Context: an optimization exercise on an open-source flow, tuned for small area. The choices shown serve that exercise and are no tape-out recipe. Where RTL was checked, it was by simulation tests only, not by an equivalence proof against the original. The series may have gaps, and a smaller design here may also do less where the tests do not look. For run 2, only the layout was checked, not whether the RTL still works.

==> design.v <==
module Counter(clk, rst, Counter_in ,Counter_out);
	input clk, rst, Counter_in;
	output[3:0] Counter_out;
	reg[3:0] Counter_out;
	always @(posedge clk)
		begin
			if(rst == 0)
				begin
					Counter_out <= 0;
				end
			else 
				begin
					if(Counter_in == 1)
						begin
							if(Counter_out >= 9)
								begin
									Counter_out <= 0;
								end
							else
								begin
									Counter_out <= Counter_out+1;
								end
						end
					else
						begin
							Counter_out <= Counter_out;
						end
				end
		end
endmodule
module Random_Number_Generator(clk, rst, Button_in, Random_Number);
	input clk, rst;
	input Button_in;
	output[3:0] Random_Number;
	reg[3:0] Random_Number;
	wire Button_invert;
	wire[3:0] count;
	assign Button_invert = ~Button_in;
	Counter Counter_module1(clk, rst, Button_invert, count);
	always @(posedge clk)
		begin
			if(rst == 0)
				Random_Number <= 0;
			else
				begin
					if(Button_invert == 0)
						Random_Number <= count;
					else
						Random_Number <= 0;
				end
		end
endmodule
module Button_Shaper(Button_in,clk,rst,Pulse_out);
	input Button_in;
	input clk, rst;
	output Pulse_out;
	reg Pulse_out;
	parameter INITIAL = 0, PULSE = 1, WAIT = 2;
	reg[1:0] Present_State, Next_State;
	always @(Button_in, Present_State)
	 begin
	  case(Present_State)
	    INITIAL: 
	      begin
	        Pulse_out <= 0;
	        if(Button_in == 1)
	          Next_State <= INITIAL;
	        else
	          Next_State <= PULSE;              
	      end
	    PULSE:
	      begin
	        Pulse_out <= 1;
	        Next_State <= WAIT;
	      end
	    WAIT:
	      begin
	        Pulse_out <= 0;
	        if(Button_in == 1)
	          Next_State <= INITIAL;
	        else
	          Next_State <= WAIT;
	      end
	    default:
	      begin
	        Pulse_out <= 0;
	        Next_State <= INITIAL;
	      end
	 endcase
	end
	always @(posedge clk)
	 begin	 
	  if(rst == 0)
	     Present_State <= INITIAL;
	  else
	     Present_State <= Next_State;
	 end
endmodule
module LoadRegister_4bit(load,reset, clk, Register_in,Register_out);
	input[3:0] Register_in;
	input load;
	output[3:0] Register_out;
	input clk,reset;
	reg[3:0] Register_out;
	always @(posedge clk)
	  begin
	    if(reset == 0)
	      begin
	       Register_out <= 4'b0000;
	      end
	    else if(load == 1)
	      begin
	       Register_out <= Register_in;
	      end
	    else
	      begin
	      end
	  end
endmodule
module Adder(a,b,sum_ones,sum_tens);
input [3:0] a,b;
output reg [3:0] sum_ones,sum_tens;
always@(a,b)
 begin
sum_ones= ((a+b) % 10);
sum_tens = ((a+b) / 10);
 end
endmodule
module OneMilliSec (clk, rst, enable, OneMilliSec);
input clk, rst, enable;
output reg OneMilliSec;
reg [15:0] LFSR;
wire Feedback = LFSR[15];
	always @ (posedge clk)
	begin
		if(rst == 0)
		begin
			LFSR <= 16'b1111111111111111; 
			OneMilliSec<=0;
		end
		else
		begin
			if (enable == 1)
			begin
	     			 LFSR[0] <= Feedback;
 				 LFSR[1] <= LFSR[0];
   				 LFSR[2] <= LFSR[1] ^ Feedback;
   				 LFSR[3] <= LFSR[2] ^ Feedback;
   				 LFSR[4] <= LFSR[3];
   				 LFSR[5] <= LFSR[4] ^ Feedback;
   				 LFSR[6] <= LFSR[5];
   				 LFSR[7] <= LFSR[6];
    				 LFSR[8] <= LFSR[7];
    				 LFSR[9] <= LFSR[8];
    				 LFSR[10] <= LFSR[9];
    				 LFSR[11] <= LFSR[10];
    				 LFSR[12] <= LFSR[11];
    				 LFSR[13] <= LFSR[12];
    				 LFSR[14] <= LFSR[13];
   				 LFSR[15] <= LFSR[14];
					if (LFSR == 16'b1111111100111011)
					begin
						OneMilliSec<=1;
					        LFSR <= 16'b1111111111111111; 
					end
					else
					begin
						OneMilliSec<=0;
					end
			end
		end
	end
endmodule
module Count1000(clk,rst,count,out);
input clk,rst,count;
output reg out;
reg [9:0] counter;
	always@(posedge clk)
	begin
		if(rst==0)
			begin
				out<=0;
				counter<=0;
			end
		else
			begin
				if(count==1)
				begin
					if(counter>=999)
						begin
							out<=1;
							counter<=0;
						end
					else
						begin
							counter<=counter+1;
							out<=0;
						end
				end
				else
					begin
						out<=0;
					end
			end
	end
endmodule
module OneSecond(clk, rst, enable, OneSecond);
input clk, rst, enable;
output OneSecond;
wire OneMilliSec;	
	OneMilliSec om1 (clk, rst, enable, OneMilliSec);
	Count1000   c1  (clk, rst, OneMilliSec, OneSecond);
endmodule
module Count1000_WatchDog(clk,rst,count, WatchDogEnable, out);
input clk,rst,count,WatchDogEnable;
output reg out;
reg [9:0] counter;
	always@(posedge clk)
	begin
		if(rst==0)
			begin
				out<=0;
				counter<=0;
			end
		else
			begin
				if(WatchDogEnable==1)
				begin
					if(count==1)
					begin
							if(counter>=999)
							begin
								out<=1;
								counter<=0;
							end
							else
							begin
								counter<=counter+1;
								out<=0;
							end
					end
					else
					begin
						out<=0;
					end
				end
				else
				begin
					counter<=0;
					out<=0;
				end
			end
	end
endmodule
module OneSecond_WatchDog(clk, rst, enable, WatchDogEnable, OneSecond);
input clk, rst, enable, WatchDogEnable;
output OneSecond;
wire OneMilliSec;	
	OneMilliSec om1 (clk, rst, enable, OneMilliSec);
	Count1000_WatchDog   c1  (clk, rst, OneMilliSec, WatchDogEnable, OneSecond);
endmodule
module Digit(clk, rst, Binary_in, Binary_load, Borrow_disable, dec, Binary_out, Borrow_req, TimeOut);
	input clk, rst;
	input Binary_load, Borrow_disable, dec;
	input[3:0] Binary_in;
	output[3:0] Binary_out;
	output Borrow_req, TimeOut;
	reg[3:0] Binary_out;
	reg Borrow_req, TimeOut;
	always @(posedge clk)
		begin
		     if( rst == 0)
		    	 begin
			       Binary_out <= 0;
			       Borrow_req <= 0;
			       TimeOut <= 0;
			       Binary_out <= 0;
		    	 end
		     else
		    	 begin
			       if( Binary_load == 1 )
				  begin
					Borrow_req <= 0;
					TimeOut <= 0;
					if( Binary_in > 9 )
					    Binary_out <= 9;
					else
					     Binary_out <= Binary_in;
				  end
			       else
				  begin
				       if( dec == 1 )
					  begin
					       if( Binary_out == 0 )
						  begin
						       if( Borrow_disable == 0 )
							  begin
								Binary_out <= 9;
								TimeOut <= 0;
								Borrow_req <= 1;
							  end
						       else 
							  begin
								Borrow_req <= 0;
								Binary_out <= 0;
								TimeOut <= 1;
							  end
						  end
					       else
						  begin
						       if( Binary_out == 1 )
							   begin
								if( Borrow_disable == 1 )
								   begin 
									TimeOut <= 1;
									Borrow_req <= 0;
									Binary_out <= 0;
								   end
								else
								   begin 
									Binary_out <= Binary_out - 1;
									TimeOut <= 0;
									Borrow_req <= 0;
								   end
							   end
						       else
							   begin
								Binary_out <= Binary_out - 1;
								TimeOut <= 0;
								Borrow_req <= 0;
							   end
						  end  
					  end  
				       else
					  begin
						TimeOut <= TimeOut;
						Binary_out <= Binary_out;
						Borrow_req <= 0;	
						if( Borrow_disable == 1 && Binary_out == 0 )
						    begin
							Binary_out <= 0;
							TimeOut <= 1;
							Borrow_req <= 0;
						    end		
					  end  
				  end  
		    	 end  
		end  
endmodule
module digitTimer (clk, rst, Binary_Tens_in, Binary_Units_in, Timer_Load, dec, Binary_Tens_out, Binary_Units_out, TimeOut_Final);
	input clk, rst;
	input Timer_Load, dec;
	input [3:0] Binary_Tens_in, Binary_Units_in;
	output [3:0] Binary_Tens_out, Binary_Units_out;
	output TimeOut_Final;
	wire Borrow_req_Units, TimeOut_Tens, Borrow_req_Tens;
	Digit Digit_Units(clk, rst, Binary_Units_in, Timer_Load, TimeOut_Tens, dec, Binary_Units_out, Borrow_req_Units, TimeOut_Final);
	Digit Digit_Tens(clk, rst, Binary_Tens_in, Timer_Load, 1'b1, Borrow_req_Units, Binary_Tens_out, Borrow_req_Tens, TimeOut_Tens);
endmodule
module user_id_rom (
	address,
	clock,
	q);
	input	[4:0]  address;
	input	  clock;
	output	[3:0]  q;
	reg [4:0] address_reg;
	reg [3:0] q;
	reg [3:0] rom_data;
	always @(*)
	  begin
	    case(address_reg)
	      5'd0: rom_data = 4'd8;
	      5'd1: rom_data = 4'd0;
	      5'd2: rom_data = 4'd4;
	      5'd3: rom_data = 4'd6;
	      5'd4: rom_data = 4'd9;
	      5'd5: rom_data = 4'd1;
	      5'd6: rom_data = 4'd1;
	      5'd7: rom_data = 4'd1;
	      5'd8: rom_data = 4'd7;
	      5'd9: rom_data = 4'd2;
	      5'd10: rom_data = 4'd3;
	      5'd11: rom_data = 4'd1;
	      5'd12: rom_data = 4'd5;
	      5'd13: rom_data = 4'd4;
	      5'd14: rom_data = 4'd2;
	      5'd15: rom_data = 4'd1;
	      5'd16: rom_data = 4'd6;
	      5'd17: rom_data = 4'd9;
	      5'd18: rom_data = 4'd4;
	      5'd19: rom_data = 4'd3;
	      default: rom_data = 4'd0;
	    endcase
	  end
	always @(posedge clock)
	  begin
	    address_reg <= address;
	    q <= rom_data;
	  end
endmodule
module password_ROM (
	address,
	clock,
	q);
	input	[4:0]  address;
	input	  clock;
	output	[3:0]  q;
	reg [4:0] address_reg;
	reg [3:0] q;
	reg [3:0] rom_data;
	always @(*)
	  begin
	    case(address_reg)
	      5'd0: rom_data = 4'd1;
	      5'd1: rom_data = 4'd0;
	      5'd2: rom_data = 4'd0;
	      5'd3: rom_data = 4'd1;
	      5'd4: rom_data = 4'd2;
	      5'd5: rom_data = 4'd0;
	      5'd6: rom_data = 4'd0;
	      5'd7: rom_data = 4'd2;
	      5'd8: rom_data = 4'd3;
	      5'd9: rom_data = 4'd0;
	      5'd10: rom_data = 4'd0;
	      5'd11: rom_data = 4'd3;
	      5'd12: rom_data = 4'd4;
	      5'd13: rom_data = 4'd0;
	      5'd14: rom_data = 4'd0;
	      5'd15: rom_data = 4'd4;
	      5'd16: rom_data = 4'd5;
	      5'd17: rom_data = 4'd0;
	      5'd18: rom_data = 4'd0;
	      5'd19: rom_data = 4'd5;
	      default: rom_data = 4'd0;
	    endcase
	  end
	always @(posedge clock)
	  begin
	    address_reg <= address;
	    q <= rom_data;
	  end
endmodule
module user_id_rom_controller(user_id_inp, clk, reset, Load_pwd, GreenLed, RedLed, user_id_display, Logout_signal, address_out);
	input [3:0] user_id_inp;
	input clk, reset, Load_pwd, Logout_signal;   
	output GreenLed, RedLed;
	output [3:0] user_id_display;
	output [4:0] address_out;
	reg Load_random_num_out, Load_player2_out_value, GreenLed, RedLed;
	reg [3:0] user_id_display;
	reg [5:0] STATE;
	reg [4:0] address_out;
	reg counter_flag;
	reg[4:0] ROM_address;
	reg[15:0] stored_pwd_ROM, entered_pwd;
	wire[3:0] ROM_data;
	parameter PWD_1_DIGIT = 0, PWD_2_DIGIT = 1, PWD_3_DIGIT = 2, PWD_4_DIGIT = 3, DIGIT_1_FETCH = 4, WAIT_CYCLE1_DIG_1 = 5,  WAIT_CYCLE2_DIG_1 = 6,
	CATCH_1_DIGIT = 7, DIGIT_2_FETCH = 8, WAIT_CYCLE1_DIG_2 = 9,  WAIT_CYCLE2_DIG_2 = 10, CATCH_2_DIGIT = 11, DIGIT_3_FETCH = 12, WAIT_CYCLE1_DIG_3 = 13, 
	WAIT_CYCLE2_DIG_3 = 14, CATCH_3_DIGIT = 15, DIGIT_4_FETCH = 16, WAIT_CYCLE1_DIG_4 = 17,  WAIT_CYCLE2_DIG_4 = 18, CATCH_4_DIGIT = 19, AUTHORIZE = 20, CHECK_FOR_LOGOUT=21;
	user_id_rom mem(ROM_address ,clk , ROM_data);
	always @(posedge clk)
	  begin
	    if(reset == 0)
	       begin
		 RedLed<=1'b1; GreenLed<=1'b0;
		 user_id_display <=4'b1010;   
		 stored_pwd_ROM <= 0;
		 entered_pwd <= 0;
		 ROM_address <= 0;
		 counter_flag <= 0;
		 STATE <= PWD_1_DIGIT;
		 address_out <= 0;
	       end
	    else
	       begin
		 case(STATE)
		   PWD_1_DIGIT:
			begin
			  if(Load_pwd == 1)
			     begin
				user_id_display <= user_id_inp;
				entered_pwd[15:12] <= user_id_inp;
				STATE <= PWD_2_DIGIT;
			     end
			  else
			     begin
				STATE <= PWD_1_DIGIT;
			     end
			end 
		   PWD_2_DIGIT:
			begin
			  if(Load_pwd == 1)
			     begin
				user_id_display <= user_id_inp;
				entered_pwd[11:8] <= user_id_inp;
				STATE <= PWD_3_DIGIT;
			     end
			  else
			     begin
				STATE <= PWD_2_DIGIT;
			     end
			end 
		   PWD_3_DIGIT:
			begin
			  if(Load_pwd == 1)
			     begin
				user_id_display <= user_id_inp;
				entered_pwd[7:4] <= user_id_inp;
				STATE <= PWD_4_DIGIT;
			     end
			  else
			     begin
				STATE <= PWD_3_DIGIT;
			     end
			end 
		   PWD_4_DIGIT:
			begin
			  if(Load_pwd == 1)
			     begin
				user_id_display <= user_id_inp;
				entered_pwd[3:0] <= user_id_inp;
				STATE <= DIGIT_1_FETCH;
			     end
			  else
			     begin
				STATE <= PWD_4_DIGIT;
			     end
			end 
		   DIGIT_1_FETCH:
			begin
			  ROM_address <= 0;
			  STATE <= WAIT_CYCLE1_DIG_1;
			end 
		   WAIT_CYCLE1_DIG_1:
			begin
			  STATE <= WAIT_CYCLE2_DIG_1;
			end 
		   WAIT_CYCLE2_DIG_1:
			begin
			  STATE <= CATCH_1_DIGIT;
			end 
		   CATCH_1_DIGIT:
			begin
			  stored_pwd_ROM[15:12] = ROM_data;
			  STATE <= DIGIT_2_FETCH;
			end 
		   DIGIT_2_FETCH:
			begin
			  ROM_address <= ROM_address + 1;
			  STATE <= WAIT_CYCLE1_DIG_2;
			end 
		   WAIT_CYCLE1_DIG_2:
			begin
			  STATE <= WAIT_CYCLE2_DIG_2;
			end 
		   WAIT_CYCLE2_DIG_2:
			begin
			  STATE <= CATCH_2_DIGIT;
			end 
		   CATCH_2_DIGIT:
			begin
			  stored_pwd_ROM[11:8] = ROM_data;
			  STATE <= DIGIT_3_FETCH;
			end 
		   DIGIT_3_FETCH:
			begin
			  ROM_address <= ROM_address + 1;
			  STATE <= WAIT_CYCLE1_DIG_3;
			end 
		   WAIT_CYCLE1_DIG_3:
			begin
			  STATE <= WAIT_CYCLE2_DIG_3;
			end 
		   WAIT_CYCLE2_DIG_3:
			begin
			  STATE <= CATCH_3_DIGIT;
			end 
		   CATCH_3_DIGIT:
			begin
			  stored_pwd_ROM[7:4] = ROM_data;
			  STATE <= DIGIT_4_FETCH;
			end 
		   DIGIT_4_FETCH:
			begin
			  ROM_address <= ROM_address + 1;
			  STATE <= WAIT_CYCLE1_DIG_4;
			end 
		   WAIT_CYCLE1_DIG_4:
			begin
			  STATE <= WAIT_CYCLE2_DIG_4;
			end 
		   WAIT_CYCLE2_DIG_4:
			begin
			  STATE <= CATCH_4_DIGIT;
			end 
		   CATCH_4_DIGIT:
			begin
			  stored_pwd_ROM[3:0] = ROM_data;
			  STATE <= AUTHORIZE;
			end 
		   AUTHORIZE:
			begin
			  if( entered_pwd == stored_pwd_ROM)
			     begin
		 		RedLed <= 1'b0;
		 		GreenLed <= 1'b1;
				STATE <= CHECK_FOR_LOGOUT;
                                counter_flag <= 0;
				address_out <= ROM_address - 3;
			     end
			  else
			     begin
                                if (counter_flag <= 4)
					begin
					ROM_address <= ROM_address + 1;
					STATE <= WAIT_CYCLE1_DIG_1;
                                	counter_flag <= counter_flag + 1;
					stored_pwd_ROM <= 0;
					end
				else
					begin
					RedLed <= 1'b1;
					GreenLed <= 1'b0;
					STATE <= AUTHORIZE;
					end
			     end
			end 
                   CHECK_FOR_LOGOUT:    
			begin
			  if( Logout_signal == 1)
			     begin
				STATE <= PWD_1_DIGIT;
		 	  	ROM_address <= 0;
		 	  	RedLed <= 1'b1;
		 	  	GreenLed <= 1'b0;
		 	  	user_id_display <= 4'b1010;
		 	  	stored_pwd_ROM <= 0;
				counter_flag <= 0;
		 	  	entered_pwd<= 0;
				address_out <= 0;
			     end
			  else
			     begin
				STATE <= CHECK_FOR_LOGOUT;
			     end
			end
                    default:
			begin
		 	  STATE <= PWD_1_DIGIT;
		 	   ROM_address<= 0;
		 	   RedLed<= 1'b1;
		 	   GreenLed<= 1'b0;
		 	   user_id_display <= 4'b1010;
		 	   stored_pwd_ROM<= 0;
		 	   entered_pwd<= 0;
			   counter_flag <= 0;
			   address_out <= 0;
			end
               endcase
        end
    end
endmodule
module password_controller(Password_inp, clk, reset, Load_pwd, GreenLed, RedLed, pswrd_display, Logout_signal, address_inp, user_id_success);
	input [3:0] Password_inp;
	input clk, reset, Load_pwd, Logout_signal, user_id_success;
	input [4:0] address_inp;
	output GreenLed, RedLed;
	output [3:0] pswrd_display;
	reg Load_random_num_out, Load_player2_out_value, GreenLed, RedLed;
	reg [3:0] pswrd_display;
	reg [5:0] STATE;
	reg[4:0] ROM_address;
	reg[15:0] stored_pwd_ROM, entered_pwd;
	wire[3:0] ROM_data;
	parameter PASS_AUTHENTICATION_USER_ID = 0, PWD_1_DIGIT = 1, PWD_2_DIGIT = 2, PWD_3_DIGIT = 3, PWD_4_DIGIT = 4, DIGIT_1_FETCH = 5, WAIT_CYCLE1_DIG_1 = 6,  WAIT_CYCLE2_DIG_1 = 7,
	CATCH_1_DIGIT = 8, DIGIT_2_FETCH = 9, WAIT_CYCLE1_DIG_2 = 10,  WAIT_CYCLE2_DIG_2 = 11, CATCH_2_DIGIT = 12, DIGIT_3_FETCH = 13, WAIT_CYCLE1_DIG_3 = 14, 
	WAIT_CYCLE2_DIG_3 = 15, CATCH_3_DIGIT = 16, DIGIT_4_FETCH = 17, WAIT_CYCLE1_DIG_4 = 18,  WAIT_CYCLE2_DIG_4 = 19, CATCH_4_DIGIT = 20, AUTHORIZE = 21, CHECK_FOR_LOGOUT=22;
	password_ROM mem1(ROM_address, clk , ROM_data);
	always @(posedge clk)
	  begin
	    if(reset == 0)
	       begin
		 RedLed<=1'b1; GreenLed<=1'b0;
		 pswrd_display <=4'b0000;
		 stored_pwd_ROM <= 0;
		 entered_pwd <= 0;
		 ROM_address <= 0;
		 STATE <= PASS_AUTHENTICATION_USER_ID;
	       end
	    else
	       begin
		 case(STATE)
                   PASS_AUTHENTICATION_USER_ID: 
			begin
			   if (user_id_success == 1)
				begin
				  STATE <= PWD_1_DIGIT;
				end
			   else 
  				begin
				  STATE <= PASS_AUTHENTICATION_USER_ID;
				end
			end
		   PWD_1_DIGIT:
			begin
			  if(Load_pwd == 1)
			     begin
				entered_pwd[15:12] <= Password_inp;
				STATE <= PWD_2_DIGIT;
			     end
			  else
			     begin
				STATE <= PWD_1_DIGIT;
			     end
			end 
		   PWD_2_DIGIT:
			begin
			  if(Load_pwd == 1)
			     begin
				entered_pwd[11:8] <= Password_inp;
				STATE <= PWD_3_DIGIT;
			     end
			  else
			     begin
				STATE <= PWD_2_DIGIT;
			     end
			end 
		   PWD_3_DIGIT:
			begin
			  if(Load_pwd == 1)
			     begin
				entered_pwd[7:4] <= Password_inp;
				STATE <= PWD_4_DIGIT;
			     end
			  else
			     begin
				STATE <= PWD_3_DIGIT;
			     end
			end 
		   PWD_4_DIGIT:
			begin
			  if(Load_pwd == 1)
			     begin
				pswrd_display <= Password_inp;
				entered_pwd[3:0] <= Password_inp;
				STATE <= DIGIT_1_FETCH;
			     end
			  else
			     begin
				STATE <= PWD_4_DIGIT;
			     end
			end 
		   DIGIT_1_FETCH:
			begin
			  ROM_address <= address_inp;
			  STATE <= WAIT_CYCLE1_DIG_1;
			end 
		   WAIT_CYCLE1_DIG_1:
			begin
			  STATE <= WAIT_CYCLE2_DIG_1;
			end 
		   WAIT_CYCLE2_DIG_1:
			begin
			  STATE <= CATCH_1_DIGIT;
			end 
		   CATCH_1_DIGIT:
			begin
			  stored_pwd_ROM[15:12] = ROM_data;
			  STATE <= DIGIT_2_FETCH;
			end 
		   DIGIT_2_FETCH:
			begin
			  ROM_address <= ROM_address + 1;
			  STATE <= WAIT_CYCLE1_DIG_2;
			end 
		   WAIT_CYCLE1_DIG_2:
			begin
			  STATE <= WAIT_CYCLE2_DIG_2;
			end 
		   WAIT_CYCLE2_DIG_2:
			begin
			  STATE <= CATCH_2_DIGIT;
			end 
		   CATCH_2_DIGIT:
			begin
			  stored_pwd_ROM[11:8] = ROM_data;
			  STATE <= DIGIT_3_FETCH;
			end 
		   DIGIT_3_FETCH:
			begin
			  ROM_address <= ROM_address + 1;
			  STATE <= WAIT_CYCLE1_DIG_3;
			end 
		   WAIT_CYCLE1_DIG_3:
			begin
			  STATE <= WAIT_CYCLE2_DIG_3;
			end 
		   WAIT_CYCLE2_DIG_3:
			begin
			  STATE <= CATCH_3_DIGIT;
			end 
		   CATCH_3_DIGIT:
			begin
			  stored_pwd_ROM[7:4] = ROM_data;
			  STATE <= DIGIT_4_FETCH;
			end 
		   DIGIT_4_FETCH:
			begin
			  ROM_address <= ROM_address + 1;
			  STATE <= WAIT_CYCLE1_DIG_4;
			end 
		   WAIT_CYCLE1_DIG_4:
			begin
			  STATE <= WAIT_CYCLE2_DIG_4;
			end 
		   WAIT_CYCLE2_DIG_4:
			begin
			  STATE <= CATCH_4_DIGIT;
			end 
		   CATCH_4_DIGIT:
			begin
			  stored_pwd_ROM[3:0] = ROM_data;
			  STATE <= AUTHORIZE;
			end 
		   AUTHORIZE:
			begin
			  if( entered_pwd == stored_pwd_ROM)
			     begin
		 		RedLed <= 1'b0;
		 		GreenLed <= 1'b1;
                                STATE <= CHECK_FOR_LOGOUT;
			     end
			  else
			     begin
				STATE <= AUTHORIZE;
			     end
			end 
                   CHECK_FOR_LOGOUT:
			begin
			  if( Logout_signal == 1)
			     begin
				STATE <= PASS_AUTHENTICATION_USER_ID;
		 	  	ROM_address <= 0;
		 	  	RedLed <= 1'b1;
		 	  	GreenLed <= 1'b0;
		 	  	pswrd_display <= 4'b0000;
		 	  	stored_pwd_ROM <= 0;
		 	  	entered_pwd<= 0;
			     end
			  else
			     begin
				STATE <= CHECK_FOR_LOGOUT;
			     end
			end
                    default:
			begin
		 	   STATE <= PASS_AUTHENTICATION_USER_ID;
		 	   ROM_address<= 0;
		 	   RedLed<= 1'b1;
		 	   GreenLed<= 1'b0;
		 	   pswrd_display <= 4'b0000;
		 	   stored_pwd_ROM<= 0;
		 	   entered_pwd<= 0;
			end
               endcase
        end
    end
endmodule
module Access_Control_Top(clk, reset, Pwd_In, pwd_BS, user_id_inp, user_id_BS, SevSeg_userID , SevSeg_PWD, Red_LED, Green_LED, RLED_pwd, GLED_pwd, Logout_signal, address_out_user_id);
	input [3:0] Pwd_In, user_id_inp;
	input pwd_BS, user_id_BS, clk, reset, Logout_signal;
	output Red_LED, Green_LED, RLED_pwd, GLED_pwd;
	output [3:0] SevSeg_userID , SevSeg_PWD;
	output [4:0] address_out_user_id;
user_id_rom_controller user_id(user_id_inp, clk, reset, user_id_BS, Green_LED, Red_LED, SevSeg_userID, Logout_signal, address_out_user_id);
password_controller pwd(Pwd_In, clk, reset, pwd_BS, GLED_pwd, RLED_pwd, SevSeg_PWD, Logout_signal, address_out_user_id, Green_LED);
endmodule
module score_level2(clock, reset,clear, player_toggle,RNG_op, rng_load, Player_Ld, SC_Tens, SC_Units,ledr_out ,
 ledg_out);
	input clock, reset;
	input rng_load, Player_Ld;
	input clear;
	input[3:0] player_toggle;
	output reg [3:0] SC_Tens, SC_Units;
	input  [3:0] RNG_op;
	output ledr_out , ledg_out;
    reg ledr_out , ledg_out;
	parameter LOAD_WAIT = 0, SCORE_CAL = 1, WAIT_RNGLOAD =2;
	reg [1:0] state;
	always@(posedge clock) 
	  begin
		if(reset == 0 | clear==1)
			 begin
				if(reset == 0)
					state <= LOAD_WAIT;
   				SC_Tens <= 0;
   				SC_Units <= 0;
				ledr_out <=0 ; 
                                ledg_out <=0;
 			end
		else 
 		   	begin
				case(state) 
					LOAD_WAIT: 
						begin
						  if(Player_Ld == 1) begin
							state <= SCORE_CAL; end
						  else begin
							state <= LOAD_WAIT; end
						end
					SCORE_CAL: 
						begin
						     if( player_toggle == RNG_op ) 
							begin
							  ledr_out = 1'b0;		
							  ledg_out = 1'b1;
							     if( SC_Units == 9)
								begin
								    SC_Units <= 0;
								    SC_Tens <= SC_Tens + 1;
								end
					     		     else
								begin
								    SC_Units <= SC_Units + 1;
								    SC_Tens <= SC_Tens;
								end 
							     state <= WAIT_RNGLOAD;
						        end
						  else 
                        begin
						        ledr_out = 1'b1;
                          ledg_out = 1'b0;
 							     SC_Units <= SC_Units;
							     SC_Tens <= SC_Tens;
							     state <= LOAD_WAIT; 
                        end
                  end							  
					WAIT_RNGLOAD: 
						begin
						  SC_Units <= SC_Units;
					 	  SC_Tens <= SC_Tens;
						  if(rng_load == 0)
							state <= LOAD_WAIT;
						  else
							state <= WAIT_RNGLOAD;
						end
					default:
						begin
   						     SC_Tens <= 0;
   						     SC_Units <= 0;
								  ledr_out <=0 ; 
                          ledg_out <=0;
						     state <= LOAD_WAIT;
						end
				endcase				   					   									
 		   end	
	  end
endmodule 
module score_level3(clock, reset,clear, sum_ones,sum_tens,plyr_toggle_Tens, plyr_toggle_Units, rng_load, rng2_load, Player_Ld, SC_Tens, SC_Units,verifier_flag);
	input clock, reset;
	input rng_load, Player_Ld, rng2_load;
	input clear;
	input[3:0] plyr_toggle_Tens, plyr_toggle_Units;
	output reg [3:0] SC_Tens, SC_Units;
	input  [3:0] sum_ones,sum_tens;
	output reg verifier_flag;
	parameter LOAD_WAIT = 0, SCORE_CAL = 1, WAIT_RNGLOAD =2, WAIT_RNG2LOAD =3;
	reg [1:0] state;
	always@(posedge clock) 
	  begin
		if(reset == 0 | clear==1)
			 begin
				if(reset == 0)
					state <= LOAD_WAIT;
   				SC_Tens <= 0;
   				SC_Units <= 0;
				verifier_flag <=0;
 			end
		else 
 		   	begin
				case(state)
					LOAD_WAIT: 
						begin
						  if(Player_Ld == 1)
							state <= SCORE_CAL;
						  else
							state <= LOAD_WAIT;
						end
					SCORE_CAL: 
						begin
						     if( ( sum_ones == plyr_toggle_Units ) && ( sum_tens == plyr_toggle_Tens ))
							begin
							 verifier_flag <=1;
							     if( SC_Units == 9)
								begin
								    SC_Units <= 0;
								    SC_Tens <= SC_Tens + 1;
								end
					     		     else
								begin
								    SC_Units <= SC_Units + 1;
								    SC_Tens <= SC_Tens;
								end
							     state <= WAIT_RNGLOAD;
							end
						     else
							begin
							     verifier_flag <=0;
							     SC_Units <= SC_Units;
							     SC_Tens <= SC_Tens;
							     state <= LOAD_WAIT;
							end
						end
					WAIT_RNGLOAD: 
						begin
						  verifier_flag <=0;
						  SC_Units <= SC_Units;
					 	  SC_Tens <= SC_Tens;
						  if(rng_load == 0)
							state <= WAIT_RNG2LOAD;
						  else
							state <= WAIT_RNGLOAD;
						end
					WAIT_RNG2LOAD: 
						begin
						  verifier_flag <=0;
						  SC_Units <= SC_Units;
					 	  SC_Tens <= SC_Tens;
						  if(rng2_load == 0)
							state <= LOAD_WAIT;
						  else
							state <= WAIT_RNG2LOAD;
						end
					default:
						begin
   						     SC_Tens <= 0;
   						     SC_Units <= 0;
						     verifier_flag <=0;
						     state <= LOAD_WAIT;
						end
				endcase				   					   									
 		   	end
	  end
endmodule 
module Verifier_level3( verifier , ledr_out , ledg_out ); 
  input verifier;
  output ledr_out , ledg_out;
  reg ledr_out , ledg_out;
  always @ (verifier)
    begin
  if(verifier==1)
        begin
          ledr_out = 1'b0;		 
          ledg_out = 1'b1;		 
        end
      else
	begin
          ledr_out = 1'b1;
          ledg_out = 1'b0;
        end
    end
endmodule
module SSD_Router(Level,password_auth, user_id, Password,index, RNG1, RNG2, PlayerTIn, PlayerUIn, FRndOrig, 
FRndEncryp, SRndEncryp, 
SRndOrig,SC_Tens_l2,SC_Units_l2,SC_Tens_l3,SC_Units_l3, NumOut1, NumOut2, NumOut3, NumOut4, NumOut5, NumOut6, 
Encrypt_on1, Encrypt_on2, Encrypt_on3, Encrypt_on4,Encrypt_on5, Encrypt_on6);
	input [2:0] Level;
	input password_auth;
	input [3:0] user_id, Password, RNG1, RNG2, PlayerTIn, PlayerUIn, FRndOrig, FRndEncryp, SRndEncryp, SRndOrig, SC_Tens_l2,SC_Units_l2,SC_Tens_l3,SC_Units_l3,index;
	output [3:0]  NumOut1, NumOut2, NumOut3, NumOut4,NumOut5, NumOut6 ;
	output  Encrypt_on1, Encrypt_on2, Encrypt_on3, Encrypt_on4,Encrypt_on5, Encrypt_on6 ;
	reg [3:0] NumOut1, NumOut2, NumOut3, NumOut4,NumOut5, NumOut6 ;
	reg Encrypt_on1, Encrypt_on2, Encrypt_on3, Encrypt_on4,Encrypt_on5, Encrypt_on6;
	always@(Level, password_auth,user_id, Password,index, RNG1, RNG2, PlayerTIn, PlayerUIn, FRndOrig, FRndEncryp, SRndEncryp, 
	SRndOrig, SC_Tens_l2,SC_Units_l2,SC_Tens_l3,SC_Units_l3)
		begin
		if(password_auth==0)
		begin
		NumOut1=Password; Encrypt_on1 = 0;
		NumOut2=user_id; Encrypt_on2 = 0;
		NumOut3=4'b1111; Encrypt_on3 = 1;
		NumOut4=4'b1111; Encrypt_on4 = 1;
		NumOut5=4'b1111; Encrypt_on5 = 1;
		NumOut6=4'b1111; Encrypt_on6 = 1;
		end
		else
		begin
			case(Level)
				1: begin
					NumOut1=Password; Encrypt_on1 = 0;
					NumOut2=FRndOrig; Encrypt_on2 = 0;
					NumOut3=FRndEncryp; Encrypt_on3 = 1;
					NumOut4=4'b1111; Encrypt_on4 = 1;
					NumOut5=4'b1111; Encrypt_on5 = 1;
					NumOut6=4'b1111; Encrypt_on6 = 1;
				   end
				2: begin
					NumOut1=Password; Encrypt_on1 = 0;
					NumOut2=SRndOrig; Encrypt_on2 = 0;
					NumOut3=SRndEncryp; Encrypt_on3 = 1;
					NumOut4=4'b1111; Encrypt_on4 = 1;	
                 	NumOut5=SC_Tens_l2; Encrypt_on5 = 0;
					NumOut6=SC_Units_l2; Encrypt_on6 = 0;				
				   end
				3: begin
					NumOut1=RNG1; Encrypt_on1 = 1;
					NumOut2=RNG2; Encrypt_on2 = 1;
					NumOut3=PlayerTIn; Encrypt_on3 = 1;
					NumOut4=PlayerUIn; Encrypt_on4 = 1;		
					NumOut5=SC_Tens_l3; Encrypt_on5 = 0;
					NumOut6=SC_Units_l3; Encrypt_on6 = 0;
					end
				4:begin
					NumOut1=4'b1111; Encrypt_on1 = 1;
					NumOut2=index; Encrypt_on2 = 0;
					NumOut3=SC_Tens_l2; Encrypt_on3 = 0;
					NumOut4=SC_Units_l2; Encrypt_on4 = 0;		
					NumOut5=SC_Tens_l3; Encrypt_on5 = 0;
					NumOut6=SC_Units_l3; Encrypt_on6 = 0;				
				   end
				default: begin
					NumOut1=Password; Encrypt_on1 = 0;
					NumOut2=4'b1111; Encrypt_on2 = 1;
					NumOut3=4'b1111; Encrypt_on3 = 1;
					NumOut4=4'b1111; Encrypt_on4 = 1;	
					NumOut5=4'b1111; Encrypt_on5 = 1;
					NumOut6=4'b1111; Encrypt_on6 = 1;					
				   	 end
			endcase
		end
	end
endmodule
module Seven_segment_symbol(Input_to_segment, output_from_segment, Encrypt_on);
   input [3:0]Input_to_segment;
   input Encrypt_on;
   output [6:0]output_from_segment;
   reg [6:0]output_from_segment;
   always @(Input_to_segment, Encrypt_on)
     begin
       if(Encrypt_on == 1)
	 begin 
          case(Input_to_segment)
                   4'b0000: begin output_from_segment = 7'b0101010; end  
                   4'b0001: begin output_from_segment = 7'b0001001; end
                   4'b0010: begin output_from_segment = 7'b0110110; end
                   4'b0011: begin output_from_segment = 7'b0110111; end
                   4'b0100: begin output_from_segment = 7'b1100100; end
                   4'b0101: begin output_from_segment = 7'b1000101; end
                   4'b0110: begin output_from_segment = 7'b0010101; end
                   4'b0111: begin output_from_segment = 7'b0111010; end
                   4'b1000: begin output_from_segment = 7'b1000000; end
                   4'b1001: begin output_from_segment = 7'b0000010; end
                   4'b1010: begin output_from_segment = 7'b1111111; end
                   4'b1011: begin output_from_segment = 7'b1111111; end
                   4'b1100: begin output_from_segment = 7'b1111111; end
                   4'b1101: begin output_from_segment = 7'b1111111; end
                   4'b1110: begin output_from_segment = 7'b1111111; end
                   4'b1111: begin output_from_segment = 7'b1111111; end
                   default: begin output_from_segment = 7'b1111111; end 
          endcase
	 end
       else
	 begin 
	  case(Input_to_segment)
	      4'b0000: begin output_from_segment = 7'b1000000; end
	      4'b0001: begin output_from_segment = 7'b1001111; end
	      4'b0010: begin output_from_segment = 7'b0100100; end
	      4'b0011: begin output_from_segment = 7'b0110000; end
	      4'b0100: begin output_from_segment = 7'b0011001; end
	      4'b0101: begin output_from_segment = 7'b0010010; end
	      4'b0110: begin output_from_segment = 7'b0000010; end
	      4'b0111: begin output_from_segment = 7'b1111000; end
	      4'b1000: begin output_from_segment = 7'b0000000; end
	      4'b1001: begin output_from_segment = 7'b0010000; end
	      4'b1010: begin output_from_segment = 7'b0001000; end
	      4'b1011: begin output_from_segment = 7'b0000011; end
	      4'b1100: begin output_from_segment = 7'b1000110; end
	      4'b1101: begin output_from_segment = 7'b0100001; end
	      4'b1110: begin output_from_segment = 7'b0000110; end
	      4'b1111: begin output_from_segment = 7'b0001110; end
	      default: begin output_from_segment = 7'b1111111; end
	  endcase
	 end
      end
endmodule
module GameControl(clk, rst, User_Key, RNG_Load, Player_Load, Game_Control, Authorization_Success, Level_Select,WatchDog_TimeOut, WatchDog_Enable, Timer_TimeOut, 
Clear_Score_Level2, Clear_Score_Level3, RNG_Load_Final,RNG2_Load_Final, Player_Load_Final, Timer_Load, Timer_Enable, Timer_Tens_Digit, Timer_Units_Digit, Digit_FirstRound, LogOut, Game_Level, ScoreTens_Level2, ScoreUnits_Level2, ScoreTens_Level3, ScoreUnits_Level3, Winner_Index, Winner_Level2_Tens, Winner_Level2_Units, Winner_Level3_Tens, Winner_Level3_Units, Level3_Count );
	input clk, rst;
	input RNG_Load, Player_Load, Game_Control, Authorization_Success, WatchDog_TimeOut, Timer_TimeOut;
	input [1:0] Level_Select;
	input [3:0] ScoreTens_Level2, ScoreUnits_Level2, ScoreTens_Level3, ScoreUnits_Level3;
	input [4:0] User_Key;
	output Level3_Count, WatchDog_Enable, Clear_Score_Level2, Clear_Score_Level3, RNG_Load_Final, RNG2_Load_Final, Player_Load_Final, Timer_Load, Timer_Enable, LogOut;
	output [3:0] Timer_Tens_Digit, Timer_Units_Digit, Digit_FirstRound, Winner_Index, Winner_Level2_Tens, Winner_Level2_Units, Winner_Level3_Tens, Winner_Level3_Units;
	output [2:0] Game_Level;
	reg WatchDog_Enable, Clear_Score_Level2, Clear_Score_Level3, RNG_Load_Final, RNG2_Load_Final, Player_Load_Final, Game_Control_Final, Timer_Load, Timer_Enable, LogOut;
	reg [3:0] Timer_Tens_Digit, Timer_Units_Digit, Digit_FirstRound, Winner_Index, Winner_Level2_Tens, Winner_Level2_Units, Winner_Level3_Tens, Winner_Level3_Units;
	reg Level3_Count;
	reg [2:0] Game_Level;
	reg [18:0] RAM [4:0];
	reg [7:0] Total_Score[4:0];
	wire[3:0] ActualID;
	assign ActualID=User_Key/4;
	wire ID_Valid = (ActualID < 5);
	wire [18:0] RAM_Cur = ID_Valid ? RAM[ActualID[2:0]] : 19'd0;
	parameter WAIT_FOR_ACCESS_GRANT = 0, CHOOSE_LEVEL = 1, LEVEL1 = 2, LEVEL2_TIMER_CONFIG = 3, 
	LEVEL2_LOAD_TIMER = 4, LEVEL2_GAME_START = 5, LEVEL2_GAME_GOING_ON = 6, LEVEL2_OVER = 7, 
	LEVEL3_TIMER_CONFIG = 8, LEVEL3_LOAD_TIMER = 9, LEVEL3_GAME_START = 10, LEVEL3_GAME_GOING_ON = 11, 
	LEVEL3_COUNT = 12, LEVEL3_WAIT = 13, GAME_OVER = 14, CHECK_LEVEL_TRANSITION = 15, PAUSE = 16, RESUME = 17, 
	LOGOUT = 18, WAIT_FOR_PASSWORD_ENTER = 19, HIGH_SCORE = 20, GAME_INTERRUPT = 21;
	reg[4:0] state;
	always @(posedge clk)
	  begin
	    if(rst == 0)
	      begin
		RNG_Load_Final <= 1;
		RNG2_Load_Final <= 1;
		Player_Load_Final <= 0;
		Timer_Load <= 0;
		Timer_Enable <= 0;
		LogOut <= 0;
		WatchDog_Enable <= 0;
		Digit_FirstRound <= 0;
		Game_Level <= 0;
		Clear_Score_Level2 <= 0;
	        Clear_Score_Level3 <= 0;
		state <= WAIT_FOR_ACCESS_GRANT;
		Timer_Tens_Digit <= 0;
		Timer_Units_Digit <= 0;
		Winner_Index <= 0;
		Winner_Level2_Units <= 0;
		Winner_Level2_Tens <= 0;
		Winner_Level3_Units <= 0;
		Winner_Level3_Tens <= 0;
		Level3_Count <= 0;
		RAM[4]<= 0;
		RAM[3]<= 0;
		RAM[2]<= 0;
		RAM[1]<= 0;
		RAM[0]<= 0;
		Total_Score[4] <= 0;
		Total_Score[3] <= 0;
		Total_Score[2] <= 0;
		Total_Score[1] <= 0;
		Total_Score[0] <= 0;
	      end
	    else
	      begin
		case(state)
		  WAIT_FOR_ACCESS_GRANT:
		     begin
			if(Authorization_Success == 1)
			  begin
			    state <= CHOOSE_LEVEL;
			  end
			else
			  begin
			    state <= WAIT_FOR_ACCESS_GRANT;
			  end
		     end
		  CHOOSE_LEVEL:
		     begin
		       Game_Level <= 0;
				 Clear_Score_Level3 <= 1;
		       if(Game_Control == 1)
		 	 begin
			   if(Level_Select == 0)
			     begin
			       state <= HIGH_SCORE;
			     end
			   else if(Level_Select == 1)
			     begin
			       state <= LEVEL1;
			     end
			   else if(Level_Select == 2)
			     begin
			       if(RAM_Cur[18]== 1)
			         begin
			    	  state <= LEVEL2_TIMER_CONFIG;
			         end
			       else
			         begin
			    	  state <= LEVEL1;
			         end
			     end
			   else if(Level_Select == 3)
			     begin
			       if(RAM_Cur[17]== 1)
			         begin
			    	  state <= LEVEL3_TIMER_CONFIG;
			         end
			       else if(RAM_Cur[18]== 1)
			         begin
			    	  state <= LEVEL2_TIMER_CONFIG;
			         end
			       else
			         begin
			    	  state <= LEVEL1;
			         end
			     end
			   else
			     begin
			       state <= LEVEL1;
			     end
		 	 end
		       else
		 	 begin
			   state <= CHOOSE_LEVEL;
		 	 end
		     end
		  LEVEL1:
		     begin
			Game_Level <= 1;
		        RNG_Load_Final <= 1;
		        RNG2_Load_Final <= 1;
			Player_Load_Final <= 0;
			WatchDog_Enable <= 1;
			if(Game_Control == 1)
			  begin
			    WatchDog_Enable <= 0;
			    state <= GAME_INTERRUPT;
			  end
			else
			  begin
			    if(Player_Load == 1)
			      begin
				if(Digit_FirstRound >= 9)
				  begin
				    if(ID_Valid) RAM[ActualID[2:0]][18] <= 1;
				    Digit_FirstRound <= 0;
				  end
				else
				  begin
				    Digit_FirstRound <= Digit_FirstRound + 1;
				  end
			      end
			    else
			      begin
				Digit_FirstRound <= Digit_FirstRound;
			      end
			    state <= LEVEL1;
			  end
		     end
		  LEVEL2_TIMER_CONFIG:
		     begin
			Game_Level <= 2;
			Timer_Enable <= 0;
			Timer_Tens_Digit <= 9;
			Timer_Units_Digit <= 0;
			state <= LEVEL2_LOAD_TIMER;
		     end
		  LEVEL2_LOAD_TIMER:
		     begin
			  Clear_Score_Level2 <=1;
			Game_Level <= 2;
			Timer_Enable <= 0;
			Timer_Load <= 1;
			state <= LEVEL2_GAME_START;
		     end
		  LEVEL2_GAME_START:
		     begin
			Clear_Score_Level2 <=0;
			Game_Level <= 2;
			Timer_Load <= 0;
			Timer_Enable <= 0;
			if(Game_Control == 1)
			  begin
			    state <= LEVEL2_GAME_GOING_ON;
			  end
			else
			  begin
			    state <= LEVEL2_GAME_START;
			  end
		     end
		  LEVEL2_GAME_GOING_ON:
		     begin
			Game_Level <= 2;
			Timer_Enable <= 1;
			WatchDog_Enable <= 1;
			if(Game_Control == 1)
			  begin
			    WatchDog_Enable <= 0;
			    state <= GAME_INTERRUPT;
			  end
			else
			  begin
			    if(Timer_TimeOut == 1)
			      begin
				Timer_Enable <= 0;
				RNG_Load_Final <= 1;
				RNG2_Load_Final <= 1;
				Player_Load_Final <= 0;
				state <= LEVEL2_OVER;
			      end
			    else
			      begin
				RNG_Load_Final <= RNG_Load;
				RNG2_Load_Final <= 1;
				Player_Load_Final <= Player_Load;
				state <= LEVEL2_GAME_GOING_ON;
			      end   
			  end
		     end
		  LEVEL2_OVER:
		     begin
			Game_Level <= 2;
			Timer_Load <= 0;
			Timer_Enable <= 0;
			RNG_Load_Final <= 1;
			RNG2_Load_Final <= 1;
			Player_Load_Final <= 0;
			if(ID_Valid) RAM[ActualID[2:0]][17] <= 1;
			if(ID_Valid) RAM[ActualID[2:0]][12:9] <= ScoreUnits_Level2;
			if(ID_Valid) RAM[ActualID[2:0]][16:13] <= ScoreTens_Level2;
			if(Game_Control == 1)
			  begin
			    state <= LEVEL3_TIMER_CONFIG;
			  end
			else
			  begin
			    state <= LEVEL2_OVER;
			  end
		     end
		  LEVEL3_TIMER_CONFIG:
		     begin
			Game_Level <= 3;
			Clear_Score_Level2 <= 1;
			Timer_Enable <= 0;
			Timer_Tens_Digit <= 6;
			Timer_Units_Digit <= 0;
			state <= LEVEL3_LOAD_TIMER;
		     end
		  LEVEL3_LOAD_TIMER:
		     begin
			  Clear_Score_Level3 <=1;
			Game_Level <= 3;
			Timer_Enable <= 0;
			Timer_Load <= 1;
			state <= LEVEL3_GAME_START;
		     end
		  LEVEL3_GAME_START:
		     begin
			  Clear_Score_Level3 <=0;
			Game_Level <= 3;
			Timer_Load <= 0;
			Timer_Enable <= 0;
			if(Game_Control == 1)
			  begin
			    state <= LEVEL3_GAME_GOING_ON;
			  end
			else
			  begin
			    state <= LEVEL3_GAME_START;
			  end
		     end
		  LEVEL3_GAME_GOING_ON:
		     begin
			Game_Level <= 3;
			Timer_Enable <= 1;
			if(Game_Control == 1)
			  begin
			    WatchDog_Enable <= 0;
			    state <= GAME_INTERRUPT;
			  end
			else
			  begin
			    if(Timer_TimeOut == 1)
			      begin
				Timer_Enable <= 0;
				RNG_Load_Final <= 1;
				RNG2_Load_Final <= 1;
				Player_Load_Final <= 0;
				state <= GAME_OVER;
			      end
			    else
			      begin
				if(RNG_Load == 0)
				  begin
				  		case(Level3_Count)
				      0: begin RNG_Load_Final <= RNG_Load; RNG2_Load_Final <= 1;  end
				      1: begin RNG_Load_Final <= 1; RNG2_Load_Final <= RNG_Load;  end
				      default: begin RNG_Load_Final <= 1; RNG2_Load_Final <= 1;  end
				    endcase
				    state <= LEVEL3_COUNT;
				  end
				else
				  begin
				    RNG_Load_Final <= 1; 
				    RNG2_Load_Final <= 1;
				    state <= LEVEL3_GAME_GOING_ON;
				  end
				Player_Load_Final <= Player_Load;
			      end   
			  end
		     end
		  LEVEL3_COUNT:
		     begin
			Game_Level <= 3;
			Level3_Count <= ~ Level3_Count;
			state <= LEVEL3_WAIT;
		     end
		  LEVEL3_WAIT:
		     begin
			Game_Level <= 3;
			if(RNG_Load == 1)
			  begin
			    state <= LEVEL3_GAME_GOING_ON;
			  end
			else
			  begin
			    state <= LEVEL3_WAIT;
			  end
		     end
		  GAME_OVER:
		     begin
			Game_Level <= 3;
			Timer_Load <= 0;
			Timer_Enable <= 0;
			RNG_Load_Final <= 1;
			Player_Load_Final <= 0;
			if(ID_Valid) RAM[ActualID[2:0]][8] <= 1;
			if(ID_Valid) RAM[ActualID[2:0]][3:0] <= ScoreUnits_Level3;
			if(ID_Valid) RAM[ActualID[2:0]][7:4] <= ScoreTens_Level3;
			if(Game_Control == 1)
			  begin			    
			    state <= CHOOSE_LEVEL;
			  end
			else
			  begin
			    state <= GAME_OVER;
			  end
		     end
		  LOGOUT:
		     begin
			Timer_Enable <= 0;
			RNG_Load_Final <= 1;
			Player_Load_Final <= 0;
			Timer_Tens_Digit <= 6;
			Timer_Units_Digit <= 0;
			Timer_Load <= 1;
			LogOut <= 1;
		   Clear_Score_Level2 <= 1;
	      Clear_Score_Level3 <= 1;
			state <= WAIT_FOR_PASSWORD_ENTER;
		     end
		  WAIT_FOR_PASSWORD_ENTER:
		     begin
			Timer_Load <= 0;
			Timer_Enable <= 0;
			RNG_Load_Final <= 1;
			Player_Load_Final <= 0;
			LogOut <= 0;
			Clear_Score_Level2 <= 0;
			Clear_Score_Level3 <= 0;
			state <= WAIT_FOR_ACCESS_GRANT;
		     end
		  CHECK_LEVEL_TRANSITION:
		     begin
		       Timer_Enable <= 0;
		       RNG_Load_Final <= 1;
		       Player_Load_Final <= 0;
		       WatchDog_Enable <= 0;
		       case(Game_Level)	 
			1: 
			  begin
			    if(RAM_Cur[18]== 1)
			      begin
				state <= LEVEL2_TIMER_CONFIG;
			      end
			    else
			      begin
				state <= LEVEL1;
			      end
			  end
			2: 
			  begin
			    if(RAM_Cur[17]== 1)
			      begin
				state <= LEVEL3_TIMER_CONFIG;
			      end
			    else
			      begin
				state <= LEVEL2_GAME_GOING_ON;
			      end
			  end
			3: 
			  begin
			    if(RAM_Cur[8]== 1)
			      begin
				state <= LEVEL1;
			      end
			    else
			      begin
				state <= LEVEL3_GAME_GOING_ON;
			      end
			  end
			default: 
			  begin
			    if(RAM_Cur[18]== 0)
			      begin
				state <= LEVEL1;
			      end
			    else if(RAM_Cur[17]== 0) 
			      begin
				state <= LEVEL2_TIMER_CONFIG;
			      end
			    else if(RAM_Cur[8]== 0) 
			      begin
				state <= LEVEL3_TIMER_CONFIG;
			      end
			    else 
			      begin
				state <= LEVEL1;
			      end
			  end
		       endcase
		     end
		  PAUSE:
		     begin
		       Timer_Enable <= 0;
		       WatchDog_Enable <= 1;
		       RNG2_Load_Final <= 1;
		       RNG_Load_Final <= 1;
		       Player_Load_Final <= 0;
		       if(WatchDog_TimeOut == 1)
			       begin
			    WatchDog_Enable <= 0;
			    state <= RESUME;
			       end
		       else
			  begin
		       if(Game_Control == 1)
			      begin
			        WatchDog_Enable <= 0;
			        state <= LOGOUT;
			      end
		       	    else
			      begin
			        state <= PAUSE;
			      end
			  end
		     end
		  RESUME:
		     begin
		       Timer_Enable <= 0;
		       RNG_Load_Final <= 1;
		       RNG2_Load_Final <= 1;
		       Player_Load_Final <= 0;
		       WatchDog_Enable <= 0;
		       if(Game_Control == 1)
			 begin
		       	   case(Game_Level)
			     1: begin state <= LEVEL1; end
			     2: begin state <= LEVEL2_GAME_GOING_ON; end
			     3: begin state <= LEVEL3_GAME_GOING_ON; end
			     default: begin state <= LEVEL1; end
		       	   endcase
			 end
		       else
			 begin
		       	   state <= RESUME;
			 end
		     end
		  HIGH_SCORE:
		     begin
			Game_Level <= 4;
			Total_Score[4][7:0] <=(RAM[4][7:4]*10 + RAM[4][3:0]) + (RAM[4][16:13]*10 + RAM[4][12:9]);
			Total_Score[3][7:0] <=(RAM[3][7:4]*10 + RAM[3][3:0]) + (RAM[3][16:13]*10 + RAM[3][12:9]);
			Total_Score[2][7:0] <=(RAM[2][7:4]*10 + RAM[2][3:0]) + (RAM[2][16:13]*10 + RAM[2][12:9]);
			Total_Score[1][7:0] <=(RAM[1][7:4]*10 + RAM[1][3:0]) + (RAM[1][16:13]*10 + RAM[1][12:9]);
			Total_Score[0][7:0] <=(RAM[0][7:4]*10 + RAM[0][3:0]) + (RAM[0][16:13]*10 + RAM[0][12:9]);
			if(Total_Score[4][7:0] > Total_Score[3][7:0] && Total_Score[4][7:0] > Total_Score[2][7:0] && Total_Score[4][7:0] > Total_Score[1][7:0] && Total_Score[4][7:0] > Total_Score[0][7:0])
			  begin
			     Winner_Index <= 4;
			     Winner_Level2_Units <= RAM[4][12:9];
			     Winner_Level2_Tens <= RAM[4][16:13];
			     Winner_Level3_Units <= RAM[4][3:0];
			     Winner_Level3_Tens <= RAM[4][7:4];
			  end
			else if(Total_Score[3][7:0] > Total_Score[4] [7:0]&& Total_Score[3][7:0] > Total_Score[2][7:0] && Total_Score[3][7:0] > Total_Score[1][7:0] && Total_Score[3][7:0] > Total_Score[0][7:0])
			  begin
			     Winner_Index <= 3;
			     Winner_Level2_Units <= RAM[3][12:9];
			     Winner_Level2_Tens <= RAM[3][16:13];
			     Winner_Level3_Units <= RAM[3][3:0];
			     Winner_Level3_Tens <= RAM[3][7:4];
			  end
			  else if(Total_Score[2][7:0] > Total_Score[4][7:0] && Total_Score[2][7:0] > Total_Score[3][7:0] && Total_Score[2][7:0] > Total_Score[1][7:0] && Total_Score[2][7:0] > Total_Score[0][7:0])
			  begin
			     Winner_Index <= 2;
			     Winner_Level2_Units <= RAM[2][12:9];
			     Winner_Level2_Tens <= RAM[2][16:13];
			     Winner_Level3_Units <= RAM[2][3:0];
			     Winner_Level3_Tens <= RAM[2][7:4];
			  end
           else if(Total_Score[1][7:0] > Total_Score[4][7:0] && Total_Score[1][7:0] > Total_Score[3][7:0] && Total_Score[1][7:0] > Total_Score[2][7:0] && Total_Score[1][7:0] > Total_Score[0][7:0])
			  begin
			     Winner_Index <= 1;
			     Winner_Level2_Units <= RAM[1][12:9];
			     Winner_Level2_Tens <= RAM[1][16:13];
			     Winner_Level3_Units <= RAM[1][3:0];
			     Winner_Level3_Tens <= RAM[1][7:4];
			  end
          else if(Total_Score[0][7:0] > Total_Score[4][7:0] && Total_Score[0][7:0] > Total_Score[3][7:0] && Total_Score[0][7:0] > Total_Score[2][7:0] && Total_Score[0][7:0] > Total_Score[1][7:0])
			  begin
			     Winner_Index <= 0;
			     Winner_Level2_Units <= RAM[0][12:9];
			     Winner_Level2_Tens <= RAM[0][16:13];
			     Winner_Level3_Units <= RAM[0][3:0];
			     Winner_Level3_Tens <= RAM[0][7:4];
			  end
                       else 
			  begin
			     Winner_Index <= 0;
			     Winner_Level2_Units <= 0;
			     Winner_Level2_Tens <= 0;
			     Winner_Level3_Units <= 0;
			     Winner_Level3_Tens <= 0;
			  end
			if(Game_Control == 1)
			  begin
			     state <= CHOOSE_LEVEL;
			  end
			else
			  begin
			     state <= HIGH_SCORE;
			  end
		     end
		  GAME_INTERRUPT:
		     begin
		       Timer_Enable <= 0;
		       RNG_Load_Final <= 1;
		       RNG2_Load_Final <= 1;
		       Player_Load_Final <= 0;
		       WatchDog_Enable <= 1;
		       if(WatchDog_TimeOut == 1)
			 begin
			   WatchDog_Enable <= 0;
		           state <= CHECK_LEVEL_TRANSITION;
			 end
		       else
			 begin
		           if(Game_Control == 1)
			      begin
				WatchDog_Enable <= 0;
				state <= PAUSE;
			      end
		           else
			      begin
				    state <= GAME_INTERRUPT;
			      end
			 end
		     end
		endcase
	      end
	  end
endmodule
module IlluminatiTop(clk, rst, UserIDIn, PwdIn, Game_Load, PlayerTensIn, PlayerUnitsIn, Player_Load_in, RNG_Load_in, Level_Select,
 HEX0, HEX1, HEX2, HEX3, HEX4, HEX5, HEX6, HEX7, RUsrLED, GUsrLED, RPwdLED, GPwdLED, SuccLev2LEDR, 
 SuccLev2LEDG, SuccLev3LEDR, SuccLev3LEDG, Level3_Count);
	input clk, rst;
	input[3:0] UserIDIn, PwdIn, PlayerTensIn, PlayerUnitsIn;
	input[1:0] Level_Select;
	input Game_Load, Player_Load_in, RNG_Load_in;
	output[6:0] HEX0, HEX1, HEX2, HEX3, HEX4, HEX5, HEX6, HEX7;
	output RUsrLED, GUsrLED, RPwdLED, GPwdLED, SuccLev2LEDR, SuccLev2LEDG, SuccLev3LEDR, 
	SuccLev3LEDG, Level3_Count;
	wire  Player_Load, Game_Control, Clear_Score_Level2, Clear_Score_Level3, RNG_Load_Final, RNG2_Load_Final, 
		Player_Load_Final, Game_Control_Final, Timer_Load, Timer_Enable, LogOut, verifier_flag, Encrypt_on1, Encrypt_on2, Encrypt_on3, Encrypt_on4,
		Encrypt_on5, Encrypt_on6, WatchDog_TimeOut, WatchDog_Enable, Timer_TimeOut, OneSecond  ;
	wire [3:0] RNG1, RNG2, Timer_Tens_Digit, Timer_Units_Digit, Digit_FirstRound, Winner_Index, Winner_Level2_Tens, Winner_Level2_Units, Winner_Level3_Tens, 
		Winner_Level3_Units, userID , PWD, Timer_Tens_out, Timer_Units_out, sum_ones,sum_tens, PlayerTensDisp, PlayerUnitsDisp, NumOut1, NumOut2, 
		NumOut3, NumOut4, NumOut5, NumOut6, Counter_Out,ScoreTens_Level2, ScoreUnits_Level2, ScoreTens_Level3, ScoreUnits_Level3;
	wire [2:0] Game_Level; 
	wire[4:0] User_Key;
Access_Control_Top Access_Control_Module(clk, rst, PwdIn, Game_Control, UserIDIn, Game_Control, userID , PWD, RUsrLED, GUsrLED, RPwdLED, GPwdLED, LogOut, User_Key);
GameControl Game_Control_Module(clk, rst, User_Key, RNG_Load_in, Player_Load, Game_Control, GPwdLED, Level_Select, WatchDog_TimeOut, 
WatchDog_Enable, Timer_TimeOut, Clear_Score_Level2, Clear_Score_Level3, RNG_Load_Final,RNG2_Load_Final, Player_Load_Final, Timer_Load, Timer_Enable, 
Timer_Tens_Digit, Timer_Units_Digit, Digit_FirstRound, LogOut, Game_Level, ScoreTens_Level2, ScoreUnits_Level2, ScoreTens_Level3, ScoreUnits_Level3, 
Winner_Index, Winner_Level2_Tens, Winner_Level2_Units, Winner_Level3_Tens, Winner_Level3_Units, Level3_Count );
OneSecond_WatchDog WatchDog_Timer(clk, rst, WatchDog_Enable, WatchDog_Enable, WatchDog_TimeOut);
SSD_Router SSD_Routing_Module(.Level(Game_Level), .password_auth(GPwdLED), .user_id(userID), .Password(PWD), .index(Winner_Index),
.RNG1(RNG1), .RNG2(RNG2), .PlayerTIn(PlayerTensDisp), .PlayerUIn(PlayerUnitsDisp), .FRndOrig(Digit_FirstRound), .FRndEncryp(Digit_FirstRound),
.SRndEncryp(RNG1), .SRndOrig(PlayerUnitsDisp), .SC_Tens_l2(ScoreTens_Level2), .SC_Units_l2(ScoreUnits_Level2), .SC_Tens_l3(ScoreTens_Level3),
.SC_Units_l3(ScoreUnits_Level3), .NumOut1(NumOut1), .NumOut2(NumOut2), .NumOut3(NumOut3), .NumOut4(NumOut4), .NumOut5(NumOut5), .NumOut6(NumOut6),
.Encrypt_on1(Encrypt_on1), .Encrypt_on2(Encrypt_on2), .Encrypt_on3(Encrypt_on3), .Encrypt_on4(Encrypt_on4), .Encrypt_on5(Encrypt_on5), .Encrypt_on6(Encrypt_on6));
OneSecond OneSecond_module(clk, rst, Timer_Enable, OneSecond);
digitTimer Timer_module(clk, rst, Timer_Tens_Digit, Timer_Units_Digit, Timer_Load, OneSecond, Timer_Tens_out, Timer_Units_out, Timer_TimeOut);
score_level3 score_level3_module(clk, rst, Clear_Score_Level3, sum_ones, sum_tens, PlayerTensIn, PlayerUnitsIn, RNG_Load_Final,RNG2_Load_Final, 
Player_Load_Final, ScoreTens_Level3, ScoreUnits_Level3, verifier_flag);
Verifier_level3 Verifier_level3_module( verifier_flag , SuccLev3LEDR, SuccLev3LEDG );
score_level2 score_level2_Module(clk, rst, Clear_Score_Level2, PlayerUnitsIn, RNG1, RNG_Load_Final,
 Player_Load, ScoreTens_Level2, ScoreUnits_Level2, SuccLev2LEDR, SuccLev2LEDG);
Adder adder_module(RNG1, RNG2, sum_ones, sum_tens);
LoadRegister_4bit Player_Tens_Load(Player_Load_Final, rst, clk, PlayerTensIn, PlayerTensDisp);
LoadRegister_4bit Player_Units_Load(Player_Load_Final, rst, clk, PlayerUnitsIn, PlayerUnitsDisp);
Button_Shaper Game_Button(Game_Load, clk, rst, Game_Control);
Button_Shaper Player_Button(Player_Load_in, clk, rst, Player_Load);
Random_Number_Generator RNG1_Module(clk, rst, RNG_Load_Final, RNG1);
Random_Number_Generator RNG2_Module(clk, rst, RNG2_Load_Final, RNG2);
Seven_segment_symbol SSD1(Timer_Tens_out, HEX7, 1'b0);
Seven_segment_symbol SSD2(Timer_Units_out, HEX6, 1'b0);
Seven_segment_symbol SSD3(NumOut1, HEX5, Encrypt_on1);
Seven_segment_symbol SSD4(NumOut2, HEX4, Encrypt_on2);
Seven_segment_symbol SSD5(NumOut3, HEX3, Encrypt_on3);
Seven_segment_symbol SSD6(NumOut4, HEX2, Encrypt_on4);
Seven_segment_symbol SSD7(NumOut5, HEX1, Encrypt_on5);
Seven_segment_symbol SSD8(NumOut6, HEX0, Encrypt_on6);
endmodule
==> run.sh <==
#!/bin/bash
# synth_recipe.tcl (not shown) runs the flow's synth.tcl, then flattens the netlist and writes it again
# the make line also repeats each setting of config.mk as NAME=value (left out here)
make -C /OpenROAD-flow-scripts/flow DESIGN_CONFIG=/design/flow/config.mk WORK_HOME=/design/flow/orfs CLKGATE_MAP_FILE= SYNTH_SCRIPT=/design/flow/synth_recipe.tcl finish
==> config.mk <==
export PLATFORM = sky130hd
export DESIGN_NAME = IlluminatiTop
export DESIGN_NICKNAME = IlluminatiTop
export VERILOG_FILES = /design/flow/design.v
export SDC_FILE = /design/flow/constraint.sdc
export NUM_CORES = 4
export LEC_CHECK = 0
export CAP_MARGIN = 20
export CORE_MARGIN = 2
export CORE_UTILIZATION = 40
export SLEW_MARGIN = 20
==> constraint.sdc <==
create_clock -name core_clock -period 8.0 [get_ports {clk}]
set_input_delay 1.6000 -clock core_clock [delete_from_list [all_inputs] [get_ports {clk}]]
set_output_delay 1.6000 -clock core_clock [all_outputs]
set_load 0.01 [all_outputs]
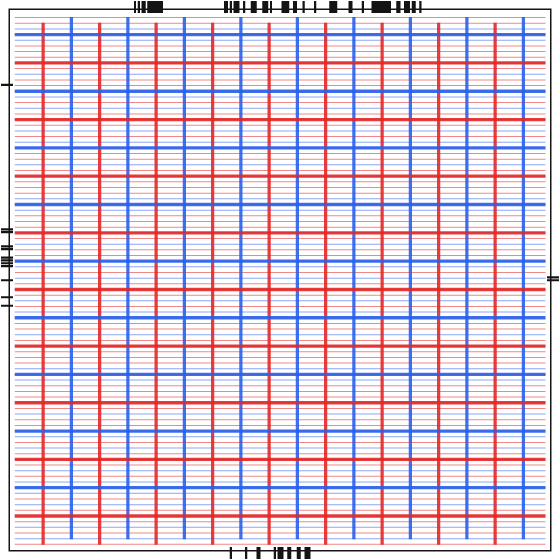
Fig. 1. PDN straps and rails (run 1).
Pins as bars on the die edge.
[VSS] red
[VDD] blue
met1 rails: 94
signal pins: 88
met5 straps: 18

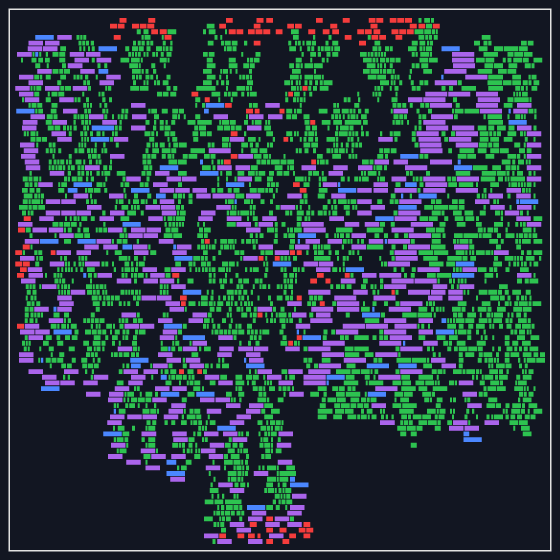
Fig. 2. Placement by cell class (run 1).
[remaining buffers and delay cells] red | cells: 112 | share of their area: 3.7%
[remaining logic cells] green | cells: 2462 | share of their area: 59%
[registers] purple | cells: 410 | share of their area: 32%
[clock drivers and dummy loads] blue | cells: 85 | share of their area: 5.4%

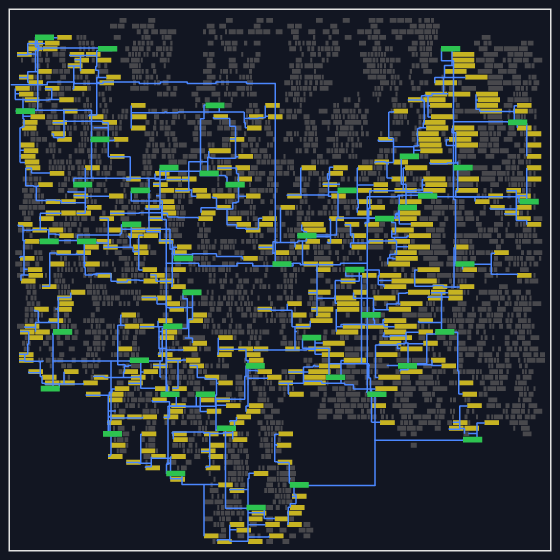
Fig. 3. Clock wires, drivers and flops (run 1).
[clock wires] blue | length: 5600 um
[flip-flops] yellow | count: 410
[clock-net drivers] green | count: 47
routed clock nets: 48

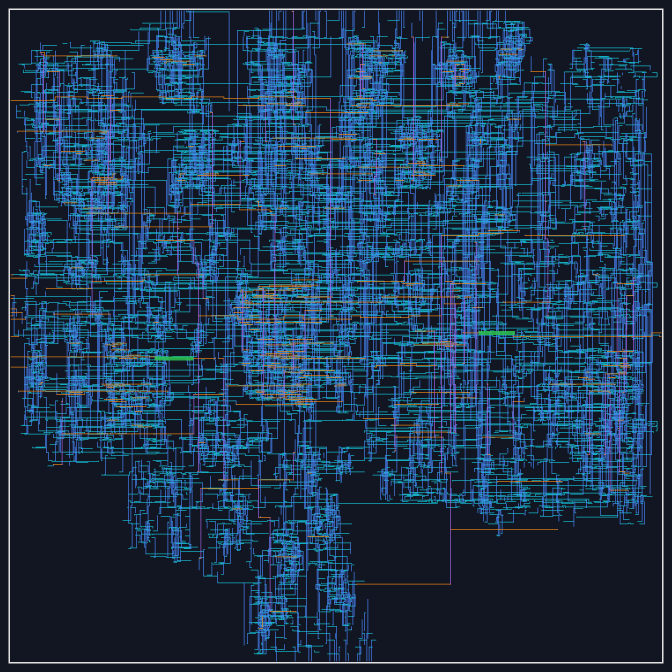
Fig. 4. Routed metal, one color a layer (run 1).
[M5] green | wire length: 26.7 um
[M3] orange | wire length: 2970 um
[M2] blue | wire length: 34.8 mm
[M1] cyan | wire length: 31.4 mm
[M4] purple | wire length: 1910 um

==> reports/results.ini, run 1 <==
[cells_and_area]
count_of_plain_and_timing_repair_buffers_in_the_layout = 112
final_design_area_no_fill_um2 = 29200
largestRegisters = Game_Control_Module.RAM x98, Game_Control_Module.Total_Score x40
drive_above_1_share = 0.0424
area_share_clock_buf_inv = 0.0523
insertedDiodeCount = 0
multiInputGateArea_um2 = 15900
layout.cells.most_common = dfxtp_1

[route]
dr_wl_met2_um = 34800
drt_iter0_markers = 1654
routed_wire_length_per_instance_um = 18.1
detailroute.via_count = 22200
routedLengthMet1_um = 31400
dr_wl_met3_um = 2970
route.detailed.drc = 0

[sta]
total_neg_setup_slack_ns = 0
setup_slack_ns = 1.48
setup_viol = 0
timing.final.hold_violations = 0
maxSlewHeadroom = 0.276

[synth]
xor_xnor_portion_of_the_synthesized_cell_area = 0.0430
ys_ff_latch = 410
synth_cell_types = 89
synth_enable_flop_cells = 84
synth-compound-area-share = 0.189
synth_cells = 3019
simple_gate_fraction_of_synth_area = 0.188
seq_area_frac_synth = 0.347
muxShareOfSynthArea = 0.0313
syn_area_um2 = 26100

[place]
placed_cell_area_um2 = 27700
place_hpwl_um = 52800
placedCellCount = 3838

[critical_path]
cpLargestDelayFamily = buffers and inverters
regToRegEndpoint = score_level3_module.SC_Tens[2]
worst-endpoint-arrival_ns = 4.92

[clocking]
htree_num_levels = 2
clock_tree_from_tritoncts = built
clk-insertion-delay-late_ns = 0.60
tritoncts.num_buffers = 47
clock_tree.buffer_depth = 3

[floorplanning]
start_util = 0.405
die-height_um = 259
floorplan.die_area_um2 = 67300

[global_route]
grt_first_pass_wirelength_um = 113000
via_count_of_the_first_global_routing_pass = 21400
grt_busiest_layer = met2

[hold_path]
holdPathEnd = Game_Control_Module.RAM[5][18]

[run]
max_cap_viol_count = 0

[run_status]
status = finished clean

## run 1: synthesized netlist by cell type (all sizes together), types with 21 or more instances
| library cell | instances | area share |
|---|---|---|
| nor2 | 317 | 0.046 |
| clkbuf | 126 | 0.018 |
| nand3 | 62 | 0.012 |
| nor2b | 43 | 0.010 |
| mux2i | 59 | 0.023 |
| a22oi | 48 | 0.014 |
| and2 | 73 | 0.018 |
| nand2 | 300 | 0.043 |
| a21o | 48 | 0.014 |
| nor4 | 25 | 0.0060 |
| dfxtp | 326 | 0.25 |
| a211oi | 32 | 0.0099 |
| a21oi | 249 | 0.048 |
| o21ai | 146 | 0.028 |
| buf | 21 | 0.0032 |
| xnor2 | 57 | 0.019 |
| o22ai | 32 | 0.0077 |
| xor2 | 71 | 0.024 |
| edfxtp | 84 | 0.097 |
| inv | 142 | 0.020 |
| fa | 46 | 0.035 |
| ha | 259 | 0.12 |
| nand4 | 50 | 0.012 |
| a31oi | 31 | 0.0074 |
| o211ai | 22 | 0.0063 |
| nand2b | 37 | 0.0089 |
| nor3 | 64 | 0.012 |
--- run 2 (changed files replaced; the others as in run 1) ---
==> design.v <==
module rc_add #(parameter W = 8) (a, b, ci, s, co);
	input [W-1:0] a, b;
	input ci;
	output [W-1:0] s;
	output co;
	wire [W:0] c;
	assign c[0] = ci;
	genvar i;
	generate for (i = 0; i < W; i = i + 1) begin : bit_
	  assign s[i] = a[i] ^ b[i] ^ c[i];
	  assign c[i+1] = (a[i] & b[i]) | (c[i] & (a[i] ^ b[i]));
	end endgenerate
	assign co = c[W];
endmodule
module rc_inc #(parameter W = 4) (a, ci, s);
	input [W-1:0] a;
	input ci;
	output [W-1:0] s;
	wire [W:0] c;
	assign c[0] = ci;
	genvar i;
	generate for (i = 0; i < W; i = i + 1) begin : bit_
	  assign s[i] = a[i] ^ c[i];
	  assign c[i+1] = a[i] & c[i];
	end endgenerate
endmodule
module rc_dec #(parameter W = 4) (a, s);
	input [W-1:0] a;
	output [W-1:0] s;
	wire [W:0] b;
	assign b[0] = 1'b1;
	genvar i;
	generate for (i = 0; i < W; i = i + 1) begin : bit_
	  assign s[i] = a[i] ^ b[i];
	  assign b[i+1] = ~a[i] & b[i];
	end endgenerate
endmodule
module rc_lt #(parameter W = 8) (a, b, lt);
	input [W-1:0] a, b;
	output lt;
	wire [W:0] l;
	assign l[0] = 1'b0;
	genvar i;
	generate for (i = 0; i < W; i = i + 1) begin : bit_
	  assign l[i+1] = (~a[i] & b[i]) | (~(a[i] ^ b[i]) & l[i]);
	end endgenerate
	assign lt = l[W];
endmodule
module SSD_Router(Level,password_auth, user_id, Password,index, RNG1, RNG2, PlayerTIn, PlayerUIn, FRndOrig, 
FRndEncryp, SRndEncryp, 
SRndOrig,SC_Tens_l2,SC_Units_l2,SC_Tens_l3,SC_Units_l3, NumOut1, NumOut2, NumOut3, NumOut4, NumOut5, NumOut6, 
Encrypt_on1, Encrypt_on2, Encrypt_on3, Encrypt_on4,Encrypt_on5, Encrypt_on6);
	input [2:0] Level;
	input password_auth;
	input [3:0] user_id, Password, RNG1, RNG2, PlayerTIn, PlayerUIn, FRndOrig, FRndEncryp, SRndEncryp, SRndOrig, SC_Tens_l2,SC_Units_l2,SC_Tens_l3,SC_Units_l3,index;
	output [3:0]  NumOut1, NumOut2, NumOut3, NumOut4,NumOut5, NumOut6 ;
	output  Encrypt_on1, Encrypt_on2, Encrypt_on3, Encrypt_on4,Encrypt_on5, Encrypt_on6 ;
	reg [3:0] NumOut1, NumOut2, NumOut3, NumOut4,NumOut5, NumOut6 ;
	reg Encrypt_on1, Encrypt_on2, Encrypt_on3, Encrypt_on4,Encrypt_on5, Encrypt_on6;
	always@(Level, password_auth,user_id, Password,index, RNG1, RNG2, PlayerTIn, PlayerUIn, FRndOrig, FRndEncryp, SRndEncryp, 
	SRndOrig, SC_Tens_l2,SC_Units_l2,SC_Tens_l3,SC_Units_l3)
		begin
		if(password_auth==0)
		begin
		NumOut1=Password; Encrypt_on1 = 0;
		NumOut2=user_id; Encrypt_on2 = 0;
		NumOut3=4'b1111; Encrypt_on3 = 1;
		NumOut4=4'b1111; Encrypt_on4 = 1;
		NumOut5=4'b1111; Encrypt_on5 = 1;
		NumOut6=4'b1111; Encrypt_on6 = 1;
		end
		else
		begin
			case(Level)
				1: begin
					NumOut1=Password; Encrypt_on1 = 0;
					NumOut2=FRndOrig; Encrypt_on2 = 0;
					NumOut3=FRndEncryp; Encrypt_on3 = 1;
					NumOut4=4'b1111; Encrypt_on4 = 1;
					NumOut5=4'b1111; Encrypt_on5 = 1;
					NumOut6=4'b1111; Encrypt_on6 = 1;
				   end
				2: begin
					NumOut1=Password; Encrypt_on1 = 0;
					NumOut2=SRndOrig; Encrypt_on2 = 0;
					NumOut3=SRndEncryp; Encrypt_on3 = 1;
					NumOut4=4'b1111; Encrypt_on4 = 1;	
                 	NumOut5=SC_Tens_l2; Encrypt_on5 = 0;
					NumOut6=SC_Units_l2; Encrypt_on6 = 0;				
				   end
				3: begin
					NumOut1=RNG1; Encrypt_on1 = 1;
					NumOut2=RNG2; Encrypt_on2 = 1;
					NumOut3=PlayerTIn; Encrypt_on3 = 1;
					NumOut4=PlayerUIn; Encrypt_on4 = 1;		
					NumOut5=SC_Tens_l3; Encrypt_on5 = 0;
					NumOut6=SC_Units_l3; Encrypt_on6 = 0;
					end
				4:begin
					NumOut1=4'b1111; Encrypt_on1 = 1;
					NumOut2=index; Encrypt_on2 = 0;
					NumOut3=SC_Tens_l2; Encrypt_on3 = 0;
					NumOut4=SC_Units_l2; Encrypt_on4 = 0;		
					NumOut5=SC_Tens_l3; Encrypt_on5 = 0;
					NumOut6=SC_Units_l3; Encrypt_on6 = 0;				
				   end
				default: begin
					NumOut1=Password; Encrypt_on1 = 0;
					NumOut2=4'b1111; Encrypt_on2 = 1;
					NumOut3=4'b1111; Encrypt_on3 = 1;
					NumOut4=4'b1111; Encrypt_on4 = 1;	
					NumOut5=4'b1111; Encrypt_on5 = 1;
					NumOut6=4'b1111; Encrypt_on6 = 1;					
				   	 end
			endcase
		end
	end
endmodule
module Seven_segment_symbol(Input_to_segment, output_from_segment, Encrypt_on);
   input [3:0] Input_to_segment;
   input Encrypt_on;
   output [6:0] output_from_segment;
   localparam [223:0] SEG_TABLE = 224'b11111111111111111111111111111111111111111100000101000000011101000101011000101110010001101110110110000100101010100001110000011001000011000110000001100010000010000000000011110000000010001001000110010110000010010010011111000000;
   assign output_from_segment = SEG_TABLE[{Encrypt_on, Input_to_segment}*7 +: 7];
endmodule
module IlluminatiTop(clk, rst, UserIDIn, PwdIn, Game_Load, PlayerTensIn, PlayerUnitsIn, Player_Load_in, RNG_Load_in, Level_Select,
 HEX0, HEX1, HEX2, HEX3, HEX4, HEX5, HEX6, HEX7, RUsrLED, GUsrLED, RPwdLED, GPwdLED, SuccLev2LEDR,
 SuccLev2LEDG, SuccLev3LEDR, SuccLev3LEDG, Level3_Count);
	input clk, rst;
	input[3:0] UserIDIn, PwdIn, PlayerTensIn, PlayerUnitsIn;
	input[1:0] Level_Select;
	input Game_Load, Player_Load_in, RNG_Load_in;
	output[6:0] HEX0, HEX1, HEX2, HEX3, HEX4, HEX5, HEX6, HEX7;
	output RUsrLED, GUsrLED, RPwdLED, GPwdLED, SuccLev2LEDR, SuccLev2LEDG, SuccLev3LEDR,
	SuccLev3LEDG, Level3_Count;
	reg gb_p, gb_w, pb_p, pb_w;
	wire Game_Control = gb_p;
	wire Player_Load = pb_p;
	always @(posedge clk) begin
	  if (rst == 0) begin
	    gb_p <= 0; gb_w <= 0; pb_p <= 0; pb_w <= 0;
	  end else begin
	    gb_p <= ~gb_p & ~gb_w & ~Game_Load;
	    gb_w <= gb_p | (gb_w & ~Game_Load);
	    pb_p <= ~pb_p & ~pb_w & ~Player_Load_in;
	    pb_w <= pb_p | (pb_w & ~Player_Load_in);
	  end
	end
	reg GUsr, GPwd;
	reg [2:0] ac_ph;       
	reg [2:0] uk;          
	reg [3:0] user_disp, pwd_disp;
	wire LogOut;
	reg [2:0] uk_first;
	always @(*) begin
	  case (UserIDIn)
	    4'd8: uk_first = 3'd0;
	    4'd9: uk_first = 3'd1;
	    4'd7: uk_first = 3'd2;
	    4'd5: uk_first = 3'd3;
	    4'd6: uk_first = 3'd4;
	    4'd0: uk_first = 3'd5;
	    default: uk_first = 3'd7;
	  endcase
	end
	reg [3:0] id_digit;
	always @(*) begin
	  case ({uk, ac_ph[1:0]})
	    {3'd0, 2'd1}: id_digit = 4'd0;
	    {3'd0, 2'd2}: id_digit = 4'd4;
	    {3'd0, 2'd3}: id_digit = 4'd6;
	    {3'd1, 2'd1}: id_digit = 4'd1;
	    {3'd1, 2'd2}: id_digit = 4'd1;
	    {3'd1, 2'd3}: id_digit = 4'd1;
	    {3'd2, 2'd1}: id_digit = 4'd2;
	    {3'd2, 2'd2}: id_digit = 4'd3;
	    {3'd2, 2'd3}: id_digit = 4'd1;
	    {3'd3, 2'd1}: id_digit = 4'd4;
	    {3'd3, 2'd2}: id_digit = 4'd2;
	    {3'd3, 2'd3}: id_digit = 4'd1;
	    {3'd4, 2'd1}: id_digit = 4'd9;
	    {3'd4, 2'd2}: id_digit = 4'd4;
	    {3'd4, 2'd3}: id_digit = 4'd3;
	    default: id_digit = 4'd0;
	  endcase
	end
	reg [3:0] pwd_end;
	reg [2:0] uk_inc;
	always @(*) begin
	  case (uk)
	    3'd0: begin pwd_end = 4'd1; uk_inc = 3'd1; end
	    3'd1: begin pwd_end = 4'd2; uk_inc = 3'd2; end
	    3'd2: begin pwd_end = 4'd3; uk_inc = 3'd3; end
	    3'd3: begin pwd_end = 4'd4; uk_inc = 3'd4; end
	    3'd4: begin pwd_end = 4'd5; uk_inc = 3'd5; end
	    3'd5: begin pwd_end = 4'd0; uk_inc = 3'd6; end
	    3'd6: begin pwd_end = 4'd7; uk_inc = 3'd7; end
	    default: begin pwd_end = 4'd8; uk_inc = 3'd0; end
	  endcase
	end
	wire [3:0] pwd_digit = (ac_ph[1:0] == 2'd0 || ac_ph[1:0] == 2'd3) ? pwd_end : 4'd0;
	wire [2:0] ac_target = GUsr ? 3'd1 : uk_inc;
	wire [9:0] wd_cnt;
	wire ac_wait = ~GPwd & (ac_ph == 3'd4);
	wire ac_done = (wd_cnt[3:0] == 4'd0) && (wd_cnt[6:4] == ac_target) && (uk != 3'd7);
	always @(posedge clk) begin
	  if (rst == 0) begin
	    GUsr <= 0; GPwd <= 0; ac_ph <= 0;
	    user_disp <= 4'b1010; pwd_disp <= 4'b0000;
	  end else if (GPwd) begin
	    if (LogOut) begin
	      GUsr <= 0; GPwd <= 0; ac_ph <= 0;
	      user_disp <= 4'b1010; pwd_disp <= 4'b0000;
	    end
	  end else if (ac_ph[2] == 0) begin
	    if (Game_Control) begin
	      ac_ph <= {ac_ph[1] & ac_ph[0], ac_ph[1] ^ ac_ph[0], ~ac_ph[0]};
	      if (!GUsr) begin
	        user_disp <= UserIDIn;
	        if (ac_ph[1:0] == 2'd0) uk <= uk_first;
	        else if (UserIDIn != id_digit) uk <= 3'd7;
	      end else begin
	        if (ac_ph[1:0] == 2'd3) pwd_disp <= PwdIn;
	        if (PwdIn != pwd_digit) uk <= 3'd7;
	      end
	    end
	  end else if (ac_ph[0] == 0) begin
	    if (ac_done) begin
	      if (!GUsr) begin GUsr <= 1; ac_ph <= 3'd5; end
	      else GPwd <= 1;
	    end
	  end else begin
	    ac_ph <= 0;
	  end
	end
	assign GUsrLED = GUsr;
	assign RUsrLED = ~GUsr;
	assign GPwdLED = GPwd;
	assign RPwdLED = ~GPwd;
	parameter WAIT_FOR_ACCESS_GRANT = 0, CHOOSE_LEVEL = 1, LEVEL1 = 2, LEVEL2_TIMER_CONFIG = 3,
	LEVEL2_LOAD_TIMER = 4, LEVEL2_GAME_START = 5, LEVEL2_GAME_GOING_ON = 6, LEVEL2_OVER = 7,
	LEVEL3_TIMER_CONFIG = 8, LEVEL3_LOAD_TIMER = 9, LEVEL3_GAME_START = 10, LEVEL3_GAME_GOING_ON = 11,
	LEVEL3_COUNT = 12, LEVEL3_WAIT = 13, GAME_OVER = 14, CHECK_LEVEL_TRANSITION = 15, PAUSE = 16, RESUME = 17,
	LOGOUT = 18, WAIT_FOR_PASSWORD_ENTER = 19, HIGH_SCORE = 20, GAME_INTERRUPT = 21;
	reg [4:0] state;
	reg RNG_Load_Final, RNG2_Load_Final, Player_Load_Final, Timer_Load, Timer_Enable, WatchDog_Enable;
	reg Clear_Score_Level2, Clear_Score_Level3, L3Count;
	reg [3:0] Digit_FirstRound;
	reg [2:0] Game_Level;
	reg [2:0] Winner_Index;
	reg [4:0] unl2, unl3, done3;            
	reg [7:0] sc2 [0:4];                    
	reg [7:0] sc3 [0:4];                    
	wire WatchDog_TimeOut, Timer_TimeOut;
	wire [3:0] ScoreTens_Level2, ScoreUnits_Level2, ScoreTens_Level3, ScoreUnits_Level3;
	assign LogOut = (state == WAIT_FOR_PASSWORD_ENTER);
	assign Level3_Count = L3Count;
	wire ID_Valid = ~uk[2] | (~uk[1] & ~uk[0]);
	wire cur_unl2 = ID_Valid & unl2[uk];
	wire cur_unl3 = ID_Valid & unl3[uk];
	wire cur_done3 = ID_Valid & done3[uk];
	wire st_l3 = (state == GAME_OVER);
	wire [3:0] st_tens = st_l3 ? ScoreTens_Level3 : ScoreTens_Level2;
	wire [3:0] st_units = st_l3 ? ScoreUnits_Level3 : ScoreUnits_Level2;
	wire [4:0] st_lo;
	wire st_lo_c;
	wire [7:0] st_val;
	wire st_c;
	rc_add #(4) st_add1({st_tens[2:0], 1'b0}, st_units, 1'b0, st_lo[3:0], st_lo_c);
	assign st_lo[4] = st_tens[3] ^ st_lo_c;
	rc_add #(5) st_add2({1'b0, st_tens}, {2'b00, st_tens[3] & st_lo_c, st_lo[4:3]}, 1'b0, st_val[7:3], st_c);
	assign st_val[2:0] = st_lo[2:0];
	wire [7:0] tot0;
	wire tot0_c;
	rc_add #(8) tot_add0(sc2[0], sc3[0], 1'b0, tot0, tot0_c);
	wire [7:0] tot1;
	wire tot1_c;
	rc_add #(8) tot_add1(sc2[1], sc3[1], 1'b0, tot1, tot1_c);
	wire [7:0] tot2;
	wire tot2_c;
	rc_add #(8) tot_add2(sc2[2], sc3[2], 1'b0, tot2, tot2_c);
	wire [7:0] tot3;
	wire tot3_c;
	rc_add #(8) tot_add3(sc2[3], sc3[3], 1'b0, tot3, tot3_c);
	wire [7:0] tot4;
	wire tot4_c;
	rc_add #(8) tot_add4(sc2[4], sc3[4], 1'b0, tot4, tot4_c);
	wire a_lt, a_eq = tot0 == tot1;
	rc_lt #(8) lt_a(tot0, tot1, a_lt);
	wire [7:0] ma = a_lt ? tot1 : tot0;
	wire [2:0] ia = {2'b00, a_lt};
	wire ta = a_eq;
	wire b_lt, b_eq = tot2 == tot3;
	rc_lt #(8) lt_b(tot2, tot3, b_lt);
	wire [7:0] mb = b_lt ? tot3 : tot2;
	wire [2:0] ib = {2'b01, b_lt};
	wire tb_ = b_eq;
	wire c_lt, c_eq = ma == mb;
	rc_lt #(8) lt_c(ma, mb, c_lt);
	wire [7:0] mc = c_lt ? mb : ma;
	wire [2:0] ic = c_lt ? ib : ia;
	wire tc = c_eq | (c_lt ? tb_ : ta);
	wire d_lt, d_eq = mc == tot4;
	rc_lt #(8) lt_d(mc, tot4, d_lt);
	wire [2:0] id_ = d_lt ? 3'd4 : ic;
	wire td = d_eq | (~d_lt & tc);
	wire [2:0] winner = td ? 3'd0 : id_;
	integer i;
	wire [3:0] dfr_inc;
	rc_inc #(4) dfr_add(Digit_FirstRound, 1'b1, dfr_inc);
	always @(posedge clk) begin
	  if (rst == 0) begin
	    RNG_Load_Final <= 1;
	    RNG2_Load_Final <= 1;
	    Player_Load_Final <= 0;
	    Timer_Load <= 0;
	    Timer_Enable <= 0;
	    WatchDog_Enable <= 0;
	    Digit_FirstRound <= 0;
	    Game_Level <= 0;
	    Clear_Score_Level2 <= 0;
	    Clear_Score_Level3 <= 0;
	    state <= WAIT_FOR_ACCESS_GRANT;
	    Winner_Index <= 0;
	    L3Count <= 0;
	    unl2 <= 0; unl3 <= 0; done3 <= 0;
	    for (i = 0; i < 5; i = i + 1) begin sc2[i] <= 0; sc3[i] <= 0; end
	  end else begin
	    case (state)
	      WAIT_FOR_ACCESS_GRANT: begin
	        if (GPwd) state <= CHOOSE_LEVEL;
	      end
	      CHOOSE_LEVEL: begin
	        Game_Level <= 0;
	        Clear_Score_Level3 <= 1;
	        if (Game_Control) begin
	          if (Level_Select == 0) state <= HIGH_SCORE;
	          else if (Level_Select == 1) state <= LEVEL1;
	          else if (Level_Select == 2) state <= cur_unl2 ? LEVEL2_TIMER_CONFIG : LEVEL1;
	          else state <= cur_unl3 ? LEVEL3_TIMER_CONFIG : cur_unl2 ? LEVEL2_TIMER_CONFIG : LEVEL1;
	        end
	      end
	      LEVEL1: begin
	        Game_Level <= 1;
	        RNG_Load_Final <= 1;
	        RNG2_Load_Final <= 1;
	        Player_Load_Final <= 0;
	        WatchDog_Enable <= 1;
	        if (Game_Control) begin
	          WatchDog_Enable <= 0;
	          state <= GAME_INTERRUPT;
	        end else if (Player_Load) begin
	          if (Digit_FirstRound[3] & Digit_FirstRound[0]) begin
	            if (ID_Valid) unl2[uk] <= 1;
	            Digit_FirstRound <= 0;
	          end else
	            Digit_FirstRound <= dfr_inc;
	        end
	      end
	      LEVEL2_TIMER_CONFIG: begin
	        Game_Level <= 2;
	        Timer_Enable <= 0;
	        state <= LEVEL2_LOAD_TIMER;
	      end
	      LEVEL2_LOAD_TIMER: begin
	        Clear_Score_Level2 <= 1;
	        Game_Level <= 2;
	        Timer_Enable <= 0;
	        Timer_Load <= 1;
	        state <= LEVEL2_GAME_START;
	      end
	      LEVEL2_GAME_START: begin
	        Clear_Score_Level2 <= 0;
	        Game_Level <= 2;
	        Timer_Load <= 0;
	        Timer_Enable <= 0;
	        if (Game_Control) state <= LEVEL2_GAME_GOING_ON;
	      end
	      LEVEL2_GAME_GOING_ON: begin
	        Game_Level <= 2;
	        Timer_Enable <= 1;
	        WatchDog_Enable <= 1;
	        if (Game_Control) begin
	          WatchDog_Enable <= 0;
	          state <= GAME_INTERRUPT;
	        end else if (Timer_TimeOut) begin
	          Timer_Enable <= 0;
	          RNG_Load_Final <= 1;
	          RNG2_Load_Final <= 1;
	          Player_Load_Final <= 0;
	          state <= LEVEL2_OVER;
	        end else begin
	          RNG_Load_Final <= RNG_Load_in;
	          RNG2_Load_Final <= 1;
	          Player_Load_Final <= Player_Load;
	        end
	      end
	      LEVEL2_OVER: begin
	        Game_Level <= 2;
	        Timer_Load <= 0;
	        Timer_Enable <= 0;
	        RNG_Load_Final <= 1;
	        RNG2_Load_Final <= 1;
	        Player_Load_Final <= 0;
	        if (ID_Valid) begin
	          unl3[uk] <= 1;
	          sc2[uk] <= st_val;
	        end
	        if (Game_Control) state <= LEVEL3_TIMER_CONFIG;
	      end
	      LEVEL3_TIMER_CONFIG: begin
	        Game_Level <= 3;
	        Clear_Score_Level2 <= 1;
	        Timer_Enable <= 0;
	        state <= LEVEL3_LOAD_TIMER;
	      end
	      LEVEL3_LOAD_TIMER: begin
	        Clear_Score_Level3 <= 1;
	        Game_Level <= 3;
	        Timer_Enable <= 0;
	        Timer_Load <= 1;
	        state <= LEVEL3_GAME_START;
	      end
	      LEVEL3_GAME_START: begin
	        Clear_Score_Level3 <= 0;
	        Game_Level <= 3;
	        Timer_Load <= 0;
	        Timer_Enable <= 0;
	        if (Game_Control) state <= LEVEL3_GAME_GOING_ON;
	      end
	      LEVEL3_GAME_GOING_ON: begin
	        Game_Level <= 3;
	        Timer_Enable <= 1;
	        if (Game_Control) begin
	          WatchDog_Enable <= 0;
	          state <= GAME_INTERRUPT;
	        end else if (Timer_TimeOut) begin
	          Timer_Enable <= 0;
	          RNG_Load_Final <= 1;
	          RNG2_Load_Final <= 1;
	          Player_Load_Final <= 0;
	          state <= GAME_OVER;
	        end else begin
	          if (RNG_Load_in == 0) begin
	            RNG_Load_Final <= L3Count;
	            RNG2_Load_Final <= ~L3Count;
	            state <= LEVEL3_COUNT;
	          end else begin
	            RNG_Load_Final <= 1;
	            RNG2_Load_Final <= 1;
	          end
	          Player_Load_Final <= Player_Load;
	        end
	      end
	      LEVEL3_COUNT: begin
	        Game_Level <= 3;
	        L3Count <= ~L3Count;
	        state <= LEVEL3_WAIT;
	      end
	      LEVEL3_WAIT: begin
	        Game_Level <= 3;
	        if (RNG_Load_in) state <= LEVEL3_GAME_GOING_ON;
	      end
	      GAME_OVER: begin
	        Game_Level <= 3;
	        Timer_Load <= 0;
	        Timer_Enable <= 0;
	        RNG_Load_Final <= 1;
	        Player_Load_Final <= 0;
	        if (ID_Valid) begin
	          done3[uk] <= 1;
	          sc3[uk] <= st_val;
	        end
	        if (Game_Control) state <= CHOOSE_LEVEL;
	      end
	      LOGOUT: begin
	        Timer_Enable <= 0;
	        RNG_Load_Final <= 1;
	        Player_Load_Final <= 0;
	        Timer_Load <= 1;
	        Clear_Score_Level2 <= 1;
	        Clear_Score_Level3 <= 1;
	        state <= WAIT_FOR_PASSWORD_ENTER;
	      end
	      WAIT_FOR_PASSWORD_ENTER: begin
	        Timer_Load <= 0;
	        Timer_Enable <= 0;
	        RNG_Load_Final <= 1;
	        Player_Load_Final <= 0;
	        Clear_Score_Level2 <= 0;
	        Clear_Score_Level3 <= 0;
	        state <= WAIT_FOR_ACCESS_GRANT;
	      end
	      CHECK_LEVEL_TRANSITION: begin
	        Timer_Enable <= 0;
	        RNG_Load_Final <= 1;
	        Player_Load_Final <= 0;
	        WatchDog_Enable <= 0;
	        case (Game_Level)
	          1: state <= cur_unl2 ? LEVEL2_TIMER_CONFIG : LEVEL1;
	          2: state <= cur_unl3 ? LEVEL3_TIMER_CONFIG : LEVEL2_GAME_GOING_ON;
	          3: state <= cur_done3 ? LEVEL1 : LEVEL3_GAME_GOING_ON;
	          default: begin
	            if (!cur_unl2) state <= LEVEL1;
	            else if (!cur_unl3) state <= LEVEL2_TIMER_CONFIG;
	            else if (!cur_done3) state <= LEVEL3_TIMER_CONFIG;
	            else state <= LEVEL1;
	          end
	        endcase
	      end
	      PAUSE: begin
	        Timer_Enable <= 0;
	        WatchDog_Enable <= 1;
	        RNG2_Load_Final <= 1;
	        RNG_Load_Final <= 1;
	        Player_Load_Final <= 0;
	        if (WatchDog_TimeOut) begin
	          WatchDog_Enable <= 0;
	          state <= RESUME;
	        end else if (Game_Control) begin
	          WatchDog_Enable <= 0;
	          state <= LOGOUT;
	        end
	      end
	      RESUME: begin
	        Timer_Enable <= 0;
	        RNG_Load_Final <= 1;
	        RNG2_Load_Final <= 1;
	        Player_Load_Final <= 0;
	        WatchDog_Enable <= 0;
	        if (Game_Control) begin
	          case (Game_Level)
	            2: state <= LEVEL2_GAME_GOING_ON;
	            3: state <= LEVEL3_GAME_GOING_ON;
	            default: state <= LEVEL1;
	          endcase
	        end
	      end
	      HIGH_SCORE: begin
	        Game_Level <= 4;
	        if (Game_Level == 4) Winner_Index <= winner;
	        if (Game_Control) state <= CHOOSE_LEVEL;
	      end
	      GAME_INTERRUPT: begin
	        Timer_Enable <= 0;
	        RNG_Load_Final <= 1;
	        RNG2_Load_Final <= 1;
	        Player_Load_Final <= 0;
	        WatchDog_Enable <= 1;
	        if (WatchDog_TimeOut) begin
	          WatchDog_Enable <= 0;
	          state <= CHECK_LEVEL_TRANSITION;
	        end else if (Game_Control) begin
	          WatchDog_Enable <= 0;
	          state <= PAUSE;
	        end
	      end
	      default: ;
	    endcase
	  end
	end
	reg [1:0] wd_ph;
	reg wd_ms, wd_out;
	reg [9:0] wd_cnt_r;
	wire [9:0] wd_inc;
	rc_inc #(10) wd_add(wd_cnt_r, 1'b1, wd_inc);
	assign wd_cnt = wd_cnt_r;
	assign WatchDog_TimeOut = wd_out;
	always @(posedge clk) begin
	  if (rst == 0) begin
	    wd_ph <= 0; wd_ms <= 0; wd_cnt_r <= 0; wd_out <= 0;
	  end else begin
	    if (WatchDog_Enable) begin
	      wd_ph <= {wd_ph[1] ^ wd_ph[0], ~wd_ph[0]};
	      wd_ms <= (wd_ph == 2'd3);
	      if (wd_ms) begin
	        if (&{wd_cnt_r[9:5], wd_cnt_r[2:0]}) begin wd_out <= 1; wd_cnt_r <= 0; end
	        else begin wd_cnt_r <= wd_inc; wd_out <= 0; end
	      end else
	        wd_out <= 0;
	    end else begin
	      wd_cnt_r <= ac_wait ? wd_inc : 10'd0;
	      wd_out <= 0;
	    end
	  end
	end
	reg [1:0] tm_ph;
	reg tm_ms, tm_sec;
	reg [9:0] tm_cnt;
	wire [9:0] tm_inc;
	rc_inc #(10) tm_add(tm_cnt, 1'b1, tm_inc);
	always @(posedge clk) begin
	  if (rst == 0) begin
	    tm_ph <= 0; tm_ms <= 0; tm_cnt <= 0; tm_sec <= 0;
	  end else begin
	    if (Timer_Enable) begin
	      tm_ph <= {tm_ph[1] ^ tm_ph[0], ~tm_ph[0]};
	      tm_ms <= (tm_ph == 2'd3);
	    end
	    if (tm_ms) begin
	      if (&{tm_cnt[9:5], tm_cnt[2:0]}) begin tm_sec <= 1; tm_cnt <= 0; end
	      else begin tm_cnt <= tm_inc; tm_sec <= 0; end
	    end else
	      tm_sec <= 0;
	  end
	end
	reg [3:0] du, dt;
	wire [3:0] du_dec, dt_dec;
	rc_dec #(4) du_sub(du, du_dec);
	rc_dec #(4) dt_sub(dt, dt_dec);
	reg du_br, du_to, dt_to;
	assign Timer_TimeOut = du_to;
	always @(posedge clk) begin
	  if (rst == 0) begin
	    du <= 0; du_br <= 0; du_to <= 0; dt <= 0; dt_to <= 0;
	  end else if (Timer_Load) begin
	    du <= 0; du_br <= 0; du_to <= 0;
	    dt <= (state == LEVEL2_GAME_START) ? 4'd9 : 4'd6;
	    dt_to <= 0;
	  end else begin
	    if (tm_sec) begin
	      if (du == 0) begin
	        if (!dt_to) begin du <= 9; du_to <= 0; du_br <= 1; end
	        else begin du_br <= 0; du_to <= 1; end
	      end else begin
	        du <= du_dec;
	        du_to <= (du == 1) & dt_to;
	        du_br <= 0;
	      end
	    end else begin
	      du_br <= 0;
	      if (dt_to && du == 0) du_to <= 1;
	    end
	    if (du_br) begin
	      if (dt[3:1] == 0) begin dt <= 0; dt_to <= 1; end
	      else begin dt <= dt_dec; dt_to <= 0; end
	    end else if (dt == 0)
	      dt_to <= 1;
	  end
	end
	reg [3:0] rc1, rc2;
	reg rl1, rl2;
	wire [3:0] rc1_inc, rc2_inc;
	rc_inc #(4) rc1_add(rc1, 1'b1, rc1_inc);
	rc_inc #(4) rc2_add(rc2, 1'b1, rc2_inc);
	wire [3:0] RNG1 = rl1 ? rc1 : 4'd0;
	wire [3:0] RNG2 = rl2 ? rc2 : 4'd0;
	always @(posedge clk) begin
	  rl1 <= RNG_Load_Final;
	  rl2 <= RNG2_Load_Final;
	  if (rst == 0) begin
	    rc1 <= 0; rc2 <= 0;
	  end else begin
	    if (!RNG_Load_Final) rc1 <= (rc1[3] & rc1[0]) ? 4'd0 : rc1_inc;
	    if (!RNG2_Load_Final) rc2 <= (rc2[3] & rc2[0]) ? 4'd0 : rc2_inc;
	  end
	end
	reg [3:0] PlayerTensDisp, PlayerUnitsDisp;
	always @(posedge clk) begin
	  if (rst == 0) begin
	    PlayerTensDisp <= 0; PlayerUnitsDisp <= 0;
	  end else if (Player_Load_Final) begin
	    PlayerTensDisp <= PlayerTensIn; PlayerUnitsDisp <= PlayerUnitsIn;
	  end
	end
	reg s2_cal, s2_wait;
	reg [3:0] sc2_t, sc2_u;
	reg l2r, l2g;
	wire [3:0] sc2_t_inc, sc2_u_inc;
	rc_inc #(4) sc2t_add(sc2_t, 1'b1, sc2_t_inc);
	rc_inc #(4) sc2u_add(sc2_u, 1'b1, sc2_u_inc);
	assign ScoreTens_Level2 = sc2_t;
	assign ScoreUnits_Level2 = sc2_u;
	assign SuccLev2LEDR = l2r;
	assign SuccLev2LEDG = l2g;
	wire m2 = (PlayerUnitsIn == RNG1);
	always @(posedge clk) begin
	  if (rst == 0 || Clear_Score_Level2) begin
	    if (rst == 0) begin s2_cal <= 0; s2_wait <= 0; end
	    sc2_t <= 0; sc2_u <= 0; l2r <= 0; l2g <= 0;
	  end else begin
	    s2_cal <= ~s2_cal & ~s2_wait & Player_Load;
	    s2_wait <= (s2_cal & m2) | (s2_wait & RNG_Load_Final);
	    if (s2_cal) begin
	      l2r <= ~m2;
	      l2g <= m2;
	      if (m2) begin
	        if (sc2_u[3] & sc2_u[0]) begin sc2_u <= 0; sc2_t <= sc2_t_inc; end
	        else sc2_u <= sc2_u_inc;
	      end
	    end
	  end
	end
	reg [1:0] s3;
	reg [3:0] sc3_t, sc3_u;
	reg vflag;
	wire [3:0] sc3_t_inc, sc3_u_inc;
	rc_inc #(4) sc3t_add(sc3_t, 1'b1, sc3_t_inc);
	rc_inc #(4) sc3u_add(sc3_u, 1'b1, sc3_u_inc);
	assign ScoreTens_Level3 = sc3_t;
	assign ScoreUnits_Level3 = sc3_u;
	assign SuccLev3LEDR = ~vflag;
	assign SuccLev3LEDG = vflag;
	wire [4:0] rsum;
	rc_add #(4) rsum_add(RNG1, RNG2, 1'b0, rsum[3:0], rsum[4]);
	wire rge10 = rsum[4] | (rsum[3] & (rsum[2] | rsum[1]));
	wire [3:0] rones;
	wire rones_c;
	rc_add #(4) rones_add(rsum[3:0], {1'b0, rge10, rge10, 1'b0}, 1'b0, rones, rones_c);
	wire m3 = (PlayerUnitsIn == rones) && (PlayerTensIn == {3'b000, rge10});
	always @(posedge clk) begin
	  if (rst == 0 || Clear_Score_Level3) begin
	    if (rst == 0) s3 <= 0;
	    sc3_t <= 0; sc3_u <= 0; vflag <= 0;
	  end else begin
	    case (s3)
	      2'd0: if (Player_Load_Final) s3 <= 2'd1;
	      2'd1: begin
	        vflag <= m3;
	        if (m3) begin
	          if (sc3_u[3] & sc3_u[0]) begin sc3_u <= 0; sc3_t <= sc3_t_inc; end
	          else sc3_u <= sc3_u_inc;
	          s3 <= 2'd2;
	        end else
	          s3 <= 2'd0;
	      end
	      2'd2: begin vflag <= 0; if (!RNG_Load_Final) s3 <= 2'd3; end
	      2'd3: begin vflag <= 0; if (!RNG2_Load_Final) s3 <= 2'd0; end
	    endcase
	  end
	end
	wire [3:0] NumOut1, NumOut2, NumOut3, NumOut4, NumOut5, NumOut6;
	wire Encrypt_on1, Encrypt_on2, Encrypt_on3, Encrypt_on4, Encrypt_on5, Encrypt_on6;
	SSD_Router SSD_Routing_Module(.Level(Game_Level), .password_auth(GPwd), .user_id(user_disp), .Password(pwd_disp), .index({1'b0, Winner_Index}),
	.RNG1(RNG1), .RNG2(RNG2), .PlayerTIn(PlayerTensDisp), .PlayerUIn(PlayerUnitsDisp), .FRndOrig(Digit_FirstRound), .FRndEncryp(Digit_FirstRound),
	.SRndEncryp(RNG1), .SRndOrig(PlayerUnitsDisp), .SC_Tens_l2(sc2_t), .SC_Units_l2(sc2_u), .SC_Tens_l3(sc3_t),
	.SC_Units_l3(sc3_u), .NumOut1(NumOut1), .NumOut2(NumOut2), .NumOut3(NumOut3), .NumOut4(NumOut4), .NumOut5(NumOut5), .NumOut6(NumOut6),
	.Encrypt_on1(Encrypt_on1), .Encrypt_on2(Encrypt_on2), .Encrypt_on3(Encrypt_on3), .Encrypt_on4(Encrypt_on4), .Encrypt_on5(Encrypt_on5), .Encrypt_on6(Encrypt_on6));
	Seven_segment_symbol SSD1(dt, HEX7, 1'b0);
	Seven_segment_symbol SSD2(du, HEX6, 1'b0);
	Seven_segment_symbol SSD3(NumOut1, HEX5, Encrypt_on1);
	Seven_segment_symbol SSD4(NumOut2, HEX4, Encrypt_on2);
	Seven_segment_symbol SSD5(NumOut3, HEX3, Encrypt_on3);
	Seven_segment_symbol SSD6(NumOut4, HEX2, Encrypt_on4);
	Seven_segment_symbol SSD7(NumOut5, HEX1, Encrypt_on5);
	Seven_segment_symbol SSD8(NumOut6, HEX0, Encrypt_on6);
endmodule
==> config.mk <==
export PLATFORM = sky130hd
export DESIGN_NAME = IlluminatiTop
export DESIGN_NICKNAME = IlluminatiTop
export VERILOG_FILES = /design/flow/design.v
export SDC_FILE = /design/flow/constraint.sdc
export NUM_CORES = 4
export LEC_CHECK = 0
export ABC_AREA = 1
export CAP_MARGIN = 20
export CORE_MARGIN = 2
export CORE_UTILIZATION = 40
export CTS_BUF_LIST = sky130_fd_sc_hd__clkbuf_4 sky130_fd_sc_hd__clkbuf_8
export SLEW_MARGIN = 20
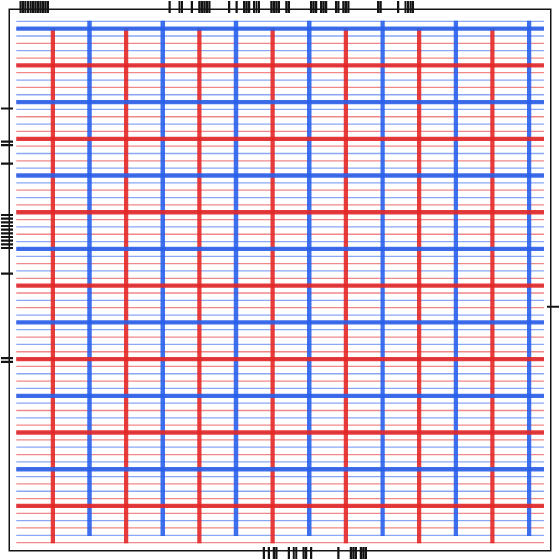
Fig. 5. PDN straps and rails (run 2).
Pins as bars on the die edge.
[VDD] blue
[VSS] red
rows: 71
met4 straps: 14

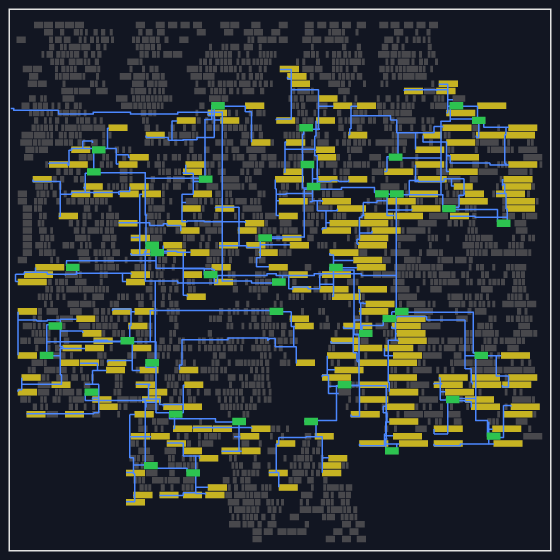
Fig. 6. Clock wires, drivers and flops (run 2).
[clock-net drivers] green | count: 40
[flip-flops] yellow | count: 219
[clock wires] blue | length: 3340 um
routed clock nets: 41

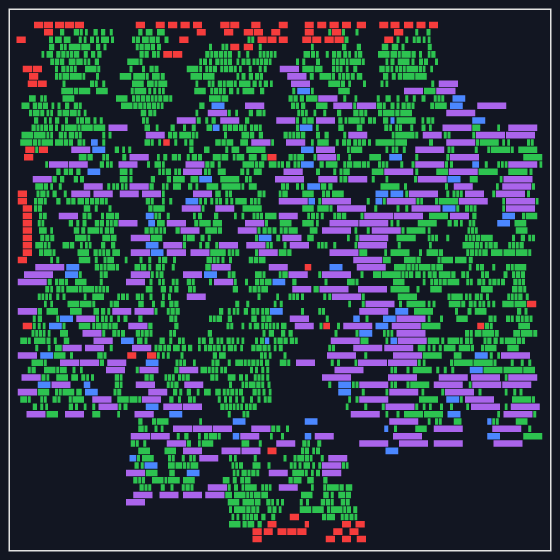
Fig. 7. Placement by cell class (run 2).
[clock drivers and dummy loads] blue | cells: 71 | share of their area: 5.1%
[registers] purple | cells: 219 | share of their area: 31%
[remaining buffers and delay cells] red | cells: 91 | share of their area: 5.3%
[remaining logic cells] green | cells: 1783 | share of their area: 59%

==> run 2 against run 1 <==
Compared with the run above: worst setup slack got worse by 0.83 ns; via count fell by 37%; utilization rose by 1.3 points; maximum frequency fell by 11%; die area fell by 41%; synthesized cell count fell by 32%; cell count fell by 32%; clock skew fell by 0.0025 ns; non-clock buffer count fell by 21; still clean; register-to-register slack got worse by 2.6 ns.
==> reports/results.ini, run 2 <==
[run_status]
status = finished clean  ; unchanged

[synth]
synth_enable_flop_cells = 87  ; was 84
syn_area_um2 = 15400  ; was 26100 um^2
synth_cell_types = 53  ; was 89
synth_top_cell_area_share = 0.172  ; was 0.250
post_synth_most_frequent_cells = 385 x nand2_1, 283 x inv_1, 265 x nor2_1  ; was 326 x dfxtp_1, 317 x nor2_1, 300 x nand2_1
cell_taking_the_most_area_after_synthesis = dfxtp_1  ; unchanged
seq_area_frac_synth = 0.342  ; was 0.347
synthTopCellsByArea = dfxtp_1 17%, edfxtp_1 17%, ha_1 12%  ; was dfxtp_1 25%, ha_1 12%, edfxtp_1 9.7%

[clocking]
clk-insertion-delay-late_ns = 0.56  ; was 0.60 ns
tritoncts.num_buffers = 40  ; was 47
htree_num_levels = 2  ; unchanged
clock_tree_from_tritoncts = built  ; unchanged
clock_tree.buffer_depth = 3  ; unchanged

[route]
detailroute.via_count = 14000  ; was 22200
dr_wl_met3_um = 2380  ; was 2970 um
route.detailed.drc = 0  ; unchanged
drt_iter0_markers = 925  ; was 1654
routed_wire_length_per_instance_um = 15.4  ; was 18.1 um

[cells_and_area]
count_of_plain_and_timing_repair_buffers_in_the_layout = 91  ; was 112
area_share_clock_buf_inv = 0.0490  ; was 0.0523
final_design_area_no_fill_um2 = 17600  ; was 29200 um^2
drive_above_1_share = 0.0555  ; was 0.0424
layout.cells.most_common = nand2_1  ; was dfxtp_1
insertedDiodeCount = 0  ; unchanged
multiInputGateArea_um2 = 8760  ; was 15900 um^2

[place]
placed_cell_area_um2 = 16700  ; was 27700 um^2
place_hpwl_um = 31100  ; was 52800 um
placedCellCount = 2604  ; was 3838

[sta]
setup_slack_ns = 0.654  ; was 1.48 ns
timing.final.hold_violations = 0  ; unchanged
setup_viol = 0  ; unchanged

[floorplanning]
start_util = 0.407  ; was 0.405
die-height_um = 200  ; was 259 um

[run]
max_cap_viol_count = 0  ; unchanged

[critical_path]
worst-endpoint-arrival_ns = 7.82  ; was 4.92 ns

[hold_path]
holdPathEnd = gb_p  ; was Game_Control_Module.RAM[5][18]

[global_route]
grt_busiest_layer = met2  ; unchanged

## run 2: cell count changes after synthesis, sizes merged, moves of 88 or more
cell    previous run  this run
a21oi            249       127
nand2            300       388
clkbuf           126        29
dfxtp            326       132
inv              142       299
ha               259       147
## run 2: cell families (layout without fill, tap and decap cells)
kind of cell | Yosys count | after routing | share of synthesized area
compound gates | 410 | 410 | 0.154
xor+xnor | 32 | 32 | 0.0182
fa+ha+maj | 185 | 185 | 0.169
buf+inv | 355 | 472 | 0.0880
flops | 219 | 219 | 0.342
simple gates | 846 | 846 | 0.228
## run 2: worst max-delay path, delay by kind of cell (launching register included)
family / cells / cell delay [ns]
buffers and inverters: 1 / 0.28
AO/OA/AOI/OAI: 7 / 1.09
flip-flops: 1 / 0.36
AND/OR/NAND/NOR: 18 / 1.44
XOR/XNOR: 1 / 0.19
adder cells (fa/ha/maj): 10 / 3.91
## run 2: what timing repair did
item | CTS | global route
resized for setup | 0 | 1
hold buffers | 0 | 0
setup endpoints to repair | 0 | 2
hold endpoints to repair | 0 | 0
==> run 2 -> run 3 <==
--- a/design.v
+++ b/design.v
@@ -1,49 +1 @@
-module rc_add #(parameter W = 8) (a, b, ci, s, co);
-	input [W-1:0] a, b;
-	input ci;
-	output [W-1:0] s;
-	output co;
-	wire [W:0] c;
-	assign c[0] = ci;
-	genvar i;
-	generate for (i = 0; i < W; i = i + 1) begin : bit_
-	  assign s[i] = a[i] ^ b[i] ^ c[i];
-	  assign c[i+1] = (a[i] & b[i]) | (c[i] & (a[i] ^ b[i]));
-	end endgenerate
-	assign co = c[W];
-endmodule
-module rc_inc #(parameter W = 4) (a, ci, s);
-	input [W-1:0] a;
-	input ci;
-	output [W-1:0] s;
-	wire [W:0] c;
-	assign c[0] = ci;
-	genvar i;
-	generate for (i = 0; i < W; i = i + 1) begin : bit_
-	  assign s[i] = a[i] ^ c[i];
-	  assign c[i+1] = a[i] & c[i];
-	end endgenerate
-endmodule
-module rc_dec #(parameter W = 4) (a, s);
-	input [W-1:0] a;
-	output [W-1:0] s;
-	wire [W:0] b;
-	assign b[0] = 1'b1;
-	genvar i;
-	generate for (i = 0; i < W; i = i + 1) begin : bit_
-	  assign s[i] = a[i] ^ b[i];
-	  assign b[i+1] = ~a[i] & b[i];
-	end endgenerate
-endmodule
-module rc_lt #(parameter W = 8) (a, b, lt);
-	input [W-1:0] a, b;
-	output lt;
-	wire [W:0] l;
-	assign l[0] = 1'b0;
-	genvar i;
-	generate for (i = 0; i < W; i = i + 1) begin : bit_
-	  assign l[i+1] = (~a[i] & b[i]) | (~(a[i] ^ b[i]) & l[i]);
-	end endgenerate
-	assign lt = l[W];
-endmodule
 module SSD_Router(Level,password_auth, user_id, Password,index, RNG1, RNG2, PlayerTIn, PlayerUIn, FRndOrig, 
@@ -119,7 +71,53 @@
 module Seven_segment_symbol(Input_to_segment, output_from_segment, Encrypt_on);
-   input [3:0] Input_to_segment;
+   input [3:0]Input_to_segment;
    input Encrypt_on;
-   output [6:0] output_from_segment;
-   localparam [223:0] SEG_TABLE = 224'b11111111111111111111111111111111111111111100000101000000011101000101011000101110010001101110110110000100101010100001110000011001000011000110000001100010000010000000000011110000000010001001000110010110000010010010011111000000;
-   assign output_from_segment = SEG_TABLE[{Encrypt_on, Input_to_segment}*7 +: 7];
+   output [6:0]output_from_segment;
+   reg [6:0]output_from_segment;
+   always @(Input_to_segment, Encrypt_on)
+     begin
+       if(Encrypt_on == 1)
+	 begin 
+          case(Input_to_segment)
+                   4'b0000: begin output_from_segment = 7'b0101010; end  
+                   4'b0001: begin output_from_segment = 7'b0001001; end
+                   4'b0010: begin output_from_segment = 7'b0110110; end
+                   4'b0011: begin output_from_segment = 7'b0110111; end
+                   4'b0100: begin output_from_segment = 7'b1100100; end
+                   4'b0101: begin output_from_segment = 7'b1000101; end
+                   4'b0110: begin output_from_segment = 7'b0010101; end
+                   4'b0111: begin output_from_segment = 7'b0111010; end
+                   4'b1000: begin output_from_segment = 7'b1000000; end
+                   4'b1001: begin output_from_segment = 7'b0000010; end
+                   4'b1010: begin output_from_segment = 7'b1111111; end
+                   4'b1011: begin output_from_segment = 7'b1111111; end
+                   4'b1100: begin output_from_segment = 7'b1111111; end
+                   4'b1101: begin output_from_segment = 7'b1111111; end
+                   4'b1110: begin output_from_segment = 7'b1111111; end
+                   4'b1111: begin output_from_segment = 7'b1111111; end
+                   default: begin output_from_segment = 7'b1111111; end 
+          endcase
+	 end
+       else
+	 begin 
+	  case(Input_to_segment)
+	      4'b0000: begin output_from_segment = 7'b1000000; end
+	      4'b0001: begin output_from_segment = 7'b1001111; end
+	      4'b0010: begin output_from_segment = 7'b0100100; end
+	      4'b0011: begin output_from_segment = 7'b0110000; end
+	      4'b0100: begin output_from_segment = 7'b0011001; end
+	      4'b0101: begin output_from_segment = 7'b0010010; end
+	      4'b0110: begin output_from_segment = 7'b0000010; end
+	      4'b0111: begin output_from_segment = 7'b1111000; end
+	      4'b1000: begin output_from_segment = 7'b0000000; end
+	      4'b1001: begin output_from_segment = 7'b0010000; end
+	      4'b1010: begin output_from_segment = 7'b0001000; end
+	      4'b1011: begin output_from_segment = 7'b0000011; end
+	      4'b1100: begin output_from_segment = 7'b1000110; end
+	      4'b1101: begin output_from_segment = 7'b0100001; end
+	      4'b1110: begin output_from_segment = 7'b0000110; end
+	      4'b1111: begin output_from_segment = 7'b0001110; end
+	      default: begin output_from_segment = 7'b1111111; end
+	  endcase
+	 end
+      end
 endmodule
@@ -150,2 +148,3 @@
 	reg [2:0] ac_ph;       
+	reg [6:0] ac_cnt;
 	reg [2:0] uk;          
@@ -186,21 +185,6 @@
 	end
-	reg [3:0] pwd_end;
-	reg [2:0] uk_inc;
-	always @(*) begin
-	  case (uk)
-	    3'd0: begin pwd_end = 4'd1; uk_inc = 3'd1; end
-	    3'd1: begin pwd_end = 4'd2; uk_inc = 3'd2; end
-	    3'd2: begin pwd_end = 4'd3; uk_inc = 3'd3; end
-	    3'd3: begin pwd_end = 4'd4; uk_inc = 3'd4; end
-	    3'd4: begin pwd_end = 4'd5; uk_inc = 3'd5; end
-	    3'd5: begin pwd_end = 4'd0; uk_inc = 3'd6; end
-	    3'd6: begin pwd_end = 4'd7; uk_inc = 3'd7; end
-	    default: begin pwd_end = 4'd8; uk_inc = 3'd0; end
-	  endcase
-	end
+	wire [3:0] pwd_end = (uk == 3'd5) ? 4'd0 : {1'b0, uk} + 4'd1;
 	wire [3:0] pwd_digit = (ac_ph[1:0] == 2'd0 || ac_ph[1:0] == 2'd3) ? pwd_end : 4'd0;
-	wire [2:0] ac_target = GUsr ? 3'd1 : uk_inc;
-	wire [9:0] wd_cnt;
-	wire ac_wait = ~GPwd & (ac_ph == 3'd4);
-	wire ac_done = (wd_cnt[3:0] == 4'd0) && (wd_cnt[6:4] == ac_target) && (uk != 3'd7);
+	wire [2:0] ac_target = GUsr ? 3'd1 : uk + 3'd1;
+	wire ac_done = (ac_cnt[3:0] == 4'd0) && (ac_cnt[6:4] == ac_target) && (uk != 3'd7);
 	always @(posedge clk) begin
@@ -215,4 +199,5 @@
 	  end else if (ac_ph[2] == 0) begin
+	    ac_cnt <= 0;
 	    if (Game_Control) begin
-	      ac_ph <= {ac_ph[1] & ac_ph[0], ac_ph[1] ^ ac_ph[0], ~ac_ph[0]};
+	      ac_ph <= ac_ph + 1;
 	      if (!GUsr) begin
@@ -227,2 +212,3 @@
 	  end else if (ac_ph[0] == 0) begin
+	    ac_cnt <= ac_cnt + 1;
 	    if (ac_done) begin
@@ -257,3 +243,3 @@
 	assign Level3_Count = L3Count;
-	wire ID_Valid = ~uk[2] | (~uk[1] & ~uk[0]);
+	wire ID_Valid = (uk < 3'd5);
 	wire cur_unl2 = ID_Valid & unl2[uk];
@@ -264,48 +250,25 @@
 	wire [3:0] st_units = st_l3 ? ScoreUnits_Level3 : ScoreUnits_Level2;
-	wire [4:0] st_lo;
-	wire st_lo_c;
-	wire [7:0] st_val;
-	wire st_c;
-	rc_add #(4) st_add1({st_tens[2:0], 1'b0}, st_units, 1'b0, st_lo[3:0], st_lo_c);
-	assign st_lo[4] = st_tens[3] ^ st_lo_c;
-	rc_add #(5) st_add2({1'b0, st_tens}, {2'b00, st_tens[3] & st_lo_c, st_lo[4:3]}, 1'b0, st_val[7:3], st_c);
-	assign st_val[2:0] = st_lo[2:0];
-	wire [7:0] tot0;
-	wire tot0_c;
-	rc_add #(8) tot_add0(sc2[0], sc3[0], 1'b0, tot0, tot0_c);
-	wire [7:0] tot1;
-	wire tot1_c;
-	rc_add #(8) tot_add1(sc2[1], sc3[1], 1'b0, tot1, tot1_c);
-	wire [7:0] tot2;
-	wire tot2_c;
-	rc_add #(8) tot_add2(sc2[2], sc3[2], 1'b0, tot2, tot2_c);
-	wire [7:0] tot3;
-	wire tot3_c;
-	rc_add #(8) tot_add3(sc2[3], sc3[3], 1'b0, tot3, tot3_c);
-	wire [7:0] tot4;
-	wire tot4_c;
-	rc_add #(8) tot_add4(sc2[4], sc3[4], 1'b0, tot4, tot4_c);
-	wire a_lt, a_eq = tot0 == tot1;
-	rc_lt #(8) lt_a(tot0, tot1, a_lt);
+	wire [7:0] st_val = {st_tens, 3'b000} + {3'b000, st_tens, 1'b0} + {4'b0000, st_units};
+	wire [7:0] tot0 = sc2[0] + sc3[0];
+	wire [7:0] tot1 = sc2[1] + sc3[1];
+	wire [7:0] tot2 = sc2[2] + sc3[2];
+	wire [7:0] tot3 = sc2[3] + sc3[3];
+	wire [7:0] tot4 = sc2[4] + sc3[4];
+	wire a_gt = tot0 > tot1, a_lt = tot0 < tot1;
 	wire [7:0] ma = a_lt ? tot1 : tot0;
-	wire [2:0] ia = {2'b00, a_lt};
-	wire ta = a_eq;
-	wire b_lt, b_eq = tot2 == tot3;
-	rc_lt #(8) lt_b(tot2, tot3, b_lt);
+	wire [2:0] ia = a_lt ? 3'd1 : 3'd0;
+	wire ta = ~a_gt & ~a_lt;
+	wire b_gt = tot2 > tot3, b_lt = tot2 < tot3;
 	wire [7:0] mb = b_lt ? tot3 : tot2;
-	wire [2:0] ib = {2'b01, b_lt};
-	wire tb_ = b_eq;
-	wire c_lt, c_eq = ma == mb;
-	rc_lt #(8) lt_c(ma, mb, c_lt);
+	wire [2:0] ib = b_lt ? 3'd3 : 3'd2;
+	wire tb_ = ~b_gt & ~b_lt;
+	wire c_gt = ma > mb, c_lt = ma < mb;
 	wire [7:0] mc = c_lt ? mb : ma;
 	wire [2:0] ic = c_lt ? ib : ia;
-	wire tc = c_eq | (c_lt ? tb_ : ta);
-	wire d_lt, d_eq = mc == tot4;
-	rc_lt #(8) lt_d(mc, tot4, d_lt);
+	wire tc = c_lt ? tb_ : c_gt ? ta : 1'b1;
+	wire d_gt = mc > tot4, d_lt = mc < tot4;
 	wire [2:0] id_ = d_lt ? 3'd4 : ic;
-	wire td = d_eq | (~d_lt & tc);
+	wire td = d_lt ? 1'b0 : d_gt ? tc : 1'b1;
 	wire [2:0] winner = td ? 3'd0 : id_;
 	integer i;
-	wire [3:0] dfr_inc;
-	rc_inc #(4) dfr_add(Digit_FirstRound, 1'b1, dfr_inc);
 	always @(posedge clk) begin
@@ -352,3 +315,3 @@
 	        end else if (Player_Load) begin
-	          if (Digit_FirstRound[3] & Digit_FirstRound[0]) begin
+	          if (Digit_FirstRound >= 9) begin
 	            if (ID_Valid) unl2[uk] <= 1;
@@ -356,3 +319,3 @@
 	          end else
-	            Digit_FirstRound <= dfr_inc;
+	            Digit_FirstRound <= Digit_FirstRound + 1;
 	        end
@@ -563,6 +526,3 @@
 	reg wd_ms, wd_out;
-	reg [9:0] wd_cnt_r;
-	wire [9:0] wd_inc;
-	rc_inc #(10) wd_add(wd_cnt_r, 1'b1, wd_inc);
-	assign wd_cnt = wd_cnt_r;
+	reg [9:0] wd_cnt;
 	assign WatchDog_TimeOut = wd_out;
@@ -570,10 +530,10 @@
 	  if (rst == 0) begin
-	    wd_ph <= 0; wd_ms <= 0; wd_cnt_r <= 0; wd_out <= 0;
+	    wd_ph <= 0; wd_ms <= 0; wd_cnt <= 0; wd_out <= 0;
 	  end else begin
 	    if (WatchDog_Enable) begin
-	      wd_ph <= {wd_ph[1] ^ wd_ph[0], ~wd_ph[0]};
+	      wd_ph <= wd_ph + 1;
 	      wd_ms <= (wd_ph == 2'd3);
 	      if (wd_ms) begin
-	        if (&{wd_cnt_r[9:5], wd_cnt_r[2:0]}) begin wd_out <= 1; wd_cnt_r <= 0; end
-	        else begin wd_cnt_r <= wd_inc; wd_out <= 0; end
+	        if (&{wd_cnt[9:5], wd_cnt[2:0]}) begin wd_out <= 1; wd_cnt <= 0; end
+	        else begin wd_cnt <= wd_cnt + 1; wd_out <= 0; end
 	      end else
@@ -581,3 +541,3 @@
 	    end else begin
-	      wd_cnt_r <= ac_wait ? wd_inc : 10'd0;
+	      wd_cnt <= 0;
 	      wd_out <= 0;
@@ -589,4 +549,2 @@
 	reg [9:0] tm_cnt;
-	wire [9:0] tm_inc;
-	rc_inc #(10) tm_add(tm_cnt, 1'b1, tm_inc);
 	always @(posedge clk) begin
@@ -596,3 +554,3 @@
 	    if (Timer_Enable) begin
-	      tm_ph <= {tm_ph[1] ^ tm_ph[0], ~tm_ph[0]};
+	      tm_ph <= tm_ph + 1;
 	      tm_ms <= (tm_ph == 2'd3);
@@ -601,3 +559,3 @@
 	      if (&{tm_cnt[9:5], tm_cnt[2:0]}) begin tm_sec <= 1; tm_cnt <= 0; end
-	      else begin tm_cnt <= tm_inc; tm_sec <= 0; end
+	      else begin tm_cnt <= tm_cnt + 1; tm_sec <= 0; end
 	    end else
@@ -607,5 +565,2 @@
 	reg [3:0] du, dt;
-	wire [3:0] du_dec, dt_dec;
-	rc_dec #(4) du_sub(du, du_dec);
-	rc_dec #(4) dt_sub(dt, dt_dec);
 	reg du_br, du_to, dt_to;
@@ -625,3 +580,3 @@
 	      end else begin
-	        du <= du_dec;
+	        du <= du - 1;
 	        du_to <= (du == 1) & dt_to;
@@ -635,3 +590,3 @@
 	      if (dt[3:1] == 0) begin dt <= 0; dt_to <= 1; end
-	      else begin dt <= dt_dec; dt_to <= 0; end
+	      else begin dt <= dt - 1; dt_to <= 0; end
 	    end else if (dt == 0)
@@ -642,5 +597,2 @@
 	reg rl1, rl2;
-	wire [3:0] rc1_inc, rc2_inc;
-	rc_inc #(4) rc1_add(rc1, 1'b1, rc1_inc);
-	rc_inc #(4) rc2_add(rc2, 1'b1, rc2_inc);
 	wire [3:0] RNG1 = rl1 ? rc1 : 4'd0;
@@ -653,4 +605,4 @@
 	  end else begin
-	    if (!RNG_Load_Final) rc1 <= (rc1[3] & rc1[0]) ? 4'd0 : rc1_inc;
-	    if (!RNG2_Load_Final) rc2 <= (rc2[3] & rc2[0]) ? 4'd0 : rc2_inc;
+	    if (!RNG_Load_Final) rc1 <= (rc1[3] & rc1[0]) ? 4'd0 : rc1 + 1;
+	    if (!RNG2_Load_Final) rc2 <= (rc2[3] & rc2[0]) ? 4'd0 : rc2 + 1;
 	  end
@@ -668,5 +620,2 @@
 	reg l2r, l2g;
-	wire [3:0] sc2_t_inc, sc2_u_inc;
-	rc_inc #(4) sc2t_add(sc2_t, 1'b1, sc2_t_inc);
-	rc_inc #(4) sc2u_add(sc2_u, 1'b1, sc2_u_inc);
 	assign ScoreTens_Level2 = sc2_t;
@@ -687,4 +636,4 @@
 	      if (m2) begin
-	        if (sc2_u[3] & sc2_u[0]) begin sc2_u <= 0; sc2_t <= sc2_t_inc; end
-	        else sc2_u <= sc2_u_inc;
+	        if (sc2_u == 9) begin sc2_u <= 0; sc2_t <= sc2_t + 1; end
+	        else sc2_u <= sc2_u + 1;
 	      end
@@ -696,5 +645,2 @@
 	reg vflag;
-	wire [3:0] sc3_t_inc, sc3_u_inc;
-	rc_inc #(4) sc3t_add(sc3_t, 1'b1, sc3_t_inc);
-	rc_inc #(4) sc3u_add(sc3_u, 1'b1, sc3_u_inc);
 	assign ScoreTens_Level3 = sc3_t;
@@ -703,9 +649,6 @@
 	assign SuccLev3LEDG = vflag;
-	wire [4:0] rsum;
-	rc_add #(4) rsum_add(RNG1, RNG2, 1'b0, rsum[3:0], rsum[4]);
-	wire rge10 = rsum[4] | (rsum[3] & (rsum[2] | rsum[1]));
-	wire [3:0] rones;
-	wire rones_c;
-	rc_add #(4) rones_add(rsum[3:0], {1'b0, rge10, rge10, 1'b0}, 1'b0, rones, rones_c);
-	wire m3 = (PlayerUnitsIn == rones) && (PlayerTensIn == {3'b000, rge10});
+	wire [4:0] rsum = RNG1 + RNG2;
+	wire rge10 = (rsum >= 5'd10);
+	wire [4:0] rones = rge10 ? rsum - 5'd10 : rsum;
+	wire m3 = (PlayerUnitsIn == rones[3:0]) && (PlayerTensIn == {3'b000, rge10});
 	always @(posedge clk) begin
@@ -720,4 +663,4 @@
 	        if (m3) begin
-	          if (sc3_u[3] & sc3_u[0]) begin sc3_u <= 0; sc3_t <= sc3_t_inc; end
-	          else sc3_u <= sc3_u_inc;
+	          if (sc3_u == 9) begin sc3_u <= 0; sc3_t <= sc3_t + 1; end
+	          else sc3_u <= sc3_u + 1;
 	          s3 <= 2'd2;
--- a/config.mk
+++ b/config.mk
@@ -7,3 +7,2 @@
 export LEC_CHECK = 0
-export ABC_AREA = 1
 export CAP_MARGIN = 20
@@ -11,3 +10,2 @@
 export CORE_UTILIZATION = 40
-export CTS_BUF_LIST = sky130_fd_sc_hd__clkbuf_4 sky130_fd_sc_hd__clkbuf_8
 export SLEW_MARGIN = 20
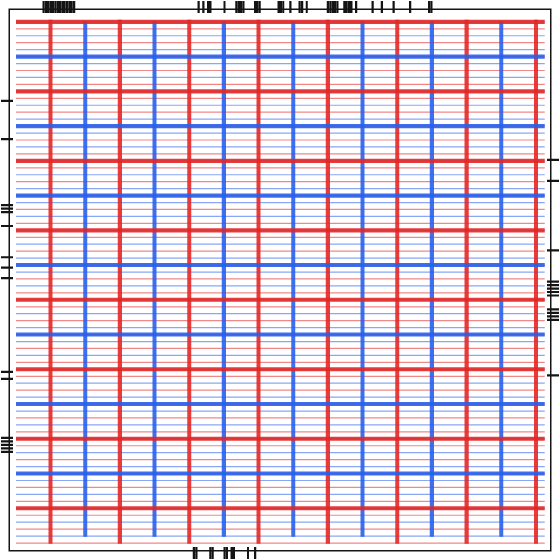
Fig. 8. PDN straps and rails (run 3).
Pins as bars on the die edge.
[VSS] red
[VDD] blue
met1 rails: 76
rows: 75

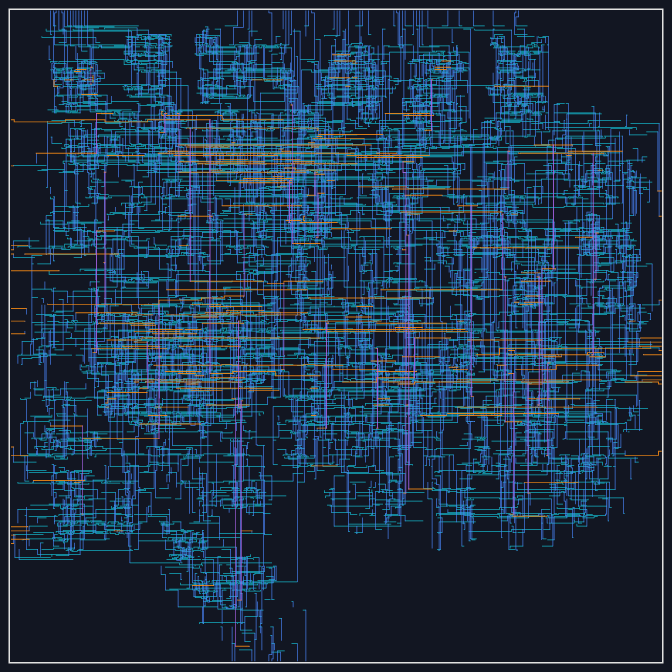
Fig. 9. Routed metal, one color a layer (run 3).
[M4] purple | wire length: 1390 um
[M1] cyan | wire length: 21.8 mm
[M3] orange | wire length: 3040 um
[M2] blue | wire length: 22.0 mm

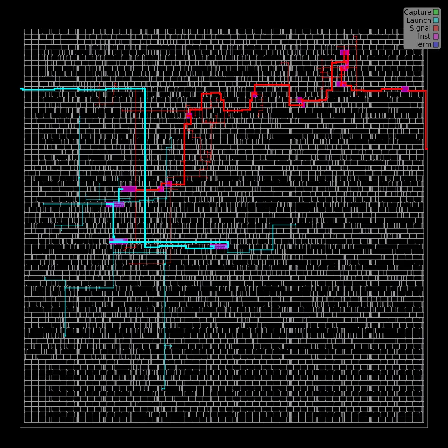
Fig. 10. Critical path on the layout (run 3).
final critical delay including setup and external delays: 6.60 ns
slack of the critical path: 1.40 ns

==> run 3 against run 2 <==
Compared with the run above: final area is 11% higher; global-route usage is 0.49 points higher; maximum frequency is 11% higher; hold slack better by 0.0056 ns; sequential share of layout area is 0.51 points lower; critical endpoint is now HEX5[0]; highest routed layer unchanged.
==> reports/results.ini, run 3 <==
[run]
max_cap_viol_count = 0  ; unchanged

[clocking]
clock_tree.buffer_depth = 3  ; unchanged
clk-insertion-delay-late_ns = 0.56  ; about the same
htree_num_levels = 1  ; was 2
clock_tree_from_tritoncts = built  ; unchanged
tritoncts.num_buffers = 28  ; was 40

[synth]
syn_area_um2 = 17200  ; was 15400 um^2
synth-compound-area-share = 0.198  ; was 0.154
muxShareOfSynthArea = 0.0420  ; was 0
synth_top_family_by_area = simple AND/OR/NAND/NOR gates  ; unchanged
synth_top_cell_area_share = 0.170  ; was 0.172
synthTopCellsByArea = dfxtp_1 17%, edfxtp_1 16%, ha_1 11%  ; was dfxtp_1 17%, edfxtp_1 17%, ha_1 12%
yosys.cell_count.top_type = nor2_1  ; was nand2_1
seq_area_frac_synth = 0.334  ; was 0.342
xor_xnor_portion_of_the_synthesized_cell_area = 0.0458  ; was 0.0182
simple_gate_fraction_of_synth_area = 0.214  ; was 0.228
ys_ff_latch = 240  ; was 219
synth_cell_types = 92  ; was 53
synth_cells = 2082  ; was 2047

[hold_path]
holdPathEnd = gb_p  ; unchanged

[sta]
maxSlewHeadroom = 0.270  ; was 0.266
timing.final.hold_violations = 0  ; unchanged

[route]
routed_wire_length_per_instance_um = 17.9  ; was 15.4 um
route.detailed.drc = 0  ; unchanged

[place]
place_hpwl_um = 34800  ; was 31100 um
placed_cell_area_um2 = 18500  ; was 16700 um^2

[run_status]
status = finished clean  ; unchanged

[cells_and_area]
final_design_area_no_fill_um2 = 19600  ; was 17600 um^2
layout.cells.most_common = nor2_1  ; was nand2_1
drive_above_1_share = 0.0568  ; was 0.0555

[critical_path]
critical_path_cell_count = 13  ; was 37
regToRegEndpoint = Winner_Index[0]  ; unchanged
cpLargestDelayFamily = compound AO/OA/AOI/OAI gates  ; was adder cells

[global_route]
grt_first_pass_wirelength_um = 76500  ; was 66100 um

[floorplanning]
die-height_um = 211  ; was 200 um

[run 3: cell count changes after synthesis, moves of 36 or more]
cell / change
nor2_1: +50
mux2i_1: +46
inv_1: -184
clkbuf_1: +47
nand3_1: -51
xnor2_1: +42
nand2b_1: +36
nand2_1: -189
[run 3: cell families after synthesis]
kind of cell	after synthesis
buffers and inverters	198
DFF	240
adders and majority gates	163
AOI/OAI and AO/OA	533
and+or+nand+nor	793
muxes	65
xor gates and xnor gates	90
[run 3: final cells by class]
type,count,area [um^2],area share
well taps,539,674,0.0345
repair buffers,105,998,0.0511
inverters,105,394,0.0202
multi-input cells,1644,10700,0.549
clock buffers,40,838,0.0429
flip-flops and latches,240,5750,0.294
clock inverters,12,161,0.00825
[run 3: layer usage]
metal,track usage,wire length [um],part of all wire,vias to the layer above
li1,-,-,-,7529
met1,0.288,21800,0.45,7262
met2,0.347,22000,0.46,466
met3,0.0317,3040,0.063,87
met4,0.0634,1390,0.029,0
met5,0,0,0,-
==> run 4: a larger rewrite; changed files in full <==
removed: run.sh
==> design.v <==
module rc_add #(parameter W = 8) (a, b, ci, s, co);
	input [W-1:0] a, b;
	input ci;
	output [W-1:0] s;
	output co;
	wire [W:0] c;
	assign c[0] = ci;
	genvar i;
	generate for (i = 0; i < W; i = i + 1) begin : bit_
	  assign s[i] = a[i] ^ b[i] ^ c[i];
	  assign c[i+1] = (a[i] & b[i]) | (c[i] & (a[i] ^ b[i]));
	end endgenerate
	assign co = c[W];
endmodule
module rc_inc #(parameter W = 4) (a, ci, s);
	input [W-1:0] a;
	input ci;
	output [W-1:0] s;
	wire [W:0] c;
	assign c[0] = ci;
	genvar i;
	generate for (i = 0; i < W; i = i + 1) begin : bit_
	  assign s[i] = a[i] ^ c[i];
	  assign c[i+1] = a[i] & c[i];
	end endgenerate
endmodule
module rc_dec #(parameter W = 4) (a, s);
	input [W-1:0] a;
	output [W-1:0] s;
	wire [W:0] b;
	assign b[0] = 1'b1;
	genvar i;
	generate for (i = 0; i < W; i = i + 1) begin : bit_
	  assign s[i] = a[i] ^ b[i];
	  assign b[i+1] = ~a[i] & b[i];
	end endgenerate
endmodule
module rc_lt #(parameter W = 8) (a, b, lt);
	input [W-1:0] a, b;
	output lt;
	wire [W:0] l;
	assign l[0] = 1'b0;
	genvar i;
	generate for (i = 0; i < W; i = i + 1) begin : bit_
	  assign l[i+1] = (~a[i] & b[i]) | (~(a[i] ^ b[i]) & l[i]);
	end endgenerate
	assign lt = l[W];
endmodule
module Seven_segment_symbol(Input_to_segment, output_from_segment, Encrypt_on);
   input [3:0] Input_to_segment;
   input Encrypt_on;
   output [6:0] output_from_segment;
   localparam [223:0] SEG_TABLE = 224'b11111111111111111111111111111111111111111100000101000000011101000101011000101110010001101110110110000100101010100001110000011001000011000110000001100010000010000000000011110000000010001001000110010110000010010010011111000000;
   assign output_from_segment = SEG_TABLE[{Encrypt_on, Input_to_segment}*7 +: 7];
endmodule
module seg_p9_e16(Input_to_segment, output_from_segment, Encrypt_on);
   input [3:0] Input_to_segment;
   input Encrypt_on;
   output [6:0] output_from_segment;
   localparam [223:0] SEG_TABLE = 224'b11111111111111111111111111111111111111111100000101000000011101000101011000101110010001101110110110000100101010101111000000001000100000011001011000001001000010000000000011110000000010001001000110010110000010010010011111000000;
   assign output_from_segment = SEG_TABLE[{Encrypt_on, Input_to_segment}*7 +: 7];
endmodule
module seg_p16_e9(Input_to_segment, output_from_segment, Encrypt_on);
   input [3:0] Input_to_segment;
   input Encrypt_on;
   output [6:0] output_from_segment;
   localparam [223:0] SEG_TABLE = 224'b00110101010100100011010001000010110101010000000101000000011101000101011000101110010001101110110110000100101010100001110000011001000011000110000001100010000010000000000011110000000010001001000110010110000010010010011111000000;
   assign output_from_segment = SEG_TABLE[{Encrypt_on, Input_to_segment}*7 +: 7];
endmodule
module seg_p9_b(Input_to_segment, output_from_segment, Encrypt_on);
   input [3:0] Input_to_segment;
   input Encrypt_on;
   output [6:0] output_from_segment;
   localparam [223:0] SEG_TABLE = 224'b11111111111111111111111111111111111111111111111111111111111111111111111111111111111111111111111111111111111111111111000000001000100000011001011000001001000010000000000011110000000010001001000110010110000010010010011111000000;
   assign output_from_segment = SEG_TABLE[{Encrypt_on, Input_to_segment}*7 +: 7];
endmodule
module seg_p16_b(Input_to_segment, output_from_segment, Encrypt_on);
   input [3:0] Input_to_segment;
   input Encrypt_on;
   output [6:0] output_from_segment;
   localparam [223:0] SEG_TABLE = 224'b11111111111111111111111111111111111111111111111111111111111111111111111111111111111111111111111111111111111111110001110000011001000011000110000001100010000010000000000011110000000010001001000110010110000010010010011111000000;
   assign output_from_segment = SEG_TABLE[{Encrypt_on, Input_to_segment}*7 +: 7];
endmodule
module IlluminatiTop(clk, rst, UserIDIn, PwdIn, Game_Load, PlayerTensIn, PlayerUnitsIn, Player_Load_in, RNG_Load_in, Level_Select,
 HEX0, HEX1, HEX2, HEX3, HEX4, HEX5, HEX6, HEX7, RUsrLED, GUsrLED, RPwdLED, GPwdLED, SuccLev2LEDR,
 SuccLev2LEDG, SuccLev3LEDR, SuccLev3LEDG, Level3_Count);
	input clk, rst;
	input[3:0] UserIDIn, PwdIn, PlayerTensIn, PlayerUnitsIn;
	input[1:0] Level_Select;
	input Game_Load, Player_Load_in, RNG_Load_in;
	output[6:0] HEX0, HEX1, HEX2, HEX3, HEX4, HEX5, HEX6, HEX7;
	output RUsrLED, GUsrLED, RPwdLED, GPwdLED, SuccLev2LEDR, SuccLev2LEDG, SuccLev3LEDR,
	SuccLev3LEDG, Level3_Count;
	reg gb_p, gb_w, pb_p, pb_w;
	wire Game_Control = gb_p;
	wire Player_Load = pb_p;
	always @(posedge clk) begin
	  if (rst == 0) begin
	    gb_p <= 0; gb_w <= 0; pb_p <= 0; pb_w <= 0;
	  end else begin
	    gb_p <= ~gb_p & ~gb_w & ~Game_Load;
	    gb_w <= gb_p | (gb_w & ~Game_Load);
	    pb_p <= ~pb_p & ~pb_w & ~Player_Load_in;
	    pb_w <= pb_p | (pb_w & ~Player_Load_in);
	  end
	end
	reg GUsr, GPwd;
	reg [2:0] ac_ph;       
	reg [2:0] uk;          
	reg [3:0] user_disp, pwd_disp;
	wire LogOut;
	reg [2:0] uk_first;
	always @(*) begin
	  case (UserIDIn)
	    4'd8: uk_first = 3'd0;
	    4'd9: uk_first = 3'd1;
	    4'd7: uk_first = 3'd2;
	    4'd5: uk_first = 3'd3;
	    4'd6: uk_first = 3'd4;
	    4'd0: uk_first = 3'd5;
	    default: uk_first = 3'd7;
	  endcase
	end
	reg [3:0] id_digit;
	always @(*) begin
	  case ({uk, ac_ph[1:0]})
	    {3'd0, 2'd1}: id_digit = 4'd0;
	    {3'd0, 2'd2}: id_digit = 4'd4;
	    {3'd0, 2'd3}: id_digit = 4'd6;
	    {3'd1, 2'd1}: id_digit = 4'd1;
	    {3'd1, 2'd2}: id_digit = 4'd1;
	    {3'd1, 2'd3}: id_digit = 4'd1;
	    {3'd2, 2'd1}: id_digit = 4'd2;
	    {3'd2, 2'd2}: id_digit = 4'd3;
	    {3'd2, 2'd3}: id_digit = 4'd1;
	    {3'd3, 2'd1}: id_digit = 4'd4;
	    {3'd3, 2'd2}: id_digit = 4'd2;
	    {3'd3, 2'd3}: id_digit = 4'd1;
	    {3'd4, 2'd1}: id_digit = 4'd9;
	    {3'd4, 2'd2}: id_digit = 4'd4;
	    {3'd4, 2'd3}: id_digit = 4'd3;
	    default: id_digit = 4'd0;
	  endcase
	end
	reg [3:0] pwd_end;
	reg [2:0] uk_inc;
	always @(*) begin
	  case (uk)
	    3'd0: begin pwd_end = 4'd1; uk_inc = 3'd1; end
	    3'd1: begin pwd_end = 4'd2; uk_inc = 3'd2; end
	    3'd2: begin pwd_end = 4'd3; uk_inc = 3'd3; end
	    3'd3: begin pwd_end = 4'd4; uk_inc = 3'd4; end
	    3'd4: begin pwd_end = 4'd5; uk_inc = 3'd5; end
	    3'd5: begin pwd_end = 4'd0; uk_inc = 3'd6; end
	    3'd6: begin pwd_end = 4'd7; uk_inc = 3'd7; end
	    default: begin pwd_end = 4'd8; uk_inc = 3'd0; end
	  endcase
	end
	wire [3:0] pwd_digit = (ac_ph[1:0] == 2'd0 || ac_ph[1:0] == 2'd3) ? pwd_end : 4'd0;
	wire [2:0] ac_target = GUsr ? 3'd1 : uk_inc;
	wire [9:0] wd_cnt;
	wire ac_wait = ~GPwd & (ac_ph == 3'd4);
	wire ac_done = (wd_cnt[3:0] == 4'd0) && (wd_cnt[6:4] == ac_target) && (uk != 3'd7);
	always @(posedge clk) begin
	  if (rst == 0) begin
	    GUsr <= 0; GPwd <= 0; ac_ph <= 0;
	    user_disp <= 4'b1010; pwd_disp <= 4'b0000;
	  end else if (GPwd) begin
	    if (LogOut) begin
	      GUsr <= 0; GPwd <= 0; ac_ph <= 0;
	      user_disp <= 4'b1010; pwd_disp <= 4'b0000;
	    end
	  end else if (ac_ph[2] == 0) begin
	    if (Game_Control) begin
	      ac_ph <= {ac_ph[1] & ac_ph[0], ac_ph[1] ^ ac_ph[0], ~ac_ph[0]};
	      if (!GUsr) begin
	        user_disp <= UserIDIn;
	        if (ac_ph[1:0] == 2'd0) uk <= uk_first;
	        else if (UserIDIn != id_digit) uk <= 3'd7;
	      end else begin
	        if (ac_ph[1:0] == 2'd3) pwd_disp <= PwdIn;
	        if (PwdIn != pwd_digit) uk <= 3'd7;
	      end
	    end
	  end else if (ac_ph[0] == 0) begin
	    if (ac_done) begin
	      if (!GUsr) begin GUsr <= 1; ac_ph <= 3'd5; end
	      else GPwd <= 1;
	    end
	  end else begin
	    ac_ph <= 0;
	  end
	end
	assign GUsrLED = GUsr;
	assign RUsrLED = ~GUsr;
	assign GPwdLED = GPwd;
	assign RPwdLED = ~GPwd;
	parameter WAIT_FOR_ACCESS_GRANT = 0, CHOOSE_LEVEL = 1, LEVEL1 = 2, LEVEL2_TIMER_CONFIG = 3,
	LEVEL2_LOAD_TIMER = 4, LEVEL2_GAME_START = 5, LEVEL2_GAME_GOING_ON = 6, LEVEL2_OVER = 7,
	LEVEL3_TIMER_CONFIG = 8, LEVEL3_LOAD_TIMER = 9, LEVEL3_GAME_START = 10, LEVEL3_GAME_GOING_ON = 11,
	LEVEL3_COUNT = 12, LEVEL3_WAIT = 13, GAME_OVER = 14, CHECK_LEVEL_TRANSITION = 15, PAUSE = 16, RESUME = 17,
	LOGOUT = 18, WAIT_FOR_PASSWORD_ENTER = 19, HIGH_SCORE = 20, GAME_INTERRUPT = 21;
	reg [4:0] state;
	reg RNG_Load_Final, RNG2_Load_Final, Player_Load_Final, Timer_Load, Timer_Enable, WatchDog_Enable;
	reg Clear_Score_Level2, Clear_Score_Level3, L3Count;
	reg [3:0] Digit_FirstRound;
	reg [2:0] Game_Level;
	reg [2:0] Winner_Index;
	reg [4:0] unl2, unl3, done3;            
	reg [7:0] sc2 [0:4];                    
	reg [7:0] sc3 [0:4];                    
	wire WatchDog_TimeOut, Timer_TimeOut;
	wire [3:0] ScoreTens_Level2, ScoreUnits_Level2, ScoreTens_Level3, ScoreUnits_Level3;
	assign LogOut = (state == WAIT_FOR_PASSWORD_ENTER);
	assign Level3_Count = L3Count;
	wire ID_Valid = ~uk[2] | (~uk[1] & ~uk[0]);
	wire cur_unl2 = ID_Valid & unl2[uk];
	wire cur_unl3 = ID_Valid & unl3[uk];
	wire cur_done3 = ID_Valid & done3[uk];
	wire st_l3 = (state == GAME_OVER);
	wire [3:0] st_tens = st_l3 ? ScoreTens_Level3 : ScoreTens_Level2;
	wire [3:0] st_units = st_l3 ? ScoreUnits_Level3 : ScoreUnits_Level2;
	wire [4:0] st_lo;
	wire st_lo_c;
	wire [7:0] st_val;
	wire st_c;
	rc_add #(4) st_add1({st_tens[2:0], 1'b0}, st_units, 1'b0, st_lo[3:0], st_lo_c);
	assign st_lo[4] = st_tens[3] ^ st_lo_c;
	rc_add #(5) st_add2({1'b0, st_tens}, {2'b00, st_tens[3] & st_lo_c, st_lo[4:3]}, 1'b0, st_val[7:3], st_c);
	assign st_val[2:0] = st_lo[2:0];
	reg [2:0] hs_p;                        
	reg [7:0] hs_best;
	reg [2:0] hs_bi;
	reg hs_tie;
	reg [7:0] hs_s2, hs_s3;
	always @(*) begin
	  case (hs_p)
	    3'd0: begin hs_s2 = sc2[0]; hs_s3 = sc3[0]; end
	    3'd1: begin hs_s2 = sc2[1]; hs_s3 = sc3[1]; end
	    3'd2: begin hs_s2 = sc2[2]; hs_s3 = sc3[2]; end
	    3'd3: begin hs_s2 = sc2[3]; hs_s3 = sc3[3]; end
	    default: begin hs_s2 = sc2[4]; hs_s3 = sc3[4]; end
	  endcase
	end
	wire [7:0] hs_tot;
	wire hs_tot_c;
	rc_add #(8) hs_add(hs_s2, hs_s3, 1'b0, hs_tot, hs_tot_c);
	wire hs_gt;
	rc_lt #(8) hs_cmp(hs_best, hs_tot, hs_gt);
	wire hs_eq = (hs_tot == hs_best);
	wire hs_act = ~(hs_p[2] & hs_p[0]);
	wire hs_new = hs_act & (hs_p == 3'd0 || hs_gt);
	wire [7:0] hs_best_n = hs_new ? hs_tot : hs_best;
	wire [2:0] hs_bi_n = hs_new ? hs_p : hs_bi;
	wire hs_tie_n = hs_new ? 1'b0 : (hs_tie | (hs_act & hs_eq));
	wire [2:0] winner = hs_tie_n ? 3'd0 : hs_bi_n;
	always @(posedge clk) begin
	  if (rst == 0 || state == LEVEL2_OVER || state == GAME_OVER)
	    hs_p <= 0;
	  else if (hs_act)
	    hs_p <= {hs_p[1] & hs_p[0], hs_p[1] ^ hs_p[0], ~hs_p[0]} | {hs_p[2], 2'b00};
	  hs_best <= hs_best_n;
	  hs_bi <= hs_bi_n;
	  hs_tie <= hs_tie_n;
	end
	integer i;
	wire [3:0] dfr_inc;
	rc_inc #(4) dfr_add(Digit_FirstRound, 1'b1, dfr_inc);
	always @(posedge clk) begin
	  if (rst == 0) begin
	    RNG_Load_Final <= 1;
	    RNG2_Load_Final <= 1;
	    Player_Load_Final <= 0;
	    Timer_Load <= 0;
	    Timer_Enable <= 0;
	    WatchDog_Enable <= 0;
	    Digit_FirstRound <= 0;
	    Game_Level <= 0;
	    Clear_Score_Level2 <= 0;
	    Clear_Score_Level3 <= 0;
	    state <= WAIT_FOR_ACCESS_GRANT;
	    Winner_Index <= 0;
	    L3Count <= 0;
	    unl2 <= 0; unl3 <= 0; done3 <= 0;
	    for (i = 0; i < 5; i = i + 1) begin sc2[i] <= 0; sc3[i] <= 0; end
	  end else begin
	    case (state)
	      WAIT_FOR_ACCESS_GRANT: begin
	        if (GPwd) state <= CHOOSE_LEVEL;
	      end
	      CHOOSE_LEVEL: begin
	        Game_Level <= 0;
	        Clear_Score_Level3 <= 1;
	        if (Game_Control) begin
	          if (Level_Select == 0) state <= HIGH_SCORE;
	          else if (Level_Select == 1) state <= LEVEL1;
	          else if (Level_Select == 2) state <= cur_unl2 ? LEVEL2_TIMER_CONFIG : LEVEL1;
	          else state <= cur_unl3 ? LEVEL3_TIMER_CONFIG : cur_unl2 ? LEVEL2_TIMER_CONFIG : LEVEL1;
	        end
	      end
	      LEVEL1: begin
	        Game_Level <= 1;
	        RNG_Load_Final <= 1;
	        RNG2_Load_Final <= 1;
	        Player_Load_Final <= 0;
	        WatchDog_Enable <= 1;
	        if (Game_Control) begin
	          WatchDog_Enable <= 0;
	          state <= GAME_INTERRUPT;
	        end else if (Player_Load) begin
	          if (Digit_FirstRound[3] & Digit_FirstRound[0]) begin
	            if (ID_Valid) unl2[uk] <= 1;
	            Digit_FirstRound <= 0;
	          end else
	            Digit_FirstRound <= dfr_inc;
	        end
	      end
	      LEVEL2_TIMER_CONFIG: begin
	        Game_Level <= 2;
	        Timer_Enable <= 0;
	        state <= LEVEL2_LOAD_TIMER;
	      end
	      LEVEL2_LOAD_TIMER: begin
	        Clear_Score_Level2 <= 1;
	        Game_Level <= 2;
	        Timer_Enable <= 0;
	        Timer_Load <= 1;
	        state <= LEVEL2_GAME_START;
	      end
	      LEVEL2_GAME_START: begin
	        Clear_Score_Level2 <= 0;
	        Game_Level <= 2;
	        Timer_Load <= 0;
	        Timer_Enable <= 0;
	        if (Game_Control) state <= LEVEL2_GAME_GOING_ON;
	      end
	      LEVEL2_GAME_GOING_ON: begin
	        Game_Level <= 2;
	        Timer_Enable <= 1;
	        WatchDog_Enable <= 1;
	        if (Game_Control) begin
	          WatchDog_Enable <= 0;
	          state <= GAME_INTERRUPT;
	        end else if (Timer_TimeOut) begin
	          Timer_Enable <= 0;
	          RNG_Load_Final <= 1;
	          RNG2_Load_Final <= 1;
	          Player_Load_Final <= 0;
	          state <= LEVEL2_OVER;
	        end else begin
	          RNG_Load_Final <= RNG_Load_in;
	          RNG2_Load_Final <= 1;
	          Player_Load_Final <= Player_Load;
	        end
	      end
	      LEVEL2_OVER: begin
	        Game_Level <= 2;
	        Timer_Load <= 0;
	        Timer_Enable <= 0;
	        RNG_Load_Final <= 1;
	        RNG2_Load_Final <= 1;
	        Player_Load_Final <= 0;
	        if (ID_Valid) begin
	          unl3[uk] <= 1;
	          sc2[uk] <= st_val;
	        end
	        if (Game_Control) state <= LEVEL3_TIMER_CONFIG;
	      end
	      LEVEL3_TIMER_CONFIG: begin
	        Game_Level <= 3;
	        Clear_Score_Level2 <= 1;
	        Timer_Enable <= 0;
	        state <= LEVEL3_LOAD_TIMER;
	      end
	      LEVEL3_LOAD_TIMER: begin
	        Clear_Score_Level3 <= 1;
	        Game_Level <= 3;
	        Timer_Enable <= 0;
	        Timer_Load <= 1;
	        state <= LEVEL3_GAME_START;
	      end
	      LEVEL3_GAME_START: begin
	        Clear_Score_Level3 <= 0;
	        Game_Level <= 3;
	        Timer_Load <= 0;
	        Timer_Enable <= 0;
	        if (Game_Control) state <= LEVEL3_GAME_GOING_ON;
	      end
	      LEVEL3_GAME_GOING_ON: begin
	        Game_Level <= 3;
	        Timer_Enable <= 1;
	        if (Game_Control) begin
	          WatchDog_Enable <= 0;
	          state <= GAME_INTERRUPT;
	        end else if (Timer_TimeOut) begin
	          Timer_Enable <= 0;
	          RNG_Load_Final <= 1;
	          RNG2_Load_Final <= 1;
	          Player_Load_Final <= 0;
	          state <= GAME_OVER;
	        end else begin
	          if (RNG_Load_in == 0) begin
	            RNG_Load_Final <= L3Count;
	            RNG2_Load_Final <= ~L3Count;
	            state <= LEVEL3_COUNT;
	          end else begin
	            RNG_Load_Final <= 1;
	            RNG2_Load_Final <= 1;
	          end
	          Player_Load_Final <= Player_Load;
	        end
	      end
	      LEVEL3_COUNT: begin
	        Game_Level <= 3;
	        L3Count <= ~L3Count;
	        state <= LEVEL3_WAIT;
	      end
	      LEVEL3_WAIT: begin
	        Game_Level <= 3;
	        if (RNG_Load_in) state <= LEVEL3_GAME_GOING_ON;
	      end
	      GAME_OVER: begin
	        Game_Level <= 3;
	        Timer_Load <= 0;
	        Timer_Enable <= 0;
	        RNG_Load_Final <= 1;
	        Player_Load_Final <= 0;
	        if (ID_Valid) begin
	          done3[uk] <= 1;
	          sc3[uk] <= st_val;
	        end
	        if (Game_Control) state <= CHOOSE_LEVEL;
	      end
	      LOGOUT: begin
	        Timer_Enable <= 0;
	        RNG_Load_Final <= 1;
	        Player_Load_Final <= 0;
	        Timer_Load <= 1;
	        Clear_Score_Level2 <= 1;
	        Clear_Score_Level3 <= 1;
	        state <= WAIT_FOR_PASSWORD_ENTER;
	      end
	      WAIT_FOR_PASSWORD_ENTER: begin
	        Timer_Load <= 0;
	        Timer_Enable <= 0;
	        RNG_Load_Final <= 1;
	        Player_Load_Final <= 0;
	        Clear_Score_Level2 <= 0;
	        Clear_Score_Level3 <= 0;
	        state <= WAIT_FOR_ACCESS_GRANT;
	      end
	      CHECK_LEVEL_TRANSITION: begin
	        Timer_Enable <= 0;
	        RNG_Load_Final <= 1;
	        Player_Load_Final <= 0;
	        WatchDog_Enable <= 0;
	        case (Game_Level)
	          1: state <= cur_unl2 ? LEVEL2_TIMER_CONFIG : LEVEL1;
	          2: state <= cur_unl3 ? LEVEL3_TIMER_CONFIG : LEVEL2_GAME_GOING_ON;
	          3: state <= cur_done3 ? LEVEL1 : LEVEL3_GAME_GOING_ON;
	          default: begin
	            if (!cur_unl2) state <= LEVEL1;
	            else if (!cur_unl3) state <= LEVEL2_TIMER_CONFIG;
	            else if (!cur_done3) state <= LEVEL3_TIMER_CONFIG;
	            else state <= LEVEL1;
	          end
	        endcase
	      end
	      PAUSE: begin
	        Timer_Enable <= 0;
	        WatchDog_Enable <= 1;
	        RNG2_Load_Final <= 1;
	        RNG_Load_Final <= 1;
	        Player_Load_Final <= 0;
	        if (WatchDog_TimeOut) begin
	          WatchDog_Enable <= 0;
	          state <= RESUME;
	        end else if (Game_Control) begin
	          WatchDog_Enable <= 0;
	          state <= LOGOUT;
	        end
	      end
	      RESUME: begin
	        Timer_Enable <= 0;
	        RNG_Load_Final <= 1;
	        RNG2_Load_Final <= 1;
	        Player_Load_Final <= 0;
	        WatchDog_Enable <= 0;
	        if (Game_Control) begin
	          case (Game_Level)
	            2: state <= LEVEL2_GAME_GOING_ON;
	            3: state <= LEVEL3_GAME_GOING_ON;
	            default: state <= LEVEL1;
	          endcase
	        end
	      end
	      HIGH_SCORE: begin
	        Game_Level <= 4;
	        if (Game_Level == 4) Winner_Index <= winner;
	        if (Game_Control) state <= CHOOSE_LEVEL;
	      end
	      GAME_INTERRUPT: begin
	        Timer_Enable <= 0;
	        RNG_Load_Final <= 1;
	        RNG2_Load_Final <= 1;
	        Player_Load_Final <= 0;
	        WatchDog_Enable <= 1;
	        if (WatchDog_TimeOut) begin
	          WatchDog_Enable <= 0;
	          state <= CHECK_LEVEL_TRANSITION;
	        end else if (Game_Control) begin
	          WatchDog_Enable <= 0;
	          state <= PAUSE;
	        end
	      end
	      default: ;
	    endcase
	  end
	end
	reg [1:0] wd_ph;
	reg wd_ms, wd_out;
	reg [9:0] wd_cnt_r;
	wire [9:0] wd_inc;
	rc_inc #(10) wd_add(wd_cnt_r, 1'b1, wd_inc);
	assign wd_cnt = wd_cnt_r;
	assign WatchDog_TimeOut = wd_out;
	always @(posedge clk) begin
	  if (rst == 0) begin
	    wd_ph <= 0; wd_ms <= 0; wd_cnt_r <= 0; wd_out <= 0;
	  end else begin
	    if (WatchDog_Enable) begin
	      wd_ph <= {wd_ph[1] ^ wd_ph[0], ~wd_ph[0]};
	      wd_ms <= (wd_ph == 2'd3);
	      if (wd_ms) begin
	        if (&{wd_cnt_r[9:5], wd_cnt_r[2:0]}) begin wd_out <= 1; wd_cnt_r <= 0; end
	        else begin wd_cnt_r <= wd_inc; wd_out <= 0; end
	      end else
	        wd_out <= 0;
	    end else begin
	      wd_cnt_r <= ac_wait ? wd_inc : 10'd0;
	      wd_out <= 0;
	    end
	  end
	end
	reg [1:0] tm_ph;
	reg tm_ms, tm_sec;
	reg [9:0] tm_cnt;
	wire [9:0] tm_inc;
	rc_inc #(10) tm_add(tm_cnt, 1'b1, tm_inc);
	always @(posedge clk) begin
	  if (rst == 0) begin
	    tm_ph <= 0; tm_ms <= 0; tm_cnt <= 0; tm_sec <= 0;
	  end else begin
	    if (Timer_Enable) begin
	      tm_ph <= {tm_ph[1] ^ tm_ph[0], ~tm_ph[0]};
	      tm_ms <= (tm_ph == 2'd3);
	    end
	    if (tm_ms) begin
	      if (&{tm_cnt[9:5], tm_cnt[2:0]}) begin tm_sec <= 1; tm_cnt <= 0; end
	      else begin tm_cnt <= tm_inc; tm_sec <= 0; end
	    end else
	      tm_sec <= 0;
	  end
	end
	reg [3:0] du, dt;
	wire [3:0] du_dec, dt_dec;
	rc_dec #(4) du_sub(du, du_dec);
	rc_dec #(4) dt_sub(dt, dt_dec);
	reg du_br, du_to, dt_to;
	assign Timer_TimeOut = du_to;
	always @(posedge clk) begin
	  if (rst == 0) begin
	    du <= 0; du_br <= 0; du_to <= 0; dt <= 0; dt_to <= 0;
	  end else if (Timer_Load) begin
	    du <= 0; du_br <= 0; du_to <= 0;
	    dt <= (state == LEVEL2_GAME_START) ? 4'd9 : 4'd6;
	    dt_to <= 0;
	  end else begin
	    if (tm_sec) begin
	      if (du == 0) begin
	        if (!dt_to) begin du <= 9; du_to <= 0; du_br <= 1; end
	        else begin du_br <= 0; du_to <= 1; end
	      end else begin
	        du <= du_dec;
	        du_to <= (du == 1) & dt_to;
	        du_br <= 0;
	      end
	    end else begin
	      du_br <= 0;
	      if (dt_to && du == 0) du_to <= 1;
	    end
	    if (du_br) begin
	      if (dt[3:1] == 0) begin dt <= 0; dt_to <= 1; end
	      else begin dt <= dt_dec; dt_to <= 0; end
	    end else if (dt == 0)
	      dt_to <= 1;
	  end
	end
	reg [3:0] rc1, rc2;
	reg rl1, rl2;
	wire [3:0] rc1_inc, rc2_inc;
	rc_inc #(4) rc1_add(rc1, 1'b1, rc1_inc);
	rc_inc #(4) rc2_add(rc2, 1'b1, rc2_inc);
	wire [3:0] RNG1 = rl1 ? rc1 : 4'd0;
	wire [3:0] RNG2 = rl2 ? rc2 : 4'd0;
	always @(posedge clk) begin
	  rl1 <= RNG_Load_Final;
	  rl2 <= RNG2_Load_Final;
	  if (rst == 0) begin
	    rc1 <= 0; rc2 <= 0;
	  end else begin
	    if (!RNG_Load_Final) rc1 <= (rc1[3] & rc1[0]) ? 4'd0 : rc1_inc;
	    if (!RNG2_Load_Final) rc2 <= (rc2[3] & rc2[0]) ? 4'd0 : rc2_inc;
	  end
	end
	reg [3:0] PlayerTensDisp, PlayerUnitsDisp;
	always @(posedge clk) begin
	  if (rst == 0) begin
	    PlayerTensDisp <= 0; PlayerUnitsDisp <= 0;
	  end else if (Player_Load_Final) begin
	    PlayerTensDisp <= PlayerTensIn; PlayerUnitsDisp <= PlayerUnitsIn;
	  end
	end
	reg s2_cal, s2_wait;
	reg [3:0] sc2_t, sc2_u;
	reg l2r, l2g;
	wire [3:0] sc2_t_inc, sc2_u_inc;
	rc_inc #(4) sc2t_add(sc2_t, 1'b1, sc2_t_inc);
	rc_inc #(4) sc2u_add(sc2_u, 1'b1, sc2_u_inc);
	assign ScoreTens_Level2 = sc2_t;
	assign ScoreUnits_Level2 = sc2_u;
	assign SuccLev2LEDR = l2r;
	assign SuccLev2LEDG = l2g;
	wire m2 = (PlayerUnitsIn == RNG1);
	always @(posedge clk) begin
	  if (rst == 0 || Clear_Score_Level2) begin
	    if (rst == 0) begin s2_cal <= 0; s2_wait <= 0; end
	    sc2_t <= 0; sc2_u <= 0; l2r <= 0; l2g <= 0;
	  end else begin
	    s2_cal <= ~s2_cal & ~s2_wait & Player_Load;
	    s2_wait <= (s2_cal & m2) | (s2_wait & RNG_Load_Final);
	    if (s2_cal) begin
	      l2r <= ~m2;
	      l2g <= m2;
	      if (m2) begin
	        if (sc2_u[3] & sc2_u[0]) begin sc2_u <= 0; sc2_t <= sc2_t_inc; end
	        else sc2_u <= sc2_u_inc;
	      end
	    end
	  end
	end
	reg [1:0] s3;
	reg [3:0] sc3_t, sc3_u;
	reg vflag;
	wire [3:0] sc3_t_inc, sc3_u_inc;
	rc_inc #(4) sc3t_add(sc3_t, 1'b1, sc3_t_inc);
	rc_inc #(4) sc3u_add(sc3_u, 1'b1, sc3_u_inc);
	assign ScoreTens_Level3 = sc3_t;
	assign ScoreUnits_Level3 = sc3_u;
	assign SuccLev3LEDR = ~vflag;
	assign SuccLev3LEDG = vflag;
	wire [4:0] rsum;
	rc_add #(4) rsum_add(RNG1, RNG2, 1'b0, rsum[3:0], rsum[4]);
	wire rge10 = rsum[4] | (rsum[3] & (rsum[2] | rsum[1]));
	wire [3:0] rones;
	wire rones_c;
	rc_add #(4) rones_add(rsum[3:0], {1'b0, rge10, rge10, 1'b0}, 1'b0, rones, rones_c);
	wire m3 = (PlayerUnitsIn == rones) && (PlayerTensIn == {3'b000, rge10});
	always @(posedge clk) begin
	  if (rst == 0 || Clear_Score_Level3) begin
	    if (rst == 0) s3 <= 0;
	    sc3_t <= 0; sc3_u <= 0; vflag <= 0;
	  end else begin
	    case (s3)
	      2'd0: if (Player_Load_Final) s3 <= 2'd1;
	      2'd1: begin
	        vflag <= m3;
	        if (m3) begin
	          if (sc3_u[3] & sc3_u[0]) begin sc3_u <= 0; sc3_t <= sc3_t_inc; end
	          else sc3_u <= sc3_u_inc;
	          s3 <= 2'd2;
	        end else
	          s3 <= 2'd0;
	      end
	      2'd2: begin vflag <= 0; if (!RNG_Load_Final) s3 <= 2'd3; end
	      2'd3: begin vflag <= 0; if (!RNG2_Load_Final) s3 <= 2'd0; end
	    endcase
	  end
	end
	wire A = GPwd;
	wire L4 = Game_Level[2];
	wire L3 = Game_Level[1] & Game_Level[0];
	wire L2 = Game_Level[1] & ~Game_Level[0];
	wire L1 = ~Game_Level[1] & Game_Level[0];
	wire L0 = ~Game_Level[2] & ~Game_Level[1] & ~Game_Level[0];
	wire [3:0] n0 = L2 ? sc2_u : sc3_u;
	wire [3:0] n1 = L2 ? sc2_t : sc3_t;
	wire [3:0] n2 = L3 ? PlayerUnitsDisp : sc2_u;
	wire [3:0] n3 = L1 ? Digit_FirstRound : L2 ? RNG1 : L3 ? PlayerTensDisp : sc2_t;
	wire [3:0] n4 = ~A ? user_disp : L1 ? Digit_FirstRound : L2 ? PlayerUnitsDisp : L3 ? RNG2 : {1'b0, Winner_Index};
	wire [3:0] n5 = (A & L3) ? RNG1 : pwd_disp;
	wire sh01 = A & ~L1 & ~L0;
	wire sh2 = A & (L3 | L4);
	wire sh3 = A & ~L0;
	wire [6:0] h4, h5;
	seg_p9_b SSD1(dt, HEX7, 1'b0);
	seg_p9_b SSD2(du, HEX6, 1'b0);
	seg_p16_e9 SSD3(n5, h5, A & L3);
	seg_p16_e9 SSD4(n4, h4, A & L3);
	Seven_segment_symbol SSD5(sh3 ? n3 : 4'hf, HEX3, ~L4 | ~sh3);
	seg_p9_e16 SSD6(sh2 ? n2 : 4'hf, HEX2, L3 | ~sh2);
	seg_p16_b SSD7(n1, HEX1, ~sh01);
	seg_p9_b SSD8(n0, HEX0, ~sh01);
	assign HEX4 = (A & L0) ? 7'h7f : h4;
	assign HEX5 = (A & L4) ? 7'h7f : h5;
endmodule
==> flow/run.sh <==
#!/bin/bash
# Own layout flow: the standard synthesis, then the combinational logic between
# the registers is mapped again by ABC for area (registers, their names and
# cell types are kept as the standard synthesis made them), then the standard
# ORFS layout with small port buffers and a lean clock tree.
set -euo pipefail
WORK=$(pwd)
FLOWDIR=$WORK/flow
RES=$WORK/orfs/results/$FLOW_PLATFORM/IlluminatiTop/base
LIB=$FLOW_HOME/platforms/$FLOW_PLATFORM/lib/sky130_fd_sc_hd__tt_025C_1v80.lib
YOSYS=$FLOW_HOME/../tools/install/yosys/bin/yosys
[ -x "$YOSYS" ] || YOSYS=yosys

# 1. standard synthesis
bash standard.sh synth > $WORK/flow_synth.log 2>&1

# 2. remap the combinational logic
cp $RES/1_2_yosys.v $WORK/std_synth.v
DU=$(sed -n '/^export DONT_USE_CELLS/,/^$/p' $FLOW_HOME/platforms/$FLOW_PLATFORM/config.mk | grep -oE 'sky130_fd_sc_hd__[A-Za-z0-9_]+' | sed 's/^/-dont_use /' | tr '\n' ' ')
FFS=$(grep -oE 'sky130_fd_sc_hd__(e?s?df|dl)[A-Za-z0-9_]+' $WORK/std_synth.v | sort -u | tr '\n' ' ')
cat > $WORK/remap.ys <<EOT
read_liberty -ignore_miss_func $LIB
$( [ -n "$FFS" ] && echo "blackbox $FFS" )
read_verilog $WORK/std_synth.v
hierarchy -top $FLOW_TOP
flatten
opt -purge
abc -liberty $LIB $DU -script $FLOWDIR/remap.abc
opt_clean -purge
hilomap -singleton -hicell sky130_fd_sc_hd__conb_1 HI -locell sky130_fd_sc_hd__conb_1 LO
insbuf -buf sky130_fd_sc_hd__buf_4 A X
splitnets
opt_clean -purge
stat -liberty $LIB
write_verilog -noattr -nohex -nodec $WORK/remap.v
EOT
$YOSYS -l $WORK/flow_remap.log -s $WORK/remap.ys > /dev/null 2>&1
cp $WORK/remap.v $RES/1_2_yosys.v
rm -f $RES/1_synth.odb $RES/1_synth.sdc

# 3. layout
bash standard.sh \
  "BUFFER_PORTS_ARGS=-buffer_cell sky130_fd_sc_hd__buf_1" \
  "CTS_ARGS=-sink_clustering_enable -repair_clock_nets -sink_clustering_size 16 -sink_clustering_max_diameter 60 -buf_list sky130_fd_sc_hd__clkbuf_8 -dont_use_dummy_load" \
  finish > $WORK/flow_layout.log 2>&1
==> flow/remap.abc <==
strash; &get -n; &deepsyn -T 60; &put; strash; &get -n; &dch -f; &nf -R 1000; &put
==> standard.sh <==
#!/bin/bash
# synth_recipe.tcl (not shown) runs the flow's synth.tcl, then flattens the netlist and writes it again
# the make line also repeats each setting of config.mk as NAME=value (left out here)
make -C /OpenROAD-flow-scripts/flow DESIGN_CONFIG=/design/flow/config.mk WORK_HOME=/design/flow/orfs CLKGATE_MAP_FILE= SYNTH_SCRIPT=/design/flow/synth_recipe.tcl "${@:-finish}"
==> config.mk <==
export PLATFORM = sky130hd
export DESIGN_NAME = IlluminatiTop
export DESIGN_NICKNAME = IlluminatiTop
export VERILOG_FILES = /design/flow/design.v
export SDC_FILE = /design/flow/constraint.sdc
export NUM_CORES = 4
export LEC_CHECK = 0
export ABC_AREA = 1
export CAP_MARGIN = 20
export CORE_MARGIN = 2
export CORE_UTILIZATION = 40
export SLEW_MARGIN = 20
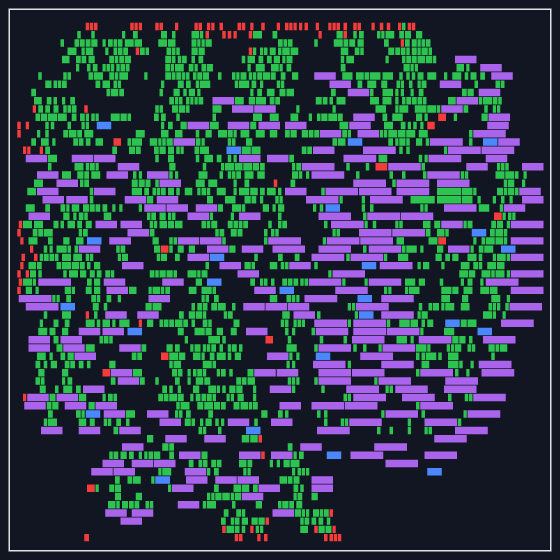
Fig. 11. Placement by cell class (run 4).
[clock-net drivers] blue | cells: 24 | share of their area: 2.6%
[remaining logic cells] green | cells: 1224 | share of their area: 50%
[registers] purple | cells: 234 | share of their area: 44%
[remaining buffers and delay cells] red | cells: 98 | share of their area: 3.2%

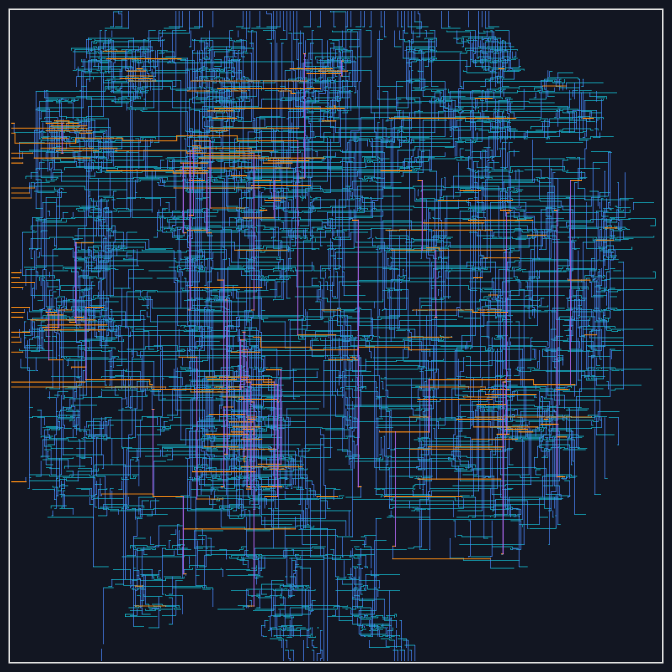
Fig. 12. Routed metal, one color a layer (run 4).
[M4] purple | wire length: 1150 um
[M3] orange | wire length: 2050 um
[M1] cyan | wire length: 15900 um
[M2] blue | wire length: 16100 um

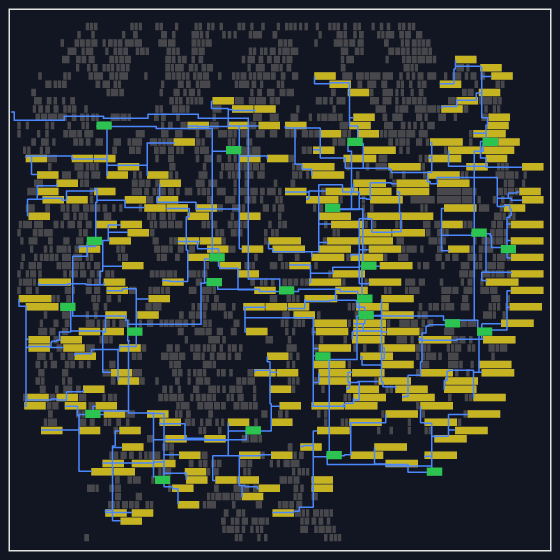
Fig. 13. Clock wires, drivers and flops (run 4).
[clock-net drivers] green | count: 24
[flip-flops] yellow | count: 234
[clock wires] blue | length: 2970 um
routed clock nets: 25

==> run 4 against run 3 <==
Compared with the run above: still clean on timing, DRC and antenna; final area is 32% lower; utilization fell by 1.4 points; clock skew increased by 0.037 ns; wire length decreased by 27%; first-iteration DRC count decreased by 30%; maximum frequency is 10% higher; die area down 29%; non-clock buffer count shrank 7; critical endpoint is now HEX2[2].
==> reports/results.ini, run 4 <==
[sta]
setup_viol = 0  ; unchanged
setup_slack_ns = 2.01  ; was 1.40 ns
maxSlewHeadroom = 0.315  ; was 0.270
timing.final.hold_violations = 0  ; unchanged
total_neg_setup_slack_ns = 0  ; unchanged

[place]
placed_cell_area_um2 = 13000  ; was 18500 um^2
place_hpwl_um = 26500  ; was 34800 um
placement.setup.worst_slack_ns = 2.30  ; was 1.56 ns

[route]
dr.max_layer_used = met4  ; unchanged
drt_iter0_markers = 912  ; was 1309
routed_wire_length_per_instance_um = 17.9  ; about the same
viasPerCell = 5.79  ; was 5.71
dr_wl_met2_um = 16100  ; was 22000 um
routedLengthMet1_um = 15900  ; was 21800 um

[cells_and_area]
biggestCellCategory = multi-input gates  ; unchanged
num-multi-input-gates = 1185  ; was 1644
final.signal_inverter_count = 39  ; was 105
layout.sequential_cells = 234  ; was 240
multiInputGateArea_um2 = 6360  ; was 10700 um^2
fraction_of_area_in_multi_input_gates = 0.475  ; was 0.549
area_share_clock_buf_inv = 0.0247  ; was 0.0511
seq_share = 0.421  ; was 0.294
area_growth_pct = 10.2  ; was 13.7%
largestRegisters = sc2 x40, sc3 x40  ; unchanged
seq_area_um2 = 5640  ; was 5750 um^2
non_clock_buffer_area_share = 0.0310  ; was 0.0511
count_of_plain_and_timing_repair_buffers_in_the_layout = 98  ; was 105
final_layout_clock_buffer_total = 24  ; was 40
drive_above_1_share = 0.0247  ; was 0.0568

[floorplanning]
start_util = 0.407  ; about the same
num_tap_cells = 390  ; was 539
floorplan.die_area_um2 = 31800  ; was 44700 um^2
num_io_pins = 88  ; unchanged
die-height_um = 178  ; was 211 um

[clocking]
clock_tree.buffer_depth = 3  ; unchanged
clock_root_buffer_master = clkbuf_8  ; was clkbuf_16
cts.sinks = 234  ; was 240
tritoncts.num_buffers = 24  ; was 28
cts.hold.buffers_added = 0  ; unchanged
clk-insertion-delay-late_ns = 0.56  ; about the same
htree_num_levels = 1  ; unchanged
postCtsResizedCells = 0  ; unchanged
clock_tree_from_tritoncts = built  ; unchanged

[run]
max_cap_viol_count = 0  ; unchanged

[synth]
synth_cells = 1458  ; was 2082
syn_area_um2 = 12100  ; was 17200 um^2

[critical_path]
worst-endpoint-arrival_ns = 4.39  ; was 5.00 ns
critical_path_buf_inv_count = 2  ; was 4
cpLargestDelayFamily = simple AND/OR/NAND/NOR gates  ; was compound AO/OA/AOI/OAI gates
critical_path_cell_count = 13  ; unchanged

[global_route]
via_count_of_the_first_global_routing_pass = 10300  ; was 14700
groute.layer.met2.usage = 0.354  ; was 0.347

[run_status]
status = finished clean  ; unchanged

==> run 4: worst register-to-register path, stage by stage (launching register included) <==
cell and delay [ns]:
dfxtp_1 0.58, nor2b_1 0.34, nor2b_1 0.72, a222oi_1 0.20, and3_1 0.25, or2_0 0.27
maj3_1 0.40, o22ai_1 0.26, a21oi_1 0.15, nor2b_1 0.15, a21oi_1 0.20, o21ai_0 0.17
nand2_1 0.09, nand2_1 0.06, xnor2_1 0.24, a22oi_1 0.13, a211oi_1 0.31, nor2_1 0.15
nor2_1 0.19, clkinv_1 0.30, nor2_1 0.22, or2_0 0.20, o22ai_1 0.09
==> run 4: through the flow <==
step           cells
5_1_grt         1970
3_5_place_dp    1946
2_1_floorplan   1458
6_report        1970
3_3_place_gp    1945
4_1_cts         1970
==> run 4: worst paths after layout <==
path / slack [ns] / startpoint / end
hold / removal: 0.38 / gb_w / gb_p
setup reg to reg: 2.21 / hs_p[2] / Winner_Index[1]
hold reg to reg: 0.38 / gb_w / gb_p
setup / recovery: 2.01 / GPwd / HEX2[2]
==> run 4 -> run 5 <==
--- a/design.v
+++ b/design.v
@@ -197,7 +197,3 @@
 	assign RPwdLED = ~GPwd;
-	parameter WAIT_FOR_ACCESS_GRANT = 0, CHOOSE_LEVEL = 1, LEVEL1 = 2, LEVEL2_TIMER_CONFIG = 3,
-	LEVEL2_LOAD_TIMER = 4, LEVEL2_GAME_START = 5, LEVEL2_GAME_GOING_ON = 6, LEVEL2_OVER = 7,
-	LEVEL3_TIMER_CONFIG = 8, LEVEL3_LOAD_TIMER = 9, LEVEL3_GAME_START = 10, LEVEL3_GAME_GOING_ON = 11,
-	LEVEL3_COUNT = 12, LEVEL3_WAIT = 13, GAME_OVER = 14, CHECK_LEVEL_TRANSITION = 15, PAUSE = 16, RESUME = 17,
-	LOGOUT = 18, WAIT_FOR_PASSWORD_ENTER = 19, HIGH_SCORE = 20, GAME_INTERRUPT = 21;
+	parameter WAIT_FOR_ACCESS_GRANT = 0, CHOOSE_LEVEL = 1, LEVEL1 = 2, LEVEL2_TIMER_CONFIG = 3, LEVEL2_LOAD_TIMER = 4, LEVEL2_GAME_START = 5, LEVEL2_GAME_GOING_ON = 10, LEVEL2_OVER = 7, LEVEL3_TIMER_CONFIG = 8, LEVEL3_LOAD_TIMER = 9, LEVEL3_GAME_START = 6, LEVEL3_GAME_GOING_ON = 11, LEVEL3_COUNT = 13, LEVEL3_WAIT = 12, GAME_OVER = 14, CHECK_LEVEL_TRANSITION = 15, PAUSE = 16, RESUME = 17, LOGOUT = 18, WAIT_FOR_PASSWORD_ENTER = 19, HIGH_SCORE = 20, GAME_INTERRUPT = 21;
 	reg [4:0] state;
--- a/flow/run.sh
+++ b/flow/run.sh
@@ -3,4 +3,5 @@
 # the registers is mapped again by ABC for area (registers, their names and
-# cell types are kept as the standard synthesis made them), then the standard
-# ORFS layout with small port buffers and a lean clock tree.
+# cell types are kept as the standard synthesis made them; a few ABC runs with
+# different seeds, the smallest result is kept), then the standard ORFS layout
+# with small port buffers and a lean clock tree.
 set -euo pipefail
@@ -20,5 +21,8 @@
 FFS=$(grep -oE 'sky130_fd_sc_hd__(e?s?df|dl)[A-Za-z0-9_]+' $WORK/std_synth.v | sort -u | tr '\n' ' ')
-cat > $WORK/remap.ys <<EOT
+BB=""
+[ -n "$FFS" ] && BB="blackbox $FFS"
+for v in 0 3 5 nf; do
+cat > $WORK/remap_$v.ys <<EOT
 read_liberty -ignore_miss_func $LIB
-$( [ -n "$FFS" ] && echo "blackbox $FFS" )
+$BB
 read_verilog $WORK/std_synth.v
@@ -27,3 +31,3 @@
 opt -purge
-abc -liberty $LIB $DU -script $FLOWDIR/remap.abc
+abc -liberty $LIB $DU -script $FLOWDIR/remap$v.abc
 opt_clean -purge
@@ -34,7 +38,19 @@
 stat -liberty $LIB
-write_verilog -noattr -nohex -nodec $WORK/remap.v
+write_verilog -noattr -nohex -nodec $WORK/remap_$v.v
 EOT
-$YOSYS -l $WORK/flow_remap.log -s $WORK/remap.ys > /dev/null 2>&1
-cp $WORK/remap.v $RES/1_2_yosys.v
-rm -f $RES/1_synth.odb $RES/1_synth.sdc
+( $YOSYS -l $WORK/flow_remap_$v.log -s $WORK/remap_$v.ys > /dev/null 2>&1 || true ) &
+done
+wait
+best=""; besta=""
+for v in 0 3 5 nf; do
+  a=$(grep -oE "Chip area for module '[^']*': [0-9.]+" $WORK/flow_remap_$v.log 2>/dev/null | grep -oE '[0-9.]+$' || true)
+  [ -n "$a" ] && [ -s $WORK/remap_$v.v ] || continue
+  echo "remap $v: $a" >> $WORK/flow_remap_choice.log
+  if [ -z "$best" ] || awk "BEGIN{exit !($a < $besta)}"; then best=$v; besta=$a; fi
+done
+echo "chosen: $best ($besta)" >> $WORK/flow_remap_choice.log
+if [ -n "$best" ]; then
+  cp $WORK/remap_$best.v $RES/1_2_yosys.v
+  rm -f $RES/1_synth.odb $RES/1_synth.sdc
+fi
 
==> flow/remap0.abc (new file) <==
strash; &get -n; &deepsyn -T 60 -S 0; &put; strash; dch -f; amap
==> flow/remap3.abc (new file) <==
strash; &get -n; &deepsyn -T 60 -S 3; &put; strash; dch -f; amap
==> flow/remap5.abc (new file) <==
strash; &get -n; &deepsyn -T 60 -S 5; &put; strash; dch -f; amap
==> flow/remapnf.abc (new file) <==
strash; &get -n; &deepsyn -T 60; &put; strash; &get -n; &dch -f; &nf -R 1000; &put
removed: flow/remap.abc
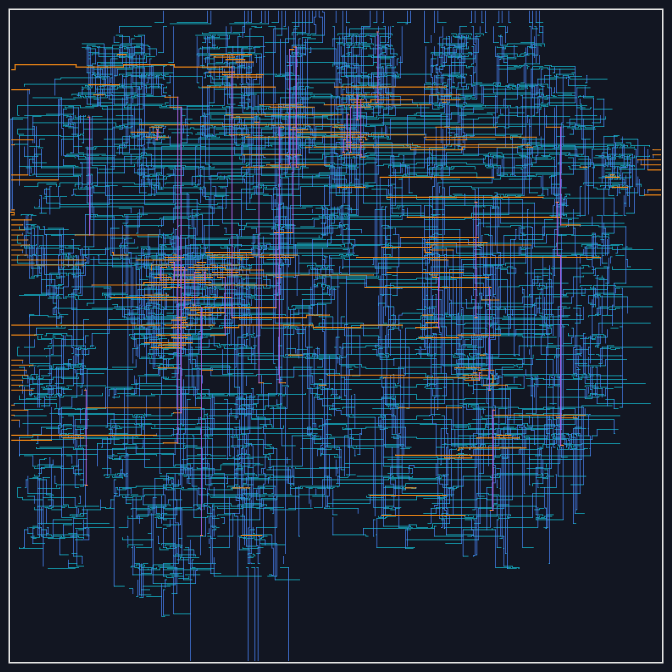
Fig. 14. Routed metal, one color a layer (run 5).
[M4] purple | wire length: 927 um
[M2] blue | wire length: 14900 um
[M1] cyan | wire length: 15600 um
[M3] orange | wire length: 2270 um

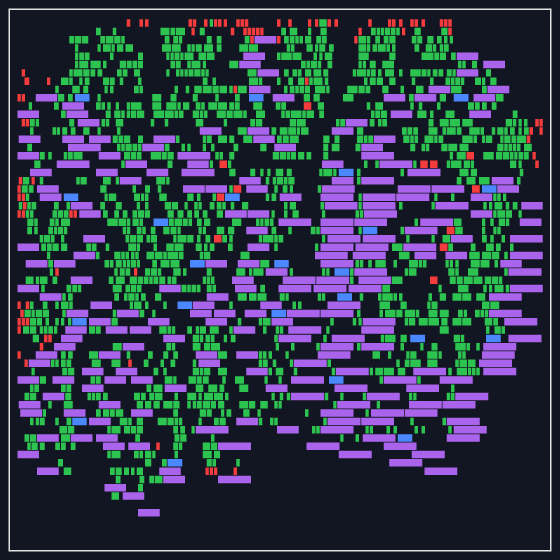
Fig. 15. Placement by cell class (run 5).
[registers] purple | cells: 234 | share of their area: 44%
[clock-net drivers] blue | cells: 22 | share of their area: 2.4%
[remaining buffers and delay cells] red | cells: 99 | share of their area: 3.3%
[remaining logic cells] green | cells: 1187 | share of their area: 50%

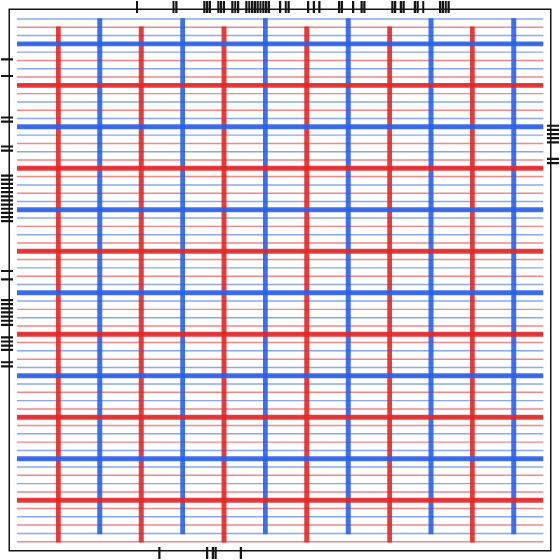
Fig. 16. PDN straps and rails (run 5).
Pins as bars on the die edge.
[VSS] red
[VDD] blue
met5 straps: 12
met1 rails: 64
rows: 63
met4 straps: 12

==> run 5 against run 4 <==
Compared with the run above: largest cell class unchanged; critical path type is now flop to flop; still clean on timing, DRC and antenna; cell count decreased by 1.9%; count of clock-buffer cells in the layout down 2; first-iteration DRC count grew 36%; utilization decreased by 0.28 points; non-clock buffer count is 1 higher; critical path depth is 9 higher; global-route usage fell by 0.53 points; via count shrank 3.0%.
==> reports/results.ini, run 5 <==
[run_status]
status = finished clean  ; unchanged

[place]
placed_cell_area_um2 = 12900  ; was 13000 um^2

[route]
viasPerCell = 5.73  ; was 5.79
routedLengthMet1_um = 15600  ; was 15900 um
dr.max_layer_used = met4  ; unchanged
detailroute.via_count = 11100  ; was 11400
route.detailed.drc = 0  ; unchanged
dr_wl_met3_um = 2270  ; was 2050 um

[cells_and_area]
seq_area_um2 = 5640  ; unchanged
largestRegisters = sc2 x40, sc3 x40  ; unchanged
drive_above_1_share = 0.0227  ; was 0.0247
insertedDiodeCount = 0  ; unchanged
finish.cell_count_without_fillers = 1932  ; was 1970
area_growth_pct = 10.1  ; was 10.2%

[critical_path]
regToRegEndpoint = Winner_Index[2]  ; was Winner_Index[1]
critical_path_buf_inv_count = 1  ; was 2
cpLargestDelayFamily = simple AND/OR/NAND/NOR gates  ; unchanged
rr_startpoint = hs_p[2]  ; unchanged
timing.critical_path.from = hs_p[2]  ; was GPwd

[global_route]
globalRouteMet3Util = 0.0316  ; was 0.0258
grt_busiest_layer = met2  ; unchanged
via_count_of_the_first_global_routing_pass = 10000  ; was 10300
grt_use_met1 = 0.307  ; was 0.309
groute.layer.met2.usage = 0.337  ; was 0.354

[floorplanning]
die-height_um = 177  ; was 178 um
floorplan.die_area_um2 = 31300  ; was 31800 um^2

[clocking]
htree_num_levels = 1  ; unchanged
clock_tree.buffer_depth = 3  ; unchanged
cts.sinks = 234  ; unchanged
tritoncts.num_buffers = 22  ; was 24

[sta]
setup_slack_ns = 1.90  ; was 2.01 ns
maxSlewHeadroom = 0.352  ; was 0.315
timing.final.hold_violations = 0  ; unchanged
setup_viol = 0  ; unchanged
total_neg_setup_slack_ns = 0  ; unchanged

[hold_path]
hp-start = RNG2_Load_Final  ; was gb_w

[synth]
syn_area_um2 = 12000  ; was 12100 um^2

run 5: changes by cell type in the layout (fill, tap and decap cells not counted), sizes merged, moves of 6 or more:
cell	before	now
clkinv	39	46
nand4	14	8
nand2b	32	24
nor3	54	60
o22ai	9	18
nor2b	13	21
a31oi	25	19
o2111ai	0	6
a21oi	78	89
nor2	270	231
nand2	240	227
run 5: worst max-delay path by stage:
stage                       to  slack (ns)  cells after the start
2_1_floorplan  Winner_Index[2]        2.75                     20
3_3_place_gp   Winner_Index[2]        2.14                     22
3_5_place_dp   Winner_Index[2]        1.92                     22
4_1_cts        Winner_Index[2]        1.88                     22
5_1_grt        Winner_Index[0]        1.26                     22
6_report       Winner_Index[2]        1.90                     22
run 5: final cells by class:
cell class              instances  area share
clock buffers                  22      0.0230
inverters                      46      0.0131
multi-input cells            1141       0.468
flip-flops and latches        234       0.428
well taps                     390      0.0370
repair buffers                 99      0.0317
==> run 5 -> run 6 <==
--- a/design.v
+++ b/design.v
@@ -205,4 +205,2 @@
 	reg [4:0] unl2, unl3, done3;            
-	reg [7:0] sc2 [0:4];                    
-	reg [7:0] sc3 [0:4];                    
 	wire WatchDog_TimeOut, Timer_TimeOut;
@@ -226,2 +224,17 @@
 	assign st_val[2:0] = st_lo[2:0];
+	wire [7:0] st_d = st_val & {8{rst}};
+	wire wr2 = (state == LEVEL2_OVER) & ID_Valid;
+	wire wr3 = (state == GAME_OVER) & ID_Valid;
+	wire [7:0] sc2 [0:4];
+	wire [7:0] sc3 [0:4];
+	genvar gi;
+	generate for (gi = 0; gi < 5; gi = gi + 1) begin : score_table
+	  reg [7:0] s2, s3;
+	  always @(posedge clk) begin
+	    if (~rst | (wr2 & (uk == gi))) s2 <= st_d;
+	    if (~rst | (wr3 & (uk == gi))) s3 <= st_d;
+	  end
+	  assign sc2[gi] = s2;
+	  assign sc3[gi] = s3;
+	end endgenerate
 	reg [2:0] hs_p;                        
@@ -262,4 +275,8 @@
 	integer i;
+	wire dfr_step = (state == LEVEL1) & ~Game_Control & Player_Load;
+	wire dfr_wrap = dfr_step & Digit_FirstRound[3] & Digit_FirstRound[0];
 	wire [3:0] dfr_inc;
-	rc_inc #(4) dfr_add(Digit_FirstRound, 1'b1, dfr_inc);
+	rc_inc #(4) dfr_add(Digit_FirstRound, dfr_step, dfr_inc);
+	always @(posedge clk)
+	  Digit_FirstRound <= (rst == 0 || dfr_wrap) ? 4'd0 : dfr_inc;
 	always @(posedge clk) begin
@@ -272,3 +289,2 @@
 	    WatchDog_Enable <= 0;
-	    Digit_FirstRound <= 0;
 	    Game_Level <= 0;
@@ -280,3 +296,2 @@
 	    unl2 <= 0; unl3 <= 0; done3 <= 0;
-	    for (i = 0; i < 5; i = i + 1) begin sc2[i] <= 0; sc3[i] <= 0; end
 	  end else begin
@@ -308,5 +323,3 @@
 	            if (ID_Valid) unl2[uk] <= 1;
-	            Digit_FirstRound <= 0;
-	          end else
-	            Digit_FirstRound <= dfr_inc;
+	          end
 	        end
@@ -360,3 +373,2 @@
 	          unl3[uk] <= 1;
-	          sc2[uk] <= st_val;
 	        end
@@ -425,3 +437,2 @@
 	          done3[uk] <= 1;
-	          sc3[uk] <= st_val;
 	        end
@@ -452,13 +463,5 @@
 	        WatchDog_Enable <= 0;
-	        case (Game_Level)
-	          1: state <= cur_unl2 ? LEVEL2_TIMER_CONFIG : LEVEL1;
-	          2: state <= cur_unl3 ? LEVEL3_TIMER_CONFIG : LEVEL2_GAME_GOING_ON;
-	          3: state <= cur_done3 ? LEVEL1 : LEVEL3_GAME_GOING_ON;
-	          default: begin
-	            if (!cur_unl2) state <= LEVEL1;
-	            else if (!cur_unl3) state <= LEVEL2_TIMER_CONFIG;
-	            else if (!cur_done3) state <= LEVEL3_TIMER_CONFIG;
-	            else state <= LEVEL1;
-	          end
-	        endcase
+	        if (!Game_Level[1]) state <= cur_unl2 ? LEVEL2_TIMER_CONFIG : LEVEL1;
+	        else if (!Game_Level[0]) state <= cur_unl3 ? LEVEL3_TIMER_CONFIG : LEVEL2_GAME_GOING_ON;
+	        else state <= cur_done3 ? LEVEL1 : LEVEL3_GAME_GOING_ON;
 	      end
@@ -485,7 +488,5 @@
 	        if (Game_Control) begin
-	          case (Game_Level)
-	            2: state <= LEVEL2_GAME_GOING_ON;
-	            3: state <= LEVEL3_GAME_GOING_ON;
-	            default: state <= LEVEL1;
-	          endcase
+	          if (!Game_Level[1]) state <= LEVEL1;
+	          else if (!Game_Level[0]) state <= LEVEL2_GAME_GOING_ON;
+	          else state <= LEVEL3_GAME_GOING_ON;
 	        end
@@ -519,3 +520,2 @@
 	wire [9:0] wd_inc;
-	rc_inc #(10) wd_add(wd_cnt_r, 1'b1, wd_inc);
 	assign wd_cnt = wd_cnt_r;
@@ -524,18 +524,16 @@
 	  if (rst == 0) begin
-	    wd_ph <= 0; wd_ms <= 0; wd_cnt_r <= 0; wd_out <= 0;
-	  end else begin
-	    if (WatchDog_Enable) begin
-	      wd_ph <= {wd_ph[1] ^ wd_ph[0], ~wd_ph[0]};
-	      wd_ms <= (wd_ph == 2'd3);
-	      if (wd_ms) begin
-	        if (&{wd_cnt_r[9:5], wd_cnt_r[2:0]}) begin wd_out <= 1; wd_cnt_r <= 0; end
-	        else begin wd_cnt_r <= wd_inc; wd_out <= 0; end
-	      end else
-	        wd_out <= 0;
-	    end else begin
-	      wd_cnt_r <= ac_wait ? wd_inc : 10'd0;
-	      wd_out <= 0;
-	    end
+	    wd_ph <= 0; wd_ms <= 0;
+	  end else if (WatchDog_Enable) begin
+	    wd_ph <= {wd_ph[1] ^ wd_ph[0], ~wd_ph[0]};
+	    wd_ms <= (wd_ph == 2'd3);
 	  end
 	end
+	wire wd_term = &{wd_cnt_r[9:5], wd_cnt_r[2:0]};
+	wire wd_step = WatchDog_Enable ? wd_ms : ac_wait;
+	wire wd_clr = WatchDog_Enable ? (wd_ms & wd_term) : ~ac_wait;
+	rc_inc #(10) wd_add(wd_cnt_r, wd_step, wd_inc);
+	always @(posedge clk) begin
+	  wd_cnt_r <= wd_clr ? 10'd0 : wd_inc;
+	  wd_out <= WatchDog_Enable & wd_ms & wd_term;
+	end
 	reg [1:0] tm_ph;
@@ -544,3 +542,4 @@
 	wire [9:0] tm_inc;
-	rc_inc #(10) tm_add(tm_cnt, 1'b1, tm_inc);
+	rc_inc #(10) tm_add(tm_cnt, tm_ms, tm_inc);
+	wire tm_term = &{tm_cnt[9:5], tm_cnt[2:0]};
 	always @(posedge clk) begin
@@ -553,7 +552,4 @@
 	    end
-	    if (tm_ms) begin
-	      if (&{tm_cnt[9:5], tm_cnt[2:0]}) begin tm_sec <= 1; tm_cnt <= 0; end
-	      else begin tm_cnt <= tm_inc; tm_sec <= 0; end
-	    end else
-	      tm_sec <= 0;
+	    tm_cnt <= (tm_ms & tm_term) ? 10'd0 : tm_inc;
+	    tm_sec <= tm_ms & tm_term;
 	  end
--- a/config.mk
+++ b/config.mk
@@ -10,3 +10,3 @@
 export CORE_MARGIN = 2
-export CORE_UTILIZATION = 40
+export CORE_UTILIZATION = 65
 export SLEW_MARGIN = 20
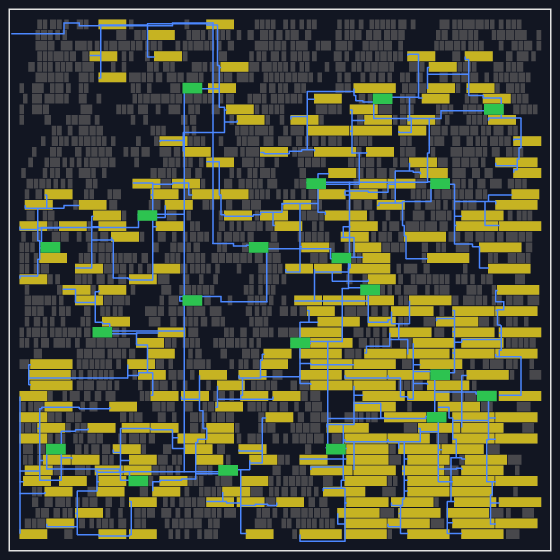
Fig. 17. Clock wires, drivers and flops (run 6).
[clock-net drivers] green | count: 20
[clock wires] blue | length: 2480 um
[flip-flops] yellow | count: 234
flops lie: all over the die
routed clock nets: 21

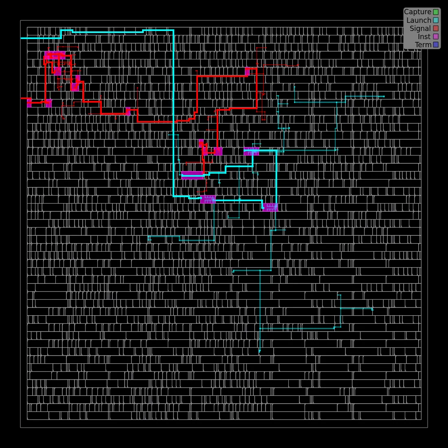
Fig. 18. Critical path on the layout (run 6).
utilization of the core after routing: 0.717
slack of the critical path: 1.79 ns
Total Neg Setup Slack: 0 ns
fin cells: 1811

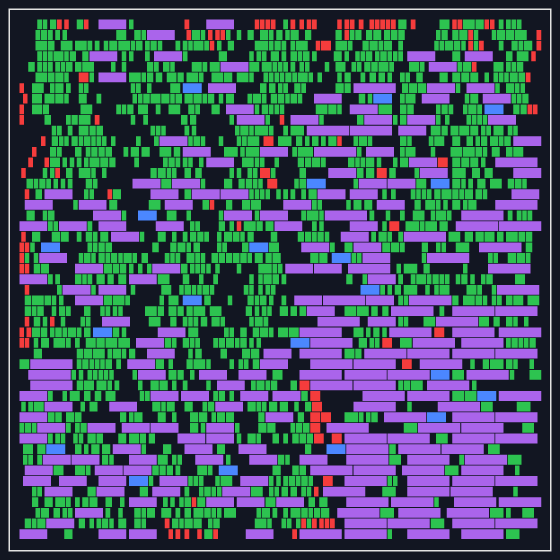
Fig. 19. Placement by cell class (run 6).
[remaining logic cells] green | cells: 1221 | share of their area: 49%
[remaining buffers and delay cells] red | cells: 107 | share of their area: 3.8%
[registers] purple | cells: 234 | share of their area: 45%
[clock-net drivers] blue | cells: 20 | share of their area: 2.2%

==> run 6 against run 5 <==
Compared with the run above: critical endpoint is now HEX5[0]; utilization increased by 27 points; critical path type is now flop to output port; global-route usage up 9.9 points; hold slack gained 0.013 ns; first-iteration DRC count fell by 20%; register-to-register slack better by 0.44 ns; die area decreased by 39%; non-clock buffer count is 8 higher; worst setup slack worse by 0.11 ns; highest routed layer unchanged.
==> reports/results.ini, run 6 <==
[critical_path]
worst-endpoint-arrival_ns = 4.61  ; was 6.52 ns
cpLargestDelayFamily = buffers and inverters  ; was simple AND/OR/NAND/NOR gates
critical_path_buf_inv_count = 6  ; was 1
critical_path_cell_count = 14  ; was 22
timing.critical_path.from = Game_Level[1]  ; was hs_p[2]

[global_route]
grt_first_pass_wirelength_um = 50100  ; was 53800 um
grt_use_met1 = 0.418  ; was 0.307
groute.layer.met2.usage = 0.520  ; was 0.337
globalRouteMet3Util = 0.0405  ; was 0.0316

[route]
drt_iter0_markers = 992  ; was 1237
viasPerCell = 6.29  ; was 5.73
routed_wire_length_per_instance_um = 17.2  ; was 17.5 um
detailroute.via_count = 11400  ; was 11100

[floorplanning]
start_util = 0.657  ; was 0.405
floorplan.die_area_um2 = 19100  ; was 31300 um^2
num_io_pins = 88  ; unchanged

[cells_and_area]
drive_above_1_share = 0.0284  ; was 0.0227
layout.cells.most_common = nor2_1  ; unchanged
area_growth_pct = 9.08  ; was 10.1%

[clocking]
cts.sinks = 234  ; unchanged
clock_tree_from_tritoncts = built  ; unchanged
clock_root_buffer_master = clkbuf_8  ; unchanged
cts.hold.buffers_added = 0  ; unchanged
htree_num_levels = 1  ; unchanged

[run_status]
status = finished clean  ; unchanged

[synth]
synth_cells = 1455  ; was 1421

[place]
placement.setup.worst_slack_ns = 2.46  ; was 1.92 ns
place_hpwl_um = 23300  ; was 25000 um

[sta]
setup_viol = 0  ; unchanged

[run]
max_cap_viol_count = 0  ; unchanged

==> run 6: cell count changes in the layout (fill, tap and decap cells not counted), moves of 27 or more <==
| cell | change |
|---|---|
| nand3_1 | -30 |
| o22ai_1 | +56 |
| nor2_1 | +55 |
| clkinv_1 | +164 |
| nand2_1 | -117 |
| nor3_1 | +27 |
==> run 6: layout make-up <==
cell class / count / area (um^2)
sequential: 234 / 5640
multi-input combinational: 1011 / 5330
tap: 229 / 287
inverter: 210 / 788
fill: 1442 / 5050
timing repair buffer: 107 / 477
clock buffer: 20 / 275
==> run 6: worst max-delay path by stage <==
stage                      end
2_1_floorplan          HEX5[0]
3_3_place_gp           HEX5[0]
3_5_place_dp   Winner_Index[0]
4_1_cts                HEX5[0]
5_1_grt                HEX2[5]
6_report               HEX5[0]
==> run 6: metal layers <==
metal / part of all wire / wire length [um] / up-vias
met5: 0 / 0 / -
met1: 0.42 / 13100 / 5264
met2: 0.47 / 14700 / 499
met4: 0.036 / 1120 / 0
met3: 0.074 / 2310 / 88
li1: - / - / 5534
==> run 6 -> run 7 <==
--- a/config.mk
+++ b/config.mk
@@ -11,2 +11,3 @@
 export CORE_UTILIZATION = 65
+export GPL_TIMING_DRIVEN = 0
 export SLEW_MARGIN = 20
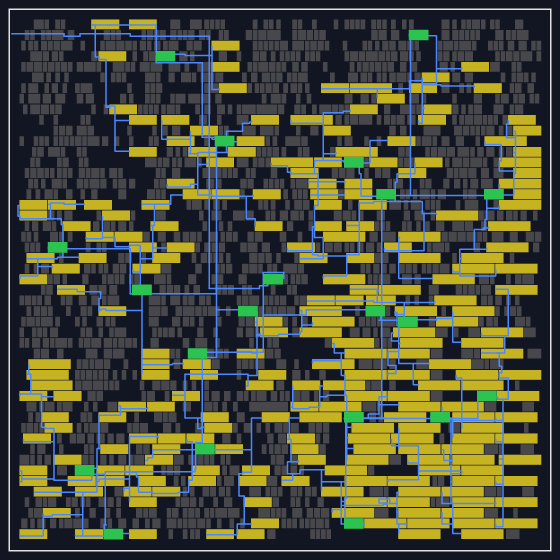
Fig. 20. Clock wires, drivers and flops (run 7).
[clock wires] blue | length: 2500 um
[flip-flops] yellow | count: 234
[clock-net drivers] green | count: 20
flops lie: all over the die
routed clock nets: 21

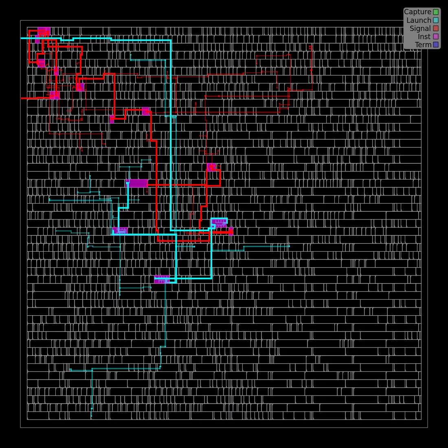
Fig. 21. Critical path on the layout (run 7).
utilization of the core after routing: 0.712
slack of the critical path: 0.642 ns
final critical delay including setup and external delays: 7.36 ns
fin cells: 1796

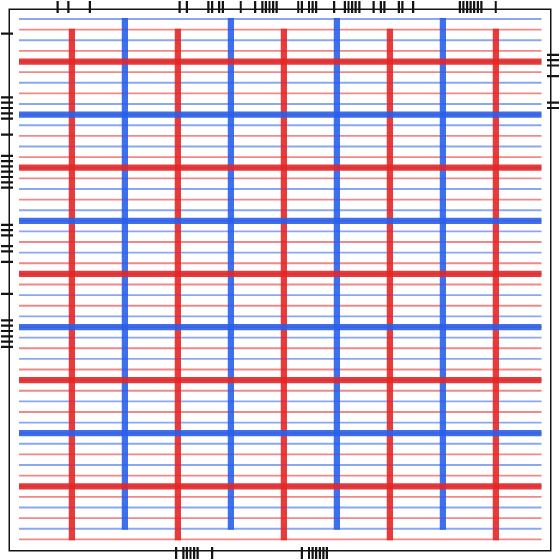
Fig. 22. PDN straps and rails (run 7).
Pins as bars on the die edge.
[VDD] blue
[VSS] red
met4 straps: 9
signal pins: 88
rows: 49
met5 straps: 9
met1 rails: 50

==> run 7 against run 6 <==
Compared with the run above: via count decreased by 1.2%; critical path type unchanged; register-to-register slack got worse by 0.75 ns; highest routed layer unchanged; die area unchanged; clock skew decreased by 0.031 ns; still clean on timing, DRC and antenna.
==> reports/results.ini, run 7 <==
[sta]
maxSlewHeadroom = 0.256  ; was 0.304
timing.final.hold_violations = 0  ; unchanged
setup_viol = 0  ; unchanged

[floorplanning]
num_tap_cells = 229  ; unchanged
start_util = 0.657  ; unchanged
die-height_um = 138  ; unchanged
floorplan.die_area_um2 = 19100  ; unchanged

[clocking]
htree_num_levels = 1  ; unchanged
clock_tree_from_tritoncts = built  ; unchanged
cts.hold.buffers_added = 0  ; unchanged
clock_tree.buffer_depth = 3  ; unchanged
postCtsResizedCells = 0  ; unchanged

[cells_and_area]
fraction_of_area_in_multi_input_gates = 0.420  ; was 0.417
area_growth_pct = 8.39  ; was 9.08%
seq_share = 0.443  ; was 0.441
drive_above_1_share = 0.0230  ; was 0.0284
area_share_clock_buf_inv = 0.0217  ; was 0.0215
layout.sequential_cells = 234  ; unchanged
layout.cells.most_common = nor2_1  ; unchanged
biggestCellCategory = flip-flops and latches  ; unchanged
final_layout_clock_buffer_total = 20  ; unchanged
fillers = 1447  ; was 1442
insertedDiodeCount = 0  ; unchanged

[synth]
synth_cells = 1455  ; unchanged

[critical_path]
worst-endpoint-arrival_ns = 5.76  ; was 4.61 ns
rr_startpoint = hs_p[0]  ; unchanged

[route]
routed_wire_length_per_instance_um = 17.2  ; about the same
detailroute.via_count = 11200  ; was 11400
drt_iter0_markers = 1250  ; was 992

[run]
max_cap_viol_count = 0  ; unchanged

[place]
placedCellCount = 1776  ; was 1791

[hold_path]
hp-start = gb_w  ; unchanged

[run_status]
status = finished clean  ; unchanged

==> run 7: worst register-to-register path, delay by kind of cell, from the launching register on <==
family | cells | cell delay, ns
flip-flops | 1 | 0.54
buffers and inverters | 6 | 1.03
AND/OR/NAND/NOR | 20 | 3.83
AO/OA/AOI/OAI | 7 | 0.89
==> run 7: per-layer routing <==
metal  GRT usage  vias up  routed length (um)
met2       0.529      511               14400
met1       0.426     5140               13100
met3      0.0450       85                2360
met5           0        -                   0
met4       0.111        0                1050
li1            -     5508                   -
==> run 7: worst max-delay path by stage <==
stage | slack [ns] | startpoint | end | cells past startpoint
floorplan | 2.83 | Game_Level[1] | HEX5[0] | 12
global route | 0.26 | Game_Level[1] | HEX5[0] | 13
finish | 0.64 | Game_Level[1] | HEX5[0] | 13
detailed placement | 1.14 | Game_Level[1] | HEX5[0] | 13
CTS | 0.56 | Game_Level[1] | HEX5[0] | 13
global placement | 1.16 | Game_Level[1] | HEX5[0] | 13
==> run 7 -> run 8 <==
==> flow/remap0.abc (replaced) <==
strash; &get -n; &deepsyn -T 90 -S 0; &put; strash; dch -f; amap
==> flow/remap3.abc (replaced) <==
strash; &get -n; &deepsyn -T 90 -S 3; &put; strash; dch -f; amap
==> flow/remap5.abc (replaced) <==
strash; &get -n; &deepsyn -T 90 -S 5; &put; strash; dch -f; amap
==> flow/remapnf.abc (replaced) <==
strash; &get -n; &deepsyn -T 90; &put; strash; &get -n; &dch -f; &nf -R 1000; &put
--- a/config.mk
+++ b/config.mk
@@ -8,3 +8,3 @@
 export ABC_AREA = 1
-export CAP_MARGIN = 20
+export CAP_MARGIN = 0
 export CORE_MARGIN = 2
@@ -12,2 +12,2 @@
 export GPL_TIMING_DRIVEN = 0
-export SLEW_MARGIN = 20
+export SLEW_MARGIN = 0
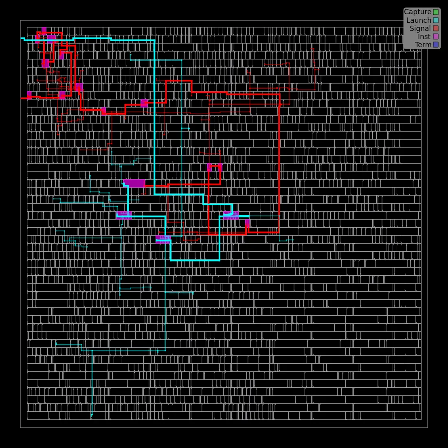
Fig. 23. Critical path on the layout (run 8).
final critical delay including setup and external delays: 7.36 ns
utilization of the core after routing: 0.710
slack of the critical path: 0.639 ns
fin cells: 1794

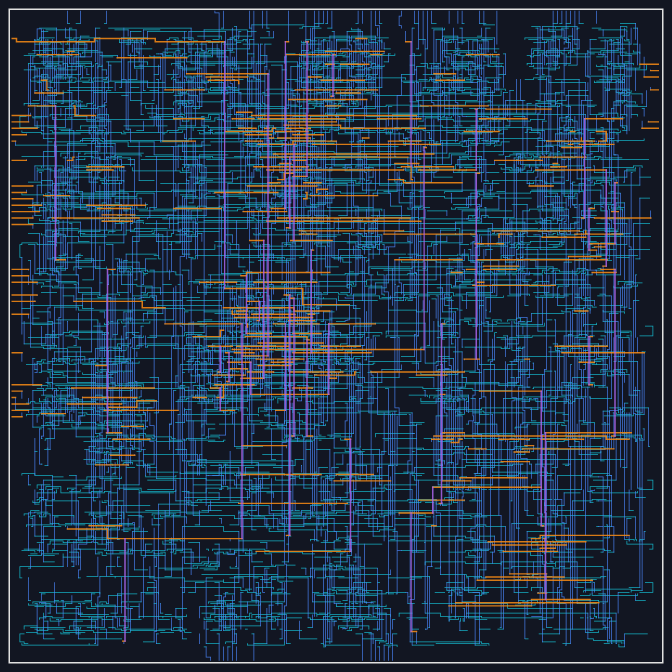
Fig. 24. Routed metal, one color a layer (run 8).
[M1] cyan | wire length: 12900 um
[M3] orange | wire length: 2450 um
[M2] blue | wire length: 14600 um
[M4] purple | wire length: 966 um

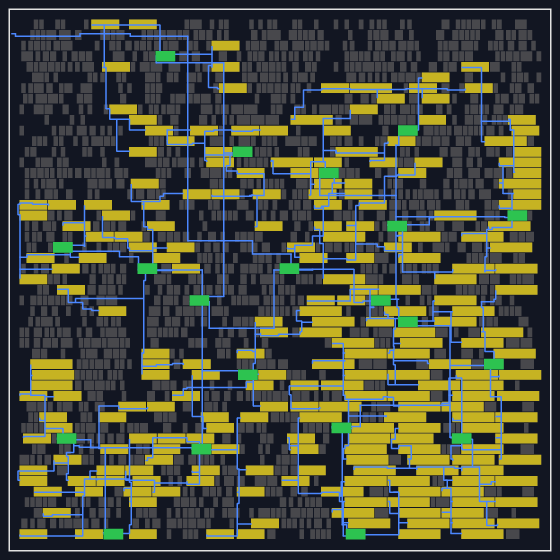
Fig. 25. Clock wires, drivers and flops (run 8).
[clock wires] blue | length: 2520 um
[clock-net drivers] green | count: 20
[flip-flops] yellow | count: 234
routed clock nets: 21

==> run 8 against run 7 <==
Compared with the run above: wire length down 0.11%; final area down 0.40%; clock skew up 0.0031 ns; die area unchanged; sequential share of layout area up 0.17 points; sequential cell count unchanged; worst setup slack worse by 0.0033 ns; largest cell class unchanged; cell count down 0.11%.
==> reports/results.ini, run 8 <==
[route]
route.detailed.drc = 0  ; unchanged
dr_wl_met3_um = 2450  ; was 2360 um
routed_wire_length_per_instance_um = 17.2  ; about the same
drt_iter0_markers = 1137  ; was 1250
detailroute.via_count = 11300  ; was 11200
dr.max_layer_used = met4  ; unchanged
viasPerCell = 6.28  ; was 6.26
routedLengthMet1_um = 12900  ; was 13100 um

[clocking]
cts.sinks = 234  ; unchanged
clock_root_buffer_master = clkbuf_8  ; unchanged
clock_tree_from_tritoncts = built  ; unchanged
clock_tree.buffer_depth = 3  ; unchanged
tritoncts.num_buffers = 20  ; unchanged

[global_route]
grt_use_met1 = 0.437  ; was 0.426
grt_busiest_layer = met2  ; unchanged
via_count_of_the_first_global_routing_pass = 10400  ; was 10300
globalRouteMet3Util = 0.0364  ; was 0.0450

[cells_and_area]
insertedDiodeCount = 0  ; unchanged
largestRegisters = score_table.s2 x40, score_table.s3 x40  ; unchanged
area_growth_pct = 7.95  ; was 8.39%

[sta]
maxSlewHeadroom = 0.113  ; was 0.256
timing.final.hold_violations = 0  ; unchanged
setup_viol = 0  ; unchanged

[place]
placement.setup.worst_slack_ns = 1.12  ; was 1.14 ns
place_hpwl_um = 22700  ; was 22900 um

[synth]
synth_cells = 1455  ; unchanged
syn_area_um2 = 11700  ; unchanged

[critical_path]
timing.critical_path.from = Game_Level[1]  ; unchanged
cpLargestDelayFamily = buffers and inverters  ; unchanged
rr_startpoint = hs_p[0]  ; unchanged

[floorplanning]
floorplan.die_area_um2 = 19100  ; unchanged
die-height_um = 138  ; unchanged
start_util = 0.657  ; unchanged

[hold_path]
hp-start = gb_w  ; unchanged

[run]
max_cap_viol_count = 0  ; unchanged

[run_status]
status = finished clean  ; unchanged

run 8: cell types whose count changed in the layout (fill, tap and decap cells not counted), sizes merged:
cell	change
clkbuf	+2
buf	-4
run 8: final cells by class:
| cell class | count | area, um^2 |
|---|---|---|
| flip-flops and latches | 234 | 5640 |
| multi-input cells | 1011 | 5320 |
| fillers | 1492 | 5180 |
| inverters | 210 | 790 |
| repair buffers | 90 | 350 |
| well taps | 229 | 287 |
| clock buffers | 20 | 275 |
run 8: timing repair:
item                                   4_1_cts  5_1_grt
hold buffers                                 0        0
gates resized for setup                      0        1
setup buffers                                0        0
setup endpoints to repair                    0        3
endpoints found under the hold margin        0        0
run 8: worst paths after layout:
kind / end / slack (ns) / cells past startpoint
max reg2reg: Winner_Index[1] / 1.55 / 32
max: HEX5[0] / 0.64 / 13
min reg2reg: gb_p / 0.42 / 1
min: gb_p / 0.42 / 1
run 8: stage by stage:
stage	cells	area, um^2	hold WS [ns]
2_1_floorplan	1455	11700	0.377
5_1_grt	1794	12700	0.438
4_1_cts	1791	12600	0.417
6_report	1794	12700	0.417
3_3_place_gp	1771	12300	0.403
3_5_place_dp	1771	12400	0.408
==> run 8 -> run 9 <==
--- a/config.mk
+++ b/config.mk
@@ -8,6 +8,6 @@
 export ABC_AREA = 1
-export CAP_MARGIN = 0
+export CAP_MARGIN = 20
 export CORE_MARGIN = 2
-export CORE_UTILIZATION = 65
+export CORE_UTILIZATION = 75
 export GPL_TIMING_DRIVEN = 0
-export SLEW_MARGIN = 0
+export SLEW_MARGIN = 20
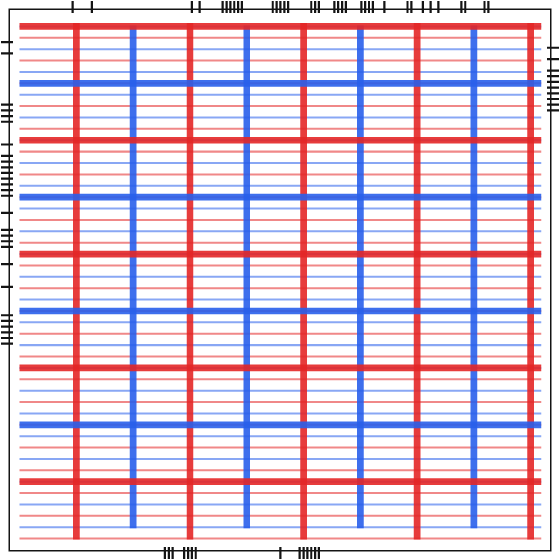
Fig. 26. PDN straps and rails (run 9).
Pins as bars on the die edge.
[VDD] blue
[VSS] red
met4 straps: 9
met5 straps: 9
met1 rails: 46

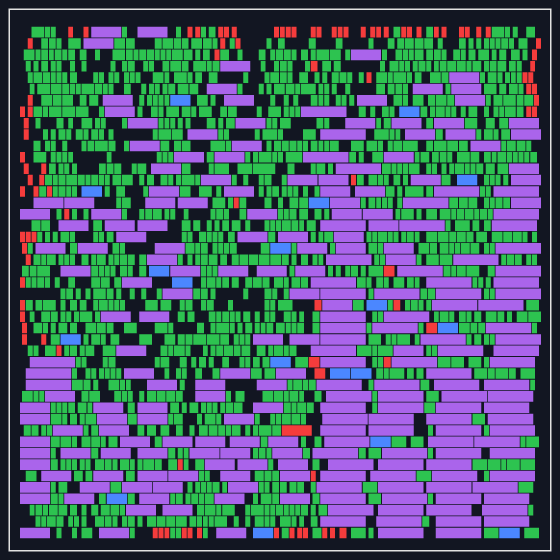
Fig. 27. Placement by cell class (run 9).
[registers] purple | cells: 234 | share of their area: 45%
[clock-net drivers] blue | cells: 18 | share of their area: 2.0%
[remaining logic cells] green | cells: 1221 | share of their area: 49%
[remaining buffers and delay cells] red | cells: 96 | share of their area: 3.2%

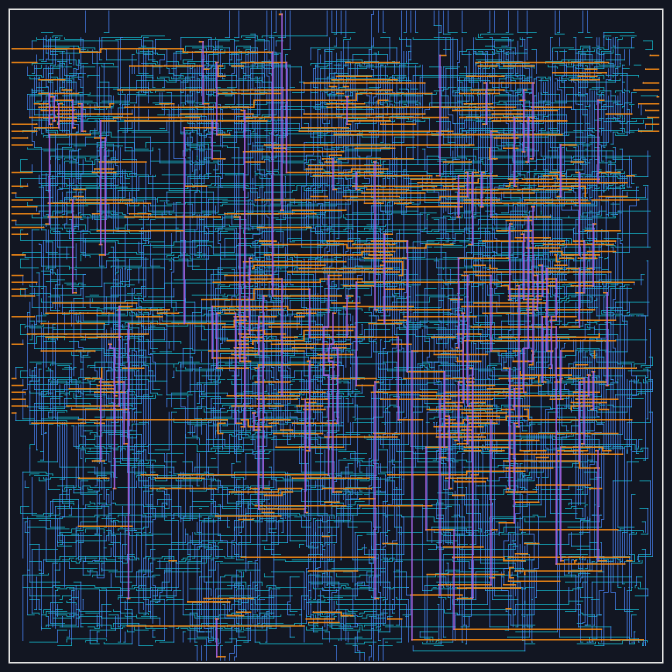
Fig. 28. Routed metal, one color a layer (run 9).
[M4] purple | wire length: 1930 um
[M3] orange | wire length: 4140 um
[M1] cyan | wire length: 12300 um
[M2] blue | wire length: 15700 um

==> run 9 against run 8 <==
Compared with the run above: utilization up 12 points; critical path type unchanged; critical endpoint unchanged; count of clock-buffer cells in the layout decreased by 2.
==> reports/results.ini, run 9 <==
[floorplanning]
num_io_pins = 88  ; unchanged
die-height_um = 129  ; was 138 um
floorplan.die_area_um2 = 16700  ; was 19100 um^2

[place]
placement.setup.worst_slack_ns = 1.32  ; was 1.12 ns

[clocking]
post-cts-setup-buffer-count = 0  ; unchanged
tritoncts.num_buffers = 18  ; was 20
clock_tree.buffer_depth = 3  ; unchanged
clk-insertion-delay-late_ns = 0.56  ; was 0.53 ns

[critical_path]
r2r_cells = 30  ; was 32
worst-endpoint-arrival_ns = 5.57  ; was 5.76 ns

[cells_and_area]
finish.cell_count_without_fillers = 1780  ; was 1794
drive_above_1_share = 0.0242  ; was 0.0185

[run_status]
status = finished clean  ; unchanged

[sta]
fin_crit_ns = 7.17  ; was 7.36 ns
setup_viol = 0  ; unchanged

[route]
viasPerCell = 6.80  ; was 6.28
routed_wire_length_per_instance_um = 19.1  ; was 17.2 um

[synth]
syn_area_um2 = 11700  ; unchanged

run 9: what timing repair did:
action	4_1_cts	5_1_grt
hold endpoints to repair	0	0
hold buffers	0	0
endpoints found under the setup margin	0	1
gates resized for setup	0	1
run 9: metal layers:
layer | up-vias | wire length (um)
met4 | 0 | 1930
met3 | 224 | 4140
met5 | - | 0
met1 | 5419 | 12300
met2 | 955 | 15700
li1 | 5499 | -
run 9: worst register-to-register path, delay by kind of cell (launching register included):
family                 cells  cell delay [ns]
buffers and inverters      5             0.90
AND/OR/NAND/NOR           18             3.15
flip-flops                 1             1.05
AO/OA/AOI/OAI              7             1.95
run 9: worst min path at each step:
stage,startpoint,endpoint,slack [ns],cells after the start
finish,gb_w,gb_p,0.40,1
global route,gb_w,gb_p,0.43,1
CTS,gb_w,gb_p,0.40,1
detailed placement,gb_w,gb_p,0.41,1
global placement,gb_w,gb_p,0.40,1
floorplan,RNG2_Load_Final,rl2,0.38,0
run 9: cell type report:
cell class | count | area, um^2
fill | 970 | 2580
sequential | 234 | 5640
multi-input combinational | 1011 | 5350
clock buffer | 18 | 248
timing repair buffer | 96 | 398
inverter | 210 | 790
tap | 211 | 264
==> run 9 -> run 10 <==
--- a/design.v
+++ b/design.v
@@ -275,8 +275,4 @@
 	integer i;
-	wire dfr_step = (state == LEVEL1) & ~Game_Control & Player_Load;
-	wire dfr_wrap = dfr_step & Digit_FirstRound[3] & Digit_FirstRound[0];
 	wire [3:0] dfr_inc;
-	rc_inc #(4) dfr_add(Digit_FirstRound, dfr_step, dfr_inc);
-	always @(posedge clk)
-	  Digit_FirstRound <= (rst == 0 || dfr_wrap) ? 4'd0 : dfr_inc;
+	rc_inc #(4) dfr_add(Digit_FirstRound, 1'b1, dfr_inc);
 	always @(posedge clk) begin
@@ -289,2 +285,3 @@
 	    WatchDog_Enable <= 0;
+	    Digit_FirstRound <= 0;
 	    Game_Level <= 0;
@@ -323,3 +320,5 @@
 	            if (ID_Valid) unl2[uk] <= 1;
-	          end
+	            Digit_FirstRound <= 0;
+	          end else
+	            Digit_FirstRound <= dfr_inc;
 	        end
==> flow/remap0.abc (replaced) <==
strash; &get -n; &deepsyn -T 60 -S 0; &put; strash; dch -f; amap
==> flow/remap3.abc (replaced) <==
strash; &get -n; &deepsyn -T 60 -S 3; &put; strash; dch -f; amap
==> flow/remap5.abc (replaced) <==
strash; &get -n; &deepsyn -T 60 -S 5; &put; strash; dch -f; amap
==> flow/remapnf.abc (replaced) <==
strash; &get -n; &deepsyn -T 60; &put; strash; &get -n; &dch -f; &nf -R 1000; &put
--- a/config.mk
+++ b/config.mk
@@ -10,4 +10,3 @@
 export CORE_MARGIN = 2
-export CORE_UTILIZATION = 75
-export GPL_TIMING_DRIVEN = 0
+export CORE_UTILIZATION = 40
 export SLEW_MARGIN = 20
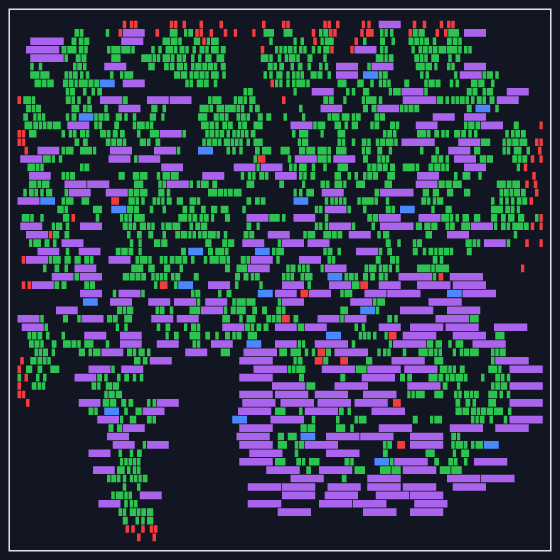
Fig. 29. Placement by cell class (run 10).
[clock-net drivers] blue | cells: 24 | share of their area: 2.7%
[remaining logic cells] green | cells: 1206 | share of their area: 49%
[remaining buffers and delay cells] red | cells: 101 | share of their area: 3.5%
[registers] purple | cells: 234 | share of their area: 45%

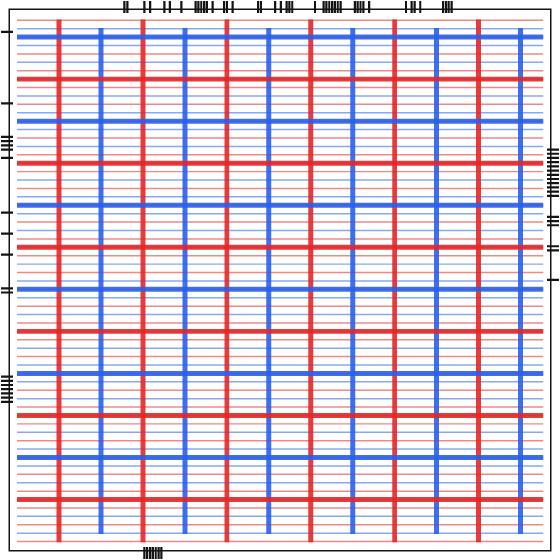
Fig. 30. PDN straps and rails (run 10).
Pins as bars on the die edge.
[VDD] blue
[VSS] red
met1 rails: 63
met5 straps: 12
signal pins: 88
rows: 62
met4 straps: 12

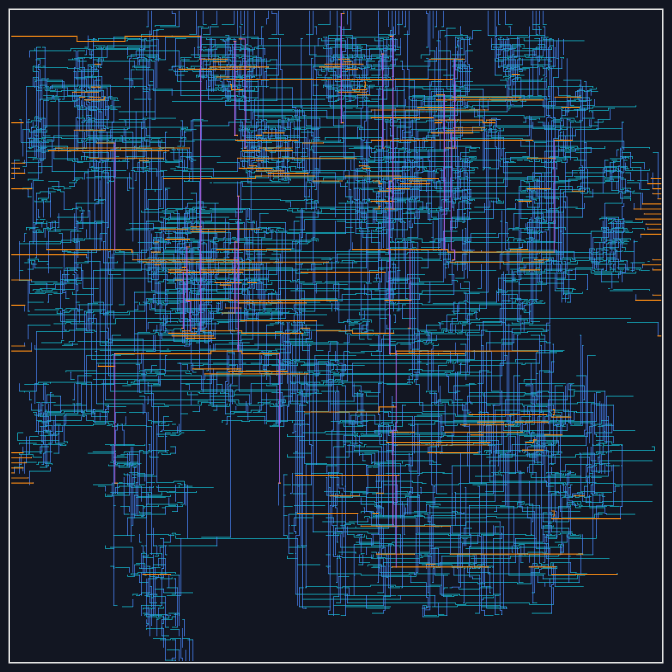
Fig. 31. Routed metal, one color a layer (run 10).
[M1] cyan | wire length: 15600 um
[M3] orange | wire length: 2040 um
[M4] purple | wire length: 701 um
[M2] blue | wire length: 14900 um

==> run 10 against run 9 <==
Compared with the run above: still clean on timing, DRC and antenna; global-route usage down 19 points; largest cell class unchanged; cell count rose by 9.5%; wire length fell by 2.6%; count of clock-buffer cells in the layout up 6; critical path type unchanged.
==> reports/results.ini, run 10 <==
[sta]
fin_crit_ns = 6.66  ; was 7.17 ns
total_neg_setup_slack_ns = 0  ; unchanged
setup_viol = 0  ; unchanged
timing.final.hold_violations = 0  ; unchanged

[synth]
synth_cells = 1440  ; was 1455
syn_area_um2 = 11700  ; about the same

[cells_and_area]
drive_above_1_share = 0.0288  ; was 0.0242
largestRegisters = score_table.s2 x40, score_table.s3 x40  ; unchanged
seq_area_um2 = 5640  ; unchanged
multiInputGateArea_um2 = 5410  ; was 5350 um^2
insertedDiodeCount = 0  ; unchanged
layout.cells.most_common = nor2_1  ; unchanged
area_growth_pct = 10.9  ; was 8.13%

[hold_path]
hold_path_depth = 0  ; was 1

[critical_path]
critical_path_buf_inv_count = 5  ; unchanged

[global_route]
groute.layer.met2.usage = 0.342  ; was 0.670
via_count_of_the_first_global_routing_pass = 9996  ; was 11200
globalRouteMet3Util = 0.0233  ; was 0.107
grt_use_met1 = 0.309  ; was 0.501

[place]
placed_cell_area_um2 = 12600  ; was 12400 um^2
placement.setup.worst_slack_ns = 2.01  ; was 1.32 ns
place_hpwl_um = 24800  ; was 24000 um

[clocking]
clk-insertion-delay-late_ns = 0.56  ; about the same
clock_tree_from_tritoncts = built  ; unchanged
cts.sinks = 234  ; unchanged
htree_num_levels = 1  ; unchanged
cts.hold.buffers_added = 0  ; unchanged
tritoncts.num_buffers = 24  ; was 18
clock_tree.buffer_depth = 3  ; unchanged

[floorplanning]
floorplan.die_area_um2 = 30500  ; was 16700 um^2
start_util = 0.406  ; was 0.769
num_io_pins = 88  ; unchanged

[route]
route.detailed.drc = 0  ; unchanged
drt_iter0_markers = 1173  ; was 2084

[run_status]
status = finished clean  ; unchanged

[run]
max_cap_viol_count = 0  ; unchanged

## run 10: final cells by class
type / count / area share
flip-flops and latches: 234 / 0.436
inverters: 170 / 0.0494
clock buffers: 24 / 0.0256
repair buffers: 101 / 0.0332
well taps: 384 / 0.0372
multi-input cells: 1036 / 0.418
## run 10: path summary, 6_finish.rpt
check                                     start         endpoint  slack (ns)
worst min register to register  RNG2_Load_Final              rl2        0.36
worst min-delay path            RNG2_Load_Final              rl2        0.36
worst max register to register          hs_p[2]  Winner_Index[1]        2.32
worst max-delay path              Game_Level[1]          HEX2[3]        1.34
## run 10: routing by layer
metal | part of all wire | wire (um) | vias to the layer above
met1 | 0.47 | 15600 | 5098
li1 | - | - | 5481
met5 | 0 | 0 | -
met4 | 0.021 | 701 | 0
met2 | 0.45 | 14900 | 387
met3 | 0.061 | 2040 | 46
## run 10: metrics by stage
stage | std cells
floorplan | 1440
global placement | 1924
detailed placement | 1925
CTS | 1949
global route | 1949
finish | 1949
==> run 10 -> run 11 <==
--- a/design.v
+++ b/design.v
@@ -275,4 +275,8 @@
 	integer i;
+	wire dfr_step = (state == LEVEL1) & ~Game_Control & Player_Load;
+	wire dfr_wrap = dfr_step & Digit_FirstRound[3] & Digit_FirstRound[0];
 	wire [3:0] dfr_inc;
-	rc_inc #(4) dfr_add(Digit_FirstRound, 1'b1, dfr_inc);
+	rc_inc #(4) dfr_add(Digit_FirstRound, dfr_step, dfr_inc);
+	always @(posedge clk)
+	  Digit_FirstRound <= (rst == 0 || dfr_wrap) ? 4'd0 : dfr_inc;
 	always @(posedge clk) begin
@@ -285,3 +289,2 @@
 	    WatchDog_Enable <= 0;
-	    Digit_FirstRound <= 0;
 	    Game_Level <= 0;
@@ -320,5 +323,3 @@
 	            if (ID_Valid) unl2[uk] <= 1;
-	            Digit_FirstRound <= 0;
-	          end else
-	            Digit_FirstRound <= dfr_inc;
+	          end
 	        end
--- a/flow/run.sh
+++ b/flow/run.sh
@@ -3,3 +3,3 @@
 # the registers is mapped again by ABC for area (registers, their names and
-# cell types are kept as the standard synthesis made them; a few ABC runs with
+# cell types are kept as the standard synthesis made them; eight ABC runs with
 # different seeds, the smallest result is kept), then the standard ORFS layout
@@ -23,3 +23,4 @@
 [ -n "$FFS" ] && BB="blackbox $FFS"
-for v in 0 3 5 nf; do
+run_remap() {
+v=$1
 cat > $WORK/remap_$v.ys <<EOT
@@ -40,7 +41,9 @@
 EOT
-( $YOSYS -l $WORK/flow_remap_$v.log -s $WORK/remap_$v.ys > /dev/null 2>&1 || true ) &
-done
-wait
+$YOSYS -l $WORK/flow_remap_$v.log -s $WORK/remap_$v.ys > /dev/null 2>&1 || true
+}
+VARIANTS="0 3 4 5 8 9 2 7"
+for v in 0 3 4 5; do run_remap $v & done; wait
+for v in 8 9 2 7; do run_remap $v & done; wait
 best=""; besta=""
-for v in 0 3 5 nf; do
+for v in $VARIANTS; do
   a=$(grep -oE "Chip area for module '[^']*': [0-9.]+" $WORK/flow_remap_$v.log 2>/dev/null | grep -oE '[0-9.]+$' || true)
==> flow/remap2.abc (new file) <==
strash; &get -n; &deepsyn -T 60 -S 2; &put; strash; dch -f; amap
==> flow/remap4.abc (new file) <==
strash; &get -n; &deepsyn -T 60 -S 4; &put; strash; dch -f; amap
==> flow/remap7.abc (new file) <==
strash; &get -n; &deepsyn -T 60 -S 7; &put; strash; dch -f; amap
==> flow/remap8.abc (new file) <==
strash; &get -n; &deepsyn -T 60 -S 8; &put; strash; dch -f; amap
==> flow/remap9.abc (new file) <==
strash; &get -n; &deepsyn -T 60 -S 9; &put; strash; dch -f; amap
--- a/config.mk
+++ b/config.mk
@@ -8,5 +8,6 @@
 export ABC_AREA = 1
-export CAP_MARGIN = 20
+export CAP_MARGIN = 0
 export CORE_MARGIN = 2
-export CORE_UTILIZATION = 40
-export SLEW_MARGIN = 20
+export CORE_UTILIZATION = 65
+export GPL_TIMING_DRIVEN = 0
+export SLEW_MARGIN = 0
removed: flow/remapnf.abc
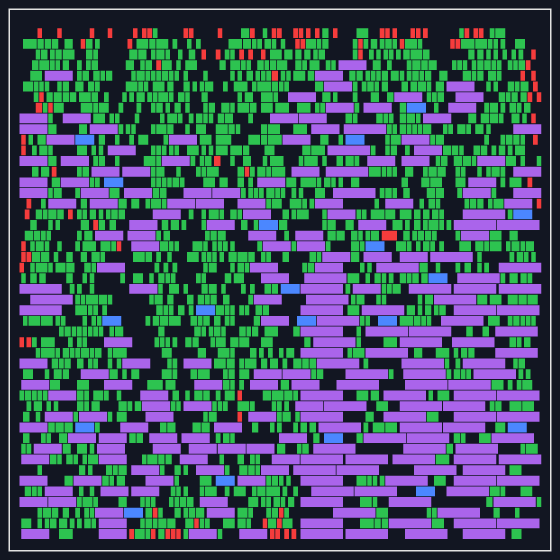
Fig. 32. Placement by cell class (run 11).
[remaining logic cells] green | cells: 1192 | share of their area: 49%
[registers] purple | cells: 234 | share of their area: 46%
[remaining buffers and delay cells] red | cells: 90 | share of their area: 2.8%
[clock-net drivers] blue | cells: 19 | share of their area: 2.1%

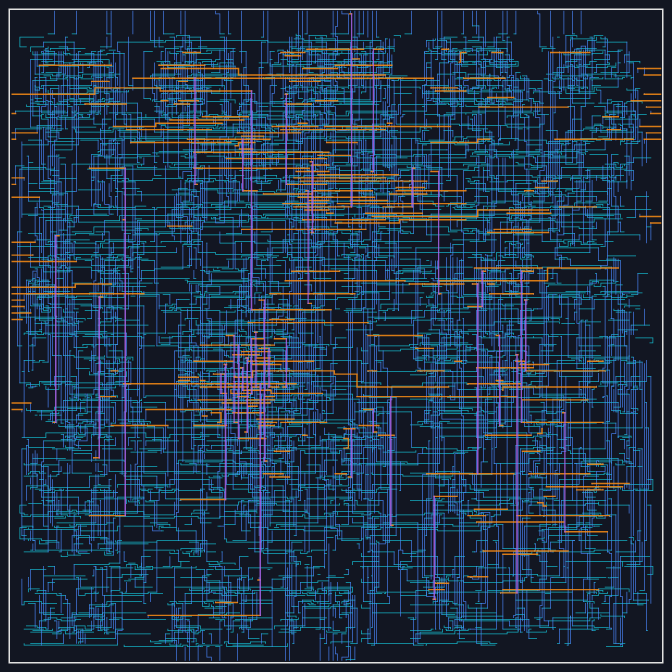
Fig. 33. Routed metal, one color a layer (run 11).
[M2] blue | wire length: 14500 um
[M4] purple | wire length: 853 um
[M3] orange | wire length: 2160 um
[M1] cyan | wire length: 13000 um

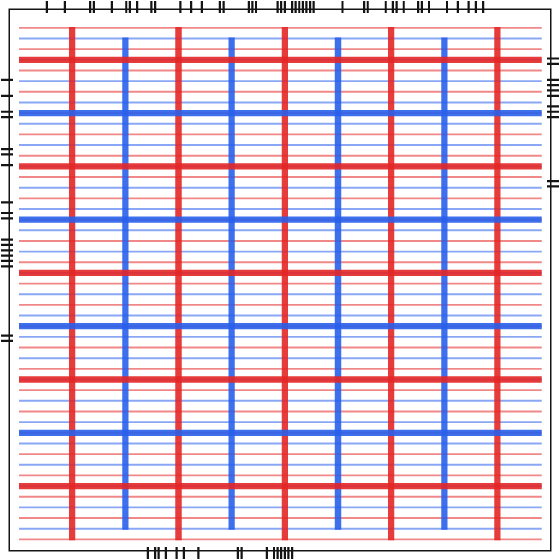
Fig. 34. PDN straps and rails (run 11).
Pins as bars on the die edge.
[VSS] red
[VDD] blue
signal pins: 88
rows: 48
met4 straps: 9
met1 rails: 49
met5 straps: 9

==> run 11 against run 10 <==
Compared with the run above: maximum frequency is 7.3% lower; count of clock-buffer cells in the layout is 5 lower; wire length is 8.3% lower; register-to-register slack worse by 0.90 ns; via count is 1.0% higher; utilization is 27 points higher.
==> reports/results.ini, run 11 <==
[run_status]
status = finished clean  ; unchanged

[critical_path]
r2r_cells = 24  ; was 26
critical_path_class = flop to output port  ; unchanged
critical_path_cell_count = 15  ; was 11
worst-endpoint-arrival_ns = 5.58  ; was 5.06 ns
critical_path_buf_inv_count = 5  ; unchanged

[floorplanning]
start_util = 0.668  ; was 0.406
num_io_pins = 88  ; unchanged
die-height_um = 138  ; was 175 um

[hold_path]
hold_path_depth = 0  ; unchanged
hold_class = flop to flop  ; unchanged

[clocking]
cts.sinks = 234  ; unchanged
post-cts-setup-buffer-count = 0  ; unchanged
clock_tree.buffer_depth = 3  ; unchanged
clk-insertion-delay-late_ns = 0.53  ; was 0.56 ns
clock_tree_from_tritoncts = built  ; unchanged
tritoncts.num_buffers = 19  ; was 24
postCtsResizedCells = 0  ; unchanged
cts.hold.buffers_added = 0  ; unchanged
clock_root_buffer_master = clkbuf_8  ; unchanged

[route]
detailroute.via_count = 11100  ; was 11000
routed_wire_length_per_instance_um = 17.3  ; was 17.0 um
route.detailed.drc = 0  ; unchanged
drt_iter0_markers = 1063  ; was 1173

[sta]
timing.final.hold_violations = 0  ; unchanged
total_neg_setup_slack_ns = 0  ; unchanged
fin_crit_ns = 7.18  ; was 6.66 ns
report.final.slew_viol_count = 0  ; unchanged
setup_slack_ns = 0.816  ; was 1.34 ns
whs_ns = 0.437  ; was 0.358 ns
maxSlewHeadroom = 0.0735  ; was 0.258
setup_viol = 0  ; unchanged

[cells_and_area]
fillers = 1461  ; was 2955
largestRegisters = score_table.s2 x40, score_table.s3 x40  ; unchanged
insertedDiodeCount = 0  ; unchanged
mostFrequentLayoutCells = 268 x nor2_1, 205 x clkinv_1, 139 x dfxtp_1, 130 x nand2_1, 95 x edfxtp_1  ; was 318 x nor2_1, 169 x clkinv_1, 139 x dfxtp_1, 112 x nand2_1, 99 x o21ai_0
layout.cells.most_common = nor2_1  ; unchanged
area_growth_pct = 7.77  ; was 10.9%
utilization_of_the_core_after_routing = 0.720  ; was 0.450
final_design_area_no_fill_um2 = 12500  ; was 12900 um^2
drive_above_1_share = 0.0169  ; was 0.0288
finish.cell_count_without_fillers = 1760  ; was 1949

[global_route]
via_count_of_the_first_global_routing_pass = 9857  ; was 9996
pin_count_of_the_biggest_net_entering_global_routing = 51  ; was 50
grt_first_pass_wirelength_um = 47600  ; was 52900 um

[place]
place_hpwl_um = 22500  ; was 24800 um
placed_cell_area_um2 = 12300  ; was 12600 um^2
placedCellCount = 1740  ; was 1925
placement.setup.worst_slack_ns = 1.62  ; was 2.01 ns

[synth]
syn_area_um2 = 11600  ; was 11700 um^2
synth_cells = 1426  ; was 1440

[run]
max_cap_viol_count = 0  ; unchanged

==> run 11: path summary, 6_finish.rpt <==
check                    end  slack (ns)       startpoint
max reg2reg  Winner_Index[2]        1.42          hs_p[2]
min reg2reg              rl2        0.44  RNG2_Load_Final
max                  HEX3[0]        0.82             GPwd
min                      rl2        0.44  RNG2_Load_Final
==> run 11: per-layer routing <==
| metal | global-route usage | part of all wire | up-vias |
|---|---|---|---|
| li1 | - | - | 5416 |
| met1 | 0.430 | 0.43 | 5168 |
| met2 | 0.531 | 0.48 | 463 |
| met3 | 0.0412 | 0.071 | 79 |
| met4 | 0.0862 | 0.028 | 0 |
| met5 | 0 | 0 | - |
==> run 11: final cells by class <==
| type | instances | area, um^2 | area share |
|---|---|---|---|
| clock buffer | 19 | 262 | 0.0208 |
| inverter | 206 | 774 | 0.0617 |
| sequential | 234 | 5640 | 0.449 |
| timing repair buffer | 90 | 349 | 0.0278 |
| multi-input combinational | 986 | 5250 | 0.418 |
| tap | 225 | 282 | 0.0224 |
==> run 11 -> run 12 <==
==> flow/remap0.abc (replaced) <==
strash; &get -n; &deepsyn -T 60 -S 0; &put; strash; dch -f; amap -F 4 -A 8
==> flow/remap2.abc (replaced) <==
strash; &get -n; &deepsyn -T 60 -S 2; &put; strash; dch -f; amap -F 4 -A 8
==> flow/remap3.abc (replaced) <==
strash; &get -n; &deepsyn -T 60 -S 3; &put; strash; dch -f; amap -F 4 -A 8
==> flow/remap4.abc (replaced) <==
strash; &get -n; &deepsyn -T 60 -S 4; &put; strash; dch -f; amap -F 4 -A 8
==> flow/remap5.abc (replaced) <==
strash; &get -n; &deepsyn -T 60 -S 5; &put; strash; dch -f; amap -F 4 -A 8
==> flow/remap7.abc (replaced) <==
strash; &get -n; &deepsyn -T 60 -S 7; &put; strash; dch -f; amap -F 4 -A 8
==> flow/remap8.abc (replaced) <==
strash; &get -n; &deepsyn -T 60 -S 8; &put; strash; dch -f; amap -F 4 -A 8
==> flow/remap9.abc (replaced) <==
strash; &get -n; &deepsyn -T 60 -S 9; &put; strash; dch -f; amap -F 4 -A 8
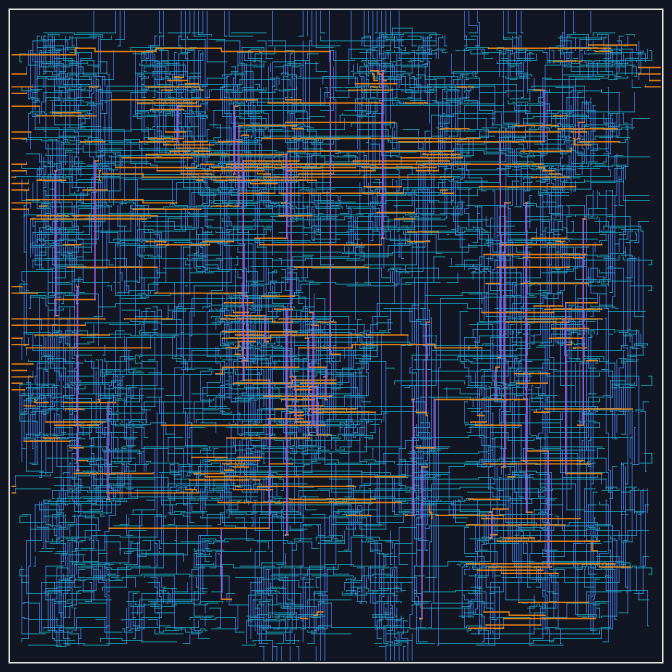
Fig. 35. Routed metal, one color a layer (run 12).
[M3] orange | wire length: 2740 um
[M2] blue | wire length: 14300 um
[M4] purple | wire length: 934 um
[M1] cyan | wire length: 13100 um

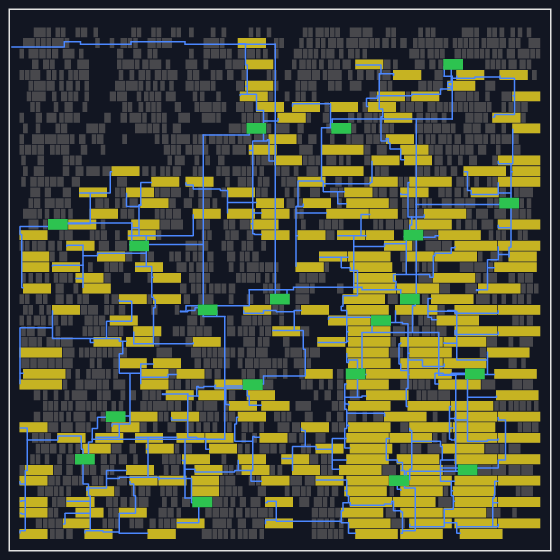
Fig. 36. Clock wires, drivers and flops (run 12).
[flip-flops] yellow | count: 234
[clock-net drivers] green | count: 19
[clock wires] blue | length: 2520 um
flops lie: all over the die

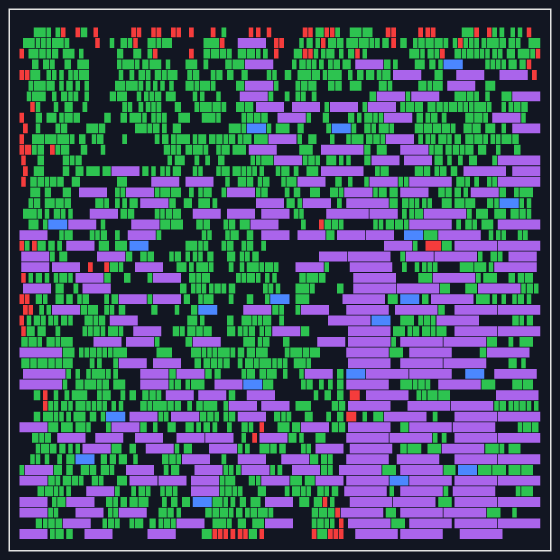
Fig. 37. Placement by cell class (run 12).
[registers] purple | cells: 234 | share of their area: 46%
[clock-net drivers] blue | cells: 19 | share of their area: 2.1%
[remaining buffers and delay cells] red | cells: 90 | share of their area: 2.9%
[remaining logic cells] green | cells: 1165 | share of their area: 49%

==> run 12 against run 11 <==
Compared with the run above: the layout now fails its checks (max-capacitance violations, max-slew violations); sequential share of layout area is 0.13 points higher; maximum frequency shrank 1.9%; clock skew grew 0.0037 ns; worst setup slack got worse by 0.14 ns; global-route usage increased by 1.1 points; die area shrank 0.33%; hold slack got worse by 0.016 ns; critical endpoint is now HEX4[6]; count of clock-buffer cells in the layout stayed put; first-iteration DRC count grew 14%; critical path depth rose by 2.
==> reports/results.ini, run 12 <==
[run_status]
status = finished with violations  ; was finished clean
layout.failed_checks = max-capacitance violations, max-slew violations

[critical_path]
critical_path_buf_inv_count = 7  ; was 5
ff2ff_setup_slack_ns = 1.36  ; was 1.42 ns
cpLargestDelayFamily = simple AND/OR/NAND/NOR gates  ; was buffers and inverters
critical_path_cell_count = 17  ; was 15
r2r_cells = 29  ; was 24

[place]
placedCellCount = 1713  ; was 1740

[sta]
report.final.slew_viol_count = 9  ; was 0
total_neg_setup_slack_ns = 0  ; unchanged
setup_slack_ns = 0.675  ; was 0.816 ns
setup_viol = 0  ; unchanged

[hold_path]
hp-start = RNG2_Load_Final  ; unchanged
hold_class = flop to flop  ; unchanged

[run]
max_cap_viol_count = 1  ; was 0

[route]
routed_wire_length_per_instance_um = 17.9  ; was 17.3 um
viasPerCell = 6.42  ; was 6.32

[floorplanning]
floorplan.die_area_um2 = 18900  ; was 19000 um^2
num_io_pins = 88  ; unchanged
die-height_um = 138  ; about the same

[clocking]
postCtsResizedCells = 0  ; unchanged
cts.sinks = 234  ; unchanged
clock_tree_from_tritoncts = built  ; unchanged
tritoncts.num_buffers = 19  ; unchanged

[cells_and_area]
layout.cells.most_common = clkinv_1  ; was nor2_1
insertedDiodeCount = 0  ; unchanged
area_growth_pct = 7.82  ; was 7.77%
fillers = 1374  ; was 1461

-- run 12: cell types whose count changed in the layout (fill, tap and decap cells not counted), sizes merged, moves of 15 or more --
cell / delta
nor2: -38
nand2: -35
o21ai: +31
clkinv: +25
a222oi: +20
nor3: -15
-- run 12: final cells by class --
class	instances	share of cell area
repair buffers	90	0.0283
inverters	232	0.0696
multi-input cells	933	0.408
clock buffers	19	0.0209
well taps	225	0.0225
flip-flops and latches	234	0.450
-- run 12: routing by layer --
| metal | wire length (um) | GRT usage | vias up |
|---|---|---|---|
| met5 | 0 | 0 | - |
| met4 | 933 | 0.110 | 0 |
| met3 | 2740 | 0.0438 | 80 |
| met2 | 14300 | 0.531 | 557 |
| met1 | 13100 | 0.449 | 5132 |
| li1 | - | - | 5355 |
-- run 12: worst max path at each step --
| stage | start | end | slack, ns |
|---|---|---|---|
| CTS | Game_Level[1] | HEX4[6] | 0.87 |
| detailed placement | Game_Level[1] | HEX4[6] | 1.46 |
| floorplan | Game_Level[1] | HEX4[6] | 2.96 |
| global route | Game_Level[1] | HEX4[6] | 0.20 |
| global placement | rst | score_table[3].s2[3] | 0.74 |
| finish | Game_Level[1] | HEX4[6] | 0.68 |
==> run 12 -> run 13 <==
--- a/design.v
+++ b/design.v
@@ -560,3 +560,4 @@
 	rc_dec #(4) dt_sub(dt, dt_dec);
-	reg du_br, du_to, dt_to;
+	reg du_br, du_to;
+	wire dt_to = (dt == 4'd0);
 	assign Timer_TimeOut = du_to;
@@ -564,3 +565,3 @@
 	  if (rst == 0) begin
-	    du <= 0; du_br <= 0; du_to <= 0; dt <= 0; dt_to <= 0;
+	    du <= 0; du_br <= 0; du_to <= 0; dt <= 0;
 	  end else if (Timer_Load) begin
@@ -568,3 +569,2 @@
 	    dt <= (state == LEVEL2_GAME_START) ? 4'd9 : 4'd6;
-	    dt_to <= 0;
 	  end else begin
@@ -583,7 +583,4 @@
 	    end
-	    if (du_br) begin
-	      if (dt[3:1] == 0) begin dt <= 0; dt_to <= 1; end
-	      else begin dt <= dt_dec; dt_to <= 0; end
-	    end else if (dt == 0)
-	      dt_to <= 1;
+	    if (du_br)
+	      dt <= (dt[3:1] == 0) ? 4'd0 : dt_dec;
 	  end
--- a/config.mk
+++ b/config.mk
@@ -8,3 +8,3 @@
 export ABC_AREA = 1
-export CAP_MARGIN = 0
+export CAP_MARGIN = 20
 export CORE_MARGIN = 2
@@ -12,2 +12,2 @@
 export GPL_TIMING_DRIVEN = 0
-export SLEW_MARGIN = 0
+export SLEW_MARGIN = 20
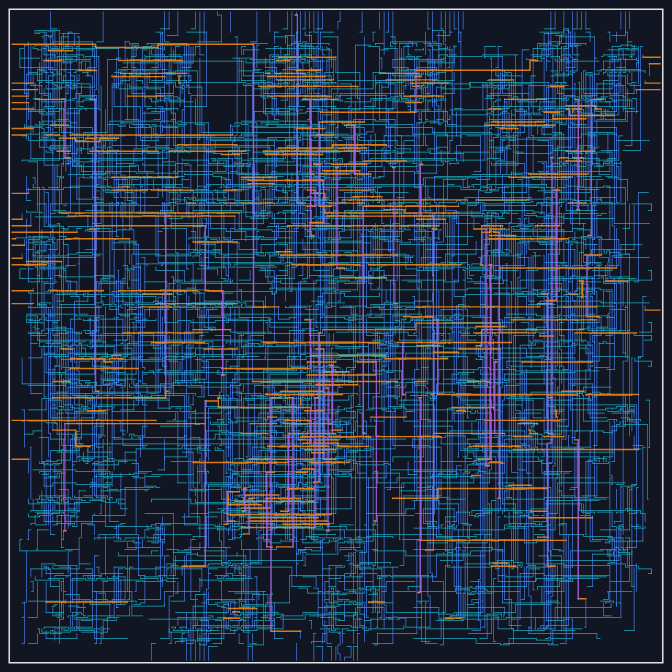
Fig. 38. Routed metal, one color a layer (run 13).
[M2] blue | wire length: 15100 um
[M1] cyan | wire length: 13000 um
[M4] purple | wire length: 1330 um
[M3] orange | wire length: 2570 um

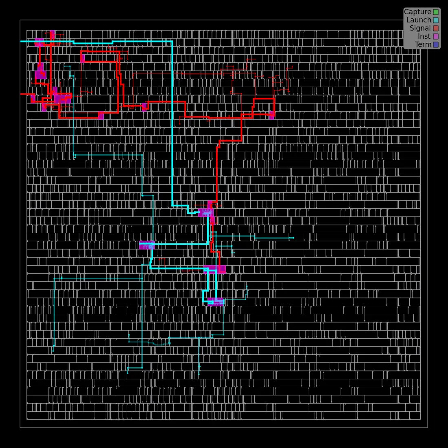
Fig. 39. Critical path on the layout (run 13).
utilization of the core after routing: 0.723
final critical delay including setup and external delays: 7.19 ns

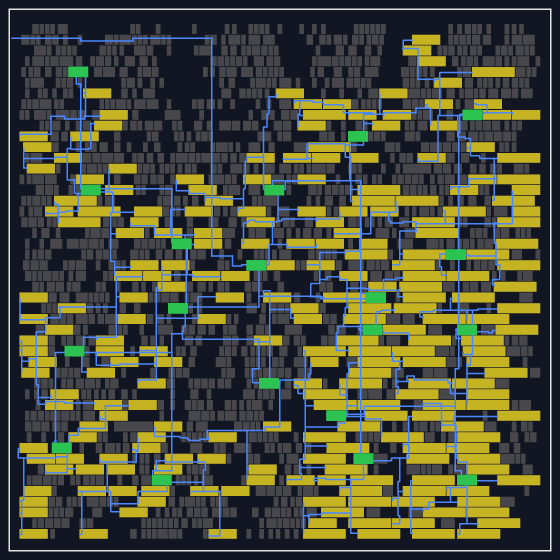
Fig. 40. Clock wires, drivers and flops (run 13).
[flip-flops] yellow | count: 233
[clock wires] blue | length: 2550 um
[clock-net drivers] green | count: 19
routed clock nets: 20
flops lie: all over the die

==> run 13 against run 12 <==
Compared with the run above: now clean on timing, DRC and antenna; final area down 0.42%.
==> reports/results.ini, run 13 <==
[clocking]
tritoncts.num_buffers = 19  ; unchanged
cts.hold.buffers_added = 0  ; unchanged
htree_num_levels = 1  ; unchanged
clk-insertion-delay-late_ns = 0.55  ; was 0.53 ns
clock_tree.buffer_depth = 3  ; unchanged

[sta]
setup_viol = 0  ; unchanged
setup_slack_ns = 0.812  ; was 0.675 ns
total_neg_setup_slack_ns = 0  ; unchanged
maxSlewHeadroom = 0.221  ; was -0.0477

[hold_path]
hold_class = flop to flop  ; unchanged

[critical_path]
critical_path_buf_inv_count = 6  ; was 7
cpLargestDelayFamily = simple AND/OR/NAND/NOR gates  ; unchanged
critical_path_class = flop to output port  ; unchanged

[synth]
synth_cells = 1380  ; was 1399
syn_area_um2 = 11400  ; was 11600 um^2

[place]
placedCellCount = 1702  ; was 1713

[cells_and_area]
final_design_area_no_fill_um2 = 12500  ; about the same
area_growth_pct = 8.82  ; was 7.82%
layout.cells.most_common = nor2_1  ; was clkinv_1
fillers = 1366  ; was 1374
drive_above_1_share = 0.0241  ; was 0.0172

[floorplanning]
floorplan.die_area_um2 = 18700  ; was 18900 um^2
start_util = 0.664  ; was 0.669

[global_route]
globalRouteMet3Util = 0.0400  ; was 0.0438
grt_busiest_layer = met2  ; unchanged
groute.layer.met2.usage = 0.563  ; was 0.531
via_count_of_the_first_global_routing_pass = 10100  ; about the same

[run_status]
status = finished clean  ; was finished with violations

==> run 13: changes by cell type in the layout (fill, tap and decap cells not counted), sizes merged, moves of 5 or more <==
cell,previous run,this run
a222oi,25,18
or2,13,6
a21oi,82,87
o21ai,125,140
clkinv,231,206
o21a,15,10
o22a,2,8
nand2,95,102
buf,90,97
nor3,55,50
a32oi,0,6
==> run 13: layout make-up <==
type	instances	area, um^2	share of cell area
timing repair buffer	97	444	0.0357
tap	225	282	0.0226
sequential	233	5620	0.451
inverter	206	774	0.0622
multi-input combinational	941	5080	0.408
clock buffer	19	262	0.0210
==> run 13: metal layers <==
metal	part of all wire	routed length [um]	up-vias
met3	0.080	2570	117
met4	0.042	1330	0
met1	0.41	13000	5172
li1	-	-	5334
met2	0.47	15100	576
met5	0	0	-
==> run 13: worst paths after layout <==
check	startpoint	end	slack, ns	cells past startpoint
max	Game_Level[1]	HEX4[2]	0.81	16
min	du_br	dt[0]	0.45	1
max reg2reg	hs_p[2]	Winner_Index[0]	1.71	23
min reg2reg	du_br	dt[0]	0.45	1
==> run 13 -> run 14 <==
--- a/config.mk
+++ b/config.mk
@@ -8,3 +8,3 @@
 export ABC_AREA = 1
-export CAP_MARGIN = 20
+export CAP_MARGIN = 10
 export CORE_MARGIN = 2
@@ -12,2 +12,2 @@
 export GPL_TIMING_DRIVEN = 0
-export SLEW_MARGIN = 20
+export SLEW_MARGIN = 10
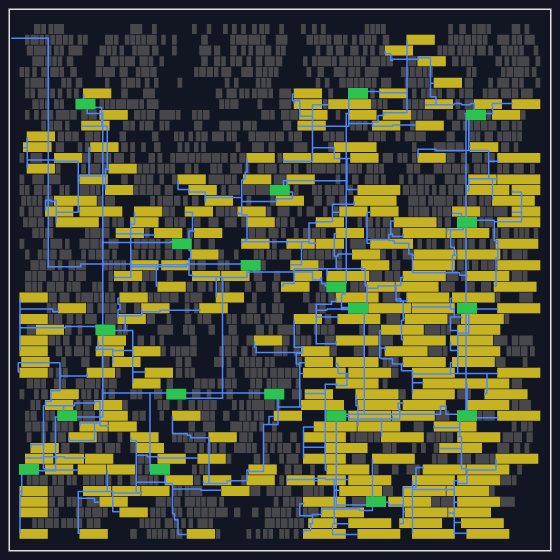
Fig. 41. Clock wires, drivers and flops (run 14).
[flip-flops] yellow | count: 233
[clock-net drivers] green | count: 19
[clock wires] blue | length: 2440 um
flops lie: all over the die
routed clock nets: 20

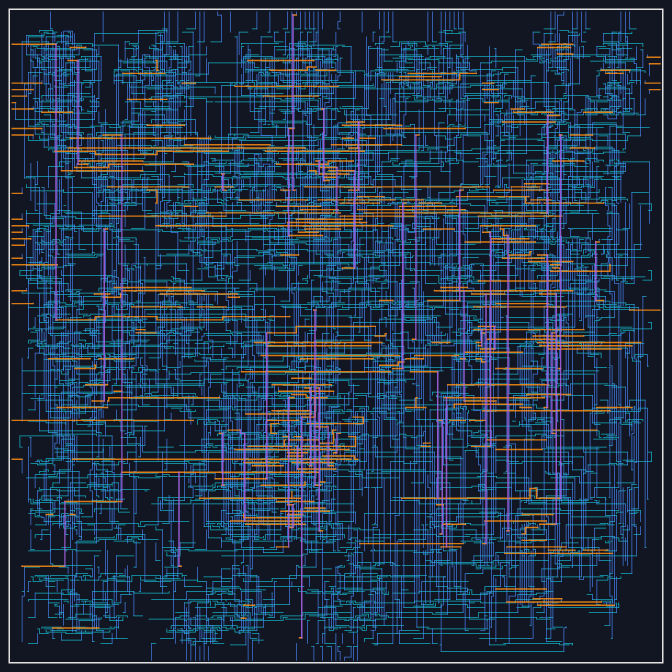
Fig. 42. Routed metal, one color a layer (run 14).
[M3] orange | wire length: 2680 um
[M2] blue | wire length: 15000 um
[M4] purple | wire length: 1180 um
[M1] cyan | wire length: 12800 um

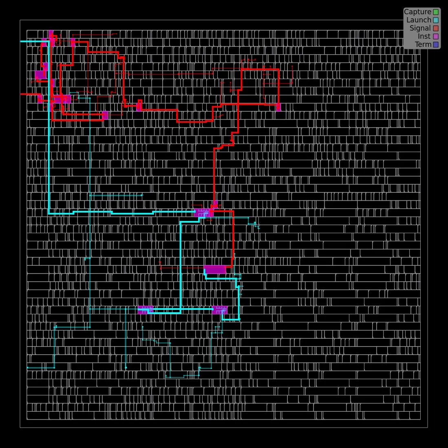
Fig. 43. Critical path on the layout (run 14).
slack of the critical path: 0.846 ns
utilization of the core after routing: 0.720
final critical delay including setup and external delays: 7.15 ns
fin cells: 1718

==> run 14 against run 13 <==
Compared with the run above: highest routed layer unchanged; utilization is 0.33 points lower; synthesized area stayed put; via count decreased by 0.41%; still clean on timing, DRC and antenna.
==> reports/results.ini, run 14 <==
[critical_path]
cpLargestDelayFamily = simple AND/OR/NAND/NOR gates  ; unchanged
critical_path_class = flop to output port  ; unchanged
r2r_cells = 23  ; unchanged
worst-endpoint-arrival_ns = 5.55  ; was 5.59 ns
ff2ff_setup_slack_ns = 1.74  ; was 1.71 ns
critical_path_cell_count = 16  ; unchanged
regToRegEndpoint = Winner_Index[1]  ; was Winner_Index[0]
rr_startpoint = hs_p[2]  ; unchanged

[place]
placedCellCount = 1699  ; was 1702
place_hpwl_um = 23300  ; was 23600 um

[route]
drt_iter0_markers = 1202  ; was 1342
routed_wire_length_per_instance_um = 18.4  ; was 18.6 um
viasPerCell = 6.49  ; was 6.51

[hold_path]
hp-start = du_br  ; unchanged
hold_class = flop to flop  ; unchanged
hold_path_depth = 1  ; unchanged
holdPathEnd = dt[0]  ; unchanged

[sta]
maxSlewHeadroom = 0.213  ; was 0.221
report.final.slew_viol_count = 0  ; unchanged
whs_ns = 0.438  ; was 0.450 ns
setup_viol = 0  ; unchanged
min_period_over_period = 0.894  ; was 0.898

[clocking]
tritoncts.num_buffers = 19  ; unchanged
post-cts-setup-buffer-count = 0  ; unchanged
clk-insertion-delay-late_ns = 0.55  ; about the same
cts.sinks = 233  ; unchanged
postCtsResizedCells = 0  ; unchanged
clock_root_buffer_master = clkbuf_8  ; unchanged
clock_tree.buffer_depth = 3  ; unchanged
clock_tree_from_tritoncts = built  ; unchanged
cts.hold.buffers_added = 0  ; unchanged

[global_route]
grt_first_pass_wirelength_um = 49500  ; was 50700 um
via_count_of_the_first_global_routing_pass = 10000  ; was 10100
pin_count_of_the_biggest_net_entering_global_routing = 55  ; was 50

[floorplanning]
die-height_um = 137  ; unchanged
start_util = 0.664  ; unchanged
floorplan.die_area_um2 = 18700  ; unchanged

[cells_and_area]
area_growth_pct = 8.33  ; was 8.82%
fillers = 1427  ; was 1366
insertedDiodeCount = 0  ; unchanged
layout.cells.most_common = nor2_1  ; unchanged

[synth]
synth_cells = 1380  ; unchanged
syn_area_um2 = 11400  ; unchanged

[run_status]
status = finished clean  ; unchanged

[run]
max_cap_viol_count = 0  ; unchanged

## run 14: cell count changes in the layout (fill, tap and decap cells not counted), sizes merged
cell	before	now
buf	97	94
## run 14: layer usage
layer | share of wire | global-route usage
met1 | 0.41 | 0.441
met2 | 0.47 | 0.558
met3 | 0.085 | 0.0467
met4 | 0.037 | 0.134
met5 | 0 | 0
## run 14: per-stage QoR
| stage | cell area [um^2] | setup slack (ns) |
|---|---|---|
| floorplan | 11400 | 2.82 |
| global placement | 12100 | 1.05 |
| detailed placement | 12100 | 1.51 |
| CTS | 12400 | 0.967 |
| global route | 12400 | 0.423 |
| finish | 12400 | 0.846 |
## run 14: layout make-up
type | count | area, um^2 | share of cell area
tap | 225 | 282 | 0.0227
timing repair buffer | 94 | 388 | 0.0313
multi-input combinational | 941 | 5080 | 0.410
clock buffer | 19 | 262 | 0.0211
sequential | 233 | 5620 | 0.453
inverter | 206 | 774 | 0.0624

port drivers added, routing unchanged:
How much do the figures lean on ideal ports? The routed layouts below were timed once more, with nothing changed but the port constraints.
Step 1: set_driving_cell puts a clkbuf_16 on clk and a buf_2 on each other input, an assumption about the parent block.
Step 2 times the ports against the registers' clock, not the clock port: input delays grow and output delays shrink by t, the midpoint of the rising clock arrivals with the driver on.
Slacks: ideal / step 1 / step 2; pairs: ideal / step 1.
| run | t, ns | slack for setup (ns) | hold slack, ns | pins driven straight from the clock port |
|---|---|---|---|---|
| run 1 | 0.651 | 1.484 / 1.423 / 2.073 | 0.349 / 0.349 / 0.349 | 1 |
| run 2 | 0.593 | 0.654 / 0.654 / 0.654 | 0.412 / 0.412 / 0.412 | 1 |
| run 3 | 0.611 | 1.395 / 1.339 / 1.521 | 0.418 / 0.418 / 0.418 | 1 |
| run 4 | 0.578 | 2.012 / 1.966 / 2.210 | 0.383 / 0.383 / 0.383 | 1 |
| run 5 | 0.555 | 1.901 / 1.901 / 1.901 | 0.398 / 0.398 / 0.398 | 1 |
| run 6 | 0.542 | 1.787 / 1.748 / 2.291 | 0.411 / 0.411 / 0.411 | 1 |
| run 7 | 0.556 | 0.642 / 0.598 / 1.154 | 0.418 / 0.418 / 0.418 | 1 |
| run 8 | 0.565 | 0.639 / 0.593 / 1.158 | 0.417 / 0.417 / 0.417 | 1 |
| run 9 | 0.570 | 0.830 / 0.789 / 0.854 | 0.401 / 0.401 / 0.401 | 1 |
| run 10 | 0.581 | 1.338 / 1.290 / 1.871 | 0.358 / 0.358 / 0.358 | 1 |
| run 11 | 0.546 | 0.816 / 0.775 / 1.321 | 0.437 / 0.437 / 0.437 | 1 |
| run 12 | 0.551 | 0.675 / 0.633 / 1.185 | 0.422 / 0.422 / 0.422 | 1 |
| run 13 | 0.549 | 0.812 / 0.774 / 1.323 | 0.450 / 0.450 / 0.450 | 1 |
| run 14 | 0.546 | 0.846 / 0.802 / 1.348 | 0.438 / 0.438 / 0.438 | 1 |
